This design comes from an exercise in tuning for small area and a short achievable clock period on the open sky130 flow, not from production work. RTL that was checked went through simulation tests only; none was proved equivalent to the original. Not every run is shown, and edits may drop behaviour that the tests do not exercise. For runs 6 to 14 and 16, only the layout was checked, not whether the RTL still works. Power and IR drop assume default switching activity.

==> flow/design.v <==
module PID(
input clk, rst_n,
input pwr_up,
input logic [17:0] integrator_in,
output logic signed [17:0] integrator,
output logic [7:0] ss_tmr
);
logic [10:0] pre;
logic [10:0] pre_inc;
logic [7:0] ss_inc;
logic [11:0] pc;
logic [8:0] sc;
always_comb begin
  pc[0] = 1'b1;
  for (int k = 0; k < 11; k++) begin
    pre_inc[k] = pre[k] ^ pc[k];
    pc[k+1] = pc[k] & pre[k];
  end
  sc[0] = pc[11] & !(&ss_tmr);
  for (int k = 0; k < 8; k++) begin
    ss_inc[k] = ss_tmr[k] ^ sc[k];
    sc[k+1] = sc[k] & ss_tmr[k];
  end
end
always_ff @(posedge clk, negedge rst_n) begin
  if (!rst_n)
    integrator <= 18'h00000;
  else
    integrator <= integrator_in;
end
always_ff @(posedge clk, negedge rst_n) begin
  if (!rst_n) begin
    pre <= 11'h000;
    ss_tmr <= 8'h00;
  end else if (!pwr_up) begin
    pre <= 11'h000;
    ss_tmr <= 8'h00;
  end else begin
    pre <= pre_inc;
    ss_tmr <= ss_inc;
  end
end
endmodule
module SegwayMath(
input vld, pwr_up, rider_off,
input logic signed [15:0] ptch,
input logic signed [15:0] ptch_rt,
input logic [11:0] steer_pot,
input logic en_steer,
input logic signed [17:0] integrator,
input logic [7:0] ss_tmr,
output logic [17:0] integrator_in,
output logic signed [11:0] lft_spd,
output logic signed [11:0] rght_spd,
output logic too_fast
);
wire e_pos = !ptch[15] && |ptch[14:9];
wire e_neg = ptch[15] && !(&ptch[14:9]);
wire [9:0] e = e_pos ? 10'h1FF : e_neg ? 10'h200 : ptch[9:0];
wire [17:0] isum;
wire ov = (integrator[17] == e[9]) && (isum[17] != integrator[17]);
assign integrator_in = rider_off ? 18'h00000 : (vld && !ov) ? isum : integrator;
wire i_pos = !integrator[17] && |integrator[16:15];
wire i_neg = integrator[17] && !(&integrator[16:15]);
wire [14:0] I_term = i_pos ? 15'h3FFF : i_neg ? 15'h4000 : integrator[15:1];
wire [9:0] r = ptch_rt[15:6];
wire pot_hi = (&steer_pot[11:9]) && (|steer_pot[8:0]);
wire pot_lo = !(|steer_pot[11:9]);
wire [11:0] lim = pot_hi ? 12'hE00 : pot_lo ? 12'h200 : steer_pot;
wire [9:0] st3;
wire [9:0] st = en_steer ? st3 : 10'h000;
wire [15:0] PID_sum;
wire pos_sat = !PID_sum[15] && |PID_sum[14:11];
wire neg_sat = PID_sum[15] && !(&PID_sum[14:11]);
wire [11:0] X = pos_sat ? 12'h7FF : neg_sat ? 12'h800 : PID_sum[11:0];
wire [12:0] lt, rt;
wire [8:0] lap, lam, rap, ram;
wire l_hi, l_pos, l_sm, l_lo, l_fast, r_hi, r_pos, r_sm, r_lo, r_fast;
wire n1 = integrator[0] ^ e[0];
wire n2 = integrator[0] & e[0];
wire n3 = integrator[1] ^ e[1] ^ n2;
wire n4 = (integrator[1] & e[1]) | (integrator[1] & n2) | (e[1] & n2);
wire n5 = integrator[2] ^ e[2] ^ n4;
wire n6 = (integrator[2] & e[2]) | (integrator[2] & n4) | (e[2] & n4);
wire n7 = integrator[3] ^ e[3] ^ n6;
wire n8 = (integrator[3] & e[3]) | (integrator[3] & n6) | (e[3] & n6);
wire n9 = integrator[4] ^ e[4] ^ n8;
wire n10 = (integrator[4] & e[4]) | (integrator[4] & n8) | (e[4] & n8);
wire n11 = integrator[5] ^ e[5] ^ n10;
wire n12 = (integrator[5] & e[5]) | (integrator[5] & n10) | (e[5] & n10);
wire n13 = integrator[6] ^ e[6] ^ n12;
wire n14 = (integrator[6] & e[6]) | (integrator[6] & n12) | (e[6] & n12);
wire n15 = integrator[7] ^ e[7] ^ n14;
wire n16 = (integrator[7] & e[7]) | (integrator[7] & n14) | (e[7] & n14);
wire n17 = integrator[8] ^ e[8] ^ n16;
wire n18 = (integrator[8] & e[8]) | (integrator[8] & n16) | (e[8] & n16);
wire n19 = integrator[9] ^ e[9] ^ n18;
wire n20 = (integrator[9] & e[9]) | (integrator[9] & n18) | (e[9] & n18);
wire n21 = integrator[10] ^ e[9] ^ n20;
wire n22 = (integrator[10] & e[9]) | (integrator[10] & n20) | (e[9] & n20);
wire n23 = integrator[11] ^ e[9] ^ n22;
wire n24 = (integrator[11] & e[9]) | (integrator[11] & n22) | (e[9] & n22);
wire n25 = integrator[12] ^ e[9] ^ n24;
wire n26 = (integrator[12] & e[9]) | (integrator[12] & n24) | (e[9] & n24);
wire n27 = integrator[13] ^ e[9] ^ n26;
wire n28 = (integrator[13] & e[9]) | (integrator[13] & n26) | (e[9] & n26);
wire n29 = integrator[14] ^ e[9] ^ n28;
wire n30 = (integrator[14] & e[9]) | (integrator[14] & n28) | (e[9] & n28);
wire n31 = integrator[15] ^ e[9] ^ n30;
wire n32 = (integrator[15] & e[9]) | (integrator[15] & n30) | (e[9] & n30);
wire n33 = integrator[16] ^ e[9] ^ n32;
wire n34 = (integrator[16] & e[9]) | (integrator[16] & n32) | (e[9] & n32);
wire n35 = integrator[17] ^ e[9] ^ n34;
wire n36 = (integrator[17] & e[9]) | (integrator[17] & n34) | (e[9] & n34);
wire n37 = I_term[0] ^ e[0];
wire n38 = I_term[0] | e[0];
wire n39 = I_term[1] ^ e[1] ^ n38;
wire n40 = (I_term[1] & e[1]) | (I_term[1] & n38) | (e[1] & n38);
wire n41 = ~r[2];
wire n42 = I_term[2] ^ n41 ^ e[2];
wire n43 = (I_term[2] & n41) | (I_term[2] & e[2]) | (n41 & e[2]);
wire n44 = I_term[3] ^ e[3] ^ e[0];
wire n45 = (I_term[3] & e[3]) | (I_term[3] & e[0]) | (e[3] & e[0]);
wire n46 = ~r[3];
wire n47 = n46 ^ n43 ^ n44;
wire n48 = (n46 & n43) | (n46 & n44) | (n43 & n44);
wire n49 = I_term[4] ^ e[4] ^ e[1];
wire n50 = (I_term[4] & e[4]) | (I_term[4] & e[1]) | (e[4] & e[1]);
wire n51 = ~r[4];
wire n52 = n51 ^ n45 ^ n49;
wire n53 = (n51 & n45) | (n51 & n49) | (n45 & n49);
wire n54 = I_term[5] ^ e[5] ^ e[2];
wire n55 = (I_term[5] & e[5]) | (I_term[5] & e[2]) | (e[5] & e[2]);
wire n56 = ~r[5];
wire n57 = n56 ^ n50 ^ n54;
wire n58 = (n56 & n50) | (n56 & n54) | (n50 & n54);
wire n59 = I_term[6] ^ e[6] ^ e[3];
wire n60 = (I_term[6] & e[6]) | (I_term[6] & e[3]) | (e[6] & e[3]);
wire n61 = ~r[6];
wire n62 = n61 ^ n55 ^ n59;
wire n63 = (n61 & n55) | (n61 & n59) | (n55 & n59);
wire n64 = I_term[7] ^ e[7] ^ e[4];
wire n65 = (I_term[7] & e[7]) | (I_term[7] & e[4]) | (e[7] & e[4]);
wire n66 = ~r[7];
wire n67 = n66 ^ n60 ^ n64;
wire n68 = (n66 & n60) | (n66 & n64) | (n60 & n64);
wire n69 = I_term[8] ^ e[8] ^ e[5];
wire n70 = (I_term[8] & e[8]) | (I_term[8] & e[5]) | (e[8] & e[5]);
wire n71 = ~r[8];
wire n72 = n71 ^ n65 ^ n69;
wire n73 = (n71 & n65) | (n71 & n69) | (n65 & n69);
wire n74 = I_term[9] ^ r[9] ^ e[6];
wire n75 = (I_term[9] & r[9]) | (I_term[9] & e[6]) | (r[9] & e[6]);
wire n76 = ~e[9];
wire n77 = n76 ^ n70 ^ n74;
wire n78 = (n76 & n70) | (n76 & n74) | (n70 & n74);
wire n79 = I_term[10] ^ e[7];
wire n80 = I_term[10] | e[7];
wire n81 = ~n79;
wire n82 = n81 ^ n75 ^ n78;
wire n83 = (n81 & n75) | (n81 & n78) | (n75 & n78);
wire n84 = I_term[11] ^ e[8];
wire n85 = I_term[11] | e[8];
wire n86 = ~n84;
wire n87 = n80 ^ n86 ^ n83;
wire n88 = (n80 & n86) | (n80 & n83) | (n86 & n83);
wire n89 = ~e[9];
wire n90 = I_term[12] ^ n89 ^ n85;
wire n91 = (I_term[12] & n89) | (I_term[12] & n85) | (n89 & n85);
wire n92 = I_term[13] ^ n91;
wire n93 = I_term[13] | n91;
wire n94 = r[0] ^ n37;
wire n95 = ~r[0] & ~n37;
wire n96 = r[1] ^ n39;
wire n97 = ~r[1] & n39;
wire n98 = n40 ^ n42;
wire n99 = n40 & n42;
wire n100 = n48 ^ n52;
wire n101 = n48 & n52;
wire n102 = n53 ^ n57;
wire n103 = n53 & n57;
wire n104 = n58 ^ n62;
wire n105 = n58 & n62;
wire n106 = n63 ^ n67;
wire n107 = n63 & n67;
wire n108 = n68 ^ n72;
wire n109 = n68 & n72;
wire n110 = n73 ^ n77;
wire n111 = n73 & n77;
wire n112 = n88 ^ n90;
wire n113 = n88 & n90;
wire n114 = I_term[14] ^ n93;
wire n115 = ~I_term[14] & n93;
wire n116 = n98 & n97;
wire n117 = n99 | n116;
wire n118 = n98 & ~n96;
wire n119 = n100 & n47;
wire n120 = n104 & n103;
wire n121 = n105 | n120;
wire n122 = n104 & n102;
wire n123 = n108 & n107;
wire n124 = n109 | n123;
wire n125 = n108 & n106;
wire n126 = n82 & n111;
wire n127 = n82 & n110;
wire n128 = n112 & n87;
wire n129 = ~n114 & ~n92;
wire n130 = ~n96 & n95;
wire n131 = n97 | n130;
wire n132 = n118 & n95;
wire n133 = n117 | n132;
wire n134 = n102 & n101;
wire n135 = n103 | n134;
wire n136 = n102 & n119;
wire n137 = n122 & n101;
wire n138 = n121 | n137;
wire n139 = n122 & n119;
wire n140 = n110 & n124;
wire n141 = n111 | n140;
wire n142 = n110 & n125;
wire n143 = n127 & n124;
wire n144 = n126 | n143;
wire n145 = n127 & n125;
wire n146 = ~n92 & n113;
wire n147 = ~n92 & n128;
wire n148 = n129 & n113;
wire n149 = n115 | n148;
wire n150 = n129 & n128;
wire n151 = n47 & n133;
wire n152 = n119 & n133;
wire n153 = n101 | n152;
wire n154 = n136 & n133;
wire n155 = n135 | n154;
wire n156 = n139 & n133;
wire n157 = n138 | n156;
wire n158 = n87 & n144;
wire n159 = n87 & n145;
wire n160 = n128 & n144;
wire n161 = n113 | n160;
wire n162 = n128 & n145;
wire n163 = n147 & n144;
wire n164 = n146 | n163;
wire n165 = n147 & n145;
wire n166 = n150 & n144;
wire n167 = n149 | n166;
wire n168 = n150 & n145;
wire n169 = n106 & n157;
wire n170 = n107 | n169;
wire n171 = n125 & n157;
wire n172 = n124 | n171;
wire n173 = n142 & n157;
wire n174 = n141 | n173;
wire n175 = n145 & n157;
wire n176 = n144 | n175;
wire n177 = n159 & n157;
wire n178 = n158 | n177;
wire n179 = n162 & n157;
wire n180 = n161 | n179;
wire n181 = n165 & n157;
wire n182 = n164 | n181;
wire n183 = n168 & n157;
wire n184 = n167 | n183;
wire n185 = n96 ^ n95;
wire n186 = n98 ^ n131;
wire n187 = n47 ^ n133;
wire n188 = n100 ^ n151;
wire n189 = n102 ^ n153;
wire n190 = n104 ^ n155;
wire n191 = n106 ^ n157;
wire n192 = n108 ^ n170;
wire n193 = n110 ^ n172;
wire n194 = n82 ^ n174;
wire n195 = n87 ^ n176;
wire n196 = n112 ^ n178;
wire n197 = n92 ^ n180;
wire n198 = n114 ^ n182;
wire n199 = ~(ss_tmr[0] & X[0]);
wire n200 = ~(ss_tmr[0] & X[1]);
wire n201 = ~(ss_tmr[0] & X[2]);
wire n202 = ~(ss_tmr[0] & X[3]);
wire n203 = ~(ss_tmr[0] & X[4]);
wire n204 = ~(ss_tmr[0] & X[5]);
wire n205 = ~(ss_tmr[0] & X[6]);
wire n206 = ~(ss_tmr[0] & X[7]);
wire n207 = ~(ss_tmr[0] & X[8]);
wire n208 = ~(ss_tmr[0] & X[9]);
wire n209 = ~(ss_tmr[0] & X[10]);
wire n210 = ~(ss_tmr[0] & X[11]);
wire n211 = ~(ss_tmr[1] & X[0]);
wire n212 = ~(ss_tmr[1] & X[1]);
wire n213 = ~(ss_tmr[1] & X[2]);
wire n214 = ~(ss_tmr[1] & X[3]);
wire n215 = ~(ss_tmr[1] & X[4]);
wire n216 = ~(ss_tmr[1] & X[5]);
wire n217 = ~(ss_tmr[1] & X[6]);
wire n218 = ~(ss_tmr[1] & X[7]);
wire n219 = ~(ss_tmr[1] & X[8]);
wire n220 = ~(ss_tmr[1] & X[9]);
wire n221 = ~(ss_tmr[1] & X[10]);
wire n222 = ~(ss_tmr[1] & X[11]);
wire n223 = ~(ss_tmr[2] & X[0]);
wire n224 = ~(ss_tmr[2] & X[1]);
wire n225 = ~(ss_tmr[2] & X[2]);
wire n226 = ~(ss_tmr[2] & X[3]);
wire n227 = ~(ss_tmr[2] & X[4]);
wire n228 = ~(ss_tmr[2] & X[5]);
wire n229 = ~(ss_tmr[2] & X[6]);
wire n230 = ~(ss_tmr[2] & X[7]);
wire n231 = ~(ss_tmr[2] & X[8]);
wire n232 = ~(ss_tmr[2] & X[9]);
wire n233 = ~(ss_tmr[2] & X[10]);
wire n234 = ~(ss_tmr[2] & X[11]);
wire n235 = ~(ss_tmr[3] & X[0]);
wire n236 = ~(ss_tmr[3] & X[1]);
wire n237 = ~(ss_tmr[3] & X[2]);
wire n238 = ~(ss_tmr[3] & X[3]);
wire n239 = ~(ss_tmr[3] & X[4]);
wire n240 = ~(ss_tmr[3] & X[5]);
wire n241 = ~(ss_tmr[3] & X[6]);
wire n242 = ~(ss_tmr[3] & X[7]);
wire n243 = ~(ss_tmr[3] & X[8]);
wire n244 = ~(ss_tmr[3] & X[9]);
wire n245 = ~(ss_tmr[3] & X[10]);
wire n246 = ~(ss_tmr[3] & X[11]);
wire n247 = ~(ss_tmr[4] & X[0]);
wire n248 = ~(ss_tmr[4] & X[1]);
wire n249 = ~(ss_tmr[4] & X[2]);
wire n250 = ~(ss_tmr[4] & X[3]);
wire n251 = ~(ss_tmr[4] & X[4]);
wire n252 = ~(ss_tmr[4] & X[5]);
wire n253 = ~(ss_tmr[4] & X[6]);
wire n254 = ~(ss_tmr[4] & X[7]);
wire n255 = ~(ss_tmr[4] & X[8]);
wire n256 = ~(ss_tmr[4] & X[9]);
wire n257 = ~(ss_tmr[4] & X[10]);
wire n258 = ~(ss_tmr[4] & X[11]);
wire n259 = ~(ss_tmr[5] & X[0]);
wire n260 = ~(ss_tmr[5] & X[1]);
wire n261 = ~(ss_tmr[5] & X[2]);
wire n262 = ~(ss_tmr[5] & X[3]);
wire n263 = ~(ss_tmr[5] & X[4]);
wire n264 = ~(ss_tmr[5] & X[5]);
wire n265 = ~(ss_tmr[5] & X[6]);
wire n266 = ~(ss_tmr[5] & X[7]);
wire n267 = ~(ss_tmr[5] & X[8]);
wire n268 = ~(ss_tmr[5] & X[9]);
wire n269 = ~(ss_tmr[5] & X[10]);
wire n270 = ~(ss_tmr[5] & X[11]);
wire n271 = ~(ss_tmr[6] & X[0]);
wire n272 = ~(ss_tmr[6] & X[1]);
wire n273 = ~(ss_tmr[6] & X[2]);
wire n274 = ~(ss_tmr[6] & X[3]);
wire n275 = ~(ss_tmr[6] & X[4]);
wire n276 = ~(ss_tmr[6] & X[5]);
wire n277 = ~(ss_tmr[6] & X[6]);
wire n278 = ~(ss_tmr[6] & X[7]);
wire n279 = ~(ss_tmr[6] & X[8]);
wire n280 = ~(ss_tmr[6] & X[9]);
wire n281 = ~(ss_tmr[6] & X[10]);
wire n282 = ~(ss_tmr[6] & X[11]);
wire n283 = ~(ss_tmr[7] & X[0]);
wire n284 = ~(ss_tmr[7] & X[1]);
wire n285 = ~(ss_tmr[7] & X[2]);
wire n286 = ~(ss_tmr[7] & X[3]);
wire n287 = ~(ss_tmr[7] & X[4]);
wire n288 = ~(ss_tmr[7] & X[5]);
wire n289 = ~(ss_tmr[7] & X[6]);
wire n290 = ~(ss_tmr[7] & X[7]);
wire n291 = ~(ss_tmr[7] & X[8]);
wire n292 = ~(ss_tmr[7] & X[9]);
wire n293 = ~(ss_tmr[7] & X[10]);
wire n294 = ~(ss_tmr[7] & X[11]);
wire n295 = n201 ^ n212 ^ n223;
wire n296 = (n201 & n212) | (n201 & n223) | (n212 & n223);
wire n297 = n202 ^ n213 ^ n224;
wire n298 = (n202 & n213) | (n202 & n224) | (n213 & n224);
wire n299 = n235 ^ n296 ^ n297;
wire n300 = (n235 & n296) | (n235 & n297) | (n296 & n297);
wire n301 = n203 ^ n214 ^ n225;
wire n302 = (n203 & n214) | (n203 & n225) | (n214 & n225);
wire n303 = n236 ^ n247 ^ n298;
wire n304 = (n236 & n247) | (n236 & n298) | (n247 & n298);
wire n305 = n301 ^ n300 ^ n303;
wire n306 = (n301 & n300) | (n301 & n303) | (n300 & n303);
wire n307 = n204 ^ n215 ^ n226;
wire n308 = (n204 & n215) | (n204 & n226) | (n215 & n226);
wire n309 = n237 ^ n248 ^ n259;
wire n310 = (n237 & n248) | (n237 & n259) | (n248 & n259);
wire n311 = n302 ^ n307 ^ n309;
wire n312 = (n302 & n307) | (n302 & n309) | (n307 & n309);
wire n313 = n304 ^ n311 ^ n306;
wire n314 = (n304 & n311) | (n304 & n306) | (n311 & n306);
wire n315 = n205 ^ n216 ^ n227;
wire n316 = (n205 & n216) | (n205 & n227) | (n216 & n227);
wire n317 = n238 ^ n249 ^ n260;
wire n318 = (n238 & n249) | (n238 & n260) | (n249 & n260);
wire n319 = n271 ^ n308 ^ n310;
wire n320 = (n271 & n308) | (n271 & n310) | (n308 & n310);
wire n321 = n315 ^ n317 ^ n312;
wire n322 = (n315 & n317) | (n315 & n312) | (n317 & n312);
wire n323 = n319 ^ n321 ^ n314;
wire n324 = (n319 & n321) | (n319 & n314) | (n321 & n314);
wire n325 = n206 ^ n217 ^ n228;
wire n326 = (n206 & n217) | (n206 & n228) | (n217 & n228);
wire n327 = n239 ^ n250 ^ n261;
wire n328 = (n239 & n250) | (n239 & n261) | (n250 & n261);
wire n329 = n272 ^ n283 ^ n316;
wire n330 = (n272 & n283) | (n272 & n316) | (n283 & n316);
wire n331 = n318 ^ n325 ^ n327;
wire n332 = (n318 & n325) | (n318 & n327) | (n325 & n327);
wire n333 = n320 ^ n329 ^ n331;
wire n334 = (n320 & n329) | (n320 & n331) | (n329 & n331);
wire n335 = n322 ^ n333 ^ n324;
wire n336 = (n322 & n333) | (n322 & n324) | (n333 & n324);
wire n337 = n200 ^ n211;
wire n338 = ~n200 & ~n211;
wire n339 = ~n295 & n338;
wire n340 = ~n295 & n337;
wire n341 = ~n305 & ~n299;
wire n342 = ~n323 & ~n313;
wire n343 = n342 & n341;
wire n344 = n343 & n339;
wire n345 = ~n335 & n344;
wire n346 = n207 ^ n218 ^ n229;
wire n347 = (n207 & n218) | (n207 & n229) | (n218 & n229);
wire n348 = n240 ^ n251 ^ n262;
wire n349 = (n240 & n251) | (n240 & n262) | (n251 & n262);
wire n350 = n273 ^ n284 ^ n326;
wire n351 = (n273 & n284) | (n273 & n326) | (n284 & n326);
wire n352 = n328 ^ n346 ^ n348;
wire n353 = (n328 & n346) | (n328 & n348) | (n346 & n348);
wire n354 = n330 ^ n332 ^ n350;
wire n355 = (n330 & n332) | (n330 & n350) | (n332 & n350);
wire n356 = n352 ^ n334 ^ n354;
wire n357 = (n352 & n334) | (n352 & n354) | (n334 & n354);
wire n358 = n208 ^ n219 ^ n230;
wire n359 = (n208 & n219) | (n208 & n230) | (n219 & n230);
wire n360 = n241 ^ n252 ^ n263;
wire n361 = (n241 & n252) | (n241 & n263) | (n252 & n263);
wire n362 = n274 ^ n285 ^ n347;
wire n363 = (n274 & n285) | (n274 & n347) | (n285 & n347);
wire n364 = n349 ^ n358 ^ n360;
wire n365 = (n349 & n358) | (n349 & n360) | (n358 & n360);
wire n366 = n351 ^ n353 ^ n362;
wire n367 = (n351 & n353) | (n351 & n362) | (n353 & n362);
wire n368 = n364 ^ n355 ^ n366;
wire n369 = (n364 & n355) | (n364 & n366) | (n355 & n366);
wire n370 = n209 ^ n220 ^ n231;
wire n371 = (n209 & n220) | (n209 & n231) | (n220 & n231);
wire n372 = n242 ^ n253 ^ n264;
wire n373 = (n242 & n253) | (n242 & n264) | (n253 & n264);
wire n374 = n275 ^ n286 ^ n359;
wire n375 = (n275 & n286) | (n275 & n359) | (n286 & n359);
wire n376 = n361 ^ n370 ^ n372;
wire n377 = (n361 & n370) | (n361 & n372) | (n370 & n372);
wire n378 = n363 ^ n365 ^ n374;
wire n379 = (n363 & n365) | (n363 & n374) | (n365 & n374);
wire n380 = n376 ^ n367 ^ n378;
wire n381 = (n376 & n367) | (n376 & n378) | (n367 & n378);
wire n382 = n210 ^ n221;
wire n383 = n210 | ~n221;
wire n384 = n232 ^ n243 ^ n254;
wire n385 = (n232 & n243) | (n232 & n254) | (n243 & n254);
wire n386 = n265 ^ n276 ^ n287;
wire n387 = (n265 & n276) | (n265 & n287) | (n276 & n287);
wire n388 = ~n382;
wire n389 = n388 ^ n371 ^ n373;
wire n390 = (n388 & n371) | (n388 & n373) | (n371 & n373);
wire n391 = n384 ^ n386 ^ n375;
wire n392 = (n384 & n386) | (n384 & n375) | (n386 & n375);
wire n393 = n377 ^ n389 ^ n379;
wire n394 = (n377 & n389) | (n377 & n379) | (n389 & n379);
wire n395 = n391 ^ n381 ^ n393;
wire n396 = (n391 & n381) | (n391 & n393) | (n381 & n393);
wire n397 = ~n222;
wire n398 = n397 ^ n233 ^ n244;
wire n399 = (n397 & n233) | (n397 & n244) | (n233 & n244);
wire n400 = n255 ^ n266 ^ n277;
wire n401 = (n255 & n266) | (n255 & n277) | (n266 & n277);
wire n402 = n288 ^ n385 ^ n387;
wire n403 = (n288 & n385) | (n288 & n387) | (n385 & n387);
wire n404 = ~n383;
wire n405 = n404 ^ n400 ^ n398;
wire n406 = (n404 & n400) | (n404 & n398) | (n400 & n398);
wire n407 = n390 ^ n402 ^ n405;
wire n408 = (n390 & n402) | (n390 & n405) | (n402 & n405);
wire n409 = n392 ^ n407 ^ n394;
wire n410 = (n392 & n407) | (n392 & n394) | (n407 & n394);
wire n411 = ~n234;
wire n412 = n411 ^ n245 ^ n256;
wire n413 = (n411 & n245) | (n411 & n256) | (n245 & n256);
wire n414 = n267 ^ n278 ^ n289;
wire n415 = (n267 & n278) | (n267 & n289) | (n278 & n289);
wire n416 = n401 ^ n414 ^ n399;
wire n417 = (n401 & n414) | (n401 & n399) | (n414 & n399);
wire n418 = n412 ^ n403 ^ n406;
wire n419 = (n412 & n403) | (n412 & n406) | (n403 & n406);
wire n420 = n416 ^ n408 ^ n418;
wire n421 = (n416 & n408) | (n416 & n418) | (n408 & n418);
wire n422 = ~n246;
wire n423 = n422 ^ n257 ^ n268;
wire n424 = (n422 & n257) | (n422 & n268) | (n257 & n268);
wire n425 = n279 ^ n290 ^ n415;
wire n426 = (n279 & n290) | (n279 & n415) | (n290 & n415);
wire n427 = n413 ^ n423 ^ n425;
wire n428 = (n413 & n423) | (n413 & n425) | (n423 & n425);
wire n429 = n417 ^ n427 ^ n419;
wire n430 = (n417 & n427) | (n417 & n419) | (n427 & n419);
wire n431 = ~n258;
wire n432 = n431 ^ n269 ^ n280;
wire n433 = (n431 & n269) | (n431 & n280) | (n269 & n280);
wire n434 = n291 ^ n424 ^ n432;
wire n435 = (n291 & n424) | (n291 & n432) | (n424 & n432);
wire n436 = n426 ^ n434 ^ n428;
wire n437 = (n426 & n434) | (n426 & n428) | (n434 & n428);
wire n438 = ~n270;
wire n439 = n438 ^ n281 ^ n292;
wire n440 = (n438 & n281) | (n438 & n292) | (n281 & n292);
wire n441 = n433 ^ n439 ^ n435;
wire n442 = (n433 & n439) | (n433 & n435) | (n439 & n435);
wire n443 = ~n282;
wire n444 = n443 ^ n293 ^ n440;
wire n445 = (n443 & n293) | (n443 & n440) | (n293 & n440);
wire n446 = lim[1] & lim[0];
wire n447 = lim[2] & n446;
wire n448 = lim[3] & n447;
wire n449 = lim[4] & n448;
wire n450 = lim[5] & n449;
wire n451 = lim[6] & n450;
wire n452 = lim[7] & n451;
wire n453 = lim[8] & n452;
wire n454 = lim[9] & n453;
wire n455 = lim[10] & n454;
wire n456 = lim[11] & n455;
wire n457 = lim[1] ^ lim[0];
wire n458 = lim[2] ^ n446;
wire n459 = lim[3] ^ n447;
wire n460 = lim[4] ^ n448;
wire n461 = lim[5] ^ n449;
wire n462 = lim[6] ^ n450;
wire n463 = lim[7] ^ n451;
wire n464 = lim[8] ^ n452;
wire n465 = lim[9] ^ n453;
wire n466 = lim[10] ^ n454;
wire n467 = lim[11] ^ n455;
wire n468 = n459 ^ n460;
wire n469 = n459 & n460;
wire n470 = n460 ^ n461;
wire n471 = n460 & n461;
wire n472 = n461 ^ n462;
wire n473 = n461 & n462;
wire n474 = n462 ^ n463;
wire n475 = n462 & n463;
wire n476 = n463 ^ n464;
wire n477 = n463 & n464;
wire n478 = n464 ^ n465;
wire n479 = n464 & n465;
wire n480 = n465 ^ n466;
wire n481 = n465 & n466;
wire n482 = n466 ^ n467;
wire n483 = n466 & ~n467;
wire n484 = n467 ^ n467;
wire n485 = ~n467 & ~n467;
wire n486 = n467 ^ n467;
wire n487 = ~n467 & ~n467;
wire n488 = n470 & n469;
wire n489 = n471 | n488;
wire n490 = n472 & n489;
wire n491 = n473 | n490;
wire n492 = n474 & n491;
wire n493 = n475 | n492;
wire n494 = n476 & n493;
wire n495 = n477 | n494;
wire n496 = n478 & n495;
wire n497 = n479 | n496;
wire n498 = n480 & n497;
wire n499 = n481 | n498;
wire n500 = ~n482 & n499;
wire n501 = n483 | n500;
wire n502 = n484 & n501;
wire n503 = n485 | n502;
wire n504 = n486 & n503;
wire n505 = n487 | n504;
wire n506 = n470 ^ n469;
wire n507 = n472 ^ n489;
wire n508 = n474 ^ n491;
wire n509 = n476 ^ n493;
wire n510 = n478 ^ n495;
wire n511 = n480 ^ n497;
wire n512 = n482 ^ n499;
wire n513 = n484 ^ n501;
wire n514 = n486 ^ n503;
wire n515 = ~st[0];
wire n516 = n515 ^ n356 ^ n336;
wire n517 = (n515 & n356) | (n515 & n336) | (n356 & n336);
wire n518 = ~st[1];
wire n519 = n518 ^ n357 ^ n368;
wire n520 = (n518 & n357) | (n518 & n368) | (n357 & n368);
wire n521 = ~st[2];
wire n522 = n521 ^ n369 ^ n380;
wire n523 = (n521 & n369) | (n521 & n380) | (n369 & n380);
wire n524 = ~st[3];
wire n525 = n524 ^ n395 ^ n523;
wire n526 = (n524 & n395) | (n524 & n523) | (n395 & n523);
wire n527 = ~st[4];
wire n528 = n527 ^ n396 ^ n409;
wire n529 = (n527 & n396) | (n527 & n409) | (n396 & n409);
wire n530 = ~st[5];
wire n531 = n530 ^ n420 ^ n410;
wire n532 = (n530 & n420) | (n530 & n410) | (n420 & n410);
wire n533 = ~st[6];
wire n534 = n533 ^ n421 ^ n429;
wire n535 = (n533 & n421) | (n533 & n429) | (n421 & n429);
wire n536 = ~st[7];
wire n537 = n536 ^ n436 ^ n430;
wire n538 = (n536 & n436) | (n536 & n430) | (n436 & n430);
wire n539 = ~st[8];
wire n540 = n539 ^ n441 ^ n437;
wire n541 = (n539 & n441) | (n539 & n437) | (n441 & n437);
wire n542 = st[9] ^ n444;
wire n543 = ~st[9] | ~n444;
wire n544 = n542 ^ n442 ^ n541;
wire n545 = (n542 & n442) | (n542 & n541) | (n442 & n541);
wire n546 = n294 ^ n543;
wire n547 = n294 | n543;
wire n548 = n445 ^ n546 ^ n545;
wire n549 = (n445 & n546) | (n445 & n545) | (n546 & n545);
wire n550 = n345 ^ n516;
wire n551 = n345 & ~n516;
wire n552 = n517 ^ n519;
wire n553 = ~n517 & ~n519;
wire n554 = n520 ^ n522;
wire n555 = ~n520 & ~n522;
wire n556 = n526 ^ n528;
wire n557 = ~n526 & ~n528;
wire n558 = n529 ^ n531;
wire n559 = ~n529 & ~n531;
wire n560 = n532 ^ n534;
wire n561 = ~n532 & ~n534;
wire n562 = n535 ^ n537;
wire n563 = ~n535 & ~n537;
wire n564 = n538 ^ n540;
wire n565 = ~n538 & ~n540;
wire n566 = n547 ^ n549;
wire n567 = n547 & ~n549;
wire n568 = n552 & n551;
wire n569 = n553 | n568;
wire n570 = n554 & n569;
wire n571 = n555 | n570;
wire n572 = ~n525 & n571;
wire n573 = n556 & n572;
wire n574 = n557 | n573;
wire n575 = n558 & n574;
wire n576 = n559 | n575;
wire n577 = n560 & n576;
wire n578 = n561 | n577;
wire n579 = n562 & n578;
wire n580 = n563 | n579;
wire n581 = n564 & n580;
wire n582 = n565 | n581;
wire n583 = ~n544 & n582;
wire n584 = ~n548 & n583;
wire n585 = ~n566 & n584;
wire n586 = n567 | n585;
wire n587 = n552 ^ n551;
wire n588 = n554 ^ n569;
wire n589 = n525 ^ n571;
wire n590 = n556 ^ n572;
wire n591 = n558 ^ n574;
wire n592 = n560 ^ n576;
wire n593 = n562 ^ n578;
wire n594 = n564 ^ n580;
wire n595 = n544 ^ n582;
wire n596 = n548 ^ n583;
wire n597 = n566 ^ n584;
wire n598 = lt[4] & lt[3];
wire n599 = ~lt[5] & n598;
wire n600 = lt[5] | n599;
wire n601 = lt[6] & n600;
wire n602 = ~lt[7] & n601;
wire n603 = lt[7] | n602;
wire n604 = lt[8] & n603;
wire n605 = lt[9] & n604;
wire n606 = lt[10] & n605;
wire n607 = lt[11] & n606;
wire n608 = lt[4] ^ lt[3];
wire n609 = lt[5] ^ n598;
wire n610 = lt[6] ^ n600;
wire n611 = lt[7] ^ n601;
wire n612 = lt[8] ^ n603;
wire n613 = lt[9] ^ n604;
wire n614 = lt[10] ^ n605;
wire n615 = lt[11] ^ n606;
wire n616 = ~lt[4] & lt[3];
wire n617 = lt[4] | n616;
wire n618 = lt[5] & n617;
wire n619 = ~lt[6] & n618;
wire n620 = lt[6] | n619;
wire n621 = lt[7] & n620;
wire n622 = ~lt[8] & n621;
wire n623 = lt[8] | n622;
wire n624 = ~lt[9] & n623;
wire n625 = lt[9] | n624;
wire n626 = ~lt[10] & n625;
wire n627 = lt[10] | n626;
wire n628 = ~lt[11] & n627;
wire n629 = lt[11] | n628;
wire n630 = lt[4] ^ lt[3];
wire n631 = lt[5] ^ n617;
wire n632 = lt[6] ^ n618;
wire n633 = lt[7] ^ n620;
wire n634 = lt[8] ^ n621;
wire n635 = lt[9] ^ n623;
wire n636 = lt[10] ^ n625;
wire n637 = lt[11] ^ n627;
wire n638 = (lt[9] & (lt[8] & (lt[7] | (lt[6] & (lt[5] | (lt[4] & lt[3]))))));
wire n639 = (lt[6] | (lt[5] & (lt[4] | (lt[3] & (lt[2] | (lt[1] & lt[0]))))));
wire n640 = (lt[7] & (lt[6] & (lt[5] | (lt[4] & (lt[3] | (lt[2] & lt[1]))))));
wire n641 = (lt[9] | (lt[8] | (lt[7] & (lt[6] | (lt[5] & (lt[4] | lt[3]))))));
wire n642 = (lt[6] & (lt[5] | (lt[4] & (lt[3] & (lt[2] | (lt[1] | lt[0]))))));
wire n643 = st[0] ^ n356;
wire n644 = ~st[0] | ~n356;
wire n645 = ~n345;
wire n646 = n643 ^ n336 ^ n645;
wire n647 = (n643 & n336) | (n643 & n645) | (n336 & n645);
wire n648 = st[1] ^ n357 ^ n368;
wire n649 = (st[1] & n357) | (st[1] & n368) | (n357 & n368);
wire n650 = ~n644;
wire n651 = n650 ^ n648 ^ n647;
wire n652 = (n650 & n648) | (n650 & n647) | (n648 & n647);
wire n653 = st[2] ^ n369 ^ n380;
wire n654 = (st[2] & n369) | (st[2] & n380) | (n369 & n380);
wire n655 = n649 ^ n653 ^ n652;
wire n656 = (n649 & n653) | (n649 & n652) | (n653 & n652);
wire n657 = st[3] ^ n395 ^ n654;
wire n658 = (st[3] & n395) | (st[3] & n654) | (n395 & n654);
wire n659 = st[4] ^ n396 ^ n409;
wire n660 = (st[4] & n396) | (st[4] & n409) | (n396 & n409);
wire n661 = st[5] ^ n420 ^ n410;
wire n662 = (st[5] & n420) | (st[5] & n410) | (n420 & n410);
wire n663 = st[6] ^ n421 ^ n429;
wire n664 = (st[6] & n421) | (st[6] & n429) | (n421 & n429);
wire n665 = st[7] ^ n436 ^ n430;
wire n666 = (st[7] & n436) | (st[7] & n430) | (n436 & n430);
wire n667 = st[8] ^ n441 ^ n437;
wire n668 = (st[8] & n441) | (st[8] & n437) | (n441 & n437);
wire n669 = st[9] ^ n444;
wire n670 = st[9] | ~n444;
wire n671 = ~n669;
wire n672 = n671 ^ n442 ^ n668;
wire n673 = (n671 & n442) | (n671 & n668) | (n442 & n668);
wire n674 = n294 ^ n670;
wire n675 = n294 | n670;
wire n676 = n445 ^ n674 ^ n673;
wire n677 = (n445 & n674) | (n445 & n673) | (n674 & n673);
wire n678 = n656 ^ n657;
wire n679 = ~n656 & ~n657;
wire n680 = n658 ^ n659;
wire n681 = ~n658 & ~n659;
wire n682 = n660 ^ n661;
wire n683 = ~n660 & ~n661;
wire n684 = n662 ^ n663;
wire n685 = ~n662 & ~n663;
wire n686 = n664 ^ n665;
wire n687 = ~n664 & ~n665;
wire n688 = n666 ^ n667;
wire n689 = ~n666 & ~n667;
wire n690 = n675 ^ n677;
wire n691 = n675 & ~n677;
wire n692 = n680 & n679;
wire n693 = n681 | n692;
wire n694 = n682 & n693;
wire n695 = n683 | n694;
wire n696 = n684 & n695;
wire n697 = n685 | n696;
wire n698 = n686 & n697;
wire n699 = n687 | n698;
wire n700 = n688 & n699;
wire n701 = n689 | n700;
wire n702 = ~n672 & n701;
wire n703 = ~n676 & n702;
wire n704 = ~n690 & n703;
wire n705 = n691 | n704;
wire n706 = n680 ^ n679;
wire n707 = n682 ^ n693;
wire n708 = n684 ^ n695;
wire n709 = n686 ^ n697;
wire n710 = n688 ^ n699;
wire n711 = n672 ^ n701;
wire n712 = n676 ^ n702;
wire n713 = n690 ^ n703;
wire n714 = rt[4] & rt[3];
wire n715 = ~rt[5] & n714;
wire n716 = rt[5] | n715;
wire n717 = rt[6] & n716;
wire n718 = ~rt[7] & n717;
wire n719 = rt[7] | n718;
wire n720 = rt[8] & n719;
wire n721 = rt[9] & n720;
wire n722 = rt[10] & n721;
wire n723 = rt[11] & n722;
wire n724 = rt[4] ^ rt[3];
wire n725 = rt[5] ^ n714;
wire n726 = rt[6] ^ n716;
wire n727 = rt[7] ^ n717;
wire n728 = rt[8] ^ n719;
wire n729 = rt[9] ^ n720;
wire n730 = rt[10] ^ n721;
wire n731 = rt[11] ^ n722;
wire n732 = ~rt[4] & rt[3];
wire n733 = rt[4] | n732;
wire n734 = rt[5] & n733;
wire n735 = ~rt[6] & n734;
wire n736 = rt[6] | n735;
wire n737 = rt[7] & n736;
wire n738 = ~rt[8] & n737;
wire n739 = rt[8] | n738;
wire n740 = ~rt[9] & n739;
wire n741 = rt[9] | n740;
wire n742 = ~rt[10] & n741;
wire n743 = rt[10] | n742;
wire n744 = ~rt[11] & n743;
wire n745 = rt[11] | n744;
wire n746 = rt[4] ^ rt[3];
wire n747 = rt[5] ^ n733;
wire n748 = rt[6] ^ n734;
wire n749 = rt[7] ^ n736;
wire n750 = rt[8] ^ n737;
wire n751 = rt[9] ^ n739;
wire n752 = rt[10] ^ n741;
wire n753 = rt[11] ^ n743;
wire n754 = (rt[9] & (rt[8] & (rt[7] | (rt[6] & (rt[5] | (rt[4] & rt[3]))))));
wire n755 = (rt[6] | (rt[5] & (rt[4] | (rt[3] & (rt[2] | (rt[1] & rt[0]))))));
wire n756 = (rt[7] & (rt[6] & (rt[5] | (rt[4] & (rt[3] | (rt[2] & rt[1]))))));
wire n757 = (rt[9] | (rt[8] | (rt[7] & (rt[6] | (rt[5] & (rt[4] | rt[3]))))));
wire n758 = (rt[6] & (rt[5] | (rt[4] & (rt[3] & (rt[2] | (rt[1] | rt[0]))))));
assign isum[0] = n1;
assign isum[1] = n3;
assign isum[2] = n5;
assign isum[3] = n7;
assign isum[4] = n9;
assign isum[5] = n11;
assign isum[6] = n13;
assign isum[7] = n15;
assign isum[8] = n17;
assign isum[9] = n19;
assign isum[10] = n21;
assign isum[11] = n23;
assign isum[12] = n25;
assign isum[13] = n27;
assign isum[14] = n29;
assign isum[15] = n31;
assign isum[16] = n33;
assign isum[17] = n35;
assign PID_sum[0] = n94;
assign PID_sum[1] = ~n185;
assign PID_sum[2] = n186;
assign PID_sum[3] = n187;
assign PID_sum[4] = n188;
assign PID_sum[5] = n189;
assign PID_sum[6] = n190;
assign PID_sum[7] = n191;
assign PID_sum[8] = n192;
assign PID_sum[9] = n193;
assign PID_sum[10] = n194;
assign PID_sum[11] = n195;
assign PID_sum[12] = n196;
assign PID_sum[13] = ~n197;
assign PID_sum[14] = ~n198;
assign PID_sum[15] = ~n184;
assign st3[0] = n468;
assign st3[1] = n506;
assign st3[2] = n507;
assign st3[3] = n508;
assign st3[4] = n509;
assign st3[5] = n510;
assign st3[6] = n511;
assign st3[7] = ~n512;
assign st3[8] = n513;
assign st3[9] = n514;
assign lt[0] = ~n550;
assign lt[1] = n587;
assign lt[2] = n588;
assign lt[3] = ~n589;
assign lt[4] = n590;
assign lt[5] = n591;
assign lt[6] = n592;
assign lt[7] = n593;
assign lt[8] = n594;
assign lt[9] = ~n595;
assign lt[10] = ~n596;
assign lt[11] = ~n597;
assign lt[12] = ~n586;
assign lap[0] = ~lt[3];
assign lam[0] = ~lt[3];
assign lap[1] = n608;
assign lam[1] = ~n630;
assign lap[2] = ~n609;
assign lam[2] = n631;
assign lap[3] = n610;
assign lam[3] = ~n632;
assign lap[4] = ~n611;
assign lam[4] = n633;
assign lap[5] = n612;
assign lam[5] = ~n634;
assign lap[6] = n613;
assign lam[6] = ~n635;
assign lap[7] = n614;
assign lam[7] = ~n636;
assign lap[8] = n615;
assign lam[8] = ~n637;
assign l_hi = (lt[11] | (lt[10] & n638));
assign l_pos = (lt[11] | (lt[10] | (lt[9] | (lt[8] | (lt[7] | n639)))));
assign l_sm = (lt[11] & (lt[10] & (lt[9] & (lt[8] & n640))));
assign l_lo = (lt[11] & (lt[10] | n641));
assign l_fast = (lt[11] | (lt[10] & (lt[9] | (lt[8] & (lt[7] | n642)))));
assign rt[0] = ~n646;
assign rt[1] = ~n651;
assign rt[2] = ~n655;
assign rt[3] = n678;
assign rt[4] = n706;
assign rt[5] = n707;
assign rt[6] = n708;
assign rt[7] = n709;
assign rt[8] = n710;
assign rt[9] = ~n711;
assign rt[10] = ~n712;
assign rt[11] = ~n713;
assign rt[12] = ~n705;
assign rap[0] = ~rt[3];
assign ram[0] = ~rt[3];
assign rap[1] = n724;
assign ram[1] = ~n746;
assign rap[2] = ~n725;
assign ram[2] = n747;
assign rap[3] = n726;
assign ram[3] = ~n748;
assign rap[4] = ~n727;
assign ram[4] = n749;
assign rap[5] = n728;
assign ram[5] = ~n750;
assign rap[6] = n729;
assign ram[6] = ~n751;
assign rap[7] = n730;
assign ram[7] = ~n752;
assign rap[8] = n731;
assign ram[8] = ~n753;
assign r_hi = (rt[11] | (rt[10] & n754));
assign r_pos = (rt[11] | (rt[10] | (rt[9] | (rt[8] | (rt[7] | n755)))));
assign r_sm = (rt[11] & (rt[10] & (rt[9] & (rt[8] & n756))));
assign r_lo = (rt[11] & (rt[10] | n757));
assign r_fast = (rt[11] | (rt[10] & (rt[9] | (rt[8] & (rt[7] | n758)))));
wire [11:0] l_y = !lt[12] ? (l_hi ? 12'h7FF : l_pos ? {lap, lt[2:0]} : {lt[9:0], 2'b00})
                          : (l_sm ? {lt[9:0], 2'b00} : l_lo ? {lam, lt[2:0]} : 12'h800);
wire [11:0] r_y = !rt[12] ? (r_hi ? 12'h7FF : r_pos ? {rap, rt[2:0]} : {rt[9:0], 2'b00})
                          : (r_sm ? {rt[9:0], 2'b00} : r_lo ? {ram, rt[2:0]} : 12'h800);
assign lft_spd = pwr_up ? l_y : 12'h000;
assign rght_spd = pwr_up ? r_y : 12'h000;
assign too_fast = pwr_up && ((!lt[12] && l_fast) || (!rt[12] && r_fast));
endmodule
module balance_cntrl
# (parameter fast_sim=1)
(
input clk, rst_n,
input vld, pwr_up, rider_off,
input logic signed [15:0] ptch,
input logic signed [15:0] ptch_rt,
input logic [11:0] steer_pot,
input logic en_steer,
output logic signed [11:0] lft_spd,
output logic signed [11:0] rght_spd,
output logic too_fast
);
logic signed [17:0] integrator;
logic [17:0] integrator_in;
logic [7:0] ss_tmr;
PID PID_balance (.clk(clk), .rst_n(rst_n), .pwr_up(pwr_up), .integrator_in(integrator_in),
                 .integrator(integrator), .ss_tmr(ss_tmr));
SegwayMath SegwayMath_balance (.vld(vld), .pwr_up(pwr_up), .rider_off(rider_off), .ptch(ptch),
                 .ptch_rt(ptch_rt), .steer_pot(steer_pot), .en_steer(en_steer),
                 .integrator(integrator), .ss_tmr(ss_tmr), .integrator_in(integrator_in),
                 .lft_spd(lft_spd), .rght_spd(rght_spd), .too_fast(too_fast));
endmodule
==> flow/flow/run.sh <==
#!/bin/bash
# Layout flow: the standard synthesis, then an inverter clean-up around the
# full-adder cells (polarity.py) and a re-map of the remaining gates
# (remap.tcl, ABC area script), then the standard layout steps.
set -euo pipefail
MARGIN=none
R=orfs/results/sky130hd/balance_cntrl/base
bash standard.sh synth > 1_standard_synth.log 2>&1
cp $R/1_2_yosys.v std_1_2_yosys.v
python3 flow/polarity.py std_1_2_yosys.v pol.v > 2_polarity.log 2>&1
export REMAP_IN=pol.v REMAP_OUT=remap.v
export REMAP_LIB=$FLOW_HOME/platforms/sky130hd/lib/sky130_fd_sc_hd__tt_025C_1v80.lib
export REMAP_ABC_SCRIPT=$FLOW_HOME/scripts/abc_area.script
export REMAP_DONT_USE="$(sed -n '/DONT_USE_CELLS += /,/^$/p' $FLOW_HOME/platforms/sky130hd/config.mk | grep -o 'sky130_fd_sc_hd__[a-z0-9_]*' | tr '\n' ' ')"
yosys -c flow/remap.tcl > 3_remap.log 2>&1
cp remap.v $R/1_2_yosys.v
rm -f $R/1_synth.odb $R/1_synth.sdc
if [ "$MARGIN" = "none" ]; then
  bash standard.sh finish > 4_standard_finish.log 2>&1
else
  bash standard.sh SETUP_SLACK_MARGIN=$MARGIN finish > 4_standard_finish.log 2>&1
fi
==> flow/flow/polarity.py <==
#!/usr/bin/env python3
"""Inverter clean-up around full adders in a flat sky130 gate netlist.

A full adder is self-dual: FA(~a, ~b, ~c) = (~sum, ~cout).  Each fa cell may
therefore run in inverted polarity.  This pass picks a polarity per fa cell
that needs the fewest inverters, removes the design's free inverters and adds
back one inverter per net whose complement some pin still needs.
Usage: polarity.py in.v out.v"""
import re, sys, collections

src = open(sys.argv[1]).read()
INV = re.compile(r'sky130_fd_sc_hd__(inv|clkinv)_\d+$')
FA = re.compile(r'sky130_fd_sc_hd__fa_\d+$')
OUTP = {'X', 'Y', 'Q', 'Q_N', 'SUM', 'COUT', 'HI', 'LO'}

m = re.search(r'\bmodule\s+(\w+)\s*\((.*?)\);(.*)\bendmodule', src, re.S)
top, portlist, body = m.group(1), m.group(2), m.group(3)
stmts = [s.strip() for s in body.split(';')]
cells = []      # [typ, name, {pin: net}]
other = []      # non-cell statements, kept verbatim
cre = re.compile(r'^(sky130_fd_sc_hd__\w+)\s+(\S+)\s*\((.*)\)$', re.S)
for s in stmts:
    if not s:
        continue
    mm = cre.match(s)
    if mm:
        pins = {p: n.strip() for p, n in re.findall(r'\.(\w+)\(([^()]*)\)', mm.group(3))}
        cells.append([mm.group(1), mm.group(2), pins])
    else:
        other.append(s)

# nets used by non-cell statements (assigns, ports) stay fixed
fixed_nets = set()
for s in other:
    if s.startswith('assign'):
        for tok in re.findall(r'\\\S+|[A-Za-z_][\w$]*(?:\[\d+\])?', s[len('assign'):]):
            fixed_nets.add(tok)
ports = set()
for s in other:
    mm = re.match(r'^(input|output|inout)\s*(\[(\d+):(\d+)\])?\s*(.*)$', s, re.S)
    if mm:
        names = [x.strip() for x in mm.group(5).split(',')]
        for n in names:
            if mm.group(2):
                a, b = int(mm.group(3)), int(mm.group(4))
                for i in range(min(a, b), max(a, b) + 1):
                    ports.add('%s[%d]' % (n, i))
            ports.add(n)
fixed_nets |= ports

driver = {}
for c in cells:
    for p, n in c[2].items():
        if p in OUTP:
            driver[n] = c

def is_free_inv(c):
    return INV.match(c[0]) and c[2]['Y'] not in fixed_nets

def root(n):
    par = 0
    seen = 0
    while n in driver and is_free_inv(driver[n]) and seen < 100:
        n = driver[n][2]['A']
        par ^= 1
        seen += 1
    return n, par

fas = [c for c in cells if FA.match(c[0])]
fa_idx = {c[1]: i for i, c in enumerate(fas)}
out_of = {}    # net -> fa index (physical driver)
for i, c in enumerate(fas):
    out_of[c[2]['SUM']] = i
    out_of[c[2]['COUT']] = i

# consumers: (cell, pin, root, parity, fa_index or None)
cons = []
for c in cells:
    if is_free_inv(c):
        continue
    for p, n in c[2].items():
        if p in OUTP:
            continue
        r, k = root(n)
        cons.append((c, p, r, k, fa_idx.get(c[1]) if FA.match(c[0]) else None))

f = [0] * len(fas)
def need(ci):
    c, p, r, k, w = cons[ci]
    ph = f[out_of[r]] if r in out_of else 0
    return k ^ ph ^ (f[w] if w is not None else 0)

by_root = collections.defaultdict(list)
for i, cc in enumerate(cons):
    by_root[cc[2]].append(i)
touch = collections.defaultdict(set)
for i, cc in enumerate(cons):
    if cc[4] is not None:
        touch[cc[4]].add(cc[2])
for i, c in enumerate(fas):
    touch[i].add(c[2]['SUM'])
    touch[i].add(c[2]['COUT'])

def cost_root(r):
    return 1 if any(need(i) for i in by_root[r]) else 0

def total():
    return sum(cost_root(r) for r in by_root)

before = total()
improved = True
it = 0
while improved and it < 50:
    improved = False
    it += 1
    for i in range(len(fas)):
        rs = touch[i]
        c0 = sum(cost_root(r) for r in rs)
        f[i] ^= 1
        c1 = sum(cost_root(r) for r in rs)
        if c1 < c0:
            improved = True
        else:
            f[i] ^= 1
after = total()

# rebuild
new_cells = [c for c in cells if not is_free_inv(c)]
old_inv = len(cells) - len(new_cells)
inv_net = {}
extra = []
wires = []
k = 0
for i, cc in enumerate(cons):
    c, p, r, par, w = cc
    if need(i):
        if r not in inv_net:
            k += 1
            nn = 'polinv_%d' % k
            inv_net[r] = nn
            wires.append(nn)
            extra.append(['sky130_fd_sc_hd__inv_1', 'polinv_cell_%d' % k, {'A': r, 'Y': nn}])
        c[2][p] = inv_net[r]
    else:
        c[2][p] = r

def emit(c):
    pins = ',\n'.join('    .%s(%s)' % (p, n + (' ' if n.startswith('\\') else '')) for p, n in c[2].items())
    return '  %s %s (\n%s\n  );' % (c[0], c[1], pins)

out = ['module %s(%s);' % (top, portlist)]
for s in other:
    out.append('  ' + s + ' ;')
for w_ in wires:
    out.append('  wire %s;' % w_)
for c in new_cells + extra:
    out.append(emit(c))
out.append('endmodule')
head = src[:m.start()]
open(sys.argv[2], 'w').write(head + '\n'.join(out) + '\n')
sys.stderr.write('polarity: %d fa cells, %d flipped, inverters %d -> %d (cost %d -> %d)\n'
                 % (len(fas), sum(f), old_inv, len(extra), before, after))
==> flow/flow/remap.tcl <==
# Re-map the random logic around the kept adder cells and flip-flops.
# env: REMAP_IN, REMAP_OUT, REMAP_LIB, REMAP_ABC_SCRIPT, REMAP_DONT_USE
yosys -import
set L $::env(REMAP_LIB)
read_liberty -ignore_miss_func -ignore_buses $L
read_verilog -defer $::env(REMAP_IN)
hierarchy -top balance_cntrl
foreach c {fa_1 fa_2 fa_4 dfrtp_1 dfrtp_2 dfrtp_4 dfxtp_1 conb_1} {
  catch { blackbox sky130_fd_sc_hd__$c }
}
flatten
opt_clean -purge
techmap
opt -fast
set dont_use {}
foreach c $::env(REMAP_DONT_USE) { lappend dont_use -dont_use $c }
abc -script $::env(REMAP_ABC_SCRIPT) -liberty $L {*}$dont_use
opt_clean -purge

stat -liberty $L
write_verilog -noattr -noexpr -nohex -nodec -selected $::env(REMAP_OUT)
==> flow/standard.sh <==
#!/bin/bash
# synth_recipe.tcl (not shown) runs the flow's synth.tcl, then flattens the netlist and writes it again
# the make line also repeats each setting of config.mk as NAME=value (left out here)
make -C /OpenROAD-flow-scripts/flow DESIGN_CONFIG=/design/flow/config.mk WORK_HOME=/design/flow/orfs CLKGATE_MAP_FILE= SYNTH_SCRIPT=/design/flow/synth_recipe.tcl "${@:-finish}"
==> flow/config.mk <==
export PLATFORM = sky130hd
export DESIGN_NAME = balance_cntrl
export DESIGN_NICKNAME = balance_cntrl
export VERILOG_FILES = /design/flow/design.v
export SDC_FILE = /design/flow/constraint.sdc
export NUM_CORES = 4
export LEC_CHECK = 0
export ABC_AREA = 1
export CAP_MARGIN = 20
export CORE_MARGIN = 2
export CORE_UTILIZATION = 40
export SLEW_MARGIN = 20
==> flow/constraint.sdc <==
create_clock -name core_clock -period 35.0 [get_ports {clk}]
set_input_delay 7.0000 -clock core_clock [delete_from_list [all_inputs] [get_ports {clk}]]
set_output_delay 7.0000 -clock core_clock [all_outputs]
set_load 0.01 [all_outputs]
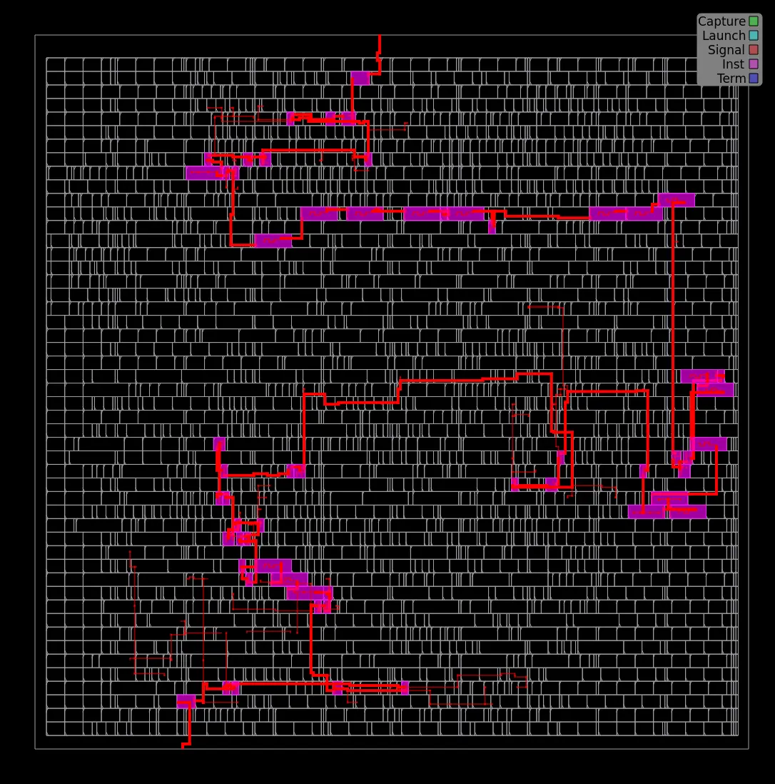
Run 1: the worst timing path
post-route minimum period: 28610 ps
Final Worst Setup Slack: 6390 ps
setup_tns: 0 ps
Finished Layout Cells: 1355
final core occ: 0.469

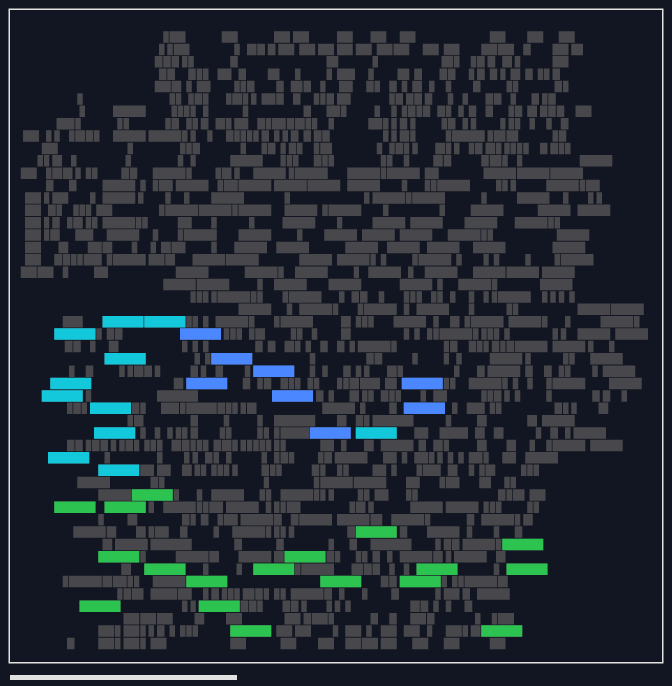
Run 1: sequential cells grouped by signal name
Scale bar: 50 um. Other cells in grey.
Key: blue = PID_balance.ss_tmr [flops 8]; cyan = PID_balance.pre [flops 11, where west]; green = PID_balance.integrator [flops 18]
Seq. pwr: 0.0518 mW
Reg area: 926 sq um
Seq/total area: 0.104

==> results.sh, run 1 <==
export IMPL_outcome="complete, no violations"
export IMPL_drt_wl_total_mm=18.9
export IMPL_cts_setup_buffers=0
export IMPL_r2r_end="PID_balance.integrator[5]"
export IMPL_dr_pass1_iters=5
export IMPL_rsz0062_at_grt="false"
export IMPL_reg2reg_depth=28
export IMPL_dp_slack_ps=6340
export IMPL_vias=6745
export IMPL_setup_worst_path_start="ptch[15]"
export IMPL_grt_overflow=0
export IMPL_netlist_instances=1025
export IMPL_num_fill_cells=1962
export IMPL_synth_area_sq_um=7760
export IMPL_insertion_delay_ps=290
export IMPL_tritoncts="yes"
export IMPL_relSlewSlack=0.347
export IMPL_power_density_nw_per_um2=59.6
export IMPL_dpl_hpwl_mm=16.1
export IMPL_fmax_ghz=0.0350
export IMPL_clock_sinks=37
export IMPL_numPlacedInstances=1347
export IMPL_root_buffer="clkbuf_16"
export IMPL_die_area_sq_um=20500
export IMPL_cp_slowest_stage_delay_ps=630
export IMPL_power_frac_seq=0.098
export IMPL_r2r_start="PID_balance.integrator[0]"
export IMPL_post_drt_wl_per_cell_um=14.0
export IMPL_min_path_cells=1
export IMPL_timing_reg2reg_setup_slack_ps=27170
export IMPL_clkTransAtPathRegs_ps=60
export IMPL_drtIter0Drc=393
export IMPL_switching_share=0.581
export IMPL_min_from="PID_balance.pre[6]"
export IMPL_crit_required_ps=28000
export IMPL_setup_violations=0
export IMPL_htree_levels=2
export IMPL_final_hold_violation_count=0
export IMPL_path_common_cell="fa_1"
export IMPL_slew_viol_final=0
export IMPL_grtUsageTotal=0.200
export IMPL_placed_cell_area_sq_um=8720
export IMPL_tightest_slew_ps=969
export IMPL_slowest_stage="clkdlybuf4s50_1"
export IMPL_power_leakage_nw=3.69
export IMPL_area_delta_synth_final_pct=14.2
export IMPL_power_switching_mw=0.307
export IMPL_final_nets=1288
export IMPL_ctsResizeCount=0
export IMPL_postCtsHoldBufs=0
export IMPL_n_antenna_cell=0
export IMPL_setup_worst_path_end="rght_spd[5]"
export IMPL_first_global_vias=6888
export IMPL_viasPerCell=4.98
export IMPL_ys_warnings_count=1
export IMPL_most_common_layout_cells="nand2_1 (211), inv_1 (191), fa_1 (144)"
export IMPL_power_frac_clock=0.088
export IMPL_cp_end_kind="output port"
export IMPL_worstPathArrival_ps=21610
export IMPL_holdCritPathClass="flip-flop to flip-flop"
export IMPL_port_buffers=68
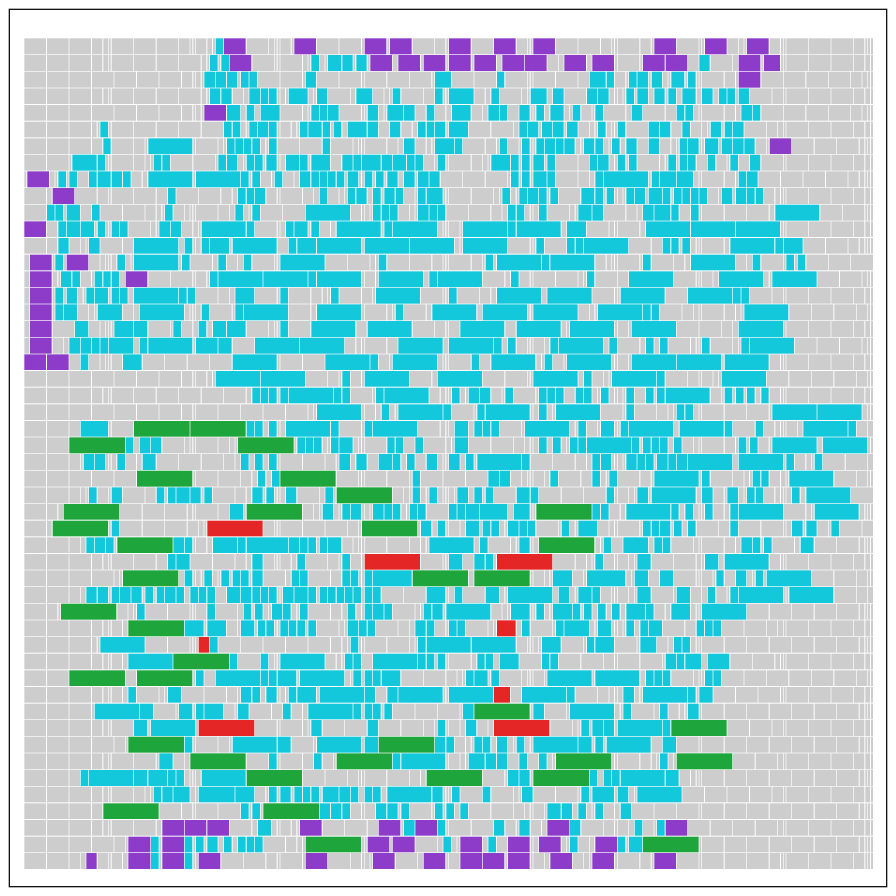
Run 1: cell classes on the final placement
Fill, decap, tap and diode cells in grey.
Key: cyan = remaining logic cells [cells 981, share of their area 79%]; purple = remaining buffers and delay cells [cells 69, share of their area 8.0%]; green = registers [cells 37, share of their area 11%]; red = clock drivers and dummy loads [cells 8, share of their area 1.7%]
Finished Cell Area: 8870 sq um
placeable core region: 18900 sq um
Rows: 50

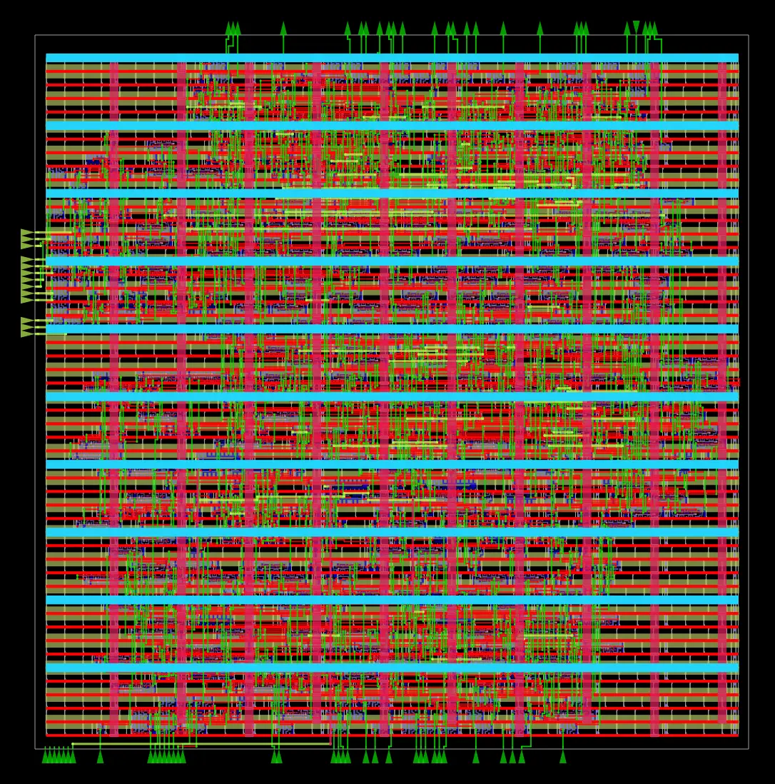
Run 1: full-chip view from the flow's report step
Die Y: 143 um
Die Width: 143 um
ports placed on the boundary: 75

==> run 1: metal layers <==
layer | GRT usage | part of all wire
met1 | 0.298 | 0.50
met2 | 0.318 | 0.45
met3 | 0.0283 | 0.045
met4 | 0.0310 | 0.0063
met5 | 0 | 0
==> run 1: flip-flops by register name (all words and copies together), names as in the netlist <==
register	count
PID_balance.ss_tmr	8
PID_balance.pre	11
PID_balance.integrator	18
==> run 1: power groups by stage <==
stage	Clock [mW]	Combinational, mW	Sequential (mW)
floorplan	0	0.336	0.0517
finish	0.0464	0.431	0.0518
global placement	0	0.427	0.0524
CTS	0.0475	0.432	0.0519
global route	0.0490	0.495	0.0526
detailed placement	0	0.430	0.0526
==> run 1: area by class of cell <==
type / count / area [sq um] / area share
clock buffer: 5 / 125 / 0.0141
tap: 260 / 325 / 0.0367
multi-input combinational: 782 / 6040 / 0.681
inverter: 199 / 752 / 0.0848
sequential: 37 / 926 / 0.104
timing repair buffer: 69 / 683 / 0.0770
clock inverter: 3 / 21.3 / 0.00240
==> run 1: critical path, delay by kind of cell <==
kind                     cells  cell delay [ps]
AO/OA/AOI/OAI                5              980
adder cells (fa/ha/maj)     18             7070
buffers and inverters       12             2530
AND/OR/NAND/NOR             24             3970
Run 1, selected gate families:
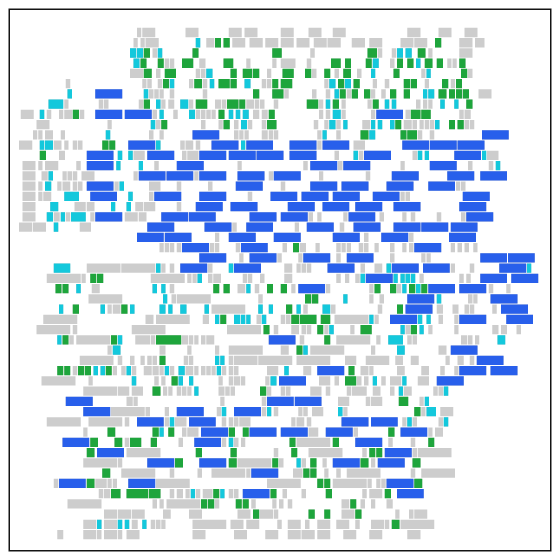

--- run 2 (diff from run 1) ---
--- a/flow/flow/run.sh
+++ b/flow/flow/run.sh
@@ -3,7 +3,7 @@
 # full-adder cells (polarity.py) and a re-map of the remaining gates
 # (remap.tcl, ABC area script), then the standard layout steps.
 set -euo pipefail
-MARGIN=none
+MARGIN=12
 R=orfs/results/sky130hd/balance_cntrl/base
 bash standard.sh synth > 1_standard_synth.log 2>&1
 cp $R/1_2_yosys.v std_1_2_yosys.v
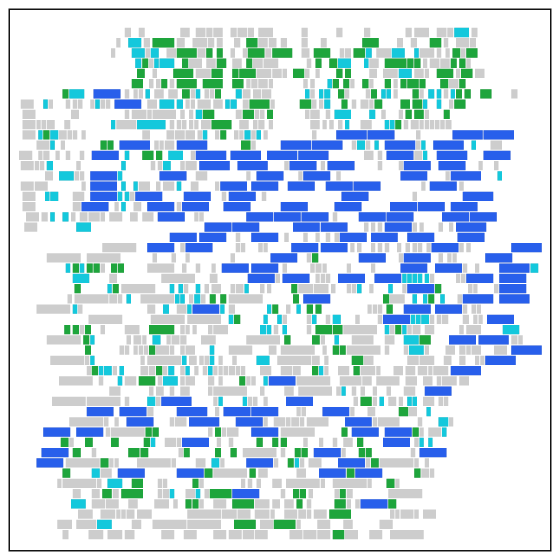
Run 2: selected gate families
Key: cyan = nor cells [cells 157, most used nor2_1]; green = aoi and oai cells [cells 173, most used a21oi_1]; blue = fa/ha/maj cells [cells 144, most used fa_1]
fraction of area in multi-input gates: 0.672
most common cell after layout, fill and taps aside: nand2_1

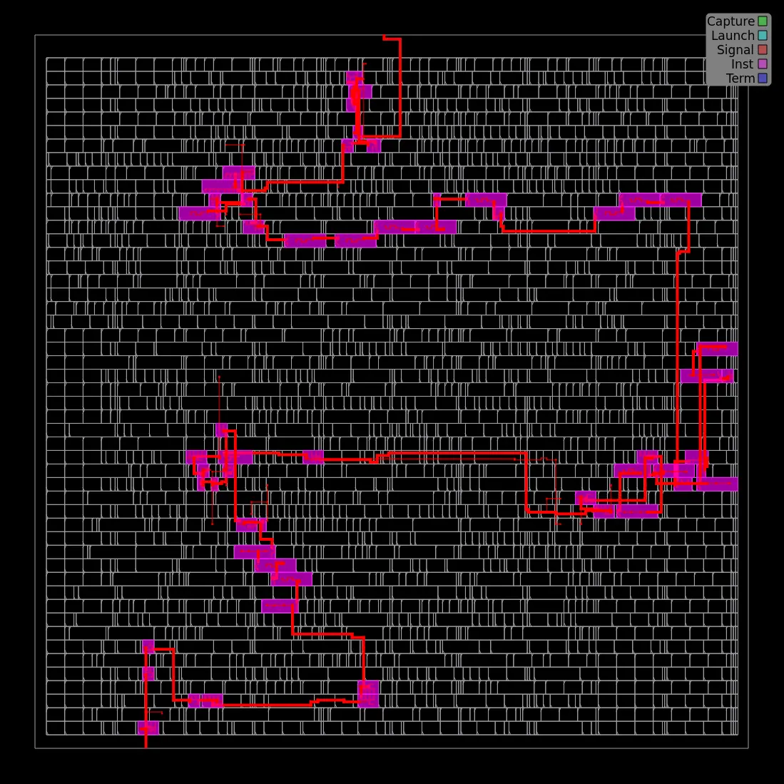
Run 2: the worst timing path
Finished Layout Cells: 1419
final core occ: 0.526

==> run 2 against run 1 <==
Sequential share of layout area is 1.1 points lower. Synthesized cell count stayed put. Register-to-register slack better by 30 ps. Sequential cell count stayed put. Combinational power is 31% higher. Critical endpoint is now rght_spd[2]. Hold slack hardly changed. Power is 26% higher. First-iteration DRC count is 23% higher. Sequential power hardly changed. Design area is 12% higher. Clock power is 2% lower.
==> results.sh, run 2 <==
export IMPL_outcome="complete, no violations"
export IMPL_post_drt_wl_per_cell_um=14.5
export IMPL_die_w_um=143
export IMPL_clock_sinks=37
export IMPL_setup_tns_ps=0
export IMPL_avgSynthCellArea_sq_um=7.57
export IMPL_grtUsageTotal=0.207
export IMPL_cp_slowest_stage_delay_ps=590
export IMPL_fin_crit_ps=25130
export IMPL_timing_reg2reg_setup_slack_ps=27200
export IMPL_initial_core_util=0.411
export IMPL_port_buffers=68
export IMPL_regMostFlops="PID_balance.integrator"
export IMPL_dp_slack_ps=7540
export IMPL_antenna_found_initial=0
export IMPL_n_antenna_cell=0
export IMPL_ctsResizeCount=156
export IMPL_worstPathArrival_ps=18130
export IMPL_htree_levels=2
export IMPL_dpl_hpwl_mm=16.1
export IMPL_met2_usage=0.331
export IMPL_reg_largest_list="PID_balance.integrator x18, PID_balance.pre x11, PID_balance.ss_tmr x8"
export IMPL_dr_pass1_iters=5
export IMPL_drt_wl_total_mm=20.6
export IMPL_multi_input_area_sq_um=6680
export IMPL_drtIter0Drc=483
export IMPL_num_fill_cells=1848
export IMPL_holdCritPathClass="flip-flop to flip-flop"
export IMPL_root_buffer="clkbuf_16"
export IMPL_core_area_sq_um=18900
export IMPL_power_density_nw_per_um2=66.8
export IMPL_first_global_vias=7092
export IMPL_ys_warnings_count=1
export IMPL_use_met3=0.0247
export IMPL_setup_worst_path_end="rght_spd[2]"
export IMPL_grt_first_pass_wirelength_mm=34.1
export IMPL_cts_setup_buffers=44
export IMPL_largest_reg_flops=18
export IMPL_cts_made_buffers=5
export IMPL_synth_area_sq_um=7760
export IMPL_insertion_delay_ps=290
export IMPL_final_hold_violation_count=0
export IMPL_grt_overflow=0
export IMPL_fmax_ghz=0.0398
export IMPL_cp_end_kind="output port"
export IMPL_io_pins=75
export IMPL_setup_worst_path_start="ptch[12]"
export IMPL_min_from="PID_balance.pre[6]"
export IMPL_power_leakage_nw=4.15
export IMPL_drv_cap=0
export IMPL_rsz0062_at_grt="true"
export IMPL_min_to="PID_balance.pre[6]"
export IMPL_slew_viol_final=0
export IMPL_register_area_sq_um=926
export IMPL_use_met1=0.313
export IMPL_setup_violations=0
export IMPL_gr_max_usage_layer="met2"
export IMPL_most_common_layout_cells="nand2_1 (191), inv_1 (173), fa_1 (114)"
export IMPL_min_path_cells=1
export IMPL_rows=50
export IMPL_tritoncts="yes"
export IMPL_gp_congestion=0.904
export IMPL_postCtsHoldBufs=0
export IMPL_final_nets=1352
export IMPL_area_delta_synth_final_pct=28.0
export IMPL_slowest_stage="fa_2"
export IMPL_crit_required_ps=28000
export IMPL_path_class="input pin to output port"
export IMPL_reg2reg_depth=28
export IMPL_path_common_cell="fa_2"
export IMPL_drive_gt1_frac=0.266
export IMPL_cts_max_path_buffers=2
export IMPL_die_area_sq_um=20500
export IMPL_r2r_end="PID_balance.integrator[5]"
export IMPL_vias=7113
export IMPL_netlist_instances=1025
export IMPL_crit_fanout=5
export IMPL_vdd_ir_drop_max_mv=0.0491
export IMPL_start_kind="input pin"
export IMPL_r2r_start="PID_balance.integrator[0]"
export IMPL_relSlewSlack=0.376
export IMPL_hold_slack_ps=457
export IMPL_tightest_slew_ps=927
export IMPL_clkTransAtPathRegs_ps=60
export IMPL_viasPerCell=5.01
export IMPL_drc=0
export IMPL_fp_dieH_um=143
export IMPL_setup_ws_ps=9870
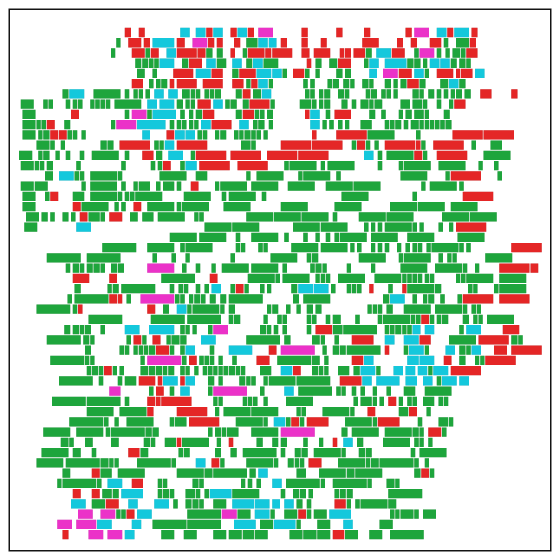
Run 2: drive-strength map
Key: magenta = x6 and larger [cells 22]; green = x1 and smaller [cells 851]; cyan = x3 and x4 [cells 110]; red = x2 [cells 176]

-- run 2: routing by layer --
layer / vias to the layer above / part of all wire
met5: - / 0
met4: 0 / 0.0065
met3: 16 / 0.052
met2: 167 / 0.46
met1: 3464 / 0.48
li1: 3466 / -
-- run 2: metrics by stage --
step                      area (sq um)  total power, mW  cells
after floorplan                   8020            0.410   1025
after global placement            8980            0.504   1347
after detailed placement          8980            0.507   1347
after CTS                         9610            0.616   1399
after global routing              9940            0.726   1419
final                             9940            0.664   1419
-- run 2: power by group --
part	internal, mW	switching [mW]
Combinational	0.219	0.347
Sequential	0.0481	0.00383
Clock	0.0265	0.0190
-- run 2: layout make-up --
class | count | area share
multi-input cells | 782 | 0.672
repair buffers | 133 | 0.110
flip-flops and latches | 37 | 0.0932
inverters | 199 | 0.0773
well taps | 260 | 0.0327
clock buffers | 5 | 0.0126
clock inverters | 3 | 0.00227
-- run 2: worst max-delay path, delay by kind of cell --
kind	cells	cell delay, ps
adders and majority gates	19	7340
and+or+nand+nor	26	2360
buffers and inverters	7	800
AOI/OAI and AO/OA	4	630
Run 2, cell classes on the final placement:
Fill, decap, tap and diode cells in grey.
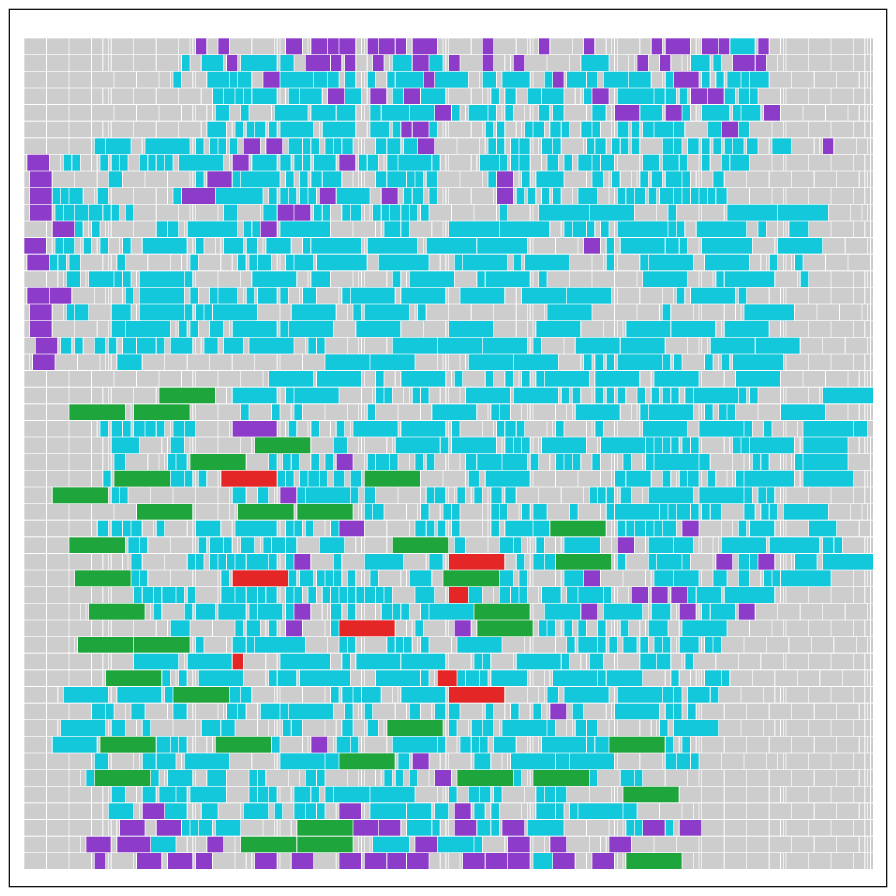

--- run 3 (diff from run 2) ---
--- a/flow/flow/run.sh
+++ b/flow/flow/run.sh
@@ -3,7 +3,7 @@
 # full-adder cells (polarity.py) and a re-map of the remaining gates
 # (remap.tcl, ABC area script), then the standard layout steps.
 set -euo pipefail
-MARGIN=12
+MARGIN=10
 R=orfs/results/sky130hd/balance_cntrl/base
 bash standard.sh synth > 1_standard_synth.log 2>&1
 cp $R/1_2_yosys.v std_1_2_yosys.v
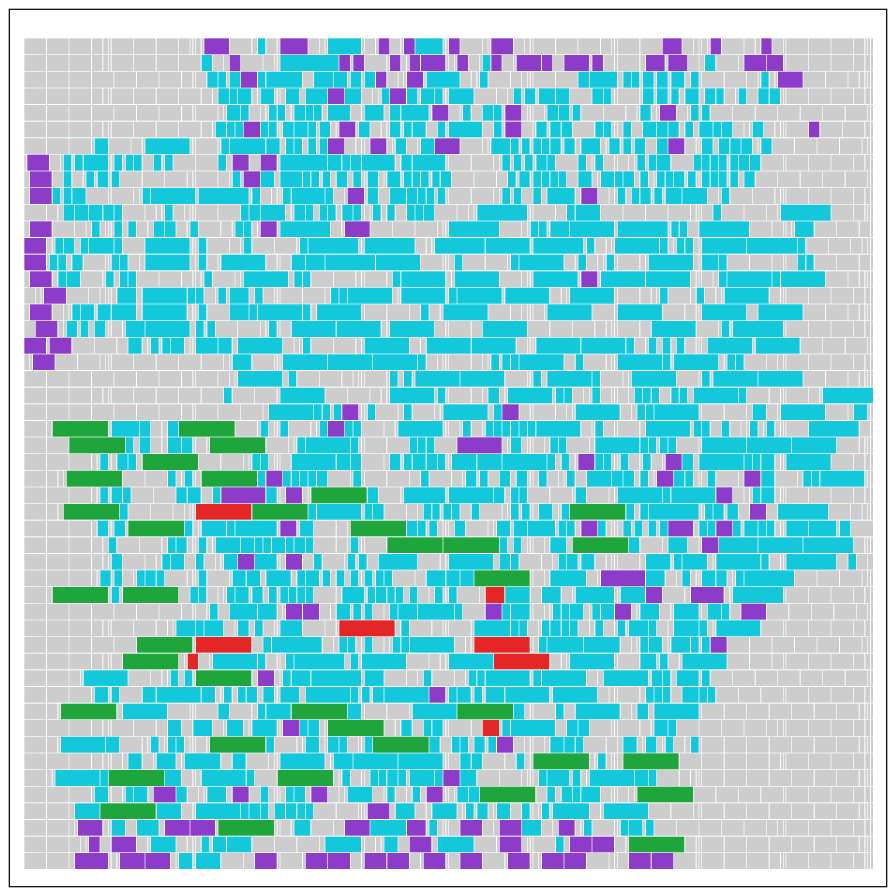
Run 3: cell classes on the final placement
Fill, decap, tap and diode cells in grey.
Key: cyan = remaining logic cells [cells 982, share of their area 77%]; green = registers [cells 37, share of their area 9.6%]; red = clock drivers and dummy loads [cells 8, share of their area 1.5%]; purple = remaining buffers and delay cells [cells 131, share of their area 12%]
Seq/total area: 0.0928
final core occ: 0.528
Finished Cell Area: 9980 sq um

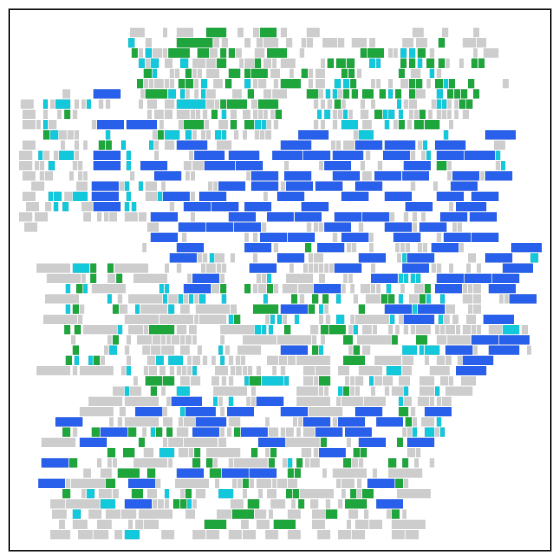
Run 3: selected gate families
Finished Layout Cells: 1418
fraction of area in multi-input gates: 0.668

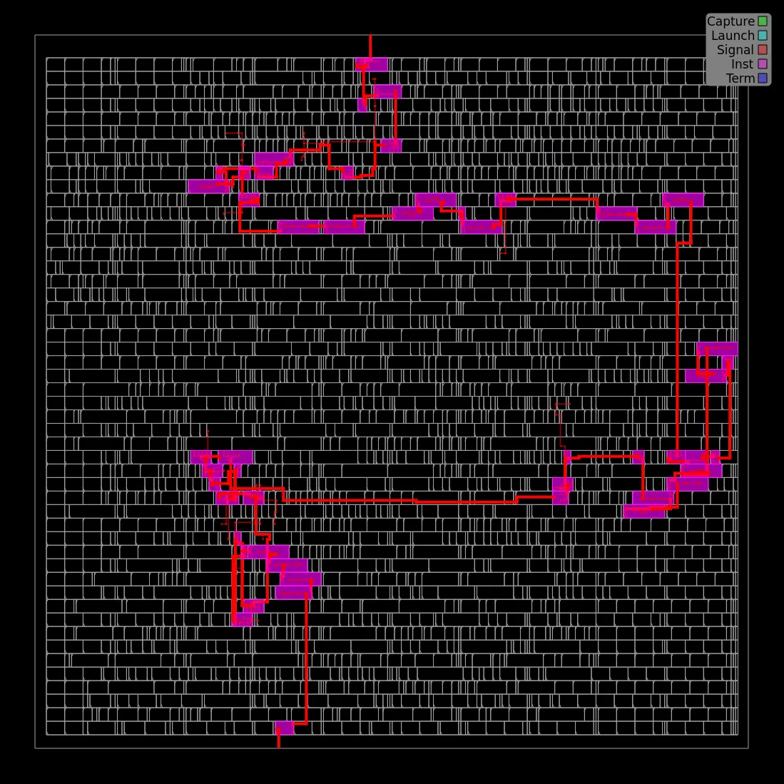
Run 3: the worst timing path
Final Worst Setup Slack: 9790 ps
post-route minimum period: 25210 ps

==> run 3 against run 2 <==
Still clean. Final cell count barely moved. Die area did not move. First-iteration DRC count is 9.3% lower. Critical endpoint unchanged. Largest cell class unchanged.
==> results.sh, run 3 <==
export IMPL_outcome="complete, no violations"
export IMPL_met2_length_mm=9.27
export IMPL_worstPathArrival_ps=18210
export IMPL_start_kind="input pin"
export IMPL_slowest_stage="fa_1"
export IMPL_tightest_slew_ps=938
export IMPL_cp_slowest_stage_delay_ps=520
export IMPL_regMostFlops="PID_balance.integrator"
export IMPL_power_leakage_nw=4.18
export IMPL_crit_fanout=6
export IMPL_drt_wl_total_mm=20.1
export IMPL_final_nets=1351
export IMPL_dr_pass1_iters=5
export IMPL_fmax_ghz=0.0397
export IMPL_clock_sinks=37
export IMPL_register_area_sq_um=926
export IMPL_rows=50
export IMPL_grt_overflow=0
export IMPL_power_total_mw=0.726
export IMPL_largest_reg_flops=18
export IMPL_cp_end_kind="output port"
export IMPL_skew_ps=7.34
export IMPL_viasPerCell=5.08
export IMPL_dp_slack_ps=7370
export IMPL_post_drt_wl_per_cell_um=14.2
export IMPL_ys_warnings_count=1
export IMPL_cts_made_buffers=5
export IMPL_dpl_hpwl_mm=16.0
export IMPL_path_common_cell="fa_2"
export IMPL_drive_gt1_frac=0.248
export IMPL_drv_cap=0
export IMPL_routed_top_layer="met4"
export IMPL_core_area_sq_um=18900
export IMPL_multi_input_area_sq_um=6670
export IMPL_first_global_vias=7089
export IMPL_final_common_cell="nand2_1"
export IMPL_crit_required_ps=28000
export IMPL_netlist_instances=1025
export IMPL_tritoncts="yes"
export IMPL_grt_max_degree=38
export IMPL_path_class="input pin to output port"
export IMPL_min_from="PID_balance.pre[6]"
export IMPL_grtUsageTotal=0.206
export IMPL_placed_cell_area_sq_um=8820
export IMPL_slew_viol_final=0
export IMPL_grt_first_pass_wirelength_mm=34.1
export IMPL_drc=0
export IMPL_min_period_over_period=0.720
export IMPL_relSlewSlack=0.368
export IMPL_die_area_sq_um=20500
export IMPL_antenna_found_initial=0
export IMPL_synth_area_sq_um=7760
export IMPL_die_w_um=143
export IMPL_avgSynthCellArea_sq_um=7.57
export IMPL_fp_dieH_um=143
export IMPL_vdd_ir_drop_max_mv=0.0555
export IMPL_met2_usage=0.330
export IMPL_htree_levels=2
export IMPL_root_buffer="clkbuf_16"
export IMPL_initial_core_util=0.411
export IMPL_r2r_start="PID_balance.integrator[0]"
export IMPL_gp_congestion=0.904
export IMPL_insertion_delay_ps=280
export IMPL_m1WireLength_mm=9.65
export IMPL_setup_worst_path_start="ptch_rt[15]"
export IMPL_use_met3=0.0267
export IMPL_io_pins=75
export IMPL_reg_largest_list="PID_balance.integrator x18, PID_balance.pre x11, PID_balance.ss_tmr x8"
export IMPL_n_antenna_cell=0
export IMPL_area_delta_synth_final_pct=28.5
export IMPL_setup_tns_ps=0
export IMPL_setup_violations=0
export IMPL_cts_max_path_buffers=2
export IMPL_num_fill_cells=1846
export IMPL_ant_nets=0
export IMPL_vias=7208
export IMPL_drtIter0Drc=438
export IMPL_rsz0062_at_grt="true"
export IMPL_clkTransAtPathRegs_ps=60
export IMPL_hold_slack_ps=461
export IMPL_port_buffers=68
export IMPL_synth_fp_nets=1219
export IMPL_final_hold_violation_count=0
export IMPL_most_common_layout_cells="nand2_1 (183), inv_1 (176), fa_1 (119)"
export IMPL_numPlacedInstances=1347
export IMPL_route_met3_wl_mm=1.05
export IMPL_use_met1=0.312
export IMPL_power_density_nw_per_um2=72.8
export IMPL_gr_max_usage_layer="met2"
export IMPL_holdCritPathClass="flip-flop to flip-flop"
[run 3: worst max-delay path: cells and delay by family]
family / cells / cell delay [ps]
buf+inv: 8 / 1160
simple gates: 22 / 2270
fa+ha+maj: 19 / 7280
compound gates: 4 / 520
[run 3: worst paths after layout]
kind,endpoint,slack [ps],cells after the start
max,rght_spd[2],9790,53
min,PID_balance.pre[6],460,1
max reg2reg,PID_balance.integrator[5],27210,28
min reg2reg,PID_balance.pre[6],460,1
max in group asynchronous,PID_balance.integrator[5],27620,1
min in group asynchronous,PID_balance.integrator[14],6830,1
[run 3: where the power goes]
group	internal (mW)	total [mW]	switching, mW
registers	0.0481	0.0518	0.00368
logic	0.259	0.629	0.369
clock network	0.0265	0.0459	0.0193
[run 3: area by class of cell]
type	instances	area share
Multi-Input combinational cell	783	0.668
Timing Repair Buffer	131	0.115
Sequential cell	37	0.0928
Inverter	199	0.0765
Tap cell	260	0.0326
Clock buffer	5	0.0125
Clock inverter	3	0.00213
[run 3: repair_timing]
item                       CTS  global route
setup endpoints to repair   25            24
hold buffers                 0             0
gates resized for setup    198            79
pin swaps                   47            55
setup buffers               41            21
cloned                       1             0
Run 3, drive-strength map:
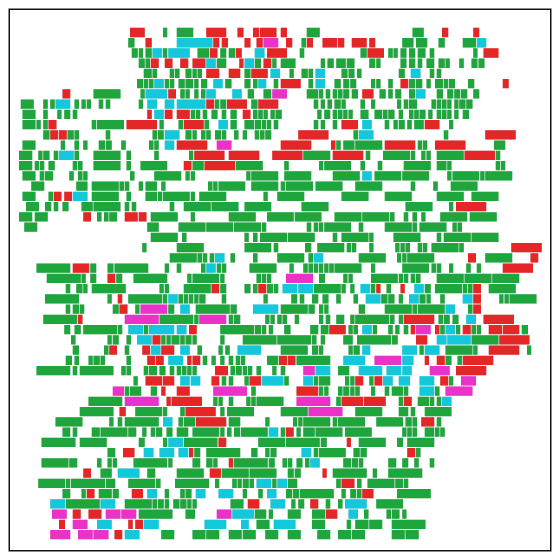

--- run 4 (diff from run 3) ---
--- a/flow/flow/run.sh
+++ b/flow/flow/run.sh
@@ -1,9 +1,10 @@
 #!/bin/bash
 # Layout flow: the standard synthesis, then an inverter clean-up around the
 # full-adder cells (polarity.py) and a re-map of the remaining gates
-# (remap.tcl, ABC area script), then the standard layout steps.
+# (remap.tcl, ABC area script), then the standard layout steps with plain
+# buf_1 port buffers and a setup-repair target of MARGIN ns.
 set -euo pipefail
-MARGIN=10
+MARGIN=8
 R=orfs/results/sky130hd/balance_cntrl/base
 bash standard.sh synth > 1_standard_synth.log 2>&1
 cp $R/1_2_yosys.v std_1_2_yosys.v
@@ -15,8 +16,8 @@
 yosys -c flow/remap.tcl > 3_remap.log 2>&1
 cp remap.v $R/1_2_yosys.v
 rm -f $R/1_synth.odb $R/1_synth.sdc
-if [ "$MARGIN" = "none" ]; then
-  bash standard.sh finish > 4_standard_finish.log 2>&1
-else
-  bash standard.sh SETUP_SLACK_MARGIN=$MARGIN finish > 4_standard_finish.log 2>&1
+ARGS=("BUFFER_PORTS_ARGS=-buffer_cell sky130_fd_sc_hd__buf_1")
+if [ "$MARGIN" != "none" ]; then
+  ARGS+=("SETUP_SLACK_MARGIN=$MARGIN")
 fi
+bash standard.sh "${ARGS[@]}" finish > 4_standard_finish.log 2>&1
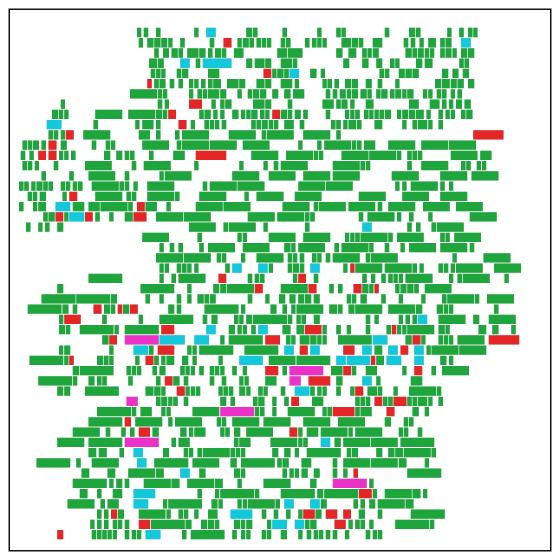
Run 4: drive-strength map
Key: red = x2 [cells 67]; cyan = x3 and x4 [cells 43]; green = x1 and smaller [cells 1001]; magenta = x6 and larger [cells 7]

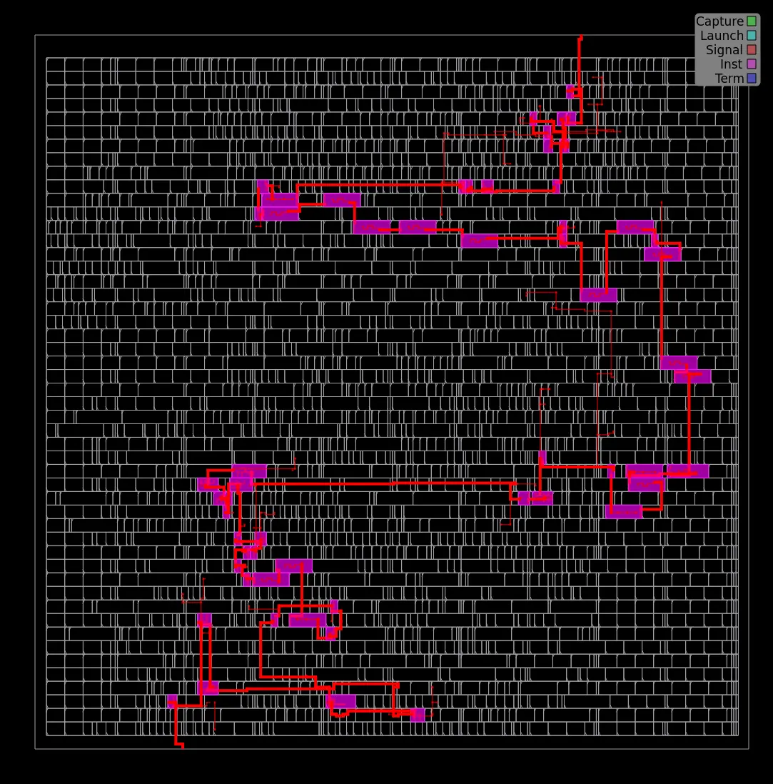
Run 4: the worst timing path
Final Worst Setup Slack: 8860 ps
final core occ: 0.464

==> run 4 against run 3 <==
Sequential cell count stayed put. Combinational power is 24% lower. First-iteration DRC count is 8.9% lower. Synthesized cell count stayed put. Die area stayed put. Power is 21% lower. Critical path depth is 5 higher. Critical path type unchanged. Critical endpoint is now lft_spd[6].
==> results.sh, run 4 <==
export IMPL_die_w_um=143
export IMPL_viasPerCell=5.00
export IMPL_regMostFlops="PID_balance.integrator"
export IMPL_htree_levels=2
export IMPL_switching_share=0.574
export IMPL_power_frac_clock=0.081
export IMPL_power_frac_seq=0.090
export IMPL_power_total_mw=0.575
export IMPL_internal_power_mw=0.245
export IMPL_stdcell_count=1378
export IMPL_dpl_hpwl_mm=15.7
export IMPL_avgSynthCellArea_sq_um=7.57
export IMPL_antenna_found_initial=0
export IMPL_grtUsageTotal=0.197
export IMPL_p_clk_mw=0.0464
export IMPL_crit_required_ps=28000
export IMPL_synth_fp_nets=1219
export IMPL_fp_dieH_um=143
export IMPL_final_hold_violation_count=0
export IMPL_reg_largest_list="PID_balance.integrator x18, PID_balance.pre x11, PID_balance.ss_tmr x8"
export IMPL_cp_slowest_stage_delay_ps=510
export IMPL_final_common_cell="nand2_1"
export IMPL_root_buffer="clkbuf_16"
export IMPL_min_period_over_period=0.747
export IMPL_port_buffers=68
export IMPL_setup_violations=0
export IMPL_timing_reg2reg_setup_slack_ps=27150
export IMPL_outcome="complete, no violations"
export IMPL_start_kind="input pin"
export IMPL_die_area_sq_um=20500
export IMPL_final_nets=1311
export IMPL_drc=0
export IMPL_grt_overflow=0
export IMPL_p_comb_mw=0.476
export IMPL_hold_slack_ps=458
export IMPL_power_switching_mw=0.330
export IMPL_slowest_stage="fa_1"
export IMPL_skew_ps=4.23
export IMPL_ant_nets=0
export IMPL_slew_viol_final=0
export IMPL_post_drt_wl_per_cell_um=13.8
export IMPL_worstPathArrival_ps=19140
export IMPL_multi_input_area_sq_um=6170
export IMPL_cts_max_path_buffers=2
export IMPL_dp_slack_ps=7080
export IMPL_setup_tns_ps=0
export IMPL_io_pins=75
export IMPL_drv_cap=0
export IMPL_core_area_sq_um=18900
export IMPL_first_global_vias=6913
export IMPL_clock_sinks=37
export IMPL_tightest_slew_ps=1040
export IMPL_path_class="input pin to output port"
export IMPL_register_area_sq_um=926
export IMPL_drive_gt1_frac=0.105
export IMPL_power_top_group="combinational logic"
export IMPL_power_frac_comb=0.829
export IMPL_synth_area_sq_um=7760
export IMPL_power_density_nw_per_um2=65.6
export IMPL_grt_max_degree=38
export IMPL_n_antenna_cell=0
export IMPL_cp_end_kind="output port"
export IMPL_num_fill_cells=2029
export IMPL_rows=50
export IMPL_insertion_delay_ps=290
export IMPL_drtIter0Drc=399
export IMPL_ys_warnings_count=1
export IMPL_dr_pass1_iters=5
export IMPL_final_cell_area_sq_um=8760
export IMPL_largest_reg_flops=18
export IMPL_fmax_ghz=0.0383
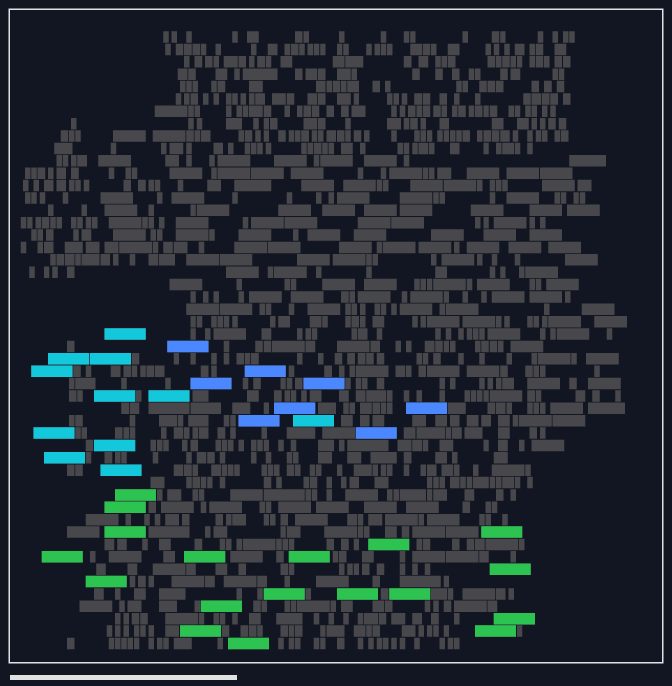
Run 4: sequential cells grouped by signal name
Scale bar: 50 um. Other cells in grey.
Key: green = PID_balance.integrator [flops 18]; blue = PID_balance.ss_tmr [flops 8, where centre]; cyan = PID_balance.pre [flops 11, where west]

==> run 4: final timing paths <==
| check | cells after the start | end | startpoint |
|---|---|---|---|
| max | 58 | lft_spd[6] | ptch[15] |
| min | 1 | PID_balance.pre[6] | PID_balance.pre[6] |
| max reg2reg | 28 | PID_balance.integrator[5] | PID_balance.integrator[0] |
| min reg2reg | 1 | PID_balance.pre[6] | PID_balance.pre[6] |
| max in group asynchronous | 1 | PID_balance.ss_tmr[0] | rst_n |
| min in group asynchronous | 1 | PID_balance.integrator[14] | rst_n |
==> run 4: final cells by class <==
class,count,share of cell area
multi-input cells,783,0.705
flip-flops and latches,37,0.106
clock inverters,3,0.00243
clock buffers,5,0.0143
repair buffers,91,0.0491
inverters,199,0.0867
well taps,260,0.0371
==> run 4: timing repair <==
action | CTS | global route
cloned | 0 | 1
gates resized for setup | 6 | 27
setup endpoints to repair | 22 | 23
pin swaps | 0 | 7
buffers inserted | 1 | 21
endpoints found under the hold margin | 0 | 0
==> run 4: metal layers <==
metal  global-route usage  vias to the layer above  share of wire
met2                0.315                      160           0.46
li1                     -                     3390              -
met5                    0                        -              0
met3               0.0240                       15          0.055
met4               0.0315                        0         0.0083
met1                0.294                     3327           0.48
Run 4, selected gate families:
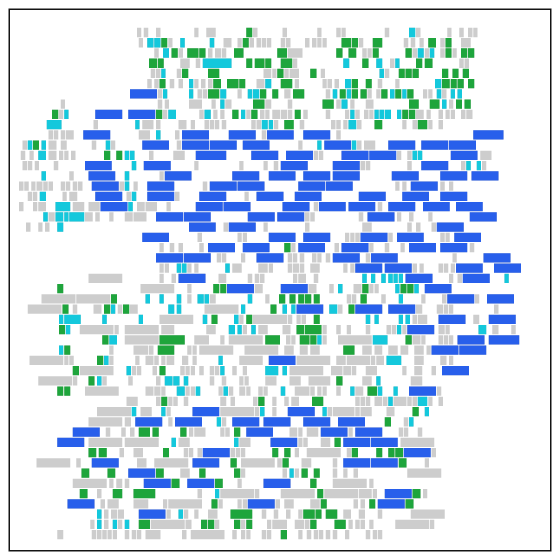

--- run 5 (diff from run 4) ---
--- a/flow/config.mk
+++ b/flow/config.mk
@@ -8,5 +8,5 @@
 export ABC_AREA = 1
 export CAP_MARGIN = 20
 export CORE_MARGIN = 2
-export CORE_UTILIZATION = 40
+export CORE_UTILIZATION = 65
 export SLEW_MARGIN = 20
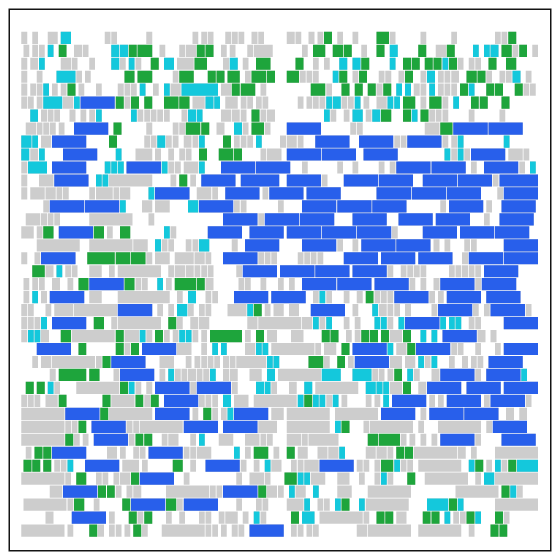
Run 5: selected gate families
Key: cyan = nor cells [cells 157, most used nor2_1, where all over the die]; green = aoi and oai cells [cells 173, most used a21oi_1, where all over the die]; blue = fa/ha/maj cells [cells 144, most used fa_1]
Finished Layout Cells: 1248
fraction of area in multi-input gates: 0.720

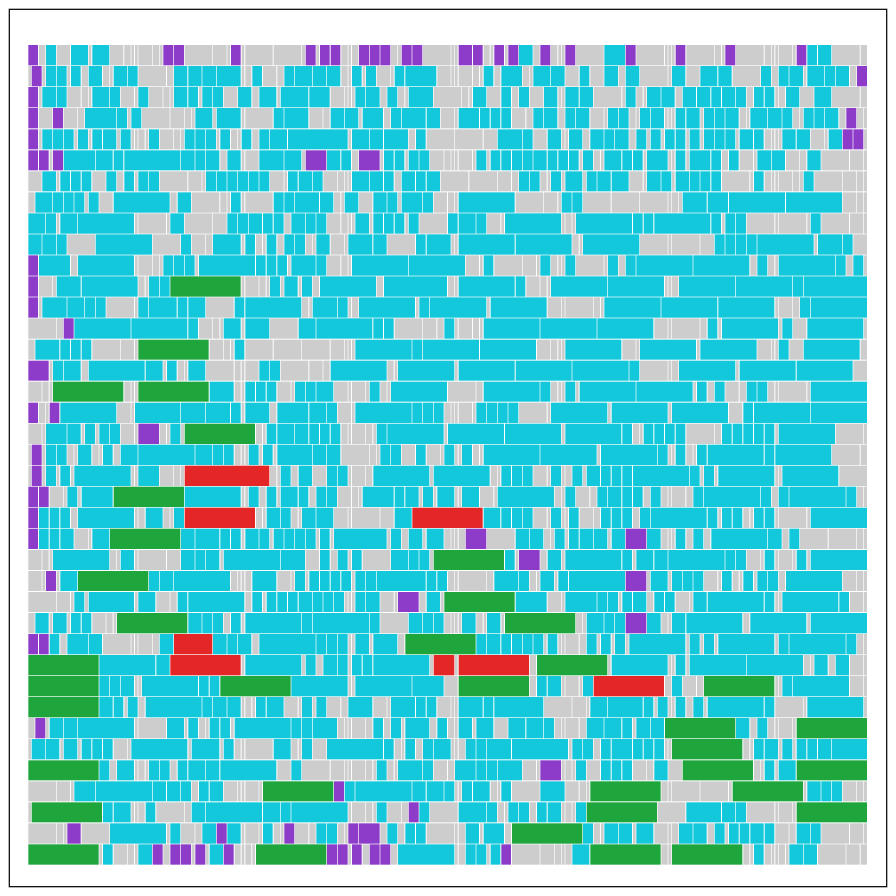
Run 5: cell classes on the final placement
Fill, decap, tap and diode cells in grey.
Key: purple = remaining buffers and delay cells [cells 79, share of their area 4.1%]; cyan = remaining logic cells [cells 981, share of their area 83%]; green = registers [cells 37, share of their area 11%]; red = clock drivers and dummy loads [cells 8, share of their area 2.1%]

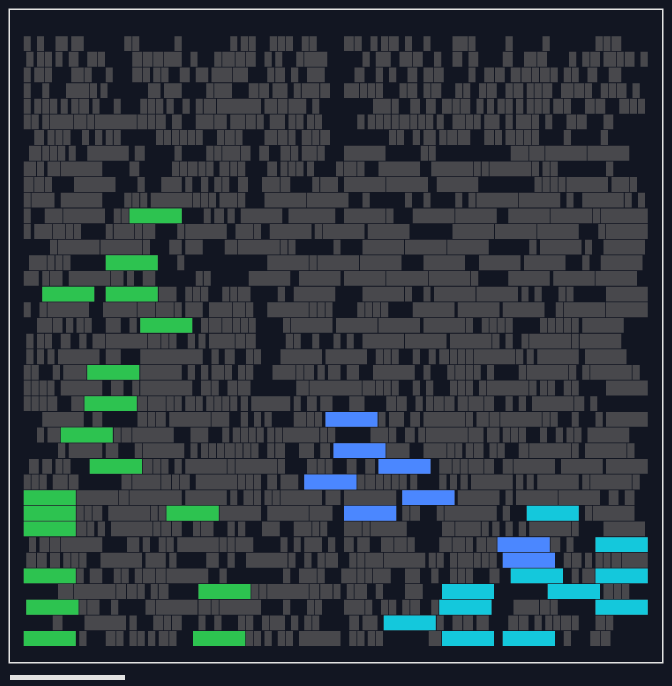
Run 5: sequential cells grouped by signal name
Scale bar: 20 um. Other cells in grey.
Key: green = PID_balance.integrator [flops 18]; cyan = PID_balance.pre [flops 11, where south-east]; blue = PID_balance.ss_tmr [flops 8, where south]

==> run 5 against run 4 <==
First-iteration DRC count grew 68%. Fmax shrank 0.48%. Register-to-register slack gained 120 ps. Worst setup slack lost 130 ps. Synthesized cell count is the same. Clock-buffer cell count grew 1. Sequential share of layout area grew 0.31 points. Hold slack gained 7.5 ps. Sequential cell count is the same. Non-clock buffer count shrank 12. Combinational power shrank 4%. Die area shrank 38%. Highest routed layer unchanged.
==> results.sh, run 5 <==
export IMPL_power_leakage_nw=3.59
export IMPL_dp_slack_ps=7030
export IMPL_power_density_nw_per_um2=66.1
export IMPL_tightest_slew_ps=950
export IMPL_tritoncts="yes"
export IMPL_drtIter0Drc=669
export IMPL_synth_fp_nets=1219
export IMPL_core_area_sq_um=11500
export IMPL_internal_power_mw=0.240
export IMPL_final_common_cell="nand2_1"
export IMPL_cp_end_kind="output port"
export IMPL_drive_gt1_frac=0.0932
export IMPL_holdCritPathClass="flip-flop to flip-flop"
export IMPL_rows=39
export IMPL_fmax_ghz=0.0381
export IMPL_power_total_mw=0.562
export IMPL_drv_cap=0
export IMPL_setup_worst_path_start="ptch[11]"
export IMPL_fin_crit_ps=26270
export IMPL_r2r_end="PID_balance.integrator[5]"
export IMPL_power_frac_clock=0.095
export IMPL_placed_cell_area_sq_um=8160
export IMPL_min_from="PID_balance.pre[0]"
export IMPL_root_buffer="clkbuf_16"
export IMPL_hold_slack_ps=465
export IMPL_cts_max_path_buffers=2
export IMPL_netlist_instances=1025
export IMPL_reg_largest_list="PID_balance.integrator x18, PID_balance.pre x11, PID_balance.ss_tmr x8"
export IMPL_setup_worst_path_end="rght_spd[6]"
export IMPL_crit_family="adder cells"
export IMPL_setup_tns_ps=0
export IMPL_insertion_delay_ps=280
export IMPL_power_switching_mw=0.322
export IMPL_clkTransAtPathRegs_ps=50
export IMPL_vdd_ir_drop_max_mv=0.0491
export IMPL_relSlewSlack=0.360
export IMPL_n_antenna_cell=0
export IMPL_clock_sinks=37
export IMPL_crit_required_ps=28000
export IMPL_final_nets=1298
export IMPL_post_drt_wl_per_cell_um=14.5
export IMPL_io_pins=75
export IMPL_area_delta_synth_final_pct=9.66
export IMPL_grtUsageTotal=0.302
export IMPL_antenna_found_initial=0
export IMPL_outcome="complete, no violations"
export IMPL_reg2reg_depth=28
export IMPL_regMostFlops="PID_balance.integrator"
export IMPL_ys_warnings_count=1
export IMPL_fp_dieH_um=113
export IMPL_min_path_cells=1
export IMPL_drc=0
export IMPL_cp_depth=59
export IMPL_power_frac_seq=0.092
export IMPL_synth_area_sq_um=7760
export IMPL_dpl_hpwl_mm=14.8
export IMPL_die_area_sq_um=12800
export IMPL_viasPerCell=5.58
run 5: layer usage:
layer / up-vias / routed length [um] / track usage
li1: 3350 / - / -
met1: 3285 / 7970 / 0.439
met2: 310 / 8430 / 0.496
met3: 18 / 1530 / 0.0487
met4: 0 / 162 / 0.0447
met5: - / 0 / 0
run 5: worst register-to-register path: cells and delay by family, from the launching register on:
family	cells	cell delay [ps]
buf+inv	3	210
fa+ha+maj	14	5320
flops	1	370
simple gates	6	1090
compound gates	5	680
run 5: timing repair:
item | 4_1_cts | 5_1_grt
gates resized for setup | 6 | 24
setup endpoints to repair | 21 | 23
setup buffers | 3 | 7
hold buffers | 0 | 0
pin swaps | 0 | 5
run 5: cell type report:
cell class	count	area [sq um]	area share
clock buffers	6	139	0.0163
inverters	199	756	0.0888
well taps	143	179	0.0210
clock inverters	2	37.5	0.00441
multi-input cells	782	6130	0.720
repair buffers	79	344	0.0404
flip-flops and latches	37	926	0.109
run 5: power by group through the flow:
stage	Sequential, mW	Clock [mW]	Combinational, mW
finish	0.0519	0.0534	0.457
global route	0.0525	0.0560	0.510
CTS	0.0519	0.0540	0.429
detailed placement	0.0526	0	0.420
global placement	0.0524	0	0.416
floorplan	0.0517	0	0.336
Run 5, full-chip view from the flow's report step:
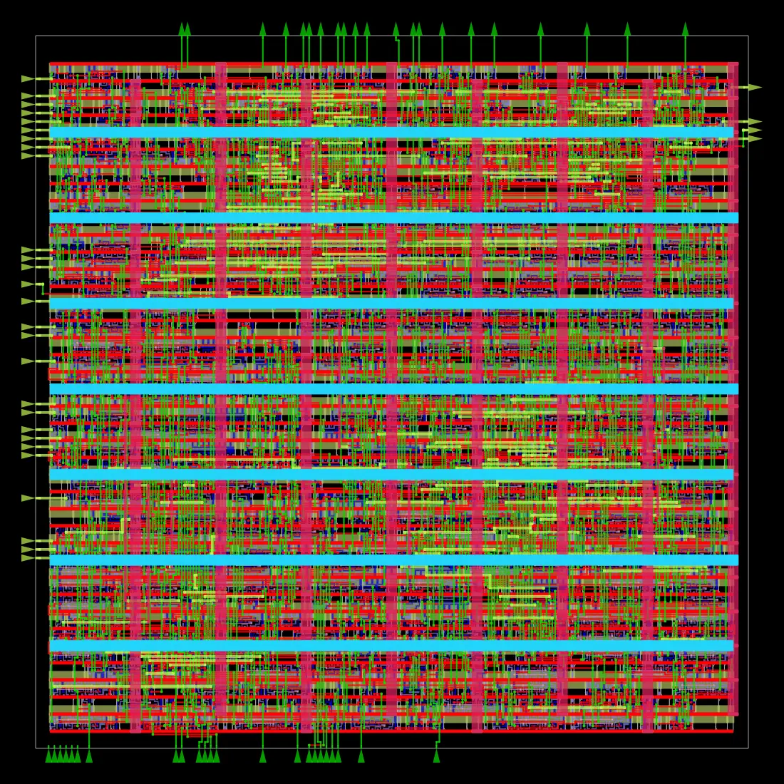

--- run 6 (diff from run 5) ---
--- a/flow/design.v
+++ b/flow/design.v
@@ -6,17 +6,12 @@
 output logic [7:0] ss_tmr
 );
 logic [10:0] pre;
-logic [10:0] pre_inc;
 logic [7:0] ss_inc;
-logic [11:0] pc;
 logic [8:0] sc;
+wire pre_fb = ~(pre[10] ^ pre[8]) ^ (&pre[9:0]);
+wire pre_wrap = pre[10] && !(|pre[9:0]);
 always_comb begin
-  pc[0] = 1'b1;
-  for (int k = 0; k < 11; k++) begin
-    pre_inc[k] = pre[k] ^ pc[k];
-    pc[k+1] = pc[k] & pre[k];
-  end
-  sc[0] = pc[11] & !(&ss_tmr);
+  sc[0] = pre_wrap & !(&ss_tmr);
   for (int k = 0; k < 8; k++) begin
     ss_inc[k] = ss_tmr[k] ^ sc[k];
     sc[k+1] = sc[k] & ss_tmr[k];
@@ -36,7 +31,7 @@
     pre <= 11'h000;
     ss_tmr <= 8'h00;
   end else begin
-    pre <= pre_inc;
+    pre <= {pre[9:0], pre_fb};
     ss_tmr <= ss_inc;
   end
 end
--- a/flow/flow/run.sh
+++ b/flow/flow/run.sh
@@ -6,7 +6,7 @@
 set -euo pipefail
 MARGIN=8
 R=orfs/results/sky130hd/balance_cntrl/base
-bash standard.sh synth > 1_standard_synth.log 2>&1
+bash standard.sh  synth > 1_standard_synth.log 2>&1
 cp $R/1_2_yosys.v std_1_2_yosys.v
 python3 flow/polarity.py std_1_2_yosys.v pol.v > 2_polarity.log 2>&1
 export REMAP_IN=pol.v REMAP_OUT=remap.v
@@ -16,7 +16,7 @@
 yosys -c flow/remap.tcl > 3_remap.log 2>&1
 cp remap.v $R/1_2_yosys.v
 rm -f $R/1_synth.odb $R/1_synth.sdc
-ARGS=("BUFFER_PORTS_ARGS=-buffer_cell sky130_fd_sc_hd__buf_1")
+ARGS=( "BUFFER_PORTS_ARGS=-buffer_cell sky130_fd_sc_hd__buf_1")
 if [ "$MARGIN" != "none" ]; then
   ARGS+=("SETUP_SLACK_MARGIN=$MARGIN")
 fi
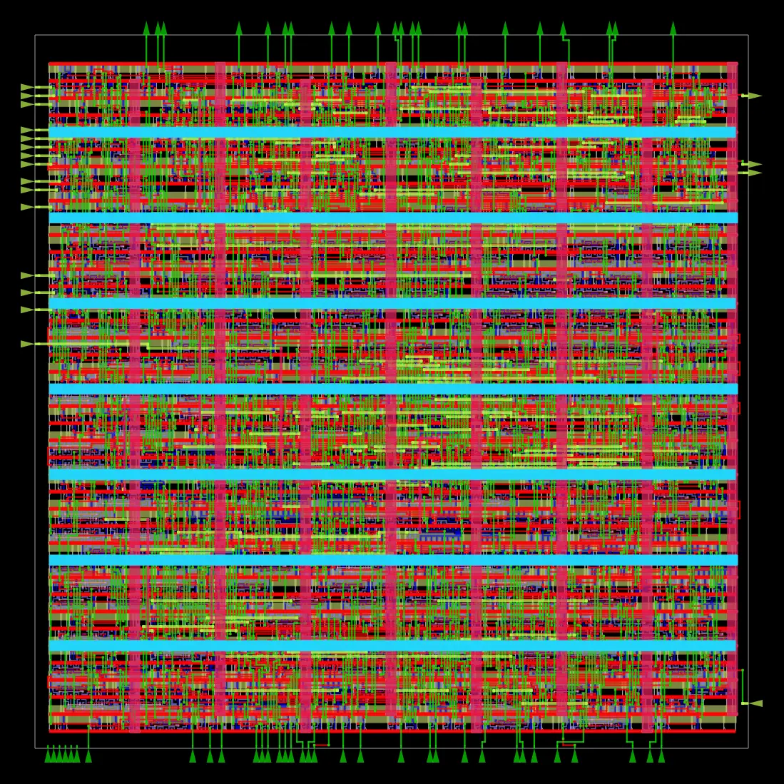
Run 6: full-chip view from the flow's report step
die area: 12900 sq um
DRT Wirelength: 17.9 mm
Die Width: 113 um
Finished Cell Area: 8490 sq um
Rows: 39

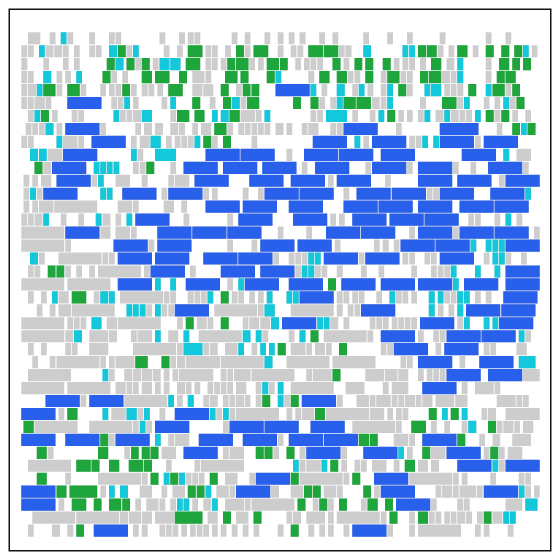
Run 6: selected gate families
Key: blue = fa/ha/maj cells [cells 144, most used fa_1]; green = aoi and oai cells [cells 150, most used a21oi_1, where all over the die]; cyan = nor cells [cells 157, most used nor2_1, where all over the die]
Finished Layout Cells: 1260
fraction of area in multi-input gates: 0.713

==> run 6 against run 5 <==
Synthesized area grew 0.18%. Die area rose by 0.17%. Final cell count grew 0.96%. Hold slack gained 29 ps. Non-clock buffer count is 1 lower. Design area is 0.29% lower. Sequential cell count unchanged. Sequential share of layout area about the same. Global-route usage decreased by 0.10 points. Critical endpoint is now rght_spd[7]. Clock power fell by 14%. Still clean. Fmax up 0.22%. Largest power group unchanged.
==> results.sh, run 6 <==
export IMPL_outcome="complete, no violations"
export IMPL_cp_depth=59
export IMPL_met2_usage=0.471
export IMPL_core_area_sq_um=11600
export IMPL_final_hold_violation_count=0
export IMPL_skew_ps=8.23
export IMPL_r2r_start="PID_balance.integrator[0]"
export IMPL_antenna_found_initial=0
export IMPL_route_met3_wl_mm=1.43
export IMPL_final_common_cell="nand2_1"
export IMPL_drv_cap=0
export IMPL_routed_top_layer="met4"
export IMPL_relSlewSlack=0.332
export IMPL_setup_worst_path_end="rght_spd[7]"
export IMPL_cp_end_kind="output port"
export IMPL_numPlacedInstances=1243
export IMPL_drtIter0Drc=634
export IMPL_final_nets=1310
export IMPL_tightest_slew_ps=1000
export IMPL_tritoncts="yes"
export IMPL_vias=6985
export IMPL_start_kind="input pin"
export IMPL_port_buffers=68
export IMPL_crit_fanout=11
export IMPL_finish_utilization=0.734
export IMPL_path_class="input pin to output port"
export IMPL_n_antenna_cell=0
export IMPL_gr_max_usage_layer="met2"
export IMPL_timing_reg2reg_setup_slack_ps=27200
export IMPL_power_leakage_nw=3.75
export IMPL_cp_slowest_stage_delay_ps=530
export IMPL_viasPerCell=5.54
export IMPL_slew_viol_final=0
export IMPL_dr_pass1_iters=5
export IMPL_clkTransAtPathRegs_ps=60
export IMPL_min_period_over_period=0.749
export IMPL_area_delta_synth_final_pct=9.14
export IMPL_setup_violations=0
export IMPL_crit_required_ps=28000
export IMPL_min_path_cells=2
export IMPL_use_met3=0.0510
export IMPL_setup_ws_ps=8790
export IMPL_min_to="PID_balance.pre[8]"
export IMPL_largest_reg_flops=18
export IMPL_reg2reg_depth=26
export IMPL_path_common_cell="fa_1"
export IMPL_first_global_vias=6729
export IMPL_power_density_nw_per_um2=61.1
export IMPL_root_buffer="clkbuf_16"
export IMPL_worstPathArrival_ps=19210
export IMPL_synth_area_sq_um=7780
export IMPL_netlist_instances=1038
export IMPL_setup_worst_path_start="ptch[13]"
export IMPL_clock_sinks=37
export IMPL_hold_slack_ps=494
export IMPL_gp_congestion=0.972
export IMPL_grt_first_pass_wirelength_mm=31.3
export IMPL_m1WireLength_mm=8.09
export IMPL_fin_crit_ps=26210
export IMPL_ant_nets=0
export IMPL_cts_max_path_buffers=2
export IMPL_drc=0
export IMPL_cts_made_buffers=5
export IMPL_post_drt_wl_per_cell_um=14.2
export IMPL_fmax_ghz=0.0382
export IMPL_dpl_hpwl_mm=14.7
export IMPL_dp_slack_ps=7760
export IMPL_drive_gt1_frac=0.0788
export IMPL_cp_num_buf_inv=8
export IMPL_most_common_layout_cells="nand2_1 (215), inv_1 (203), fa_1 (143)"
export IMPL_initial_core_util=0.672
export IMPL_grt_overflow=0
export IMPL_use_met1=0.458
export IMPL_holdCritPathClass="flip-flop to flip-flop"
export IMPL_avgSynthCellArea_sq_um=7.49
export IMPL_setup_tns_ps=0
export IMPL_synth_fp_nets=1232
export IMPL_htree_levels=2
export IMPL_slowest_stage="fa_1"
export IMPL_min_from="PID_balance.pre[7]"
export IMPL_crit_family="adder cells"
export IMPL_num_fill_cells=985
export IMPL_io_pins=75
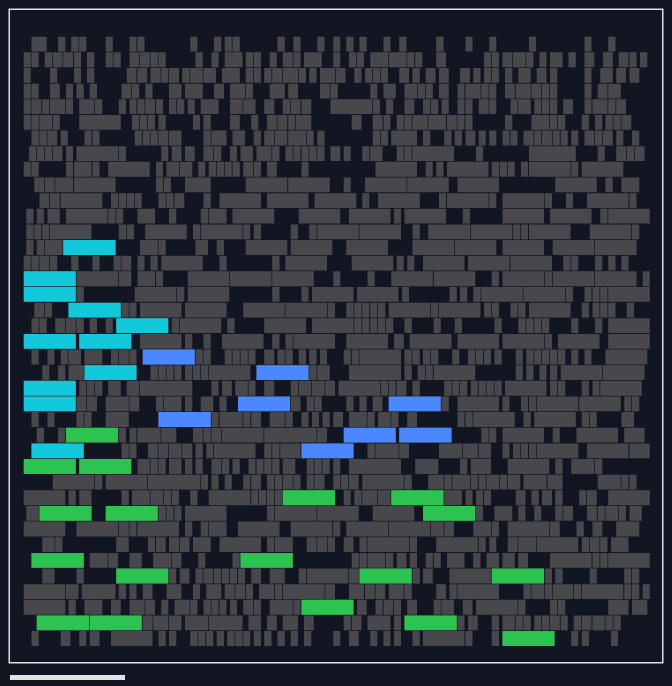
Run 6: sequential cells grouped by signal name
Scale bar: 20 um. Other cells in grey.
Seq/total area: 0.109
Seq. pwr: 0.0504 mW

==> run 6: layout make-up <==
cell class                      instances  share of cell area
Timing Repair Buffer                   78              0.0395
Inverter                              221               0.100
Clock inverter                          3             0.00251
Tap cell                              143              0.0211
Multi-Input combinational cell        773               0.713
Sequential cell                        37               0.109
Clock buffer                            5              0.0147
==> run 6: worst register-to-register path: stages (launching register included) <==
cell and delay (ps):
dfrtp_1 350, nand2_1 90, fa_1 430, fa_1 440, fa_1 430, fa_1 390
inv_1 70, nand2_1 70, a21oi_1 180, fa_1 220, fa_1 170, inv_1 60
nor2_1 130, a21oi_1 90, fa_1 430, fa_1 430, fa_1 420, fa_1 420
fa_1 430, fa_1 420, fa_1 390, inv_1 90, fa_1 210, o31ai_1 100
a21oi_1 440, nand2_1 490, o22ai_1 310
==> run 6: power breakdown <==
group	internal (mW)	switching [mW]	total, mW
clock network	0.0265	0.0194	0.0459
logic	0.139	0.284	0.423
registers	0.0473	0.00315	0.0504
==> run 6: what timing repair did <==
action,CTS,global route
pin swaps,0,3
gates resized for setup,1,28
setup buffers,1,8
setup endpoints to repair,18,23
Run 6, cell classes on the final placement:
Fill, decap, tap and diode cells in grey.
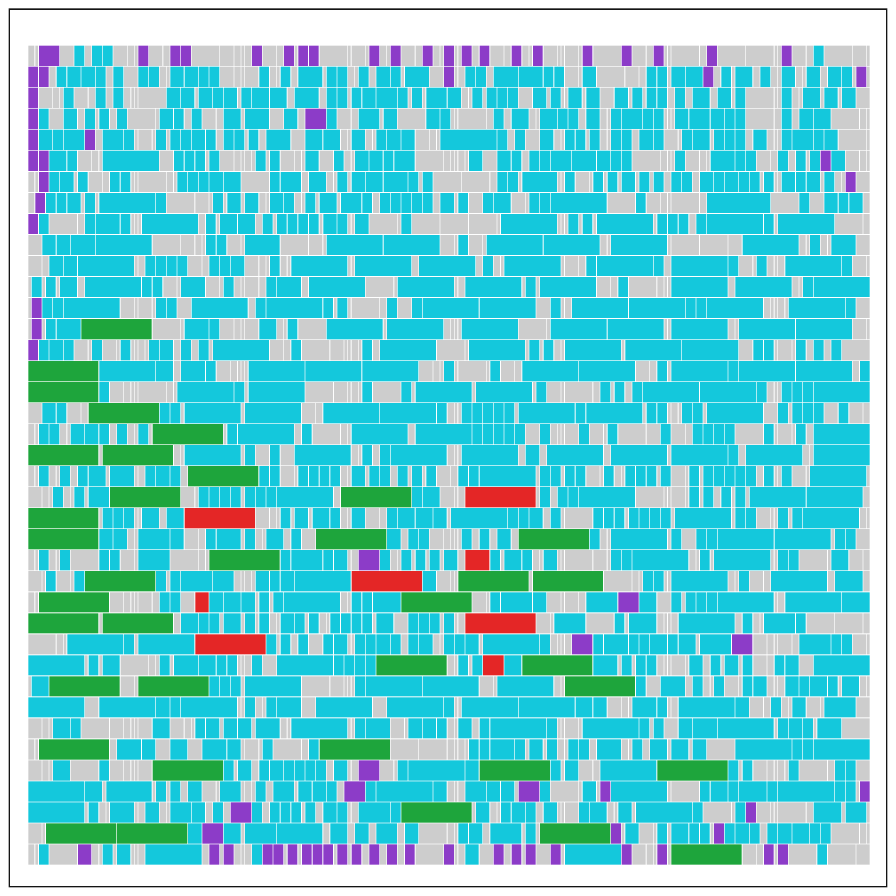

--- run 7 (diff from run 6) ---
--- a/flow/flow/run.sh
+++ b/flow/flow/run.sh
@@ -11,7 +11,7 @@
 python3 flow/polarity.py std_1_2_yosys.v pol.v > 2_polarity.log 2>&1
 export REMAP_IN=pol.v REMAP_OUT=remap.v
 export REMAP_LIB=$FLOW_HOME/platforms/sky130hd/lib/sky130_fd_sc_hd__tt_025C_1v80.lib
-export REMAP_ABC_SCRIPT=$FLOW_HOME/scripts/abc_area.script
+export REMAP_ABC_SCRIPT=flow/abc.script
 export REMAP_DONT_USE="$(sed -n '/DONT_USE_CELLS += /,/^$/p' $FLOW_HOME/platforms/sky130hd/config.mk | grep -o 'sky130_fd_sc_hd__[a-z0-9_]*' | tr '\n' ' ')"
 yosys -c flow/remap.tcl > 3_remap.log 2>&1
 cp remap.v $R/1_2_yosys.v
==> flow/flow/abc.script (new file) <==
strash
dc2
dch -f
map -a
strash
dch -f
map -a
topo
buffer -c
upsize -c
dnsize -c
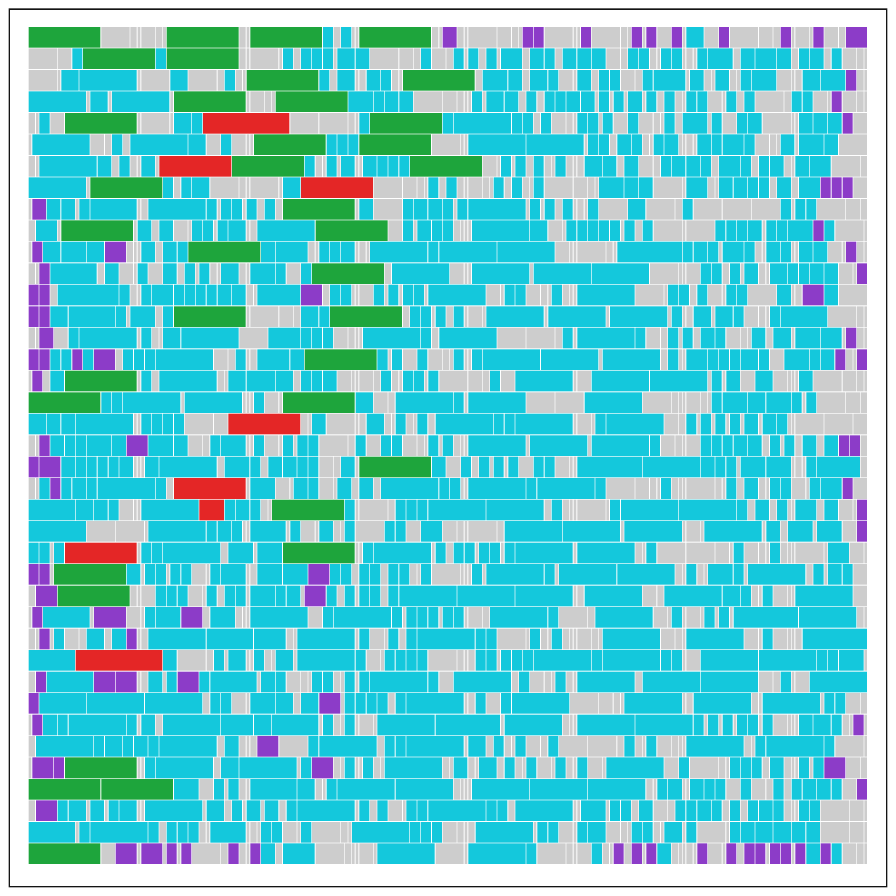
Run 7: cell classes on the final placement
Fill, decap, tap and diode cells in grey.
Key: red = clock drivers and dummy loads [cells 8, share of their area 2.4%]; cyan = remaining logic cells [cells 916, share of their area 81%]; purple = remaining buffers and delay cells [cells 91, share of their area 5.3%]; green = registers [cells 37, share of their area 11%]

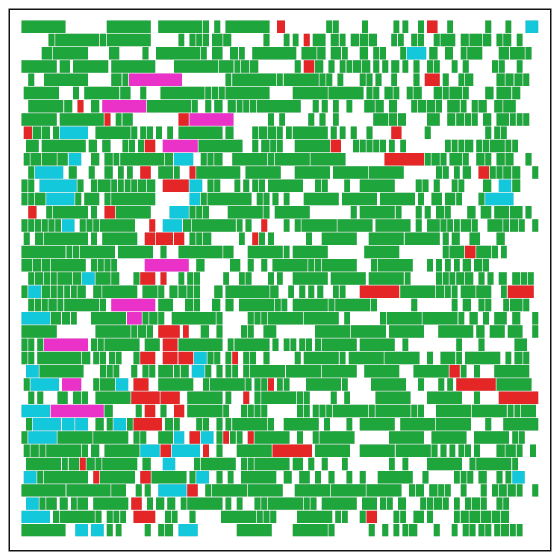
Run 7: drive-strength map
Key: red = x2 [cells 61]; green = x1 and smaller [cells 938]; cyan = x3 and x4 [cells 43]; magenta = x6 and larger [cells 10]
Finished Cell Area: 8400 sq um
Final Worst Setup Slack: 8580 ps
bufs w/o clock: 91

==> run 7 against run 6 <==
Clock-buffer cell count did not move. Synthesized area fell by 4.5%. Via count fell by 4.0%. Worst setup slack got worse by 210 ps. Critical path type unchanged. Critical endpoint is now lft_spd[6]. Highest routed layer unchanged.
==> results.sh, run 7 <==
export IMPL_outcome="complete, no violations"
export IMPL_clock_sinks=37
export IMPL_regMostFlops="PID_balance.integrator"
export IMPL_drv_cap=0
export IMPL_dr_pass1_iters=5
export IMPL_grt_max_degree=38
export IMPL_ys_warnings_count=1
export IMPL_min_from="PID_balance.pre[9]"
export IMPL_die_w_um=111
export IMPL_core_area_sq_um=11300
export IMPL_skew_ps=6.60
export IMPL_final_nets=1245
export IMPL_power_density_nw_per_um2=54.7
export IMPL_n_antenna_cell=0
export IMPL_antenna_found_initial=0
export IMPL_tritoncts="yes"
export IMPL_drc=0
export IMPL_min_to="PID_balance.pre[10]"
export IMPL_vias=6705
export IMPL_cp_slowest_stage_delay_ps=550
export IMPL_avgSynthCellArea_sq_um=7.75
export IMPL_holdCritPathClass="flip-flop to flip-flop"
export IMPL_slew_viol_final=0
export IMPL_area_delta_synth_final_pct=13.1
export IMPL_setup_worst_path_start="ptch[12]"
export IMPL_crit_fanout=8
export IMPL_largest_reg_flops=18
export IMPL_tightest_slew_ps=1060
export IMPL_setup_worst_path_end="lft_spd[6]"
export IMPL_most_common_layout_cells="inv_1 (188), nor2_1 (150), fa_1 (139)"
export IMPL_insertion_delay_ps=280
export IMPL_r2r_end="PID_balance.integrator[4]"
export IMPL_worstPathArrival_ps=19420
export IMPL_vdd_ir_drop_max_mv=0.0576
export IMPL_rows=39
export IMPL_timing_reg2reg_setup_slack_ps=26650
export IMPL_first_global_vias=6785
export IMPL_cts_max_path_buffers=2
export IMPL_clkTransAtPathRegs_ps=60
export IMPL_numPlacedInstances=1164
export IMPL_slowest_stage="fa_1"
export IMPL_initial_core_util=0.659
export IMPL_post_drt_wl_per_cell_um=15.1
export IMPL_final_common_cell="inv_1"
export IMPL_relSlewSlack=0.291
export IMPL_fmax_ghz=0.0378
export IMPL_dpl_hpwl_mm=14.3
export IMPL_synth_fp_nets=1152
export IMPL_setup_tns_ps=0
export IMPL_path_class="input pin to output port"
export IMPL_grt_overflow=0
export IMPL_reg_largest_list="PID_balance.integrator x18, PID_balance.pre x11, PID_balance.ss_tmr x8"
export IMPL_grt_first_pass_wirelength_mm=29.9
export IMPL_crit_required_ps=28000
export IMPL_viasPerCell=5.61
export IMPL_finish_utilization=0.745
export IMPL_setup_violations=0
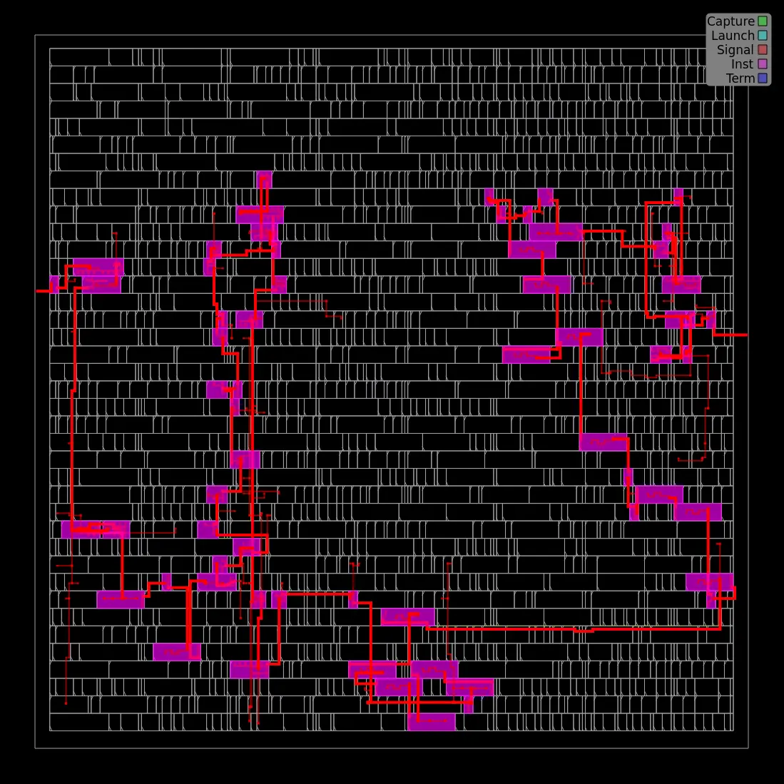
Run 7: the worst timing path
Finished Layout Cells: 1195
post-route minimum period: 26420 ps

-- run 7: worst max-delay path, delay by kind of cell --
kind            cells  cell delay (ps)
fa+ha+maj          17             7310
simple gates       20             2010
buf+inv            16             1490
compound gates      9             1430
xor+xnor            1              170
-- run 7: cell type report --
cell class | instances | area, sq um
Clock buffer | 5 | 125
Clock inverter | 3 | 68.8
Fill cell | 904 | 2870
Inverter | 211 | 797
Multi-Input combinational cell | 705 | 5870
Sequential cell | 37 | 926
Tap cell | 143 | 179
Timing Repair Buffer | 91 | 435
-- run 7: timing repair --
item	in CTS	in global routing
setup endpoints to repair	22	23
pin swaps	0	17
buffers inserted	0	23
hold buffers	0	0
resized for setup	8	44
gates cloned	0	0
-- run 7: report_power, final --
group          internal, mW  leakage (nW)  switching [mW]
Combinational         0.121          2.79           0.230
Clock                0.0411        0.0944          0.0187
Sequential           0.0464         0.502         0.00240
Total                 0.208          3.39           0.251
-- run 7: layer usage --
layer  vias to the layer above  share of wire  track usage
li1                       3179              -            -
met3                        57          0.038       0.0273
met4                         0          0.043        0.112
met5                         -              0            0
met1                      3230           0.40        0.374
met2                       239           0.51        0.540
Run 7, full-chip view from the flow's report step:
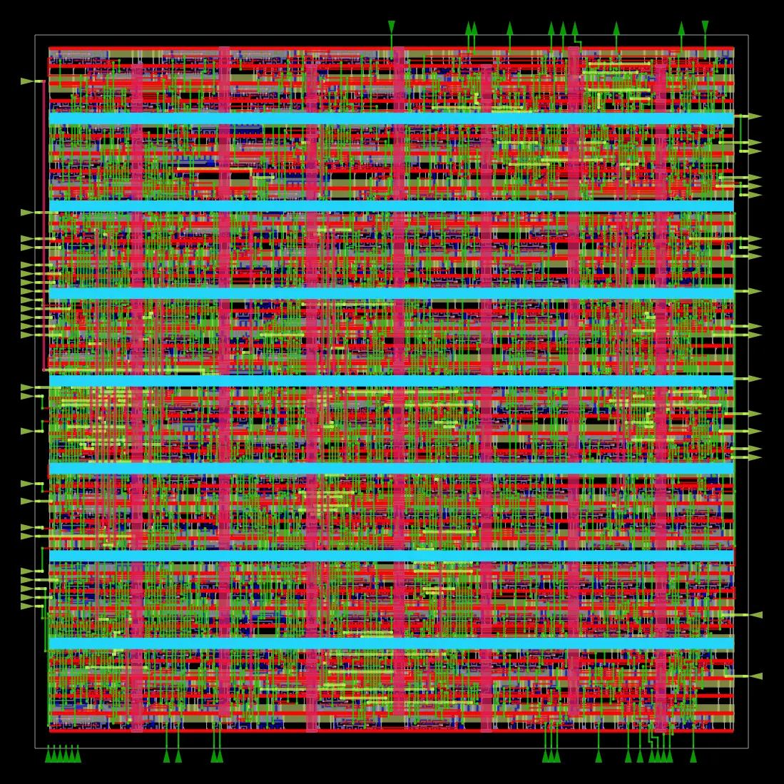

--- run 8 (diff from run 7) ---
--- a/flow/flow/run.sh
+++ b/flow/flow/run.sh
@@ -4,7 +4,7 @@
 # (remap.tcl, ABC area script), then the standard layout steps with plain
 # buf_1 port buffers and a setup-repair target of MARGIN ns.
 set -euo pipefail
-MARGIN=8
+MARGIN=6
 R=orfs/results/sky130hd/balance_cntrl/base
 bash standard.sh  synth > 1_standard_synth.log 2>&1
 cp $R/1_2_yosys.v std_1_2_yosys.v
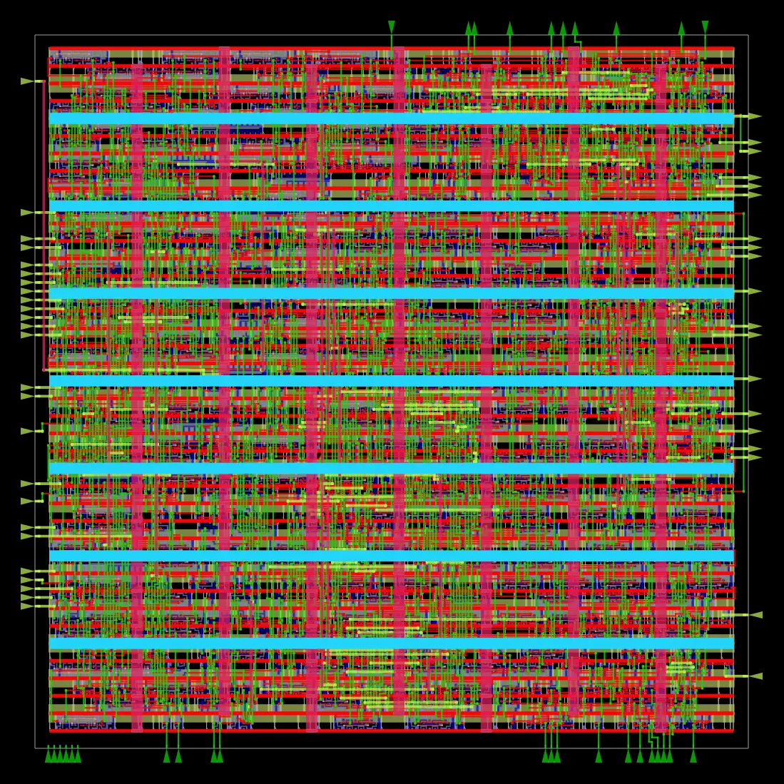
Run 8: full-chip view from the flow's report step
Finished Cell Area: 8040 sq um
Finished Layout Cells: 1172
Die Width: 111 um

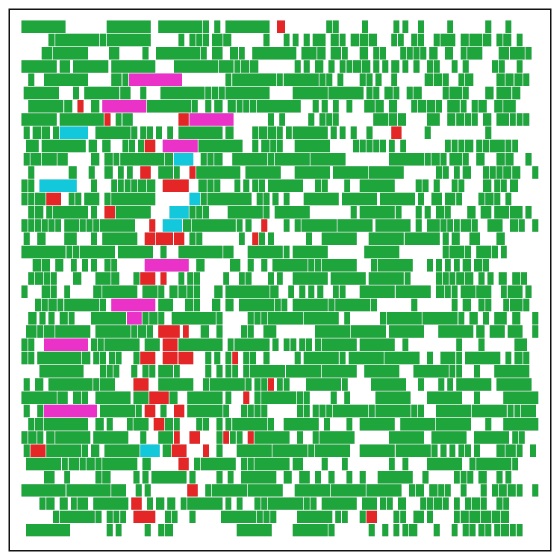
Run 8: drive-strength map
Key: cyan = x3 and x4 [cells 7]; magenta = x6 and larger [cells 9]; red = x2 [cells 45]; green = x1 and smaller [cells 968]
P&R area growth vs syn: 8.22%
bufs w/o clock: 68

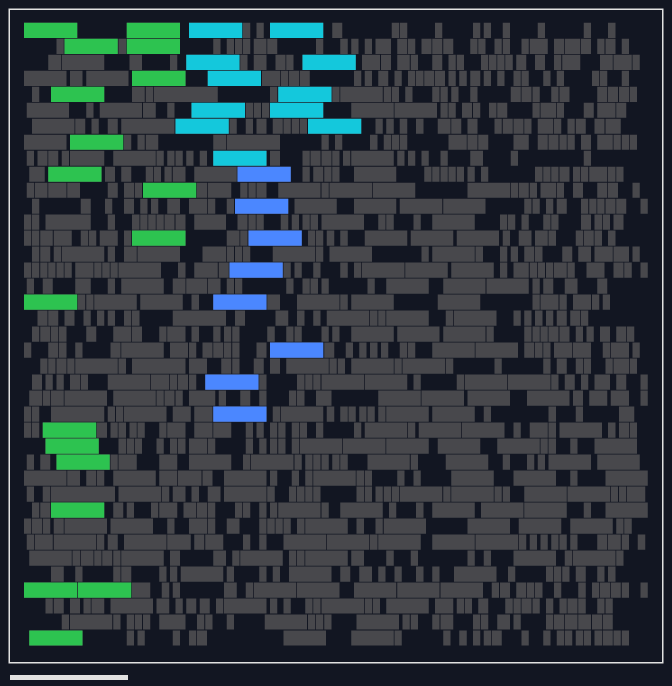
Run 8: sequential cells grouped by signal name
Scale bar: 20 um. Other cells in grey.
final core occ: 0.713
Seq. pwr: 0.0485 mW
Seq/total area: 0.115

==> run 8 against run 7 <==
Global-route usage fell by 0.14 points. Clock-buffer cell count did not move. Worst setup slack got worse by 1000 ps. Synthesized area did not move. Combinational power fell by 8.3%. Die area did not move. Synthesized cell count did not move. Largest cell class unchanged.
==> results.sh, run 8 <==
export IMPL_regMostFlops="PID_balance.integrator"
export IMPL_final_nets=1222
export IMPL_drv_cap=0
export IMPL_clkTransAtPathRegs_ps=60
export IMPL_cts_made_buffers=5
export IMPL_largest_reg_flops=18
export IMPL_core_area_sq_um=11300
export IMPL_power_total_mw=0.430
export IMPL_dpl_hpwl_mm=14.3
export IMPL_rows=39
export IMPL_path_class="input pin to output port"
export IMPL_tightest_slew_ps=1040
export IMPL_grt_first_pass_wirelength_mm=29.8
export IMPL_setup_ws_ps=7540
export IMPL_power_leakage_nw=3.24
export IMPL_tritoncts="yes"
export IMPL_post_drt_wl_per_cell_um=14.4
export IMPL_drc=0
export IMPL_switching_share=0.554
export IMPL_crit_fanout=9
export IMPL_ys_warnings_count=1
export IMPL_min_period_over_period=0.785
export IMPL_vias=6541
export IMPL_ctsResizeCount=0
export IMPL_grt_overflow=0
export IMPL_gp_congestion=0.942
export IMPL_die_area_sq_um=12300
export IMPL_htree_levels=2
export IMPL_ant_nets=0
export IMPL_reg_largest_list="PID_balance.integrator x18, PID_balance.pre x11, PID_balance.ss_tmr x8"
export IMPL_slew_viol_final=0
export IMPL_initial_core_util=0.659
export IMPL_first_global_vias=6756
export IMPL_fin_crit_ps=27460
export IMPL_antenna_found_initial=0
export IMPL_cts_max_path_buffers=2
export IMPL_outcome="complete, no violations"
export IMPL_worstPathArrival_ps=20460
export IMPL_skew_ps=4.28
export IMPL_rsz0062_at_grt="false"
export IMPL_root_buffer="clkbuf_16"
export IMPL_slowest_stage="fa_1"
export IMPL_power_switching_mw=0.238
export IMPL_r2r_start="PID_balance.integrator[0]"
export IMPL_final_hold_violation_count=0
export IMPL_relSlewSlack=0.305
export IMPL_avgSynthCellArea_sq_um=7.75
export IMPL_grtUsageTotal=0.297
export IMPL_dr_pass1_iters=5
export IMPL_crit_family="adder cells"
export IMPL_netlist_instances=958
export IMPL_vdd_ir_drop_max_mv=0.0558
export IMPL_n_antenna_cell=0
## run 8: worst paths after layout
check	endpoint	slack, ps	cells after the start
setup / recovery	lft_spd[6]	7540	62
max in group asynchronous	PID_balance.integrator[13]	27540	1
setup reg to reg	PID_balance.integrator[15]	26860	27
hold reg to reg	PID_balance.integrator[8]	500	1
hold / removal	PID_balance.integrator[8]	500	1
min in group asynchronous	PID_balance.pre[10]	6860	1
## run 8: per-layer routing
metal  part of all wire  GRT usage  up-vias
met5                  0          0        -
met1               0.40      0.373     3141
met3              0.050     0.0273       37
li1                   -          -     3138
met2               0.51      0.537      225
met4              0.035      0.110        0
## run 8: cell type report
cell class                      instances  area, sq um
Multi-Input combinational cell        705         5690
Fill cell                             970         3230
Sequential cell                        37          926
Inverter                              211          795
Timing Repair Buffer                   68          256
Tap cell                              143          179
Clock buffer                            5          125
Clock inverter                          3         68.8
## run 8: power by group through the flow
stage / Combinational [mW] / Sequential, mW / Clock [mW]
finish: 0.322 / 0.0485 / 0.0594
global route: 0.363 / 0.0489 / 0.0621
CTS: 0.322 / 0.0485 / 0.0607
detailed placement: 0.320 / 0.0492 / 0
global placement: 0.315 / 0.0492 / 0
floorplan: 0.251 / 0.0486 / 0
Run 8, selected gate families:
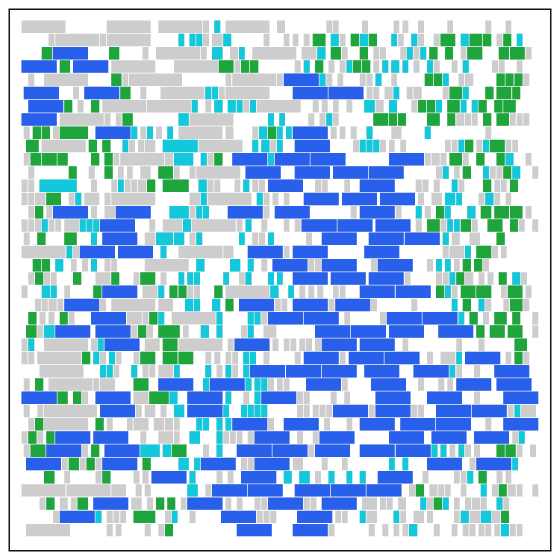

--- run 9 (diff from run 8) ---
--- a/flow/flow/run.sh
+++ b/flow/flow/run.sh
@@ -4,7 +4,7 @@
 # (remap.tcl, ABC area script), then the standard layout steps with plain
 # buf_1 port buffers and a setup-repair target of MARGIN ns.
 set -euo pipefail
-MARGIN=6
+MARGIN=10
 R=orfs/results/sky130hd/balance_cntrl/base
 bash standard.sh  synth > 1_standard_synth.log 2>&1
 cp $R/1_2_yosys.v std_1_2_yosys.v
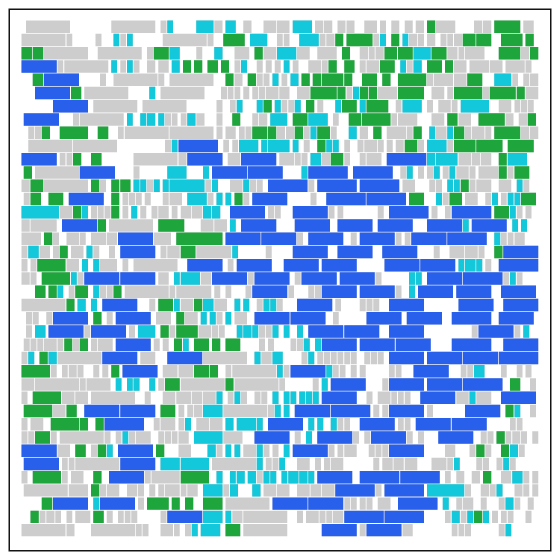
Run 9: selected gate families
Finished Layout Cells: 1248
fraction of area in multi-input gates: 0.676
most common cell after layout, fill and taps aside: inv_1

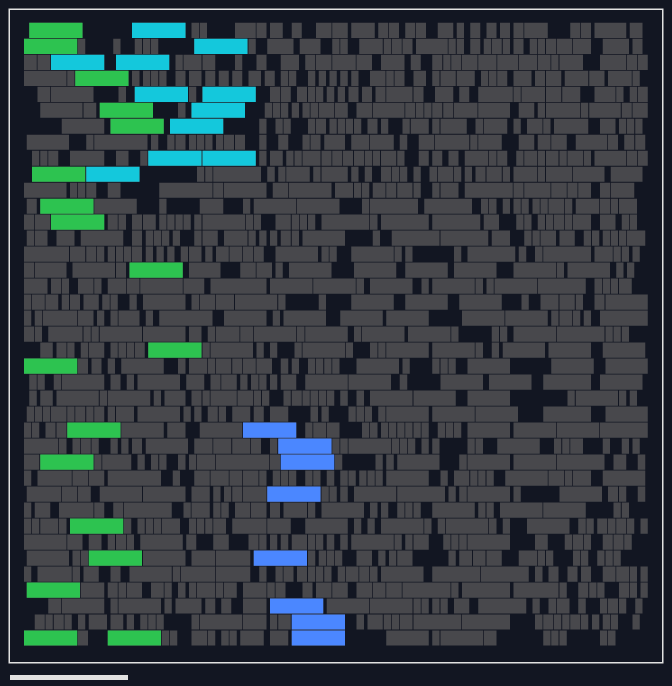
Run 9: sequential cells grouped by signal name
Scale bar: 20 um. Other cells in grey.
Seq. pwr: 0.0486 mW
Seq/total area: 0.0998
final core occ: 0.823

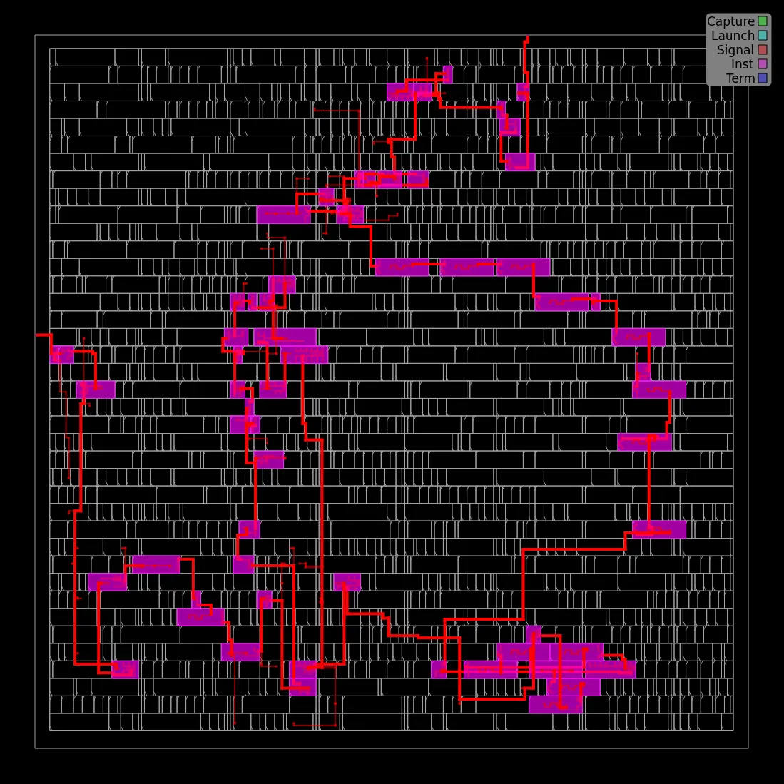
Run 9: the worst timing path
Final Worst Setup Slack: 9210 ps
post-route minimum period: 25790 ps

==> run 9 against run 8 <==
Design area increased by 15%. Power is 30% higher. Sequential cell count stayed put. Critical path type unchanged. Worst setup slack improved by 1700 ps. Via count is 10% higher. Hold slack improved by 3.1 ps. Largest power group unchanged. Clock-buffer cell count is 2 higher. Highest routed layer unchanged. First-iteration DRC count grew 40%. Final cell count is 6.5% higher. Sequential share of layout area shrank 1.5 points.
==> results.sh, run 9 <==
export IMPL_power_leakage_nw=3.78
export IMPL_power_total_mw=0.559
export IMPL_drt_wl_total_mm=20.5
export IMPL_io_pins=75
export IMPL_crit_fanout=8
export IMPL_min_from="PID_balance.pre[9]"
export IMPL_grt_first_pass_wirelength_mm=33.0
export IMPL_final_nets=1299
export IMPL_final_cell_area_sq_um=9280
export IMPL_cts_setup_buffers=43
export IMPL_power_frac_comb=0.833
export IMPL_power_frac_clock=0.080
export IMPL_power_frac_seq=0.087
export IMPL_rows=39
export IMPL_route_met3_wl_mm=1.39
export IMPL_use_met3=0.0383
export IMPL_fmax_ghz=0.0388
export IMPL_path_common_cell="fa_2"
export IMPL_die_area_sq_um=12300
export IMPL_first_global_vias=7285
export IMPL_relSlewSlack=0.357
export IMPL_tightest_slew_ps=964
export IMPL_routed_top_layer="met4"
export IMPL_vias=7194
export IMPL_min_to="PID_balance.pre[10]"
export IMPL_worstPathArrival_ps=18790
export IMPL_synth_fp_nets=1152
export IMPL_power_switching_mw=0.298
export IMPL_setup_tns_ps=0
export IMPL_grtUsageTotal=0.328
export IMPL_crit_family="adder cells"
export IMPL_htree_levels=2
export IMPL_min_period_over_period=0.737
export IMPL_r2r_start="PID_balance.integrator[0]"
export IMPL_ys_warnings_count=1
export IMPL_slew_viol_final=0
export IMPL_dp_slack_ps=8520
export IMPL_power_top_group="combinational logic"
export IMPL_power_density_nw_per_um2=60.3
export IMPL_fp_dieH_um=111
export IMPL_p_clk_mw=0.0449
export IMPL_vdd_ir_drop_max_mv=0.0492
export IMPL_hold_slack_ps=499
export IMPL_port_buffers=68
export IMPL_largest_reg_flops=18
export IMPL_met2_length_mm=10.5
export IMPL_drv_cap=0
export IMPL_met2_usage=0.589
export IMPL_viasPerCell=5.76
export IMPL_post_drt_wl_per_cell_um=16.4
export IMPL_cts_max_path_buffers=2
export IMPL_switching_share=0.532
export IMPL_gp_congestion=0.922
export IMPL_tritoncts="yes"
export IMPL_timing_reg2reg_setup_slack_ps=26720
export IMPL_synth_area_sq_um=7430
export IMPL_path_class="input pin to output port"
export IMPL_slowest_stage="fa_2"
export IMPL_dr_pass1_iters=7
export IMPL_ant_nets=0
export IMPL_cp_num_buf_inv=13
export IMPL_ctsResizeCount=109
export IMPL_cp_slowest_stage_delay_ps=620
export IMPL_internal_power_mw=0.261
export IMPL_grt_max_degree=38
export IMPL_netlist_instances=958
export IMPL_gr_max_usage_layer="met2"
export IMPL_grt_overflow=0
export IMPL_outcome="complete, no violations"
export IMPL_antenna_found_initial=0
export IMPL_insertion_delay_ps=280
export IMPL_dpl_hpwl_mm=14.7
export IMPL_reg_largest_list="PID_balance.integrator x18, PID_balance.pre x11, PID_balance.ss_tmr x8"
export IMPL_r2r_end="PID_balance.integrator[15]"
export IMPL_drive_gt1_frac=0.262
export IMPL_reg2reg_depth=27
export IMPL_m1WireLength_mm=7.68
export IMPL_cts_made_buffers=5
export IMPL_drtIter0Drc=574
export IMPL_crit_required_ps=28000
export IMPL_setup_violations=0
export IMPL_skew_ps=6.12
export IMPL_root_buffer="clkbuf_16"
export IMPL_placed_cell_area_sq_um=8070
export IMPL_p_comb_mw=0.466
export IMPL_final_hold_violation_count=0
==> run 9: worst max path at each step <==
stage             start           to  depth (start not counted)
5_1_grt        ptch[10]  rght_spd[7]                         64
6_report       ptch[14]  rght_spd[4]                         62
2_1_floorplan   ptch[9]   lft_spd[4]                         59
4_1_cts        ptch[10]  rght_spd[6]                         61
3_5_place_dp    ptch[9]  rght_spd[4]                         61
3_3_place_gp   ptch[15]  rght_spd[4]                         58
==> run 9: layout make-up <==
| type | count | area [sq um] |
|---|---|---|
| flip-flops and latches | 37 | 926 |
| multi-input cells | 705 | 6270 |
| repair buffers | 145 | 936 |
| clock buffers | 7 | 143 |
| inverters | 211 | 820 |
| well taps | 143 | 179 |
| fillers | 743 | 2000 |
==> run 9: worst reg2reg max path, cell delays in order, from the launching register on <==
cell and delay, ps:
dfrtp_1 340, nand2_1 90, fa_1 430, fa_1 430
fa_1 460, fa_1 440, nand2_1 100, inv_1 50
o21ai_0 240, fa_1 270, fa_1 190, nor2_1 60
o21bai_1 190, fa_1 430, fa_1 440, fa_1 430
fa_1 420, fa_1 430, fa_1 430, fa_1 400
inv_1 80, fa_1 200, o31ai_1 100, a31oi_1 250
inv_1 160, nor2_1 480, inv_1 390, o22ai_1 240
Run 9, drive-strength map:
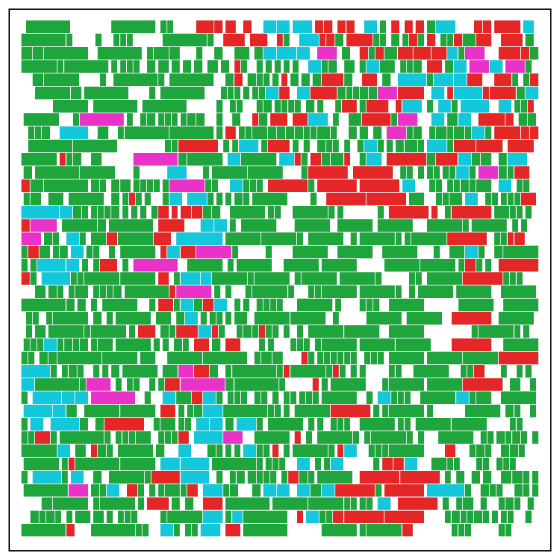

--- run 10 (diff from run 9) ---
--- a/flow/flow/run.sh
+++ b/flow/flow/run.sh
@@ -4,7 +4,7 @@
 # (remap.tcl, ABC area script), then the standard layout steps with plain
 # buf_1 port buffers and a setup-repair target of MARGIN ns.
 set -euo pipefail
-MARGIN=10
+MARGIN=8
 R=orfs/results/sky130hd/balance_cntrl/base
 bash standard.sh  synth > 1_standard_synth.log 2>&1
 cp $R/1_2_yosys.v std_1_2_yosys.v
==> flow/flow/abc.script (replaced) <==
strash
&get -n
&fraig -x
&put
scorr
dc2
strash
&get -n
&dch -f
&nf -a
&put
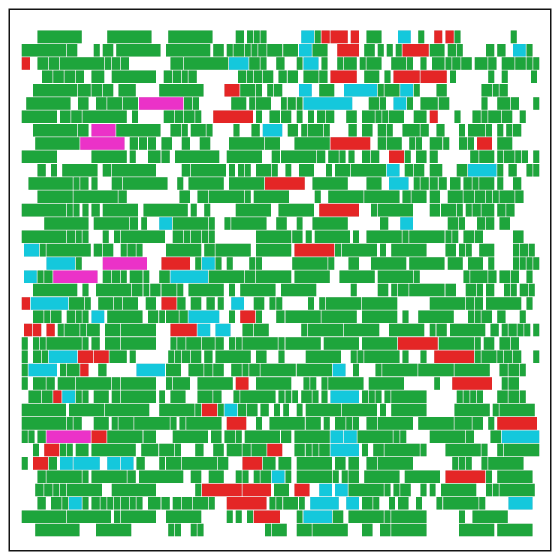
Run 10: drive-strength map
Key: magenta = x6 and larger [cells 6]; red = x2 [cells 50]; green = x1 and smaller [cells 835]; cyan = x3 and x4 [cells 51]

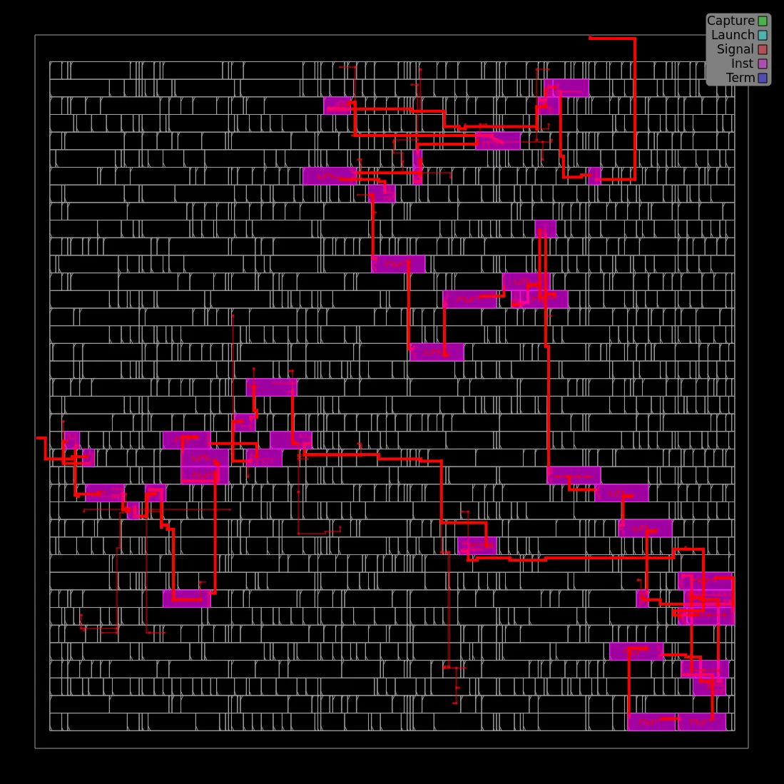
Run 10: the worst timing path
Final Worst Setup Slack: 8420 ps
Finished Layout Cells: 1082
final core occ: 0.778

==> run 10 against run 9 <==
Die area down 1.2%. Via count down 8.4%. Critical endpoint unchanged. Global-route usage down 0.75 points. Synthesized cell count down 13%. Fmax down 3.0%. Sequential share of layout area up 0.90 points. Critical path depth down 18. Final cell count down 13%. Still clean on timing, DRC and antenna. Critical path type unchanged. Clock skew up 1.1 ps. Design area down 8.3%. Sequential cell count unchanged. Synthesized area down 1.3%.
==> results.sh, run 10 <==
export IMPL_outcome="complete, no violations"
export IMPL_fp_dieH_um=110
export IMPL_regMostFlops="PID_balance.integrator"
export IMPL_drt_wl_total_mm=18.6
export IMPL_antenna_found_initial=0
export IMPL_grt_first_pass_wirelength_mm=30.4
export IMPL_vdd_ir_drop_max_mv=0.0561
export IMPL_power_top_group="combinational logic"
export IMPL_p_clk_mw=0.0462
export IMPL_postCtsHoldBufs=0
export IMPL_crit_required_ps=28000
export IMPL_dr_pass1_iters=5
export IMPL_slew_viol_final=0
export IMPL_netlist_instances=836
export IMPL_insertion_delay_ps=290
export IMPL_setup_worst_path_end="rght_spd[4]"
export IMPL_cp_num_buf_inv=4
export IMPL_internal_power_mw=0.235
export IMPL_worstPathArrival_ps=19580
export IMPL_most_common_layout_cells="fa_1 (132), nand2_1 (129), clkinv_1 (89)"
export IMPL_n_antenna_cell=0
export IMPL_power_frac_comb=0.809
export IMPL_grt_max_degree=47
export IMPL_avgSynthCellArea_sq_um=8.77
export IMPL_placed_cell_area_sq_um=7790
export IMPL_relSlewSlack=0.281
export IMPL_power_switching_mw=0.279
export IMPL_drtIter0Drc=509
export IMPL_final_hold_violation_count=0
export IMPL_htree_levels=2
export IMPL_rows=38
export IMPL_power_total_mw=0.515
export IMPL_io_pins=75
export IMPL_drive_gt1_frac=0.114
export IMPL_power_frac_seq=0.101
export IMPL_clock_sinks=37
export IMPL_die_w_um=110
export IMPL_min_path_cells=1
export IMPL_numPlacedInstances=1047
export IMPL_cp_depth=44
export IMPL_num_fill_cells=787
export IMPL_power_density_nw_per_um2=60.5
export IMPL_ant_nets=0
export IMPL_root_buffer="clkbuf_16"
export IMPL_final_nets=1135
export IMPL_cts_made_buffers=5
export IMPL_cts_setup_buffers=12
export IMPL_setup_violations=0
export IMPL_pg_seq_mw=0.0522
export IMPL_synth_fp_nets=1030
export IMPL_holdCritPathClass="flip-flop to flip-flop"
export IMPL_initial_core_util=0.670
export IMPL_min_to="PID_balance.pre[0]"
export IMPL_reg2reg_depth=23
export IMPL_dpl_hpwl_mm=14.2
export IMPL_port_buffers=68
export IMPL_power_leakage_nw=2.88
export IMPL_hold_slack_ps=486
export IMPL_reg_largest_list="PID_balance.integrator x18, PID_balance.pre x11, PID_balance.ss_tmr x8"
export IMPL_fin_crit_ps=26590
export IMPL_timing_reg2reg_setup_slack_ps=27010
export IMPL_tritoncts="yes"
export IMPL_cp_end_kind="output port"
export IMPL_multi_input_area_sq_um=6440
export IMPL_ys_warnings_count=1
export IMPL_first_global_vias=6697
export IMPL_core_area_sq_um=10900
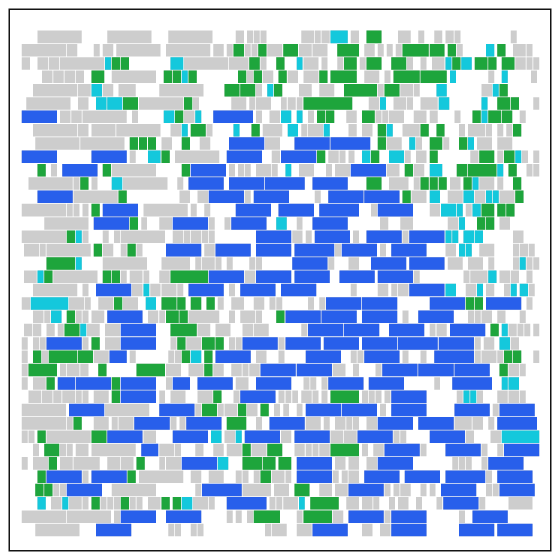
Run 10: selected gate families
Key: green = aoi and oai cells [cells 164, most used o21ai_0, where all over the die]; cyan = nor cells [cells 84, most used nor2_1]; blue = fa/ha/maj cells [cells 148, most used fa_1]
fraction of area in multi-input gates: 0.757
most common cell after layout, fill and taps aside: fa_1

## run 10: worst reg2reg max path, cell delays in order, from the launching register on
cell      delay, ps
dfrtp_1         360
nand2_1          90
fa_1            430
fa_1            430
fa_1            420
fa_1            460
o21ai_0         280
fa_1            250
fa_1            240
maj3_1          180
clkinv_1        110
fa_1            430
fa_1            430
fa_1            430
fa_1            430
fa_1            440
fa_1            430
fa_1            440
clkinv_1         80
fa_1            220
a21oi_1         190
nor2_1          860
nand2_1         150
o21ai_0         120
## run 10: layout make-up
| class | count | share of cell area |
|---|---|---|
| tap | 140 | 0.0206 |
| clock buffer | 6 | 0.0163 |
| sequential | 37 | 0.109 |
| inverter | 89 | 0.0393 |
| timing repair buffer | 96 | 0.0563 |
| multi-input combinational | 712 | 0.757 |
| clock inverter | 2 | 0.00162 |
## run 10: metal layers
| metal | up-vias | track usage | routed length (um) | share of wire |
|---|---|---|---|---|
| met5 | - | 0 | 0 | 0 |
| met4 | 0 | 0.120 | 601 | 0.032 |
| met3 | 52 | 0.0317 | 918 | 0.049 |
| met2 | 251 | 0.585 | 9570 | 0.51 |
| met1 | 3289 | 0.393 | 7510 | 0.40 |
| li1 | 3000 | - | - | - |
Run 10, sequential cells grouped by signal name:
Scale bar: 20 um. Other cells in grey.
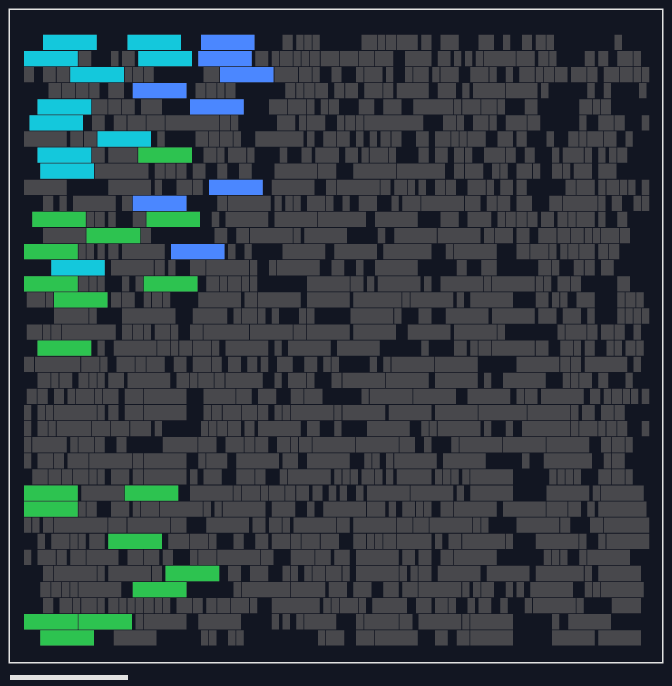

--- run 11 (diff from run 10) ---
--- a/flow/design.v
+++ b/flow/design.v
@@ -708,46 +708,46 @@
 wire n635 = lt[9] ^ n623;
 wire n636 = lt[10] ^ n625;
 wire n637 = lt[11] ^ n627;
-wire n638 = (lt[9] & (lt[8] & (lt[7] | (lt[6] & (lt[5] | (lt[4] & lt[3]))))));
-wire n639 = (lt[6] | (lt[5] & (lt[4] | (lt[3] & (lt[2] | (lt[1] & lt[0]))))));
-wire n640 = (lt[7] & (lt[6] & (lt[5] | (lt[4] & (lt[3] | (lt[2] & lt[1]))))));
-wire n641 = (lt[9] | (lt[8] | (lt[7] & (lt[6] | (lt[5] & (lt[4] | lt[3]))))));
-wire n642 = (lt[6] & (lt[5] | (lt[4] & (lt[3] & (lt[2] | (lt[1] | lt[0]))))));
-wire n643 = st[0] ^ n356;
-wire n644 = ~st[0] | ~n356;
-wire n645 = ~n345;
-wire n646 = n643 ^ n336 ^ n645;
-wire n647 = (n643 & n336) | (n643 & n645) | (n336 & n645);
-wire n648 = st[1] ^ n357 ^ n368;
-wire n649 = (st[1] & n357) | (st[1] & n368) | (n357 & n368);
-wire n650 = ~n644;
-wire n651 = n650 ^ n648 ^ n647;
-wire n652 = (n650 & n648) | (n650 & n647) | (n648 & n647);
-wire n653 = st[2] ^ n369 ^ n380;
-wire n654 = (st[2] & n369) | (st[2] & n380) | (n369 & n380);
-wire n655 = n649 ^ n653 ^ n652;
-wire n656 = (n649 & n653) | (n649 & n652) | (n653 & n652);
-wire n657 = st[3] ^ n395 ^ n654;
-wire n658 = (st[3] & n395) | (st[3] & n654) | (n395 & n654);
-wire n659 = st[4] ^ n396 ^ n409;
-wire n660 = (st[4] & n396) | (st[4] & n409) | (n396 & n409);
-wire n661 = st[5] ^ n420 ^ n410;
-wire n662 = (st[5] & n420) | (st[5] & n410) | (n420 & n410);
-wire n663 = st[6] ^ n421 ^ n429;
-wire n664 = (st[6] & n421) | (st[6] & n429) | (n421 & n429);
-wire n665 = st[7] ^ n436 ^ n430;
-wire n666 = (st[7] & n436) | (st[7] & n430) | (n436 & n430);
-wire n667 = st[8] ^ n441 ^ n437;
-wire n668 = (st[8] & n441) | (st[8] & n437) | (n441 & n437);
-wire n669 = st[9] ^ n444;
-wire n670 = st[9] | ~n444;
-wire n671 = ~n669;
-wire n672 = n671 ^ n442 ^ n668;
-wire n673 = (n671 & n442) | (n671 & n668) | (n442 & n668);
-wire n674 = n294 ^ n670;
-wire n675 = n294 | n670;
-wire n676 = n445 ^ n674 ^ n673;
-wire n677 = (n445 & n674) | (n445 & n673) | (n674 & n673);
+wire n638 = (lt[6] | (lt[5] & (lt[4] | (lt[3] & (lt[2] | (lt[1] & lt[0]))))));
+wire n639 = (lt[7] & (lt[6] & (lt[5] | (lt[4] & (lt[3] | (lt[2] & lt[1]))))));
+wire n640 = (lt[6] & (lt[5] | (lt[4] & (lt[3] & (lt[2] | (lt[1] | lt[0]))))));
+wire n641 = st[0] ^ n356;
+wire n642 = ~st[0] | ~n356;
+wire n643 = ~n345;
+wire n644 = n641 ^ n336 ^ n643;
+wire n645 = (n641 & n336) | (n641 & n643) | (n336 & n643);
+wire n646 = st[1] ^ n357 ^ n368;
+wire n647 = (st[1] & n357) | (st[1] & n368) | (n357 & n368);
+wire n648 = ~n642;
+wire n649 = n648 ^ n646 ^ n645;
+wire n650 = (n648 & n646) | (n648 & n645) | (n646 & n645);
+wire n651 = st[2] ^ n369 ^ n380;
+wire n652 = (st[2] & n369) | (st[2] & n380) | (n369 & n380);
+wire n653 = n647 ^ n651 ^ n650;
+wire n654 = (n647 & n651) | (n647 & n650) | (n651 & n650);
+wire n655 = st[3] ^ n395 ^ n652;
+wire n656 = (st[3] & n395) | (st[3] & n652) | (n395 & n652);
+wire n657 = st[4] ^ n396 ^ n409;
+wire n658 = (st[4] & n396) | (st[4] & n409) | (n396 & n409);
+wire n659 = st[5] ^ n420 ^ n410;
+wire n660 = (st[5] & n420) | (st[5] & n410) | (n420 & n410);
+wire n661 = st[6] ^ n421 ^ n429;
+wire n662 = (st[6] & n421) | (st[6] & n429) | (n421 & n429);
+wire n663 = st[7] ^ n436 ^ n430;
+wire n664 = (st[7] & n436) | (st[7] & n430) | (n436 & n430);
+wire n665 = st[8] ^ n441 ^ n437;
+wire n666 = (st[8] & n441) | (st[8] & n437) | (n441 & n437);
+wire n667 = st[9] ^ n444;
+wire n668 = st[9] | ~n444;
+wire n669 = ~n667;
+wire n670 = n669 ^ n442 ^ n666;
+wire n671 = (n669 & n442) | (n669 & n666) | (n442 & n666);
+wire n672 = n294 ^ n668;
+wire n673 = n294 | n668;
+wire n674 = n445 ^ n672 ^ n671;
+wire n675 = (n445 & n672) | (n445 & n671) | (n672 & n671);
+wire n676 = n654 ^ n655;
+wire n677 = ~n654 & ~n655;
 wire n678 = n656 ^ n657;
 wire n679 = ~n656 & ~n657;
 wire n680 = n658 ^ n659;
@@ -758,11 +758,11 @@
 wire n685 = ~n662 & ~n663;
 wire n686 = n664 ^ n665;
 wire n687 = ~n664 & ~n665;
-wire n688 = n666 ^ n667;
-wire n689 = ~n666 & ~n667;
-wire n690 = n675 ^ n677;
-wire n691 = n675 & ~n677;
-wire n692 = n680 & n679;
+wire n688 = n673 ^ n675;
+wire n689 = n673 & ~n675;
+wire n690 = n678 & n677;
+wire n691 = n679 | n690;
+wire n692 = n680 & n691;
 wire n693 = n681 | n692;
 wire n694 = n682 & n693;
 wire n695 = n683 | n694;
@@ -770,65 +770,61 @@
 wire n697 = n685 | n696;
 wire n698 = n686 & n697;
 wire n699 = n687 | n698;
-wire n700 = n688 & n699;
-wire n701 = n689 | n700;
-wire n702 = ~n672 & n701;
-wire n703 = ~n676 & n702;
-wire n704 = ~n690 & n703;
-wire n705 = n691 | n704;
-wire n706 = n680 ^ n679;
-wire n707 = n682 ^ n693;
-wire n708 = n684 ^ n695;
-wire n709 = n686 ^ n697;
-wire n710 = n688 ^ n699;
-wire n711 = n672 ^ n701;
-wire n712 = n676 ^ n702;
-wire n713 = n690 ^ n703;
-wire n714 = rt[4] & rt[3];
-wire n715 = ~rt[5] & n714;
-wire n716 = rt[5] | n715;
-wire n717 = rt[6] & n716;
-wire n718 = ~rt[7] & n717;
-wire n719 = rt[7] | n718;
-wire n720 = rt[8] & n719;
-wire n721 = rt[9] & n720;
-wire n722 = rt[10] & n721;
-wire n723 = rt[11] & n722;
-wire n724 = rt[4] ^ rt[3];
-wire n725 = rt[5] ^ n714;
-wire n726 = rt[6] ^ n716;
-wire n727 = rt[7] ^ n717;
-wire n728 = rt[8] ^ n719;
-wire n729 = rt[9] ^ n720;
-wire n730 = rt[10] ^ n721;
-wire n731 = rt[11] ^ n722;
-wire n732 = ~rt[4] & rt[3];
-wire n733 = rt[4] | n732;
-wire n734 = rt[5] & n733;
-wire n735 = ~rt[6] & n734;
-wire n736 = rt[6] | n735;
-wire n737 = rt[7] & n736;
-wire n738 = ~rt[8] & n737;
-wire n739 = rt[8] | n738;
-wire n740 = ~rt[9] & n739;
-wire n741 = rt[9] | n740;
-wire n742 = ~rt[10] & n741;
-wire n743 = rt[10] | n742;
-wire n744 = ~rt[11] & n743;
-wire n745 = rt[11] | n744;
-wire n746 = rt[4] ^ rt[3];
-wire n747 = rt[5] ^ n733;
-wire n748 = rt[6] ^ n734;
-wire n749 = rt[7] ^ n736;
-wire n750 = rt[8] ^ n737;
-wire n751 = rt[9] ^ n739;
-wire n752 = rt[10] ^ n741;
-wire n753 = rt[11] ^ n743;
-wire n754 = (rt[9] & (rt[8] & (rt[7] | (rt[6] & (rt[5] | (rt[4] & rt[3]))))));
-wire n755 = (rt[6] | (rt[5] & (rt[4] | (rt[3] & (rt[2] | (rt[1] & rt[0]))))));
-wire n756 = (rt[7] & (rt[6] & (rt[5] | (rt[4] & (rt[3] | (rt[2] & rt[1]))))));
-wire n757 = (rt[9] | (rt[8] | (rt[7] & (rt[6] | (rt[5] & (rt[4] | rt[3]))))));
-wire n758 = (rt[6] & (rt[5] | (rt[4] & (rt[3] & (rt[2] | (rt[1] | rt[0]))))));
+wire n700 = ~n670 & n699;
+wire n701 = ~n674 & n700;
+wire n702 = ~n688 & n701;
+wire n703 = n689 | n702;
+wire n704 = n678 ^ n677;
+wire n705 = n680 ^ n691;
+wire n706 = n682 ^ n693;
+wire n707 = n684 ^ n695;
+wire n708 = n686 ^ n697;
+wire n709 = n670 ^ n699;
+wire n710 = n674 ^ n700;
+wire n711 = n688 ^ n701;
+wire n712 = rt[4] & rt[3];
+wire n713 = ~rt[5] & n712;
+wire n714 = rt[5] | n713;
+wire n715 = rt[6] & n714;
+wire n716 = ~rt[7] & n715;
+wire n717 = rt[7] | n716;
+wire n718 = rt[8] & n717;
+wire n719 = rt[9] & n718;
+wire n720 = rt[10] & n719;
+wire n721 = rt[11] & n720;
+wire n722 = rt[4] ^ rt[3];
+wire n723 = rt[5] ^ n712;
+wire n724 = rt[6] ^ n714;
+wire n725 = rt[7] ^ n715;
+wire n726 = rt[8] ^ n717;
+wire n727 = rt[9] ^ n718;
+wire n728 = rt[10] ^ n719;
+wire n729 = rt[11] ^ n720;
+wire n730 = ~rt[4] & rt[3];
+wire n731 = rt[4] | n730;
+wire n732 = rt[5] & n731;
+wire n733 = ~rt[6] & n732;
+wire n734 = rt[6] | n733;
+wire n735 = rt[7] & n734;
+wire n736 = ~rt[8] & n735;
+wire n737 = rt[8] | n736;
+wire n738 = ~rt[9] & n737;
+wire n739 = rt[9] | n738;
+wire n740 = ~rt[10] & n739;
+wire n741 = rt[10] | n740;
+wire n742 = ~rt[11] & n741;
+wire n743 = rt[11] | n742;
+wire n744 = rt[4] ^ rt[3];
+wire n745 = rt[5] ^ n731;
+wire n746 = rt[6] ^ n732;
+wire n747 = rt[7] ^ n734;
+wire n748 = rt[8] ^ n735;
+wire n749 = rt[9] ^ n737;
+wire n750 = rt[10] ^ n739;
+wire n751 = rt[11] ^ n741;
+wire n752 = (rt[6] | (rt[5] & (rt[4] | (rt[3] & (rt[2] | (rt[1] & rt[0]))))));
+wire n753 = (rt[7] & (rt[6] & (rt[5] | (rt[4] & (rt[3] | (rt[2] & rt[1]))))));
+wire n754 = (rt[6] & (rt[5] | (rt[4] & (rt[3] & (rt[2] | (rt[1] | rt[0]))))));
 assign isum[0] = n1;
 assign isum[1] = n3;
 assign isum[2] = n5;
@@ -904,47 +900,47 @@
 assign lam[7] = ~n636;
 assign lap[8] = n615;
 assign lam[8] = ~n637;
-assign l_hi = (lt[11] | (lt[10] & n638));
-assign l_pos = (lt[11] | (lt[10] | (lt[9] | (lt[8] | (lt[7] | n639)))));
-assign l_sm = (lt[11] & (lt[10] & (lt[9] & (lt[8] & n640))));
-assign l_lo = (lt[11] & (lt[10] | n641));
-assign l_fast = (lt[11] | (lt[10] & (lt[9] | (lt[8] & (lt[7] | n642)))));
-assign rt[0] = ~n646;
-assign rt[1] = ~n651;
-assign rt[2] = ~n655;
-assign rt[3] = n678;
-assign rt[4] = n706;
-assign rt[5] = n707;
-assign rt[6] = n708;
-assign rt[7] = n709;
-assign rt[8] = n710;
-assign rt[9] = ~n711;
-assign rt[10] = ~n712;
-assign rt[11] = ~n713;
-assign rt[12] = ~n705;
+assign l_hi = n615;
+assign l_pos = (lt[11] | (lt[10] | (lt[9] | (lt[8] | (lt[7] | n638)))));
+assign l_sm = (lt[11] & (lt[10] & (lt[9] & (lt[8] & n639))));
+assign l_lo = ~n637;
+assign l_fast = (lt[11] | (lt[10] & (lt[9] | (lt[8] & (lt[7] | n640)))));
+assign rt[0] = ~n644;
+assign rt[1] = ~n649;
+assign rt[2] = ~n653;
+assign rt[3] = n676;
+assign rt[4] = n704;
+assign rt[5] = n705;
+assign rt[6] = n706;
+assign rt[7] = n707;
+assign rt[8] = n708;
+assign rt[9] = ~n709;
+assign rt[10] = ~n710;
+assign rt[11] = ~n711;
+assign rt[12] = ~n703;
 assign rap[0] = ~rt[3];
 assign ram[0] = ~rt[3];
-assign rap[1] = n724;
-assign ram[1] = ~n746;
-assign rap[2] = ~n725;
-assign ram[2] = n747;
-assign rap[3] = n726;
-assign ram[3] = ~n748;
-assign rap[4] = ~n727;
-assign ram[4] = n749;
-assign rap[5] = n728;
-assign ram[5] = ~n750;
-assign rap[6] = n729;
-assign ram[6] = ~n751;
-assign rap[7] = n730;
-assign ram[7] = ~n752;
-assign rap[8] = n731;
-assign ram[8] = ~n753;
-assign r_hi = (rt[11] | (rt[10] & n754));
-assign r_pos = (rt[11] | (rt[10] | (rt[9] | (rt[8] | (rt[7] | n755)))));
-assign r_sm = (rt[11] & (rt[10] & (rt[9] & (rt[8] & n756))));
-assign r_lo = (rt[11] & (rt[10] | n757));
-assign r_fast = (rt[11] | (rt[10] & (rt[9] | (rt[8] & (rt[7] | n758)))));
+assign rap[1] = n722;
+assign ram[1] = ~n744;
+assign rap[2] = ~n723;
+assign ram[2] = n745;
+assign rap[3] = n724;
+assign ram[3] = ~n746;
+assign rap[4] = ~n725;
+assign ram[4] = n747;
+assign rap[5] = n726;
+assign ram[5] = ~n748;
+assign rap[6] = n727;
+assign ram[6] = ~n749;
+assign rap[7] = n728;
+assign ram[7] = ~n750;
+assign rap[8] = n729;
+assign ram[8] = ~n751;
+assign r_hi = n729;
+assign r_pos = (rt[11] | (rt[10] | (rt[9] | (rt[8] | (rt[7] | n752)))));
+assign r_sm = (rt[11] & (rt[10] & (rt[9] & (rt[8] & n753))));
+assign r_lo = ~n751;
+assign r_fast = (rt[11] | (rt[10] & (rt[9] | (rt[8] & (rt[7] | n754)))));
 wire [11:0] l_y = !lt[12] ? (l_hi ? 12'h7FF : l_pos ? {lap, lt[2:0]} : {lt[9:0], 2'b00})
                           : (l_sm ? {lt[9:0], 2'b00} : l_lo ? {lam, lt[2:0]} : 12'h800);
 wire [11:0] r_y = !rt[12] ? (r_hi ? 12'h7FF : r_pos ? {rap, rt[2:0]} : {rt[9:0], 2'b00})
--- a/flow/flow/run.sh
+++ b/flow/flow/run.sh
@@ -4,16 +4,26 @@
 # (remap.tcl, ABC area script), then the standard layout steps with plain
 # buf_1 port buffers and a setup-repair target of MARGIN ns.
 set -euo pipefail
-MARGIN=8
+MARGIN=none
 R=orfs/results/sky130hd/balance_cntrl/base
 bash standard.sh  synth > 1_standard_synth.log 2>&1
 cp $R/1_2_yosys.v std_1_2_yosys.v
 python3 flow/polarity.py std_1_2_yosys.v pol.v > 2_polarity.log 2>&1
-export REMAP_IN=pol.v REMAP_OUT=remap.v
 export REMAP_LIB=$FLOW_HOME/platforms/sky130hd/lib/sky130_fd_sc_hd__tt_025C_1v80.lib
-export REMAP_ABC_SCRIPT=flow/abc.script
 export REMAP_DONT_USE="$(sed -n '/DONT_USE_CELLS += /,/^$/p' $FLOW_HOME/platforms/sky130hd/config.mk | grep -o 'sky130_fd_sc_hd__[a-z0-9_]*' | tr '\n' ' ')"
-yosys -c flow/remap.tcl > 3_remap.log 2>&1
+STA=$(dirname $(command -v openroad))/sta
+best=""; bestm=""
+for s in flow/abc_*.script; do
+  k=$(basename $s .script)
+  REMAP_IN=pol.v REMAP_OUT=remap_$k.v REMAP_ABC_SCRIPT=$s yosys -c flow/remap.tcl > 3_remap_$k.log 2>&1 || continue
+  PICK_NET=remap_$k.v PICK_LIB=$REMAP_LIB PICK_SDC=constraint.sdc $STA -no_init -exit flow/pick.tcl > 3_pick_$k.log 2>&1 || continue
+  line=$(grep '^PICK' 3_pick_$k.log) || continue
+  m=$(echo "$line" | awk '{print $3 * (37.5 - $5 * 1e9)}')
+  echo "$k $line metric $m" >> 3_pick_summary.log
+  if [ -z "$bestm" ] || awk "BEGIN {exit !($m < $bestm)}"; then best=$k; bestm=$m; fi
+done
+echo "chosen $best" >> 3_pick_summary.log
+cp remap_$best.v remap.v
 cp remap.v $R/1_2_yosys.v
 rm -f $R/1_synth.odb $R/1_synth.sdc
 ARGS=( "BUFFER_PORTS_ARGS=-buffer_cell sky130_fd_sc_hd__buf_1")
==> flow/flow/abc_a.script (new file) <==
strash
dch
map -B 0.9
topo
stime -c
buffer -c
upsize -c
dnsize -c
==> flow/flow/abc_b.script (new file) <==
strash
dc2
dch -f
map -a
strash
dch -f
map -a
topo
buffer -c
upsize -c
dnsize -c
==> flow/flow/abc_c.script (new file) <==
strash
&get -n
&fraig -x
&put
scorr
dc2
dretime
strash
&get -n
&dch -f
&nf -a
&put
buffer -c
upsize -c
dnsize -c
==> flow/flow/abc_e.script (new file) <==
strash
dc2
dch -f
map -a
strash
dc2
dch -f
map -a
strash
dch -f
map -a
topo
buffer -c
upsize -c
dnsize -c
==> flow/flow/abc_f.script (new file) <==
strash
&get -n
&dch -f
&nf -a
&put
strash
dch -f
map -a
topo
buffer -c
upsize -c
dnsize -c
==> flow/flow/pick.tcl (new file) <==
# Report area and worst setup slack of a candidate netlist (no wires).
# env: PICK_NET, PICK_LIB, PICK_SDC
read_liberty $::env(PICK_LIB)
read_verilog $::env(PICK_NET)
link_design balance_cntrl
read_sdc $::env(PICK_SDC)
set area 0.0
foreach inst [get_cells *] {
  set area [expr {$area + [get_property [get_lib_cells -of_objects $inst] area]}]
}
puts "PICK area $area slack [sta::worst_slack_cmd max]"
removed: flow/flow/abc.script
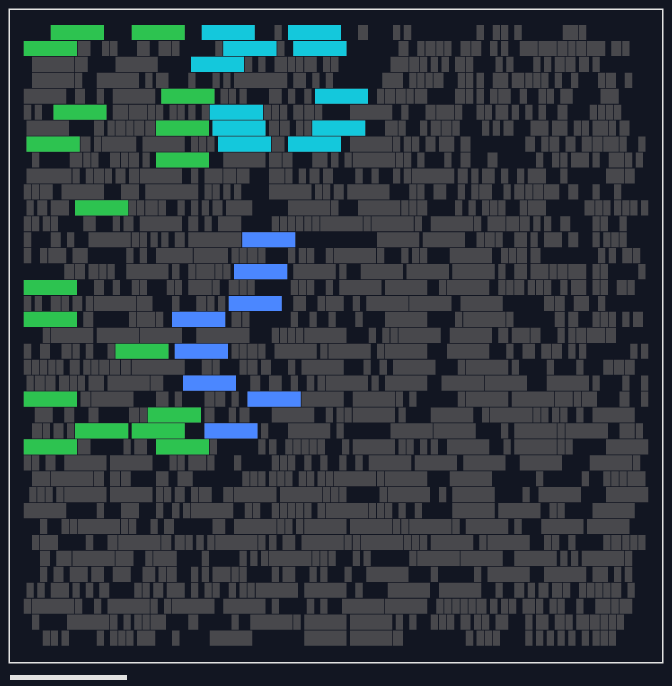
Run 11: sequential cells grouped by signal name
Scale bar: 20 um. Other cells in grey.
Key: cyan = PID_balance.pre [flops 11]; blue = PID_balance.ss_tmr [flops 8]; green = PID_balance.integrator [flops 18]
final core occ: 0.711
Seq. pwr: 0.0487 mW
Seq/total area: 0.115

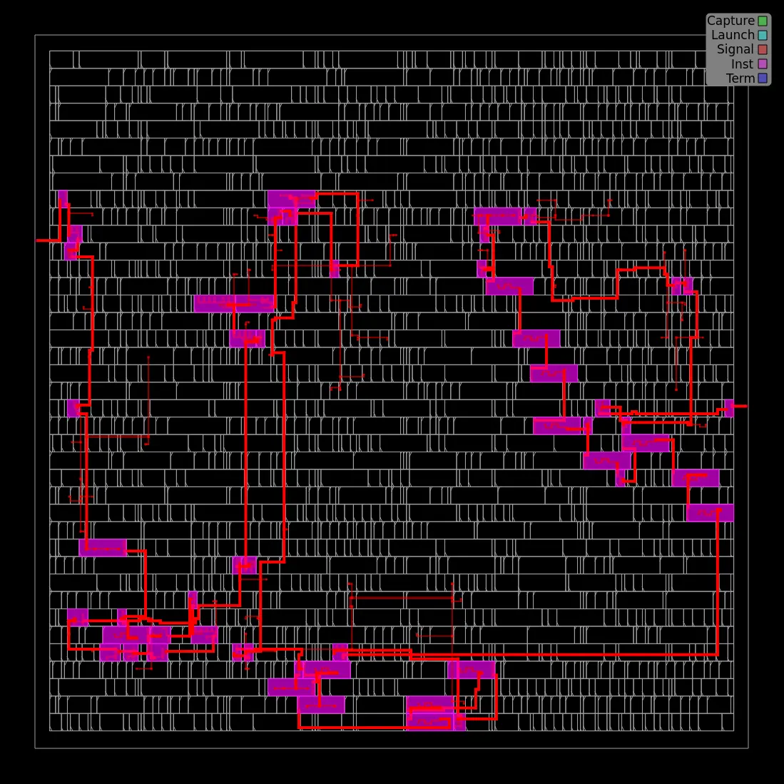
Run 11: the worst timing path
Finished Layout Cells: 1191
Final Worst Setup Slack: 7310 ps
post-route minimum period: 27690 ps

==> run 11 against run 10 <==
Largest cell class unchanged. Fmax is 4.0% lower. Sequential cell count unchanged. Design area is 5.4% lower. Via count increased by 0.97%. Sequential power fell by 6.7%. Critical path depth rose by 10.
==> results.sh, run 11 <==
export IMPL_post_drt_wl_per_cell_um=14.8
export IMPL_final_nets=1241
export IMPL_drt_wl_total_mm=17.7
export IMPL_dpl_hpwl_mm=14.7
export IMPL_min_period_over_period=0.791
export IMPL_final_hold_violation_count=0
export IMPL_drive_gt1_frac=0.0468
export IMPL_dp_slack_ps=7370
export IMPL_reg2reg_depth=27
export IMPL_grt_overflow=0
export IMPL_n_antenna_cell=0
export IMPL_power_frac_seq=0.113
export IMPL_vias=6656
export IMPL_area_delta_synth_final_pct=7.58
export IMPL_clock_sinks=37
export IMPL_drc=0
export IMPL_drv_cap=0
export IMPL_vdd_ir_drop_max_mv=0.0652
export IMPL_netlist_instances=976
export IMPL_regMostFlops="PID_balance.integrator"
export IMPL_power_density_nw_per_um2=53.8
export IMPL_tritoncts="yes"
export IMPL_insertion_delay_ps=280
export IMPL_rows=39
export IMPL_reg_largest_list="PID_balance.integrator x18, PID_balance.pre x11, PID_balance.ss_tmr x8"
export IMPL_internal_power_mw=0.179
export IMPL_hold_slack_ps=483
export IMPL_power_switching_mw=0.254
export IMPL_dr_pass1_iters=5
export IMPL_timing_reg2reg_setup_slack_ps=27220
export IMPL_skew_ps=1.71
export IMPL_power_leakage_nw=3.31
export IMPL_slowest_stage="fa_1"
export IMPL_cp_end_kind="output port"
export IMPL_r2r_end="PID_balance.integrator[17]"
export IMPL_power_frac_clock=0.101
export IMPL_tightest_slew_ps=1020
export IMPL_most_common_layout_cells="inv_1 (203), nor2_1 (184), fa_1 (144)"
export IMPL_cts_setup_buffers=0
export IMPL_viasPerCell=5.59
export IMPL_outcome="complete, no violations"
export IMPL_setup_tns_ps=0
export IMPL_cp_slowest_stage_delay_ps=660
export IMPL_crit_fanout=9
export IMPL_start_kind="input pin"
export IMPL_largest_reg_flops=18
export IMPL_avgSynthCellArea_sq_um=7.67
export IMPL_root_buffer="clkbuf_16"
export IMPL_die_area_sq_um=12400
export IMPL_min_from="PID_balance.integrator[5]"
export IMPL_core_area_sq_um=11300
export IMPL_drtIter0Drc=510
export IMPL_grt_first_pass_wirelength_mm=30.1
export IMPL_path_common_cell="fa_1"
export IMPL_clkTransAtPathRegs_ps=60
export IMPL_num_fill_cells=1033
export IMPL_cts_max_path_buffers=2
export IMPL_cts_made_buffers=5
export IMPL_setup_worst_path_end="rght_spd[6]"
export IMPL_power_frac_comb=0.786
export IMPL_synth_fp_nets=1170
export IMPL_synth_area_sq_um=7480
export IMPL_r2r_start="PID_balance.integrator[0]"
export IMPL_switching_share=0.587
export IMPL_gp_congestion=0.973
export IMPL_grtUsageTotal=0.297
export IMPL_holdCritPathClass="flip-flop to flip-flop"
export IMPL_grt_max_degree=38
export IMPL_initial_core_util=0.661
export IMPL_final_common_cell="inv_1"
export IMPL_setup_worst_path_start="ptch[11]"
export IMPL_die_w_um=111
export IMPL_first_global_vias=6719
export IMPL_htree_levels=2
export IMPL_fmax_ghz=0.0361
export IMPL_postCtsHoldBufs=0
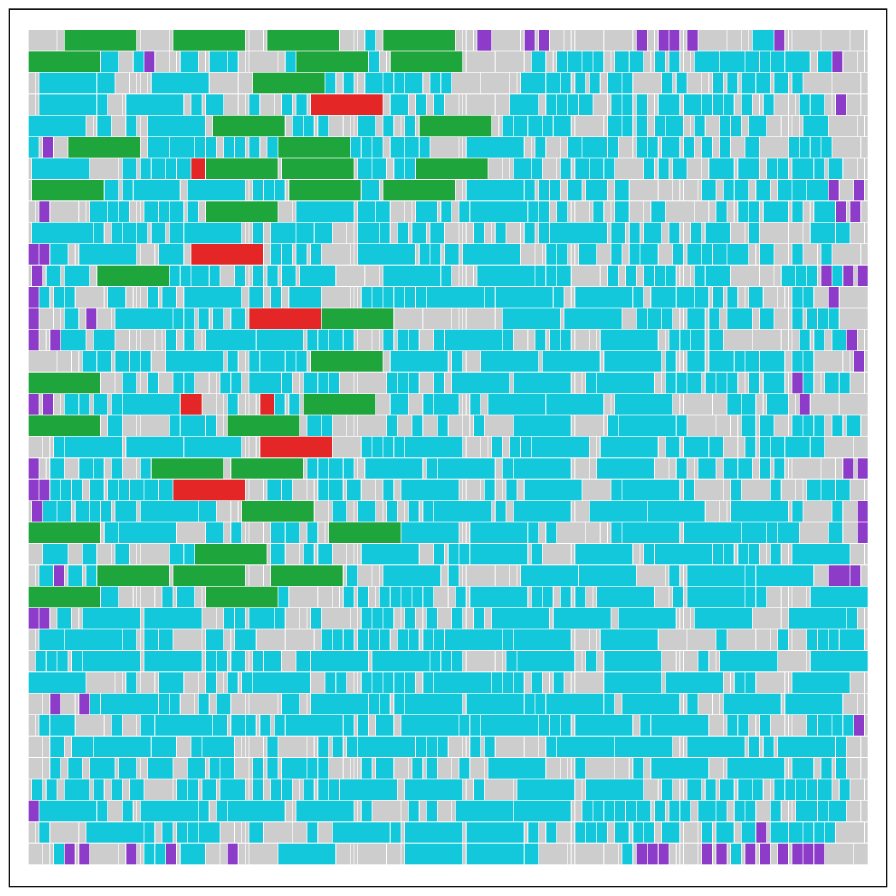
Run 11: cell classes on the final placement
Fill, decap, tap and diode cells in grey.
Key: green = registers [cells 37, share of their area 12%]; purple = remaining buffers and delay cells [cells 69, share of their area 3.4%]; red = clock drivers and dummy loads [cells 8, share of their area 1.8%]; cyan = remaining logic cells [cells 934, share of their area 83%]

==> run 11: layout make-up <==
type	instances	area (sq um)	area share
multi-input cells	717	5720	0.711
flip-flops and latches	37	926	0.115
inverters	217	815	0.101
repair buffers	69	264	0.0328
well taps	143	179	0.0222
clock buffers	5	125	0.0155
clock inverters	3	17.5	0.00218
==> run 11: per-stage QoR <==
stage,cell area (sq um),power (mW)
6_report,8050,0.433
3_5_place_dp,7910,0.386
2_1_floorplan,7480,0.309
4_1_cts,8050,0.432
5_1_grt,8050,0.478
3_3_place_gp,7910,0.381
==> run 11: power by group through the flow <==
stage	Sequential (mW)	Clock, mW	Combinational (mW)
after floorplan	0.0489	0	0.260
after global placement	0.0493	0	0.332
after detailed placement	0.0493	0	0.336
after CTS	0.0487	0.0446	0.339
after global routing	0.0492	0.0459	0.383
final	0.0487	0.0438	0.340
==> run 11: worst max-delay path, delay by kind of cell <==
family / cells / cell delay [ps]
fa+ha+maj: 17 / 7390
simple gates: 20 / 3120
compound gates: 8 / 2190
xor+xnor: 1 / 200
buf+inv: 8 / 790
==> run 11: per-layer routing <==
metal  global-route usage  wire [um]
met3               0.0295        903
met2                0.547       9100
met4               0.0963        554
met1                0.368       7130
met5                    0          0
--- run 12 (diff from run 11) ---
--- a/flow/flow/run.sh
+++ b/flow/flow/run.sh
@@ -4,7 +4,7 @@
 # (remap.tcl, ABC area script), then the standard layout steps with plain
 # buf_1 port buffers and a setup-repair target of MARGIN ns.
 set -euo pipefail
-MARGIN=none
+MARGIN=6
 R=orfs/results/sky130hd/balance_cntrl/base
 bash standard.sh  synth > 1_standard_synth.log 2>&1
 cp $R/1_2_yosys.v std_1_2_yosys.v
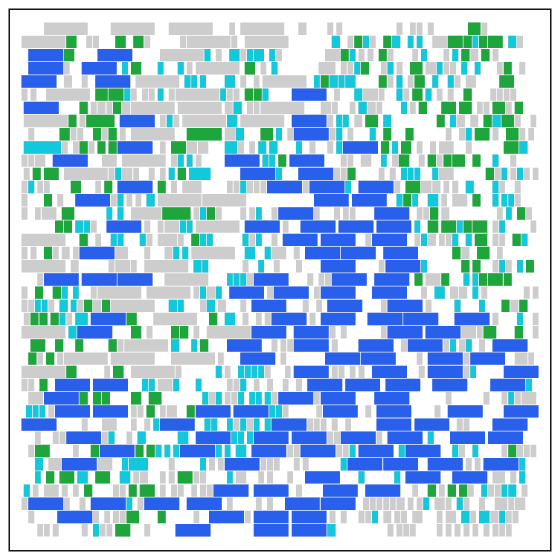
Run 12: selected gate families
Key: cyan = nor cells [cells 230, most used nor2_1, where all over the die]; green = aoi and oai cells [cells 154, most used a21oi_1, where all over the die]; blue = fa/ha/maj cells [cells 144, most used fa_1, where all over the die]

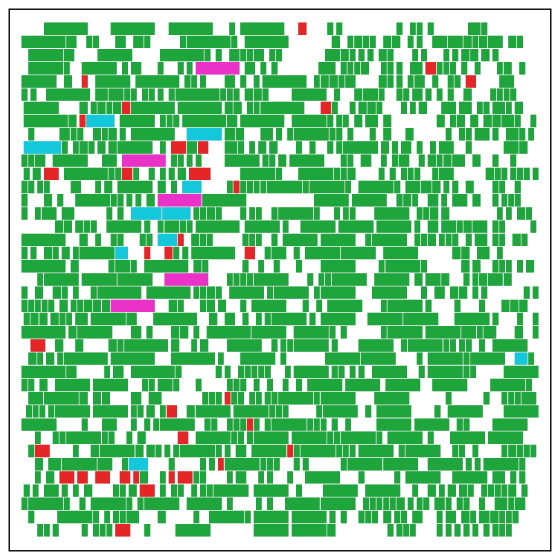
Run 12: drive-strength map
Key: green = x1 and smaller [cells 999]; magenta = x6 and larger [cells 5]; cyan = x3 and x4 [cells 10]; red = x2 [cells 34]
P&R area growth vs syn: 7.58%
Finished Cell Area: 8050 sq um
bufs w/o clock: 69

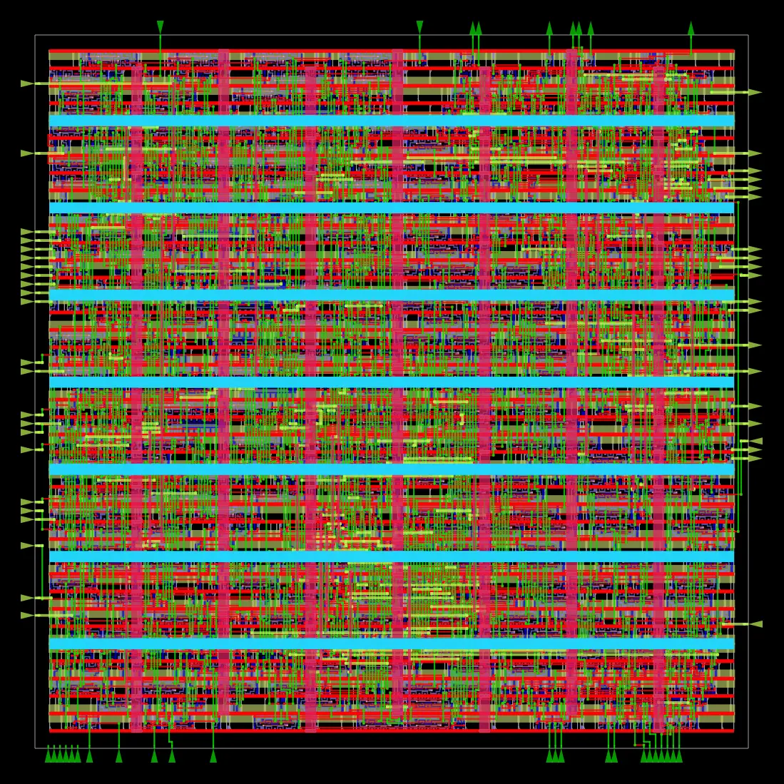
Run 12: full-chip view from the flow's report step
Die Y: 111 um
DRT Wirelength: 17.7 mm
die area: 12400 sq um

==> run 12 against run 11 <==
Utilization did not move. First-iteration DRC count did not move. Final cell count did not move. Critical endpoint unchanged. Largest cell class unchanged. Highest routed layer unchanged.
==> results.sh, run 12 <==
export IMPL_gr_max_usage_layer="met2"
export IMPL_worstPathArrival_ps=20690
export IMPL_p_comb_mw=0.340
export IMPL_io_pins=75
export IMPL_synth_fp_nets=1170
export IMPL_switching_share=0.587
export IMPL_final_nets=1241
export IMPL_drtIter0Drc=510
export IMPL_power_total_mw=0.433
export IMPL_slowest_stage="fa_1"
export IMPL_regMostFlops="PID_balance.integrator"
export IMPL_use_met3=0.0295
export IMPL_cp_slowest_stage_delay_ps=660
export IMPL_crit_family="adder cells"
export IMPL_setup_ws_ps=7310
export IMPL_reg_largest_list="PID_balance.integrator x18, PID_balance.pre x11, PID_balance.ss_tmr x8"
export IMPL_setup_tns_ps=0
export IMPL_root_buffer="clkbuf_16"
export IMPL_tightest_slew_ps=1020
export IMPL_power_frac_clock=0.101
export IMPL_power_switching_mw=0.254
export IMPL_ant_nets=0
export IMPL_rows=39
export IMPL_largest_reg_flops=18
export IMPL_fin_crit_ps=27690
export IMPL_met2_usage=0.547
export IMPL_cts_max_path_buffers=2
export IMPL_outcome="complete, no violations"
export IMPL_vdd_ir_drop_max_mv=0.0652
export IMPL_drv_cap=0
export IMPL_synth_area_sq_um=7480
export IMPL_cp_num_buf_inv=8
export IMPL_skew_ps=1.71
export IMPL_fmax_ghz=0.0361
export IMPL_relSlewSlack=0.322
export IMPL_final_hold_violation_count=0
export IMPL_stdcell_count=1191
export IMPL_core_area_sq_um=11300
export IMPL_hold_slack_ps=483
export IMPL_clkTransAtPathRegs_ps=60
export IMPL_drc=0
export IMPL_antenna_found_initial=0
export IMPL_placed_cell_area_sq_um=7910
export IMPL_grtUsageTotal=0.297
export IMPL_dr_pass1_iters=5
export IMPL_start_kind="input pin"
export IMPL_htree_levels=2
export IMPL_cts_made_buffers=5
export IMPL_grt_max_degree=38
export IMPL_tritoncts="yes"
export IMPL_cts_setup_buffers=0
export IMPL_grt_first_pass_wirelength_mm=30.1
export IMPL_numPlacedInstances=1183
export IMPL_avgSynthCellArea_sq_um=7.67
export IMPL_min_period_over_period=0.791
export IMPL_slew_viol_final=0
export IMPL_internal_power_mw=0.179
export IMPL_most_common_layout_cells="inv_1 (203), nor2_1 (184), fa_1 (144)"
export IMPL_holdCritPathClass="flip-flop to flip-flop"
export IMPL_final_common_cell="inv_1"
export IMPL_dp_slack_ps=7370
export IMPL_post_drt_wl_per_cell_um=14.8
export IMPL_path_common_cell="fa_1"
export IMPL_pg_seq_mw=0.0487
export IMPL_ys_warnings_count=1
export IMPL_n_antenna_cell=0
export IMPL_die_w_um=111
export IMPL_clock_sinks=37
export IMPL_port_buffers=68
export IMPL_power_frac_seq=0.113
export IMPL_first_global_vias=6719
export IMPL_power_density_nw_per_um2=53.8
export IMPL_cp_end_kind="output port"
export IMPL_initial_core_util=0.661
export IMPL_crit_fanout=9
export IMPL_grt_overflow=0
export IMPL_netlist_instances=976
export IMPL_power_leakage_nw=3.31
export IMPL_gp_congestion=0.973
export IMPL_rsz0062_at_grt="false"
export IMPL_insertion_delay_ps=280
export IMPL_finish_utilization=0.711
export IMPL_ctsResizeCount=0
export IMPL_drive_gt1_frac=0.0468
export IMPL_path_class="input pin to output port"
export IMPL_postCtsHoldBufs=0
export IMPL_dpl_hpwl_mm=14.7
export IMPL_setup_violations=0
export IMPL_use_met1=0.368
export IMPL_viasPerCell=5.59
export IMPL_power_frac_comb=0.786
export IMPL_power_top_group="combinational logic"
export IMPL_p_clk_mw=0.0438
export IMPL_crit_required_ps=28000
export IMPL_vias=6656
run 12: cell type report:
| type | count | area, sq um |
|---|---|---|
| Multi-Input combinational cell | 717 | 5720 |
| Fill cell | 1033 | 3270 |
| Sequential cell | 37 | 926 |
| Inverter | 217 | 815 |
| Timing Repair Buffer | 69 | 264 |
| Tap cell | 143 | 179 |
| Clock buffer | 5 | 125 |
| Clock inverter | 3 | 17.5 |
run 12: path summary, 6_finish.rpt:
check                                     startpoint                          to  slack (ps)  depth (start not counted)
max                                         ptch[11]                 rght_spd[6]        7310                         54
min                        PID_balance.integrator[5]   PID_balance.integrator[5]         480                          1
max reg2reg                PID_balance.integrator[0]  PID_balance.integrator[17]       27220                         27
min reg2reg                PID_balance.integrator[5]   PID_balance.integrator[5]         480                          1
max in group asynchronous                      rst_n         PID_balance.pre[10]       27540                          1
min in group asynchronous                      rst_n          PID_balance.pre[7]        6850                          1
run 12: layer usage:
layer	wire length, um	vias up
met2	9100	270
met4	554	0
met1	7130	3159
li1	-	3183
met5	0	-
met3	903	44
==> run 13: too many edits to list; what changed since run 12 <==
flow/design.v: 974 -> 1094 lines; modules unchanged: 1
  PID: edited, 38 -> 43 lines
  SegwayMath: edited, 913 -> 1028 lines
==> module PID as of run 13 <==
module PID(
input clk, rst_n,
input pwr_up,
input logic [17:0] integrator_in,
output logic signed [17:0] integrator,
output logic [7:0] ss_tmr
);
logic [10:0] pre;
logic [10:0] pre_inc;
logic [7:0] ss_inc;
logic [11:0] pc;
logic [8:0] sc;
always_comb begin
  pc[0] = 1'b1;
  for (int k = 0; k < 11; k++) begin
    pre_inc[k] = pre[k] ^ pc[k];
    pc[k+1] = pc[k] & pre[k];
  end
  sc[0] = pc[11] & !(&ss_tmr);
  for (int k = 0; k < 8; k++) begin
    ss_inc[k] = ss_tmr[k] ^ sc[k];
    sc[k+1] = sc[k] & ss_tmr[k];
  end
end
always_ff @(posedge clk, negedge rst_n) begin
  if (!rst_n)
    integrator <= 18'h00000;
  else
    integrator <= integrator_in;
end
always_ff @(posedge clk, negedge rst_n) begin
  if (!rst_n) begin
    pre <= 11'h000;
    ss_tmr <= 8'h00;
  end else if (!pwr_up) begin
    pre <= 11'h000;
    ss_tmr <= 8'h00;
  end else begin
    pre <= pre_inc;
    ss_tmr <= ss_inc;
  end
end
endmodule
==> flow/flow/run.sh (replaced) <==
#!/bin/bash
# Layout flow: the standard synthesis, then an inverter clean-up around the
# full-adder cells (polarity.py) and a re-map of the remaining gates
# (remap.tcl, ABC area script), then the standard layout steps.
set -euo pipefail
MARGIN=10
R=orfs/results/sky130hd/balance_cntrl/base
bash standard.sh synth > 1_standard_synth.log 2>&1
cp $R/1_2_yosys.v std_1_2_yosys.v
python3 flow/polarity.py std_1_2_yosys.v pol.v > 2_polarity.log 2>&1
export REMAP_IN=pol.v REMAP_OUT=remap.v
export REMAP_LIB=$FLOW_HOME/platforms/sky130hd/lib/sky130_fd_sc_hd__tt_025C_1v80.lib
export REMAP_ABC_SCRIPT=$FLOW_HOME/scripts/abc_area.script
export REMAP_DONT_USE="$(sed -n '/DONT_USE_CELLS += /,/^$/p' $FLOW_HOME/platforms/sky130hd/config.mk | grep -o 'sky130_fd_sc_hd__[a-z0-9_]*' | tr '\n' ' ')"
yosys -c flow/remap.tcl > 3_remap.log 2>&1
cp remap.v $R/1_2_yosys.v
rm -f $R/1_synth.odb $R/1_synth.sdc
if [ "$MARGIN" = "none" ]; then
  bash standard.sh finish > 4_standard_finish.log 2>&1
else
  bash standard.sh SETUP_SLACK_MARGIN=$MARGIN finish > 4_standard_finish.log 2>&1
fi
--- a/flow/config.mk
+++ b/flow/config.mk
@@ -9,4 +9,4 @@
 export CAP_MARGIN = 20
 export CORE_MARGIN = 2
-export CORE_UTILIZATION = 65
+export CORE_UTILIZATION = 40
 export SLEW_MARGIN = 20
removed: flow/flow/abc_a.script
removed: flow/flow/abc_b.script
removed: flow/flow/abc_c.script
removed: flow/flow/abc_e.script
removed: flow/flow/abc_f.script
removed: flow/flow/pick.tcl
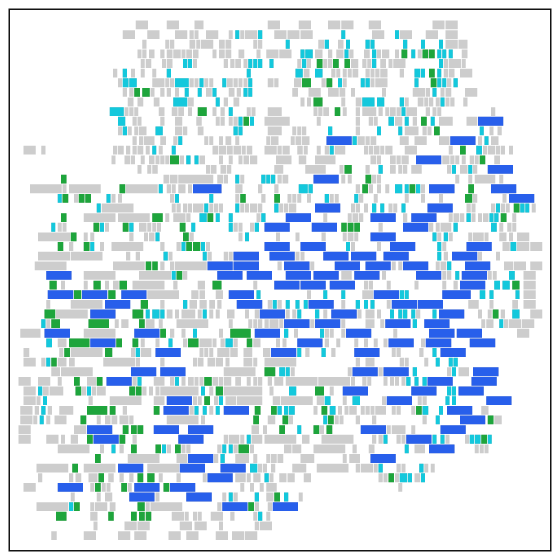
Run 13: selected gate families
Key: cyan = nor cells [cells 256, most used nor2_1]; green = aoi and oai cells [cells 131, most used a21oi_1, where all over the die]; blue = fa/ha/maj cells [cells 122, most used fa_1]

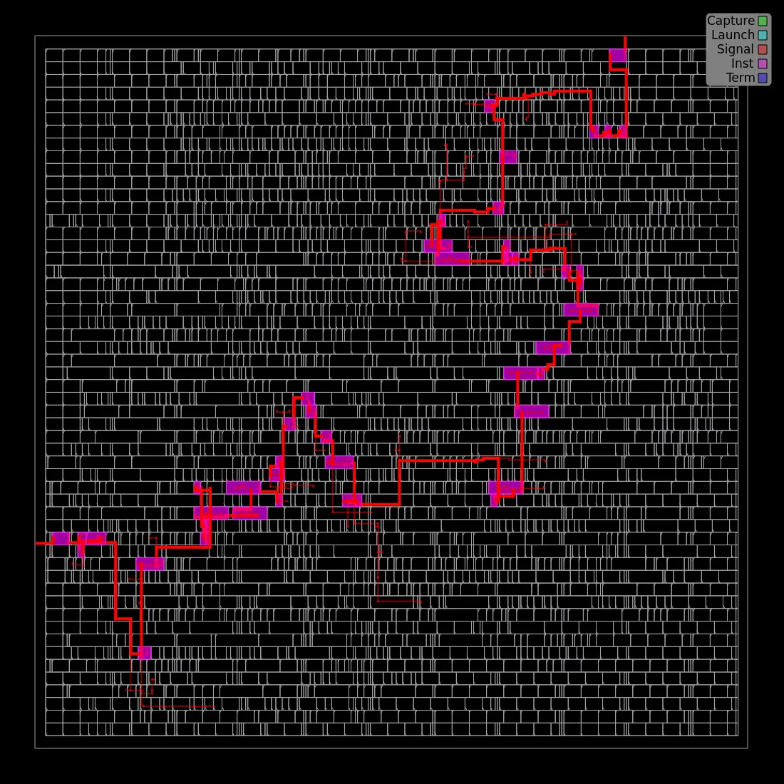
Run 13: the worst timing path
post-route minimum period: 24250 ps
Finished Layout Cells: 1701
final core occ: 0.469

==> run 13 against run 12 <==
Still clean on timing, DRC and antenna. Clock power increased by 36%. Register-to-register slack gained 270 ps. Sequential cell count is the same. Critical path depth fell by 9. Clock-buffer cell count is the same. Global-route usage is 11 points lower. Synthesized cell count increased by 37%. Hold slack got worse by 25 ps. Final cell count is 43% higher. Critical endpoint is now rght_spd[5]. Largest power group unchanged. Highest routed layer unchanged.
==> results.sh, run 13 <==
export IMPL_outcome="complete, no violations"
export IMPL_r2r_start="PID_balance.integrator[0]"
export IMPL_min_path_cells=1
export IMPL_grt_first_pass_wirelength_mm=37.2
export IMPL_tightest_slew_ps=862
export IMPL_path_class="input pin to output port"
export IMPL_dpl_hpwl_mm=17.7
export IMPL_tritoncts="yes"
export IMPL_grtUsageTotal=0.187
export IMPL_hold_slack_ps=458
export IMPL_placed_cell_area_sq_um=9820
export IMPL_setup_tns_ps=0
export IMPL_synth_fp_nets=1511
export IMPL_crit_required_ps=28000
export IMPL_min_period_over_period=0.693
export IMPL_cp_end_kind="output port"
export IMPL_gr_max_usage_layer="met2"
export IMPL_most_common_layout_cells="nand2_1 (315), inv_1 (231), nor2_1 (218)"
export IMPL_r2r_end="PID_balance.integrator[0]"
export IMPL_rows=54
export IMPL_p_clk_mw=0.0594
export IMPL_met2_usage=0.329
export IMPL_use_met1=0.262
export IMPL_die_w_um=152
export IMPL_slowest_stage="fa_1"
export IMPL_gp_congestion=0.861
export IMPL_fmax_ghz=0.0412
export IMPL_met2_length_mm=10.1
export IMPL_skew_ps=4.41
export IMPL_final_hold_violation_count=0
export IMPL_min_from="PID_balance.pre[0]"
export IMPL_power_switching_mw=0.322
export IMPL_avgSynthCellArea_sq_um=6.58
export IMPL_viasPerCell=4.92
export IMPL_routed_top_layer="met4"
export IMPL_cts_made_buffers=5
export IMPL_crit_fanout=8
export IMPL_htree_levels=2
export IMPL_power_frac_seq=0.088
export IMPL_worstPathArrival_ps=17250
export IMPL_port_buffers=68
export IMPL_drive_gt1_frac=0.107
export IMPL_rsz0062_at_grt="false"
export IMPL_clock_sinks=37
export IMPL_io_pins=75
export IMPL_min_to="PID_balance.pre[0]"
export IMPL_fp_dieH_um=152
export IMPL_reg2reg_depth=28
export IMPL_clkTransAtPathRegs_ps=60
export IMPL_postCtsHoldBufs=0
export IMPL_setup_worst_path_start="ptch[10]"
export IMPL_insertion_delay_ps=280
export IMPL_drt_wl_total_mm=21.4
export IMPL_vias=8363
export IMPL_power_frac_comb=0.809
export IMPL_dp_slack_ps=9500
export IMPL_power_frac_clock=0.103
export IMPL_vdd_ir_drop_max_mv=0.0415
export IMPL_setup_ws_ps=10750
export IMPL_netlist_instances=1339
export IMPL_first_global_vias=8175
export IMPL_timing_reg2reg_setup_slack_ps=27490
export IMPL_switching_share=0.559
export IMPL_power_total_mw=0.577
export IMPL_largest_reg_flops=18
export IMPL_core_area_sq_um=21800
export IMPL_slew_viol_final=0
export IMPL_final_common_cell="nand2_1"
export IMPL_use_met3=0.0137
export IMPL_die_area_sq_um=23200
export IMPL_numPlacedInstances=1682
export IMPL_path_common_cell="fa_1"
export IMPL_route_met3_wl_um=678
export IMPL_ys_warnings_count=1
export IMPL_n_antenna_cell=0
export IMPL_antenna_found_initial=0
export IMPL_setup_worst_path_end="rght_spd[5]"
export IMPL_final_cell_area_sq_um=10200
export IMPL_cts_max_path_buffers=2
export IMPL_start_kind="input pin"
export IMPL_initial_core_util=0.405
export IMPL_reg_largest_list="PID_balance.integrator x18, PID_balance.pre x11, PID_balance.ss_tmr x8"
export IMPL_power_top_group="combinational logic"
export IMPL_power_leakage_nw=5.12
export IMPL_drv_cap=0
export IMPL_grt_overflow=0
export IMPL_drtIter0Drc=355
export IMPL_setup_violations=0
export IMPL_dr_pass1_iters=4
export IMPL_regMostFlops="PID_balance.integrator"
export IMPL_cp_slowest_stage_delay_ps=610
export IMPL_relSlewSlack=0.425
export IMPL_holdCritPathClass="flip-flop to flip-flop"
export IMPL_root_buffer="clkbuf_16"
export IMPL_power_density_nw_per_um2=56.6
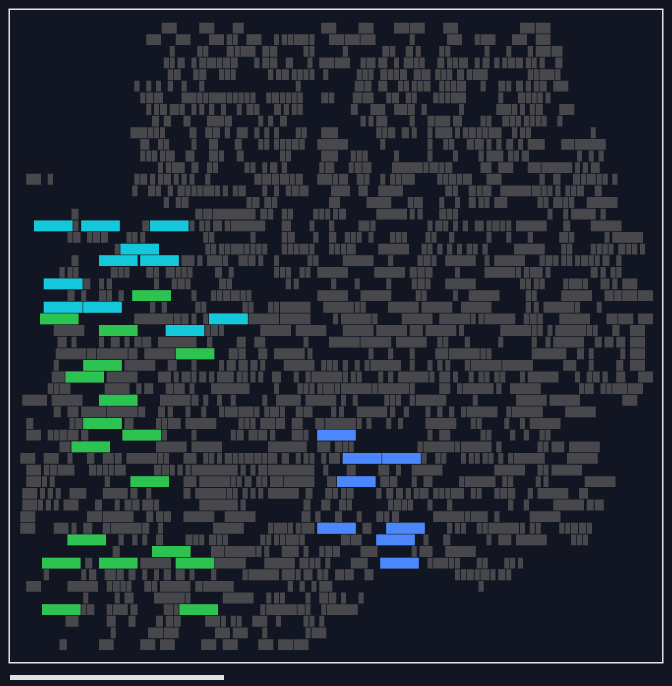
Run 13: sequential cells grouped by signal name
Scale bar: 50 um. Other cells in grey.
Key: blue = PID_balance.ss_tmr [flops 8, where south]; cyan = PID_balance.pre [flops 11, where west]; green = PID_balance.integrator [flops 18]
Seq/total area: 0.0908
Seq. pwr: 0.0510 mW

[run 13: cell count changes in the layout (fill, tap and decap cells not counted), moves of 24 or more]
cell	previous run	this run
buf_1	67	0
clkdlybuf4s50_1	0	66
fa_1	144	120
inv_1	203	231
nand2_1	123	315
nand2_2	2	46
nand3_1	24	91
nor2_1	184	218
[run 13: critical path: cells and delay by family]
kind / cells / cell delay (ps)
buffers and inverters: 10 / 1750
and+or+nand+nor: 17 / 2430
AOI/OAI and AO/OA: 8 / 1490
xor gates and xnor gates: 1 / 300
adders and majority gates: 9 / 4260
[run 13: area by class of cell]
| cell class | count | area, sq um |
|---|---|---|
| fillers | 2265 | 11600 |
| multi-input cells | 1046 | 7010 |
| inverters | 250 | 965 |
| flip-flops and latches | 37 | 926 |
| repair buffers | 80 | 761 |
| well taps | 280 | 350 |
| clock buffers | 5 | 125 |
| clock inverters | 3 | 65.1 |
[run 13: repair_timing]
action	4_1_cts	5_1_grt
gates resized for setup	4	23
setup buffers	1	9
pin swaps	0	6
cloned	0	1
endpoints found under the setup margin	23	23
Run 13, drive-strength map:
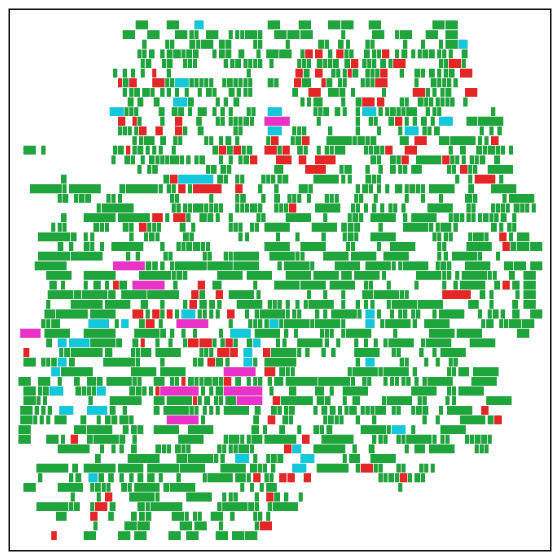

==> run 14: too many edits to list; what changed since run 13 <==
flow/design.v: 1094 -> 960 lines; modules unchanged: 2
  SegwayMath: edited, 1028 -> 894 lines
--- a/flow/flow/run.sh
+++ b/flow/flow/run.sh
@@ -4,5 +4,5 @@
 # (remap.tcl, ABC area script), then the standard layout steps.
 set -euo pipefail
-MARGIN=10
+MARGIN=8
 R=orfs/results/sky130hd/balance_cntrl/base
 bash standard.sh synth > 1_standard_synth.log 2>&1
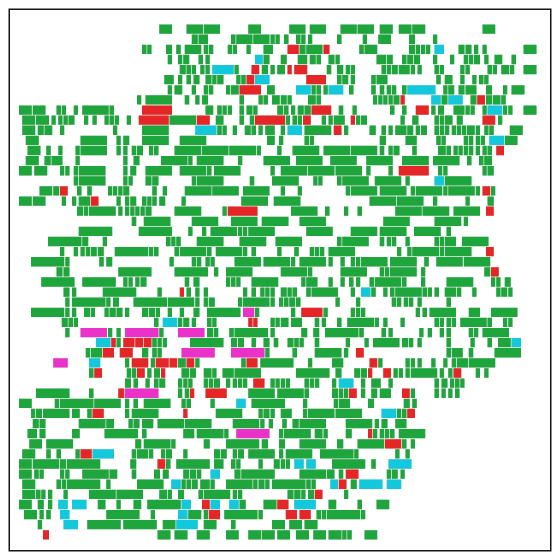
Run 14: drive-strength map
Key: green = x1 and smaller [cells 1055]; magenta = x6 and larger [cells 9]; red = x2 [cells 74]; cyan = x3 and x4 [cells 41]
P&R area growth vs syn: 18.1%
Final Worst Setup Slack: 8740 ps
Finished Cell Area: 9420 sq um
bufs w/o clock: 81

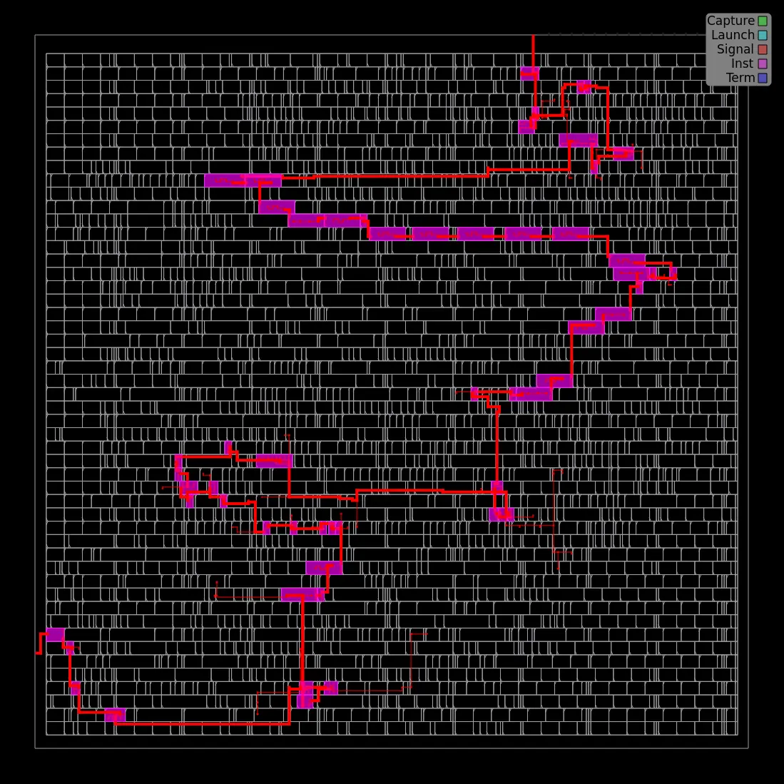
Run 14: the worst timing path
Finished Layout Cells: 1444
post-route minimum period: 26260 ps
final core occ: 0.483

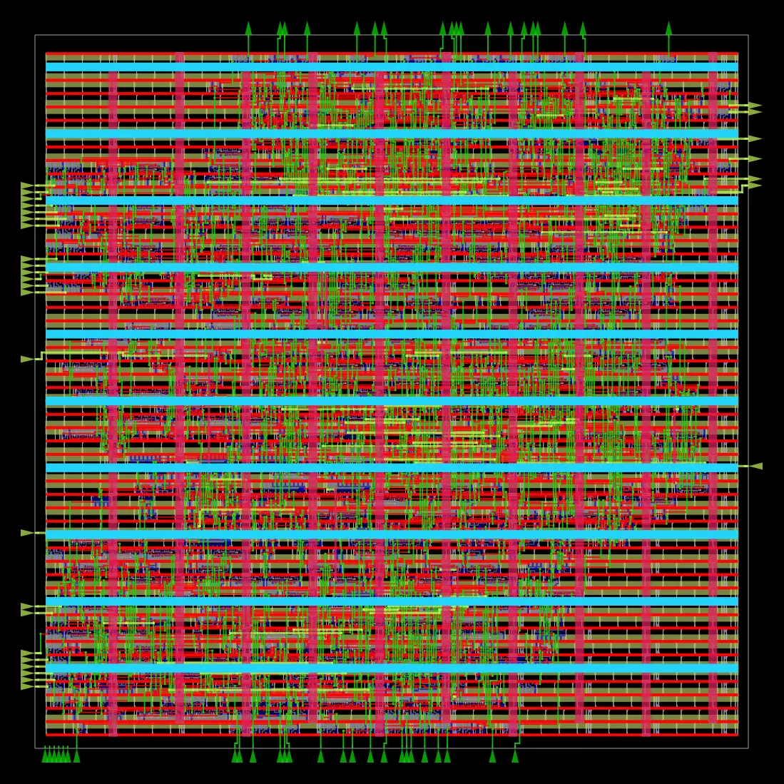
Run 14: full-chip view from the flow's report step
DRT Wirelength: 19.8 mm
die area: 21100 sq um
Rows: 51
Die Y: 145 um

==> run 14 against run 13 <==
Still clean on timing, DRC and antenna. Power shrank 9.7%. Routed wire length shrank 7.7%. Utilization grew 1.4 points. Sequential power shrank 0.8%. Final cell count shrank 15%. Sequential cell count is the same. Global-route usage grew 0.60 points. Critical endpoint is now lft_spd[8].
==> results.sh, run 14 <==
export IMPL_drc=0
export IMPL_hold_slack_ps=453
export IMPL_port_buffers=68
export IMPL_setup_violations=0
export IMPL_cts_setup_buffers=6
export IMPL_n_antenna_cell=0
export IMPL_grt_max_degree=38
export IMPL_crit_fanout=12
export IMPL_synth_fp_nets=1289
export IMPL_drv_cap=0
export IMPL_power_switching_mw=0.299
export IMPL_final_common_cell="nand2_1"
export IMPL_tightest_slew_ps=910
export IMPL_regMostFlops="PID_balance.integrator"
export IMPL_power_total_mw=0.521
export IMPL_path_class="input pin to output port"
export IMPL_pg_seq_mw=0.0506
export IMPL_drtIter0Drc=354
export IMPL_final_hold_violation_count=0
export IMPL_power_frac_seq=0.097
export IMPL_met2_length_mm=9.20
export IMPL_netlist_instances=1097
export IMPL_final_nets=1370
export IMPL_grt_overflow=0
export IMPL_avgSynthCellArea_sq_um=7.27
export IMPL_tritoncts="yes"
export IMPL_clock_sinks=37
export IMPL_power_frac_clock=0.088
export IMPL_io_pins=75
export IMPL_cts_made_buffers=5
export IMPL_gp_congestion=0.883
export IMPL_grtUsageTotal=0.193
export IMPL_switching_share=0.573
export IMPL_dp_slack_ps=6760
export IMPL_m1WireLength_mm=9.39
export IMPL_post_drt_wl_per_cell_um=13.7
export IMPL_cp_end_kind="output port"
export IMPL_min_period_over_period=0.750
export IMPL_core_area_sq_um=19500
export IMPL_grt_first_pass_wirelength_mm=34.0
export IMPL_skew_ps=8.25
export IMPL_internal_power_mw=0.222
export IMPL_worstPathArrival_ps=19260
export IMPL_most_common_layout_cells="nand2_1 (214), inv_1 (208), nor2_1 (177)"
export IMPL_outcome="complete, no violations"
export IMPL_rsz0062_at_grt="true"
export IMPL_p_clk_mw=0.0461
export IMPL_largest_reg_flops=18
export IMPL_placed_cell_area_sq_um=8950
export IMPL_setup_tns_ps=0
export IMPL_cts_max_path_buffers=2
export IMPL_ys_warnings_count=1
export IMPL_viasPerCell=4.90
export IMPL_power_density_nw_per_um2=55.3
export IMPL_dr_pass1_iters=5
export IMPL_root_buffer="clkbuf_16"
export IMPL_slew_viol_final=0
export IMPL_initial_core_util=0.409
export IMPL_numPlacedInstances=1424
export IMPL_clkTransAtPathRegs_ps=60
export IMPL_insertion_delay_ps=280
export IMPL_power_top_group="combinational logic"
export IMPL_holdCritPathClass="flip-flop to flip-flop"
export IMPL_dpl_hpwl_mm=16.3
export IMPL_cp_slowest_stage_delay_ps=590
export IMPL_htree_levels=2
export IMPL_power_leakage_nw=4.56
export IMPL_vias=7069
export IMPL_ant_nets=0
export IMPL_route_met3_wl_mm=1.05
export IMPL_ctsResizeCount=20
export IMPL_antenna_found_initial=0
export IMPL_num_fill_cells=1991
export IMPL_die_w_um=145
export IMPL_drive_gt1_frac=0.105
export IMPL_crit_required_ps=28000
export IMPL_power_frac_comb=0.815
export IMPL_start_kind="input pin"
export IMPL_p_comb_mw=0.424
export IMPL_slowest_stage="clkdlybuf4s50_1"
export IMPL_routed_top_layer="met4"
export IMPL_path_common_cell="fa_1"
export IMPL_relSlewSlack=0.394
export IMPL_fmax_ghz=0.0381
export IMPL_timing_reg2reg_setup_slack_ps=27010
export IMPL_reg_largest_list="PID_balance.integrator x18, PID_balance.pre x11, PID_balance.ss_tmr x8"
export IMPL_vdd_ir_drop_max_mv=0.0453
export IMPL_synth_area_sq_um=7980
export IMPL_postCtsHoldBufs=0
export IMPL_first_global_vias=7218
==> run 14: per-layer routing <==
layer  global-route usage  vias to the layer above
met5                    0                        -
met3               0.0204                       14
li1                     -                     3520
met2                0.319                      161
met4               0.0260                        0
met1                0.283                     3374
==> run 14: worst max-delay path, delay by kind of cell <==
kind            cells  cell delay, ps
compound gates      4             740
fa+ha+maj          18            6870
buf+inv            14            2160
simple gates       21            2480
==> run 14: layout make-up <==
type / instances / area, sq um / area share
sequential: 37 / 926 / 0.0983
multi-input combinational: 826 / 6350 / 0.674
inverter: 227 / 872 / 0.0926
clock inverter: 3 / 21.3 / 0.00226
tap: 265 / 332 / 0.0352
timing repair buffer: 81 / 793 / 0.0842
clock buffer: 5 / 125 / 0.0133
==> run 14: worst paths after layout <==
path | start | to | cells past startpoint
setup / recovery | ptch[9] | lft_spd[8] | 57
hold / removal | PID_balance.pre[0] | PID_balance.pre[0] | 1
setup reg to reg | PID_balance.integrator[0] | PID_balance.integrator[3] | 28
hold reg to reg | PID_balance.pre[0] | PID_balance.pre[0] | 1
max in group asynchronous | rst_n | PID_balance.ss_tmr[5] | 1
min in group asynchronous | rst_n | PID_balance.integrator[11] | 1
Run 14, cell classes on the final placement:
Fill, decap, tap and diode cells in grey.
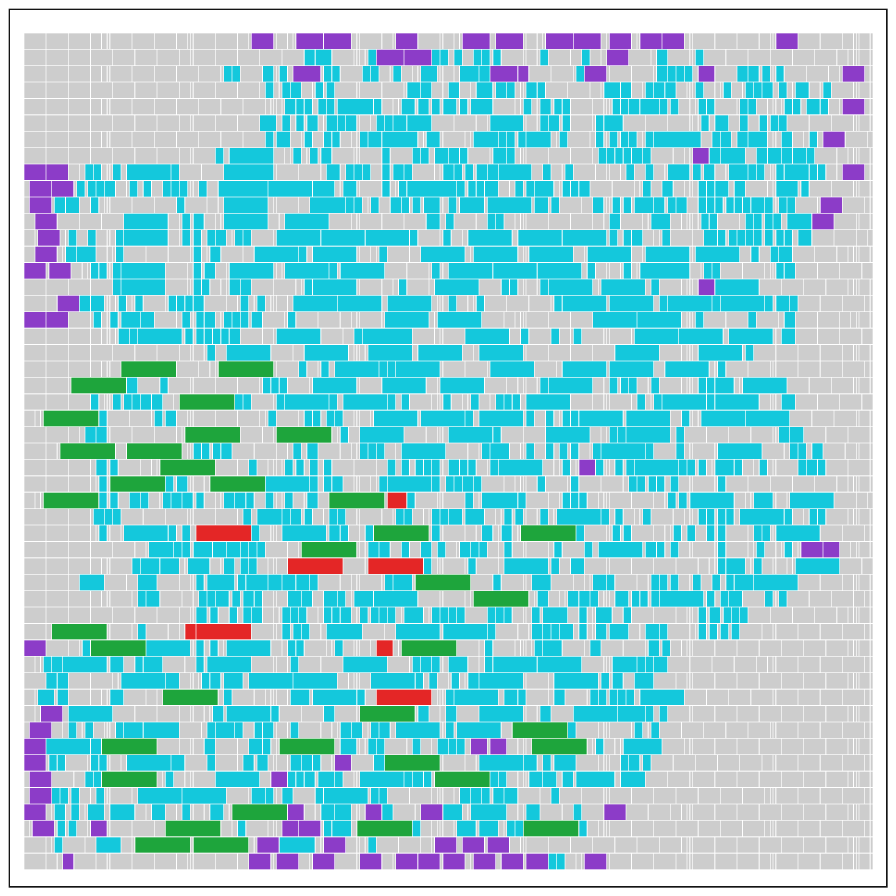

## Run 15: large edit since run 14, in outline
flow/design.v: 960 -> 960 lines; modules unchanged: 2
  SegwayMath: edited, 894 -> 894 lines
==> flow/run.sh (new file) <==
#!/bin/bash
# synth_recipe.tcl (not shown) runs the flow's synth.tcl, then flattens the netlist and writes it again
# the make line also repeats each setting of config.mk as NAME=value (left out here)
make -C /OpenROAD-flow-scripts/flow DESIGN_CONFIG=/design/flow/config.mk WORK_HOME=/design/flow/orfs CLKGATE_MAP_FILE= SYNTH_SCRIPT=/design/flow/synth_recipe.tcl finish
removed: flow/flow/run.sh
removed: flow/flow/polarity.py
removed: flow/flow/remap.tcl
removed: flow/standard.sh
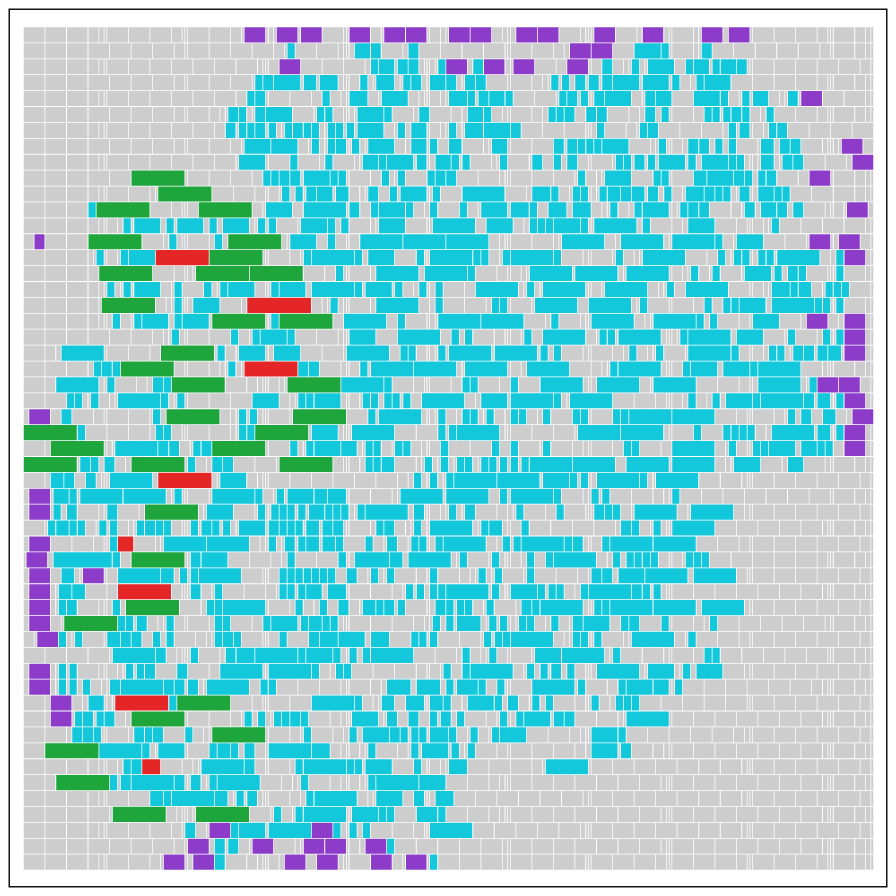
Run 15: cell classes on the final placement
Fill, decap, tap and diode cells in grey.
Key: red = clock drivers and dummy loads [cells 8, share of their area 1.9%]; purple = remaining buffers and delay cells [cells 68, share of their area 7.3%]; cyan = remaining logic cells [cells 1030, share of their area 81%]; green = registers [cells 37, share of their area 10%]
final core occ: 0.458
placeable core region: 21000 sq um
Finished Cell Area: 9600 sq um
Rows: 53

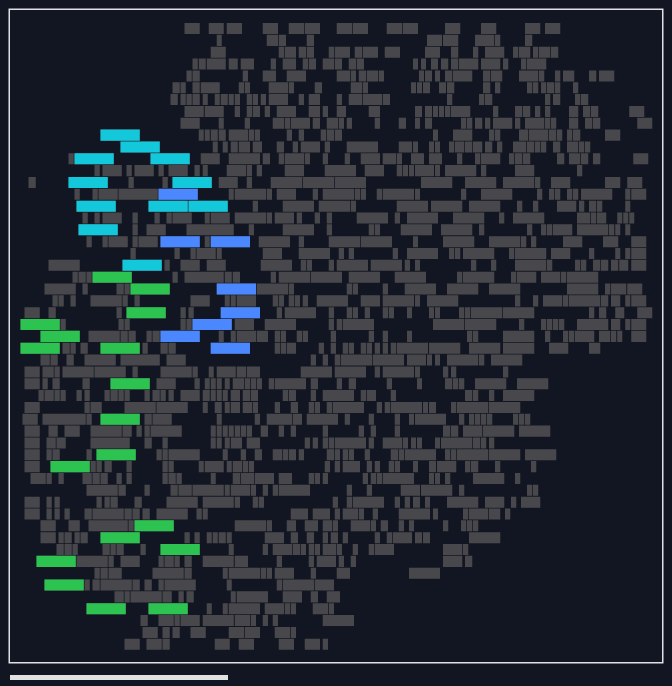
Run 15: sequential cells grouped by signal name
Scale bar: 50 um. Other cells in grey.
Seq. pwr: 0.0524 mW
Seq/total area: 0.0964

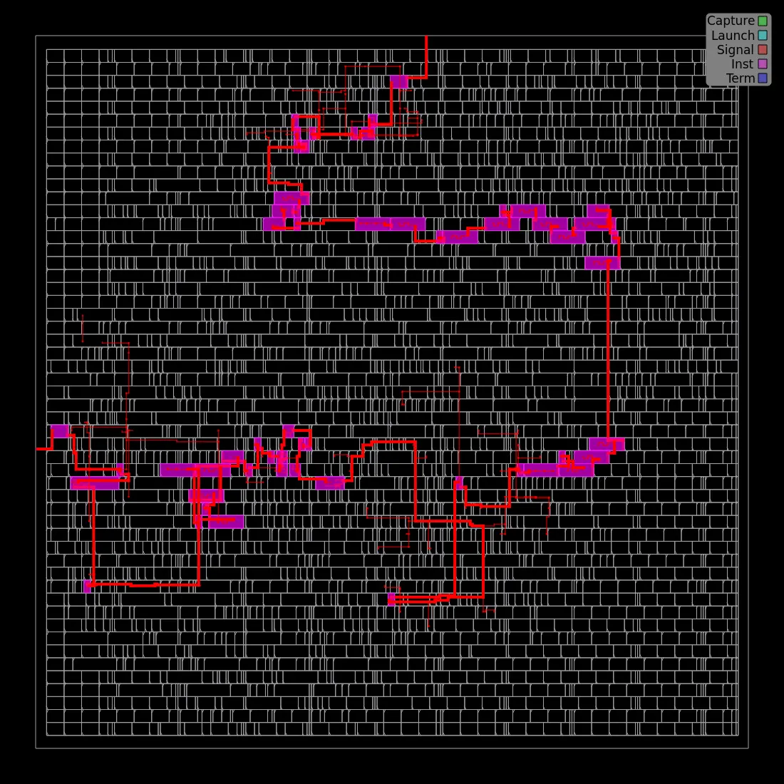
Run 15: the worst timing path
Finished Layout Cells: 1418
Final Worst Setup Slack: 7220 ps
post-route minimum period: 27780 ps

==> run 15 against run 14 <==
Still clean. Clock skew decreased by 3.6 ps. Global-route usage decreased by 1.7 points. Synthesized area increased by 6.6%. Worst setup slack got worse by 1500 ps. Final cell count decreased by 1.8%. Die area increased by 6.4%. Sequential share of layout area decreased by 0.19 points. Power increased by 21%. Critical path depth unchanged. Highest routed layer unchanged.
==> results.sh, run 15 <==
export IMPL_outcome="complete, no violations"
export IMPL_cp_num_buf_inv=16
export IMPL_power_leakage_nw=4.91
export IMPL_clock_buffers=5
export IMPL_drc=0
export IMPL_avgSynthCellArea_sq_um=7.83
export IMPL_reg2reg_depth=28
export IMPL_placed_cell_area_sq_um=9430
export IMPL_crit_required_ps=28000
export IMPL_ant_nets=0
export IMPL_reg_largest_list="PID_balance.integrator x18, PID_balance.pre x11, PID_balance.ss_tmr x8"
export IMPL_r2r_end="PID_balance.integrator[7]"
export IMPL_rsz0062_at_grt="false"
export IMPL_most_common_layout_cells="inv_1 (275), nand2_1 (175), fa_1 (137)"
export IMPL_gp_congestion=0.854
export IMPL_synth_area_sq_um=8500
export IMPL_hold_slack_ps=434
export IMPL_setup_tns_ps=0
export IMPL_slew_viol_final=0
export IMPL_cp_slowest_stage_delay_ps=630
export IMPL_power_density_nw_per_um2=65.9
export IMPL_cp_end_kind="output port"
export IMPL_grt_overflow=0
export IMPL_min_path_cells=1
export IMPL_nNonClkBuffers=68
export IMPL_path_common_cell="fa_1"
export IMPL_first_global_vias=7017
export IMPL_insertion_delay_ps=290
export IMPL_clock_sinks=37
export IMPL_viasPerCell=4.83
export IMPL_netlist_instances=1086
export IMPL_crit_family="adder cells"
export IMPL_relSlewSlack=0.435
export IMPL_clockNetworkAreaShare=0.0178
export IMPL_final_hold_violation_count=0
export IMPL_dominant_cells="multi-input gates"
export IMPL_min_from="PID_balance.pre[0]"
export IMPL_min_period_over_period=0.794
export IMPL_timing_reg2reg_setup_slack_ps=27500
export IMPL_multi_input_area_share=0.670
export IMPL_grt_max_degree=38
export IMPL_r2r_start="PID_balance.integrator[0]"
export IMPL_vias=6852
export IMPL_ctsResizeCount=0
export IMPL_buffer_area_frac=0.0703
export IMPL_num_multi_input_gates=749
export IMPL_cts_max_path_buffers=2
export IMPL_min_to="PID_balance.pre[0]"
export IMPL_drtIter0Drc=288
export IMPL_cts_made_buffers=5
export IMPL_dp_slack_ps=7080
export IMPL_tapCellCount=275
export IMPL_cts_setup_buffers=0
export IMPL_ys_warnings_count=1
export IMPL_register_area_sq_um=926
export IMPL_drive_gt1_frac=0.0306
export IMPL_slowest_stage="clkdlybuf4s50_1"
export IMPL_fp_dieH_um=150
[run 15: how the worst max path moves through the flow]
| stage | start | end | slack [ps] | cells past startpoint |
|---|---|---|---|---|
| 2_1_floorplan | ptch[10] | lft_spd[4] | 9860 | 55 |
| 3_3_place_gp | ptch[15] | lft_spd[6] | 7190 | 55 |
| 3_5_place_dp | ptch[15] | lft_spd[5] | 7080 | 53 |
| 4_1_cts | ptch[15] | lft_spd[6] | 7150 | 55 |
| 5_1_grt | ptch[15] | lft_spd[6] | 6180 | 55 |
| 6_report | ptch[15] | lft_spd[6] | 7220 | 57 |
[run 15: per-layer routing]
layer	vias up	track usage	part of all wire
met1	3264	0.240	0.46
met3	14	0.00732	0.034
li1	3444	-	-
met4	0	0.0316	0.0099
met2	130	0.316	0.49
met5	-	0	0
[run 15: worst register-to-register path: cells and delay by family, from the launching register on]
kind	cells	cell delay [ps]
compound gates	3	590
fa+ha+maj	15	5190
buf+inv	4	290
flops	1	360
simple gates	6	900
[run 15: where the power goes]
group | internal [mW] | leakage [nW] | switching [mW]
clock network | 0.0337 | 0.0800 | 0.0184
registers | 0.0490 | 0.501 | 0.00340
logic | 0.184 | 4.33 | 0.345
total | 0.266 | 4.91 | 0.366
Run 15, full-chip view from the flow's report step:
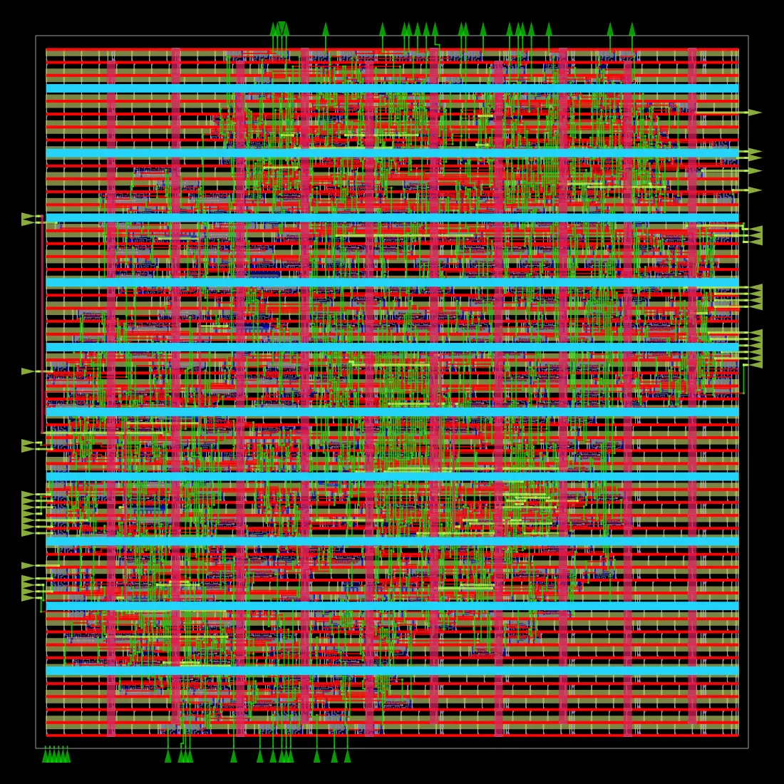

==> run 16: too many edits to list; what changed since run 15 <==
flow/design.v: 960 -> 947 lines; modules unchanged: 2
  SegwayMath: edited, 894 -> 877 lines
  fa_cell: new, 4 lines
==> module fa_cell as of run 16 <==
module fa_cell(input a, b, c, output s, co);
assign s = a ^ b ^ c;
assign co = (a & b) | (a & c) | (b & c);
endmodule
==> flow/flow/run.sh (new file) <==
#!/bin/bash
# Layout flow: the standard synthesis, then an inverter clean-up around the
# full-adder cells (polarity.py) and a re-map of the remaining gates
# (remap.tcl, ABC area script), then the standard layout steps with plain
# buf_1 port buffers and a setup-repair target of MARGIN ns.
set -euo pipefail
MARGIN=8
R=orfs/results/sky130hd/balance_cntrl/base
bash standard.sh SYNTH_KEEP_MODULES=fa_cell synth > 1_standard_synth.log 2>&1
cp $R/1_2_yosys.v std_1_2_yosys.v
python3 flow/polarity.py std_1_2_yosys.v pol.v > 2_polarity.log 2>&1
export REMAP_IN=pol.v REMAP_OUT=remap.v
export REMAP_LIB=$FLOW_HOME/platforms/sky130hd/lib/sky130_fd_sc_hd__tt_025C_1v80.lib
export REMAP_ABC_SCRIPT=$FLOW_HOME/scripts/abc_area.script
export REMAP_DONT_USE="$(sed -n '/DONT_USE_CELLS += /,/^$/p' $FLOW_HOME/platforms/sky130hd/config.mk | grep -o 'sky130_fd_sc_hd__[a-z0-9_]*' | tr '\n' ' ')"
yosys -c flow/remap.tcl > 3_remap.log 2>&1
cp remap.v $R/1_2_yosys.v
rm -f $R/1_synth.odb $R/1_synth.sdc
ARGS=(SYNTH_KEEP_MODULES=fa_cell "BUFFER_PORTS_ARGS=-buffer_cell sky130_fd_sc_hd__buf_1")
if [ "$MARGIN" != "none" ]; then
  ARGS+=("SETUP_SLACK_MARGIN=$MARGIN")
fi
bash standard.sh "${ARGS[@]}" finish > 4_standard_finish.log 2>&1
==> flow/flow/polarity.py (new file) <==
#!/usr/bin/env python3
"""Inverter clean-up around full adders in a flat sky130 gate netlist.

A full adder is self-dual: FA(~a, ~b, ~c) = (~sum, ~cout).  Each fa cell may
therefore run in inverted polarity.  This pass picks a polarity per fa cell
that needs the fewest inverters, removes the design's free inverters and adds
back one inverter per net whose complement some pin still needs.
Usage: polarity.py in.v out.v"""
import re, sys, collections

src = open(sys.argv[1]).read()
INV = re.compile(r'sky130_fd_sc_hd__(inv|clkinv)_\d+$')
FA = re.compile(r'sky130_fd_sc_hd__fa_\d+$')
OUTP = {'X', 'Y', 'Q', 'Q_N', 'SUM', 'COUT', 'HI', 'LO'}

m = re.search(r'\bmodule\s+(\w+)\s*\((.*?)\);(.*)\bendmodule', src, re.S)
top, portlist, body = m.group(1), m.group(2), m.group(3)
stmts = [s.strip() for s in body.split(';')]
cells = []      # [typ, name, {pin: net}]
other = []      # non-cell statements, kept verbatim
cre = re.compile(r'^(sky130_fd_sc_hd__\w+)\s+(\S+)\s*\((.*)\)$', re.S)
for s in stmts:
    if not s:
        continue
    mm = cre.match(s)
    if mm:
        pins = {p: n.strip() for p, n in re.findall(r'\.(\w+)\(([^()]*)\)', mm.group(3))}
        cells.append([mm.group(1), mm.group(2), pins])
    else:
        other.append(s)

# nets used by non-cell statements (assigns, ports) stay fixed
fixed_nets = set()
for s in other:
    if s.startswith('assign'):
        for tok in re.findall(r'\\\S+|[A-Za-z_][\w$]*(?:\[\d+\])?', s[len('assign'):]):
            fixed_nets.add(tok)
ports = set()
for s in other:
    mm = re.match(r'^(input|output|inout)\s*(\[(\d+):(\d+)\])?\s*(.*)$', s, re.S)
    if mm:
        names = [x.strip() for x in mm.group(5).split(',')]
        for n in names:
            if mm.group(2):
                a, b = int(mm.group(3)), int(mm.group(4))
                for i in range(min(a, b), max(a, b) + 1):
                    ports.add('%s[%d]' % (n, i))
            ports.add(n)
fixed_nets |= ports

driver = {}
for c in cells:
    for p, n in c[2].items():
        if p in OUTP:
            driver[n] = c

def is_free_inv(c):
    return INV.match(c[0]) and c[2]['Y'] not in fixed_nets

def root(n):
    par = 0
    seen = 0
    while n in driver and is_free_inv(driver[n]) and seen < 100:
        n = driver[n][2]['A']
        par ^= 1
        seen += 1
    return n, par

fas = [c for c in cells if FA.match(c[0])]
fa_idx = {c[1]: i for i, c in enumerate(fas)}
out_of = {}    # net -> fa index (physical driver)
for i, c in enumerate(fas):
    out_of[c[2]['SUM']] = i
    out_of[c[2]['COUT']] = i

# consumers: (cell, pin, root, parity, fa_index or None)
cons = []
for c in cells:
    if is_free_inv(c):
        continue
    for p, n in c[2].items():
        if p in OUTP:
            continue
        r, k = root(n)
        cons.append((c, p, r, k, fa_idx.get(c[1]) if FA.match(c[0]) else None))

f = [0] * len(fas)
def need(ci):
    c, p, r, k, w = cons[ci]
    ph = f[out_of[r]] if r in out_of else 0
    return k ^ ph ^ (f[w] if w is not None else 0)

by_root = collections.defaultdict(list)
for i, cc in enumerate(cons):
    by_root[cc[2]].append(i)
touch = collections.defaultdict(set)
for i, cc in enumerate(cons):
    if cc[4] is not None:
        touch[cc[4]].add(cc[2])
for i, c in enumerate(fas):
    touch[i].add(c[2]['SUM'])
    touch[i].add(c[2]['COUT'])

def cost_root(r):
    return 1 if any(need(i) for i in by_root[r]) else 0

def total():
    return sum(cost_root(r) for r in by_root)

before = total()
improved = True
it = 0
while improved and it < 50:
    improved = False
    it += 1
    for i in range(len(fas)):
        rs = touch[i]
        c0 = sum(cost_root(r) for r in rs)
        f[i] ^= 1
        c1 = sum(cost_root(r) for r in rs)
        if c1 < c0:
            improved = True
        else:
            f[i] ^= 1
after = total()

# rebuild
new_cells = [c for c in cells if not is_free_inv(c)]
old_inv = len(cells) - len(new_cells)
inv_net = {}
extra = []
wires = []
k = 0
for i, cc in enumerate(cons):
    c, p, r, par, w = cc
    if need(i):
        if r not in inv_net:
            k += 1
            nn = 'polinv_%d' % k
            inv_net[r] = nn
            wires.append(nn)
            extra.append(['sky130_fd_sc_hd__inv_1', 'polinv_cell_%d' % k, {'A': r, 'Y': nn}])
        c[2][p] = inv_net[r]
    else:
        c[2][p] = r

def emit(c):
    pins = ',\n'.join('    .%s(%s)' % (p, n + (' ' if n.startswith('\\') else '')) for p, n in c[2].items())
    return '  %s %s (\n%s\n  );' % (c[0], c[1], pins)

out = ['module %s(%s);' % (top, portlist)]
for s in other:
    out.append('  ' + s + ' ;')
for w_ in wires:
    out.append('  wire %s;' % w_)
for c in new_cells + extra:
    out.append(emit(c))
out.append('endmodule')
head = src[:m.start()]
open(sys.argv[2], 'w').write(head + '\n'.join(out) + '\n')
sys.stderr.write('polarity: %d fa cells, %d flipped, inverters %d -> %d (cost %d -> %d)\n'
                 % (len(fas), sum(f), old_inv, len(extra), before, after))
==> flow/flow/remap.tcl (new file) <==
# Re-map the random logic around the kept adder cells and flip-flops.
# env: REMAP_IN, REMAP_OUT, REMAP_LIB, REMAP_ABC_SCRIPT, REMAP_DONT_USE
yosys -import
set L $::env(REMAP_LIB)
read_liberty -ignore_miss_func -ignore_buses $L
read_verilog -defer $::env(REMAP_IN)
hierarchy -top balance_cntrl
foreach c {fa_1 fa_2 fa_4 dfrtp_1 dfrtp_2 dfrtp_4 dfxtp_1 conb_1} {
  catch { blackbox sky130_fd_sc_hd__$c }
}
flatten
opt_clean -purge
techmap
opt -fast
set dont_use {}
foreach c $::env(REMAP_DONT_USE) { lappend dont_use -dont_use $c }
abc -script $::env(REMAP_ABC_SCRIPT) -liberty $L {*}$dont_use
opt_clean -purge

stat -liberty $L
write_verilog -noattr -noexpr -nohex -nodec -selected $::env(REMAP_OUT)
==> flow/standard.sh (new file) <==
#!/bin/bash
# synth_recipe.tcl (not shown) runs the flow's synth.tcl, then flattens the netlist and writes it again
# the make line also repeats each setting of config.mk as NAME=value (left out here)
make -C /OpenROAD-flow-scripts/flow DESIGN_CONFIG=/design/flow/config.mk WORK_HOME=/design/flow/orfs CLKGATE_MAP_FILE= SYNTH_SCRIPT=/design/flow/synth_recipe.tcl "${@:-finish}"
--- a/flow/config.mk
+++ b/flow/config.mk
@@ -9,4 +9,4 @@
 export CAP_MARGIN = 20
 export CORE_MARGIN = 2
-export CORE_UTILIZATION = 40
+export CORE_UTILIZATION = 65
 export SLEW_MARGIN = 20
removed: flow/run.sh
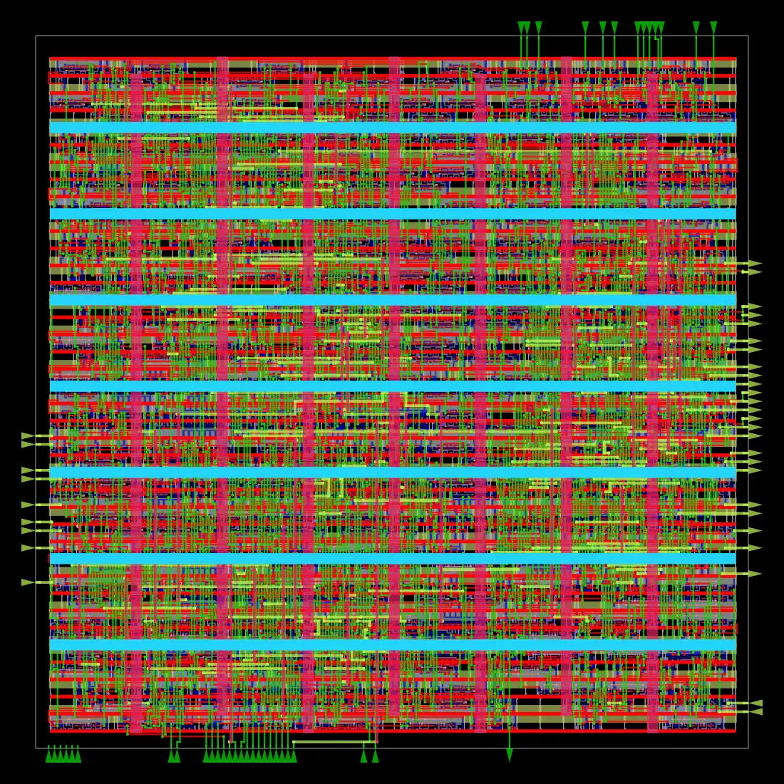
Run 16: full-chip view from the flow's report step
Die Width: 112 um
DRT Wirelength: 20.6 mm

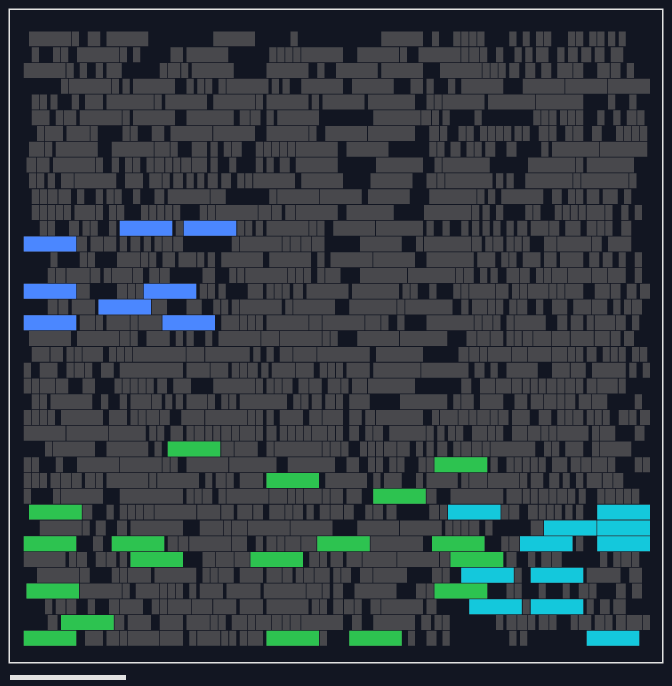
Run 16: sequential cells grouped by signal name
Scale bar: 20 um. Other cells in grey.
Key: blue = PID_balance.ss_tmr [flops 8, where west]; cyan = PID_balance.pre [flops 11, where south-east]; green = PID_balance.integrator [flops 18]

==> run 16 against run 15 <==
Power rose by 40%. Combinational power rose by 45%. Final cell count fell by 11%. Synthesized area fell by 10%. Via count rose by 6.3%. Clock skew rose by 1.2 ps. Sequential share of layout area rose by 0.50 points. Fmax rose by 3.6%. Critical path type unchanged. Largest power group unchanged.
==> results.sh, run 16 <==
export IMPL_most_common_layout_cells="nand2_1 (190), inv_1 (155), nor2_1 (113)"
export IMPL_switching_share=0.592
export IMPL_start_kind="input pin"
export IMPL_area_delta_synth_final_pct=19.5
export IMPL_power_density_nw_per_um2=97.4
export IMPL_setup_tns_ps=0
export IMPL_core_area_sq_um=11500
export IMPL_pg_seq_mw=0.0647
export IMPL_skew_ps=5.86
export IMPL_final_hold_violation_count=0
export IMPL_avgSynthCellArea_sq_um=7.58
export IMPL_io_pins=75
export IMPL_num_fill_cells=815
export IMPL_final_nets=1313
export IMPL_dp_slack_ps=5540
export IMPL_ctsResizeCount=75
export IMPL_path_common_cell="fa_2"
export IMPL_grt_overflow=0
export IMPL_outcome="complete, no violations"
export IMPL_fin_crit_ps=26800
export IMPL_setup_worst_path_start="ptch[11]"
export IMPL_drtIter0Drc=728
export IMPL_grt_first_pass_wirelength_mm=32.5
export IMPL_port_buffers=68
export IMPL_min_from="PID_balance.pre[9]"
export IMPL_tritoncts="yes"
export IMPL_power_frac_seq=0.073
export IMPL_r2r_end="PID_balance.integrator[0]"
export IMPL_power_frac_comb=0.860
export IMPL_ys_warnings_count=1
export IMPL_vdd_ir_drop_max_mv=0.160
export IMPL_crit_required_ps=28000
export IMPL_regMostFlops="PID_balance.integrator"
export IMPL_gp_congestion=0.946
export IMPL_clock_sinks=37
export IMPL_worstPathArrival_ps=19800
export IMPL_htree_levels=2
export IMPL_reg_largest_list="PID_balance.integrator x18, PID_balance.pre x11, PID_balance.ss_tmr x8"
export IMPL_p_clk_mw=0.0596
export IMPL_clkTransAtPathRegs_ps=60
export IMPL_grt_max_degree=38
export IMPL_r2r_start="PID_balance.integrator[0]"
export IMPL_power_switching_mw=0.526
export IMPL_synth_area_sq_um=7640
export IMPL_slew_viol_final=0
export IMPL_cts_setup_buffers=23
export IMPL_power_leakage_nw=3.92
export IMPL_tightest_slew_ps=1020
export IMPL_initial_core_util=0.666
export IMPL_drive_gt1_frac=0.217
export IMPL_power_top_group="combinational logic"
export IMPL_die_area_sq_um=12600
export IMPL_antenna_found_initial=0
export IMPL_cts_max_path_buffers=2
export IMPL_ant_nets=0
export IMPL_cts_made_buffers=5
export IMPL_post_drt_wl_per_cell_um=16.3
export IMPL_power_total_mw=0.889
export IMPL_dr_pass1_iters=6
export IMPL_p_comb_mw=0.765
export IMPL_timing_reg2reg_setup_slack_ps=25610
export IMPL_largest_reg_flops=18
export IMPL_reg2reg_depth=25
export IMPL_root_buffer="clkbuf_16"
export IMPL_postCtsHoldBufs=0
export IMPL_n_antenna_cell=0
export IMPL_drc=0
export IMPL_viasPerCell=5.76
export IMPL_holdCritPathClass="flip-flop to flip-flop"
export IMPL_first_global_vias=7036
export IMPL_dpl_hpwl_mm=14.4
export IMPL_cp_end_kind="output port"
export IMPL_min_period_over_period=0.766
export IMPL_netlist_instances=1008
export IMPL_setup_violations=0
export IMPL_relSlewSlack=0.323
export IMPL_cp_slowest_stage_delay_ps=640
export IMPL_synth_fp_nets=1200
export IMPL_setup_ws_ps=8200
export IMPL_vias=7282
export IMPL_min_path_cells=1
export IMPL_rsz0062_at_grt="true"
export IMPL_grtUsageTotal=0.316
export IMPL_insertion_delay_ps=290
export IMPL_internal_power_mw=0.362
export IMPL_setup_worst_path_end="lft_spd[2]"
export IMPL_min_to="PID_balance.pre[9]"
export IMPL_path_class="input pin to output port"
export IMPL_crit_fanout=9
export IMPL_rows=39
export IMPL_fmax_ghz=0.0373
export IMPL_drv_cap=0
export IMPL_slowest_stage="fa_2"
export IMPL_power_frac_clock=0.067
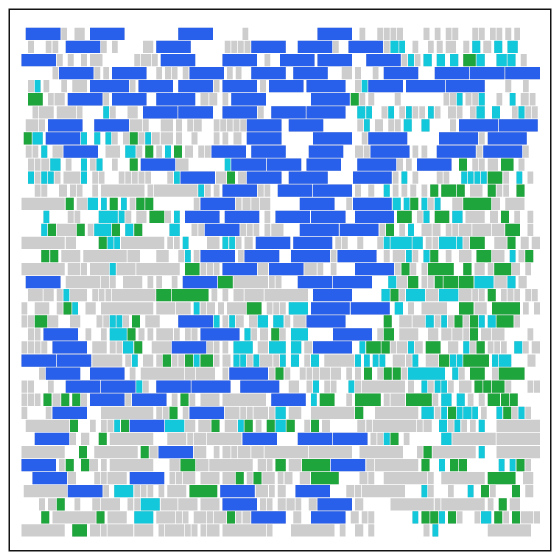
Run 16: selected gate families
fraction of area in multi-input gates: 0.702
most common cell after layout, fill and taps aside: nand2_1

## run 16: stage by stage
step | hold WS [ps] | area [sq um] | std cells | util
floorplan | 433 | 7660 | 1008 | -
CTS | 469 | 8610 | 1240 | 0.751
finish | 472 | 9130 | 1265 | 0.796
global route | 496 | 9130 | 1265 | 0.796
global placement | 451 | 8040 | 1209 | 0.701
detailed placement | 453 | 8040 | 1209 | 0.701
## run 16: area by class of cell
class | instances | area, sq um | area share
tap | 143 | 179 | 0.0196
clock inverter | 3 | 65.1 | 0.00713
timing repair buffer | 117 | 717 | 0.0785
sequential | 37 | 926 | 0.101
multi-input combinational | 777 | 6410 | 0.702
inverter | 183 | 707 | 0.0775
clock buffer | 5 | 125 | 0.0137
## run 16: worst max-delay path, delay by kind of cell
family                     cells  cell delay (ps)
buffers and inverters         10              880
adders and majority gates     20             8180
and+or+nand+nor               30             3160
AOI/OAI and AO/OA              3              560
## run 16: routing by layer
metal | GRT usage | share of wire | wire length, um
met2 | 0.519 | 0.49 | 10100
met3 | 0.0324 | 0.066 | 1350
met1 | 0.449 | 0.41 | 8440
met4 | 0.103 | 0.032 | 658
met5 | 0 | 0 | 0
Run 16, the worst timing path:
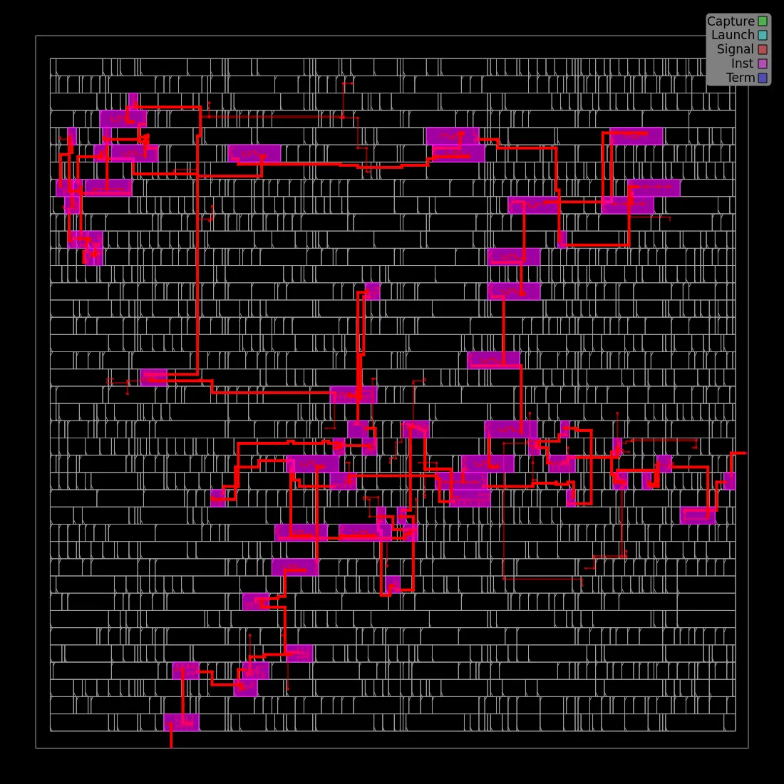

## Run 17: large edit since run 16, in outline
flow/design.v: 947 -> 1086 lines; modules unchanged: 2
  PID: edited, 43 -> 38 lines
  SegwayMath: edited, 877 -> 1021 lines
==> module PID as of run 17 <==
module PID(
input clk, rst_n,
input pwr_up,
input logic [17:0] integrator_in,
output logic signed [17:0] integrator,
output logic [7:0] ss_tmr
);
logic [10:0] pre;
logic [7:0] ss_inc;
logic [8:0] sc;
wire pre_fb = ~(pre[10] ^ pre[8]) ^ (&pre[9:0]);
wire pre_wrap = pre[10] && !(|pre[9:0]);
always_comb begin
  sc[0] = pre_wrap & !(&ss_tmr);
  for (int k = 0; k < 8; k++) begin
    ss_inc[k] = ss_tmr[k] ^ sc[k];
    sc[k+1] = sc[k] & ss_tmr[k];
  end
end
always_ff @(posedge clk, negedge rst_n) begin
  if (!rst_n)
    integrator <= 18'h00000;
  else
    integrator <= integrator_in;
end
always_ff @(posedge clk, negedge rst_n) begin
  if (!rst_n) begin
    pre <= 11'h000;
    ss_tmr <= 8'h00;
  end else if (!pwr_up) begin
    pre <= 11'h000;
    ss_tmr <= 8'h00;
  end else begin
    pre <= {pre[9:0], pre_fb};
    ss_tmr <= ss_inc;
  end
end
endmodule
==> flow/flow/run.sh (replaced) <==
#!/bin/bash
# Layout flow: the standard synthesis, then an inverter clean-up around the
# full-adder cells (polarity.py) and a re-map of the remaining gates
# (remap.tcl, ABC area script), then the standard layout steps with plain
# buf_1 port buffers and a setup-repair target of MARGIN ns.
set -euo pipefail
MARGIN=8
R=orfs/results/sky130hd/balance_cntrl/base
bash standard.sh  synth > 1_standard_synth.log 2>&1
cp $R/1_2_yosys.v std_1_2_yosys.v
python3 flow/polarity.py std_1_2_yosys.v pol.v > 2_polarity.log 2>&1
export REMAP_LIB=$FLOW_HOME/platforms/sky130hd/lib/sky130_fd_sc_hd__tt_025C_1v80.lib
export REMAP_DONT_USE="$(sed -n '/DONT_USE_CELLS += /,/^$/p' $FLOW_HOME/platforms/sky130hd/config.mk | grep -o 'sky130_fd_sc_hd__[a-z0-9_]*' | tr '\n' ' ')"
STA=$(dirname $(command -v openroad))/sta
best=""; bestm=""
for s in flow/abc_*.script; do
  k=$(basename $s .script)
  REMAP_IN=pol.v REMAP_OUT=remap_$k.v REMAP_ABC_SCRIPT=$s yosys -c flow/remap.tcl > 3_remap_$k.log 2>&1 || continue
  PICK_NET=remap_$k.v PICK_LIB=$REMAP_LIB PICK_SDC=constraint.sdc $STA -no_init -exit flow/pick.tcl > 3_pick_$k.log 2>&1 || continue
  line=$(grep '^PICK' 3_pick_$k.log) || continue
  m=$(echo "$line" | awk '{print $3 * (37.5 - $5 * 1e9)}')
  echo "$k $line metric $m" >> 3_pick_summary.log
  if [ -z "$bestm" ] || awk "BEGIN {exit !($m < $bestm)}"; then best=$k; bestm=$m; fi
done
echo "chosen $best" >> 3_pick_summary.log
cp remap_$best.v remap.v
cp remap.v $R/1_2_yosys.v
rm -f $R/1_synth.odb $R/1_synth.sdc
ARGS=( "BUFFER_PORTS_ARGS=-buffer_cell sky130_fd_sc_hd__buf_1")
if [ "$MARGIN" != "none" ]; then
  ARGS+=("SETUP_SLACK_MARGIN=$MARGIN")
fi
bash standard.sh "${ARGS[@]}" finish > 4_standard_finish.log 2>&1
==> flow/flow/abc_a.script (new file) <==
strash
dch
map -B 0.9
topo
stime -c
buffer -c
upsize -c
dnsize -c
==> flow/flow/abc_b.script (new file) <==
strash
dc2
dch -f
map -a
strash
dch -f
map -a
topo
buffer -c
upsize -c
dnsize -c
==> flow/flow/abc_c.script (new file) <==
strash
&get -n
&fraig -x
&put
scorr
dc2
dretime
strash
&get -n
&dch -f
&nf -a
&put
buffer -c
upsize -c
dnsize -c
==> flow/flow/abc_e.script (new file) <==
strash
dc2
dch -f
map -a
strash
dc2
dch -f
map -a
strash
dch -f
map -a
topo
buffer -c
upsize -c
dnsize -c
==> flow/flow/abc_f.script (new file) <==
strash
&get -n
&dch -f
&nf -a
&put
strash
dch -f
map -a
topo
buffer -c
upsize -c
dnsize -c
==> flow/flow/pick.tcl (new file) <==
# Report area and worst setup slack of a candidate netlist (no wires).
# env: PICK_NET, PICK_LIB, PICK_SDC
read_liberty $::env(PICK_LIB)
read_verilog $::env(PICK_NET)
link_design balance_cntrl
read_sdc $::env(PICK_SDC)
set area 0.0
foreach inst [get_cells *] {
  set area [expr {$area + [get_property [get_lib_cells -of_objects $inst] area]}]
}
puts "PICK area $area slack [sta::worst_slack_cmd max]"
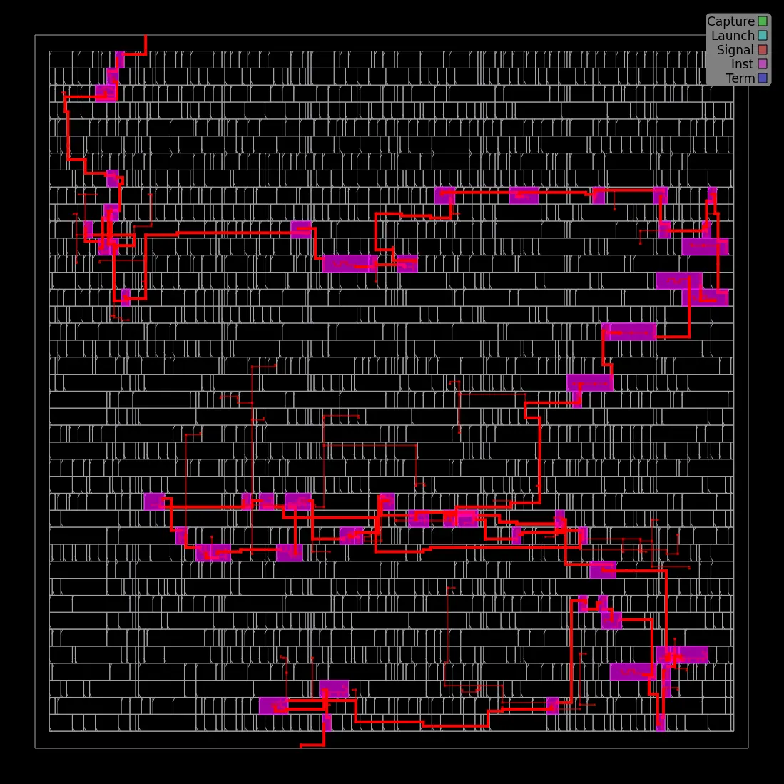
Run 17: the worst timing path
Final Worst Setup Slack: 9350 ps
Finished Layout Cells: 1319
post-route minimum period: 25650 ps
final core occ: 0.712

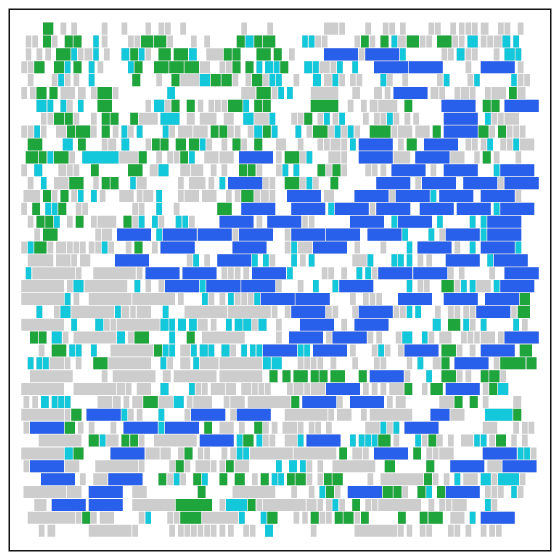
Run 17: selected gate families
Key: blue = fa/ha/maj cells [cells 116, most used fa_1]; green = aoi and oai cells [cells 190, most used a21oi_1, where all over the die]; cyan = nor cells [cells 237, most used nor2_1, where all over the die]

==> run 17 against run 16 <==
First-iteration DRC count shrank 4.4%. Clock power shrank 24%. Final cell count grew 4.3%. Critical endpoint is now rght_spd[4]. Global-route usage shrank 2.1 points. Largest cell class unchanged. Power shrank 36%. Non-clock buffer count shrank 45. Utilization shrank 8.4 points. Still clean on timing, DRC and antenna. Critical path type unchanged. Register-to-register slack gained 2200 ps. Highest routed layer unchanged. Via count grew 1.6%. Sequential power shrank 22%.
==> results.sh, run 17 <==
export IMPL_routed_top_layer="met4"
export IMPL_nNonClkBuffers=72
export IMPL_p_clk_mw=0.0453
export IMPL_n_antenna_cell=0
export IMPL_met2_length_mm=8.41
export IMPL_clockNetworkAreaShare=0.0173
export IMPL_use_met3=0.0254
export IMPL_setup_violations=0
export IMPL_power_frac_comb=0.832
export IMPL_drc=0
export IMPL_met2_usage=0.470
export IMPL_synth_area_sq_um=7880
export IMPL_relSlewSlack=0.432
export IMPL_initial_core_util=0.661
export IMPL_io_pins=75
export IMPL_ant_nets=0
export IMPL_viasPerCell=5.61
export IMPL_slew_viol_final=0
export IMPL_insertion_delay_ps=280
export IMPL_numPlacedInstances=1309
export IMPL_clock_buffers=5
export IMPL_num_fill_cells=1066
export IMPL_rsz0062_at_grt="false"
export IMPL_buffer_area_frac=0.0370
export IMPL_seq_share=0.109
export IMPL_power_frac_seq=0.089
export IMPL_grt_overflow=0
export IMPL_power_total_mw=0.568
export IMPL_post_drt_wl_per_cell_um=13.8
export IMPL_start_kind="input pin"
export IMPL_path_class="input pin to output port"
export IMPL_multi_input_area_share=0.719
export IMPL_core_area_sq_um=11900
export IMPL_drt_wl_total_mm=18.2
export IMPL_num_nonclk_inverters=215
export IMPL_reg_largest_list="PID_balance.integrator x18, PID_balance.pre x11, PID_balance.ss_tmr x8"
export IMPL_crit_required_ps=28000
export IMPL_power_switching_mw=0.357
export IMPL_outcome="complete, no violations"
export IMPL_area_delta_synth_final_pct=7.69
export IMPL_worstPathArrival_ps=18650
export IMPL_cts_setup_buffers=0
export IMPL_clock_sinks=37
export IMPL_ctsResizeCount=0
export IMPL_internal_power_mw=0.211
export IMPL_final_common_cell="inv_1"
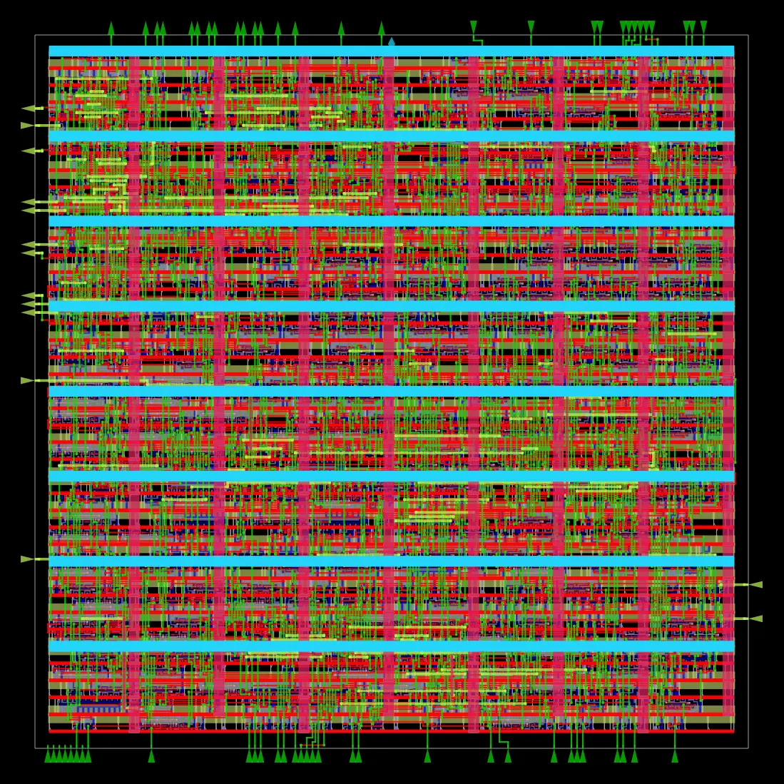
Run 17: full-chip view from the flow's report step
Die Y: 114 um
Finished Cell Area: 8480 sq um

run 17: changes by cell type in the layout (fill, tap and decap cells not counted), moves of 10 or more:
cell,before,now
nor2_1,113,187
buf_4,45,2
fa_2,39,0
inv_1,155,190
nand3_1,51,20
xor2_1,4,31
nand2_2,21,6
o22ai_1,1,16
buf_1,53,67
a21oi_1,42,55
fa_1,103,115
nand2_4,17,7
run 17: critical path: cells and delay by family:
family / cells / cell delay (ps)
xor gates and xnor gates: 2 / 600
and+or+nand+nor: 23 / 3040
adders and majority gates: 8 / 3790
buffers and inverters: 10 / 990
AOI/OAI and AO/OA: 16 / 3210
run 17: worst paths after layout:
kind / from / endpoint / slack, ps / depth (start not counted)
setup / recovery: ptch[9] / rght_spd[4] / 9350 / 59
hold / removal: PID_balance.pre[0] / PID_balance.pre[1] / 520 / 2
setup reg to reg: PID_balance.integrator[0] / PID_balance.integrator[13] / 27840 / 30
hold reg to reg: PID_balance.pre[0] / PID_balance.pre[1] / 520 / 2
max in group asynchronous: rst_n / PID_balance.ss_tmr[4] / 27830 / 2
min in group asynchronous: rst_n / PID_balance.integrator[14] / 6690 / 1

Re-timed with assumed drivers on the ports (clkbuf_16 on the clock, buf_2 on other inputs), run 17 has 9.325 ns of setup slack against 9.346 ns with ideal ports, and 9.325 ns once port delays also move by the mid clock arrival of 0.308 ns.
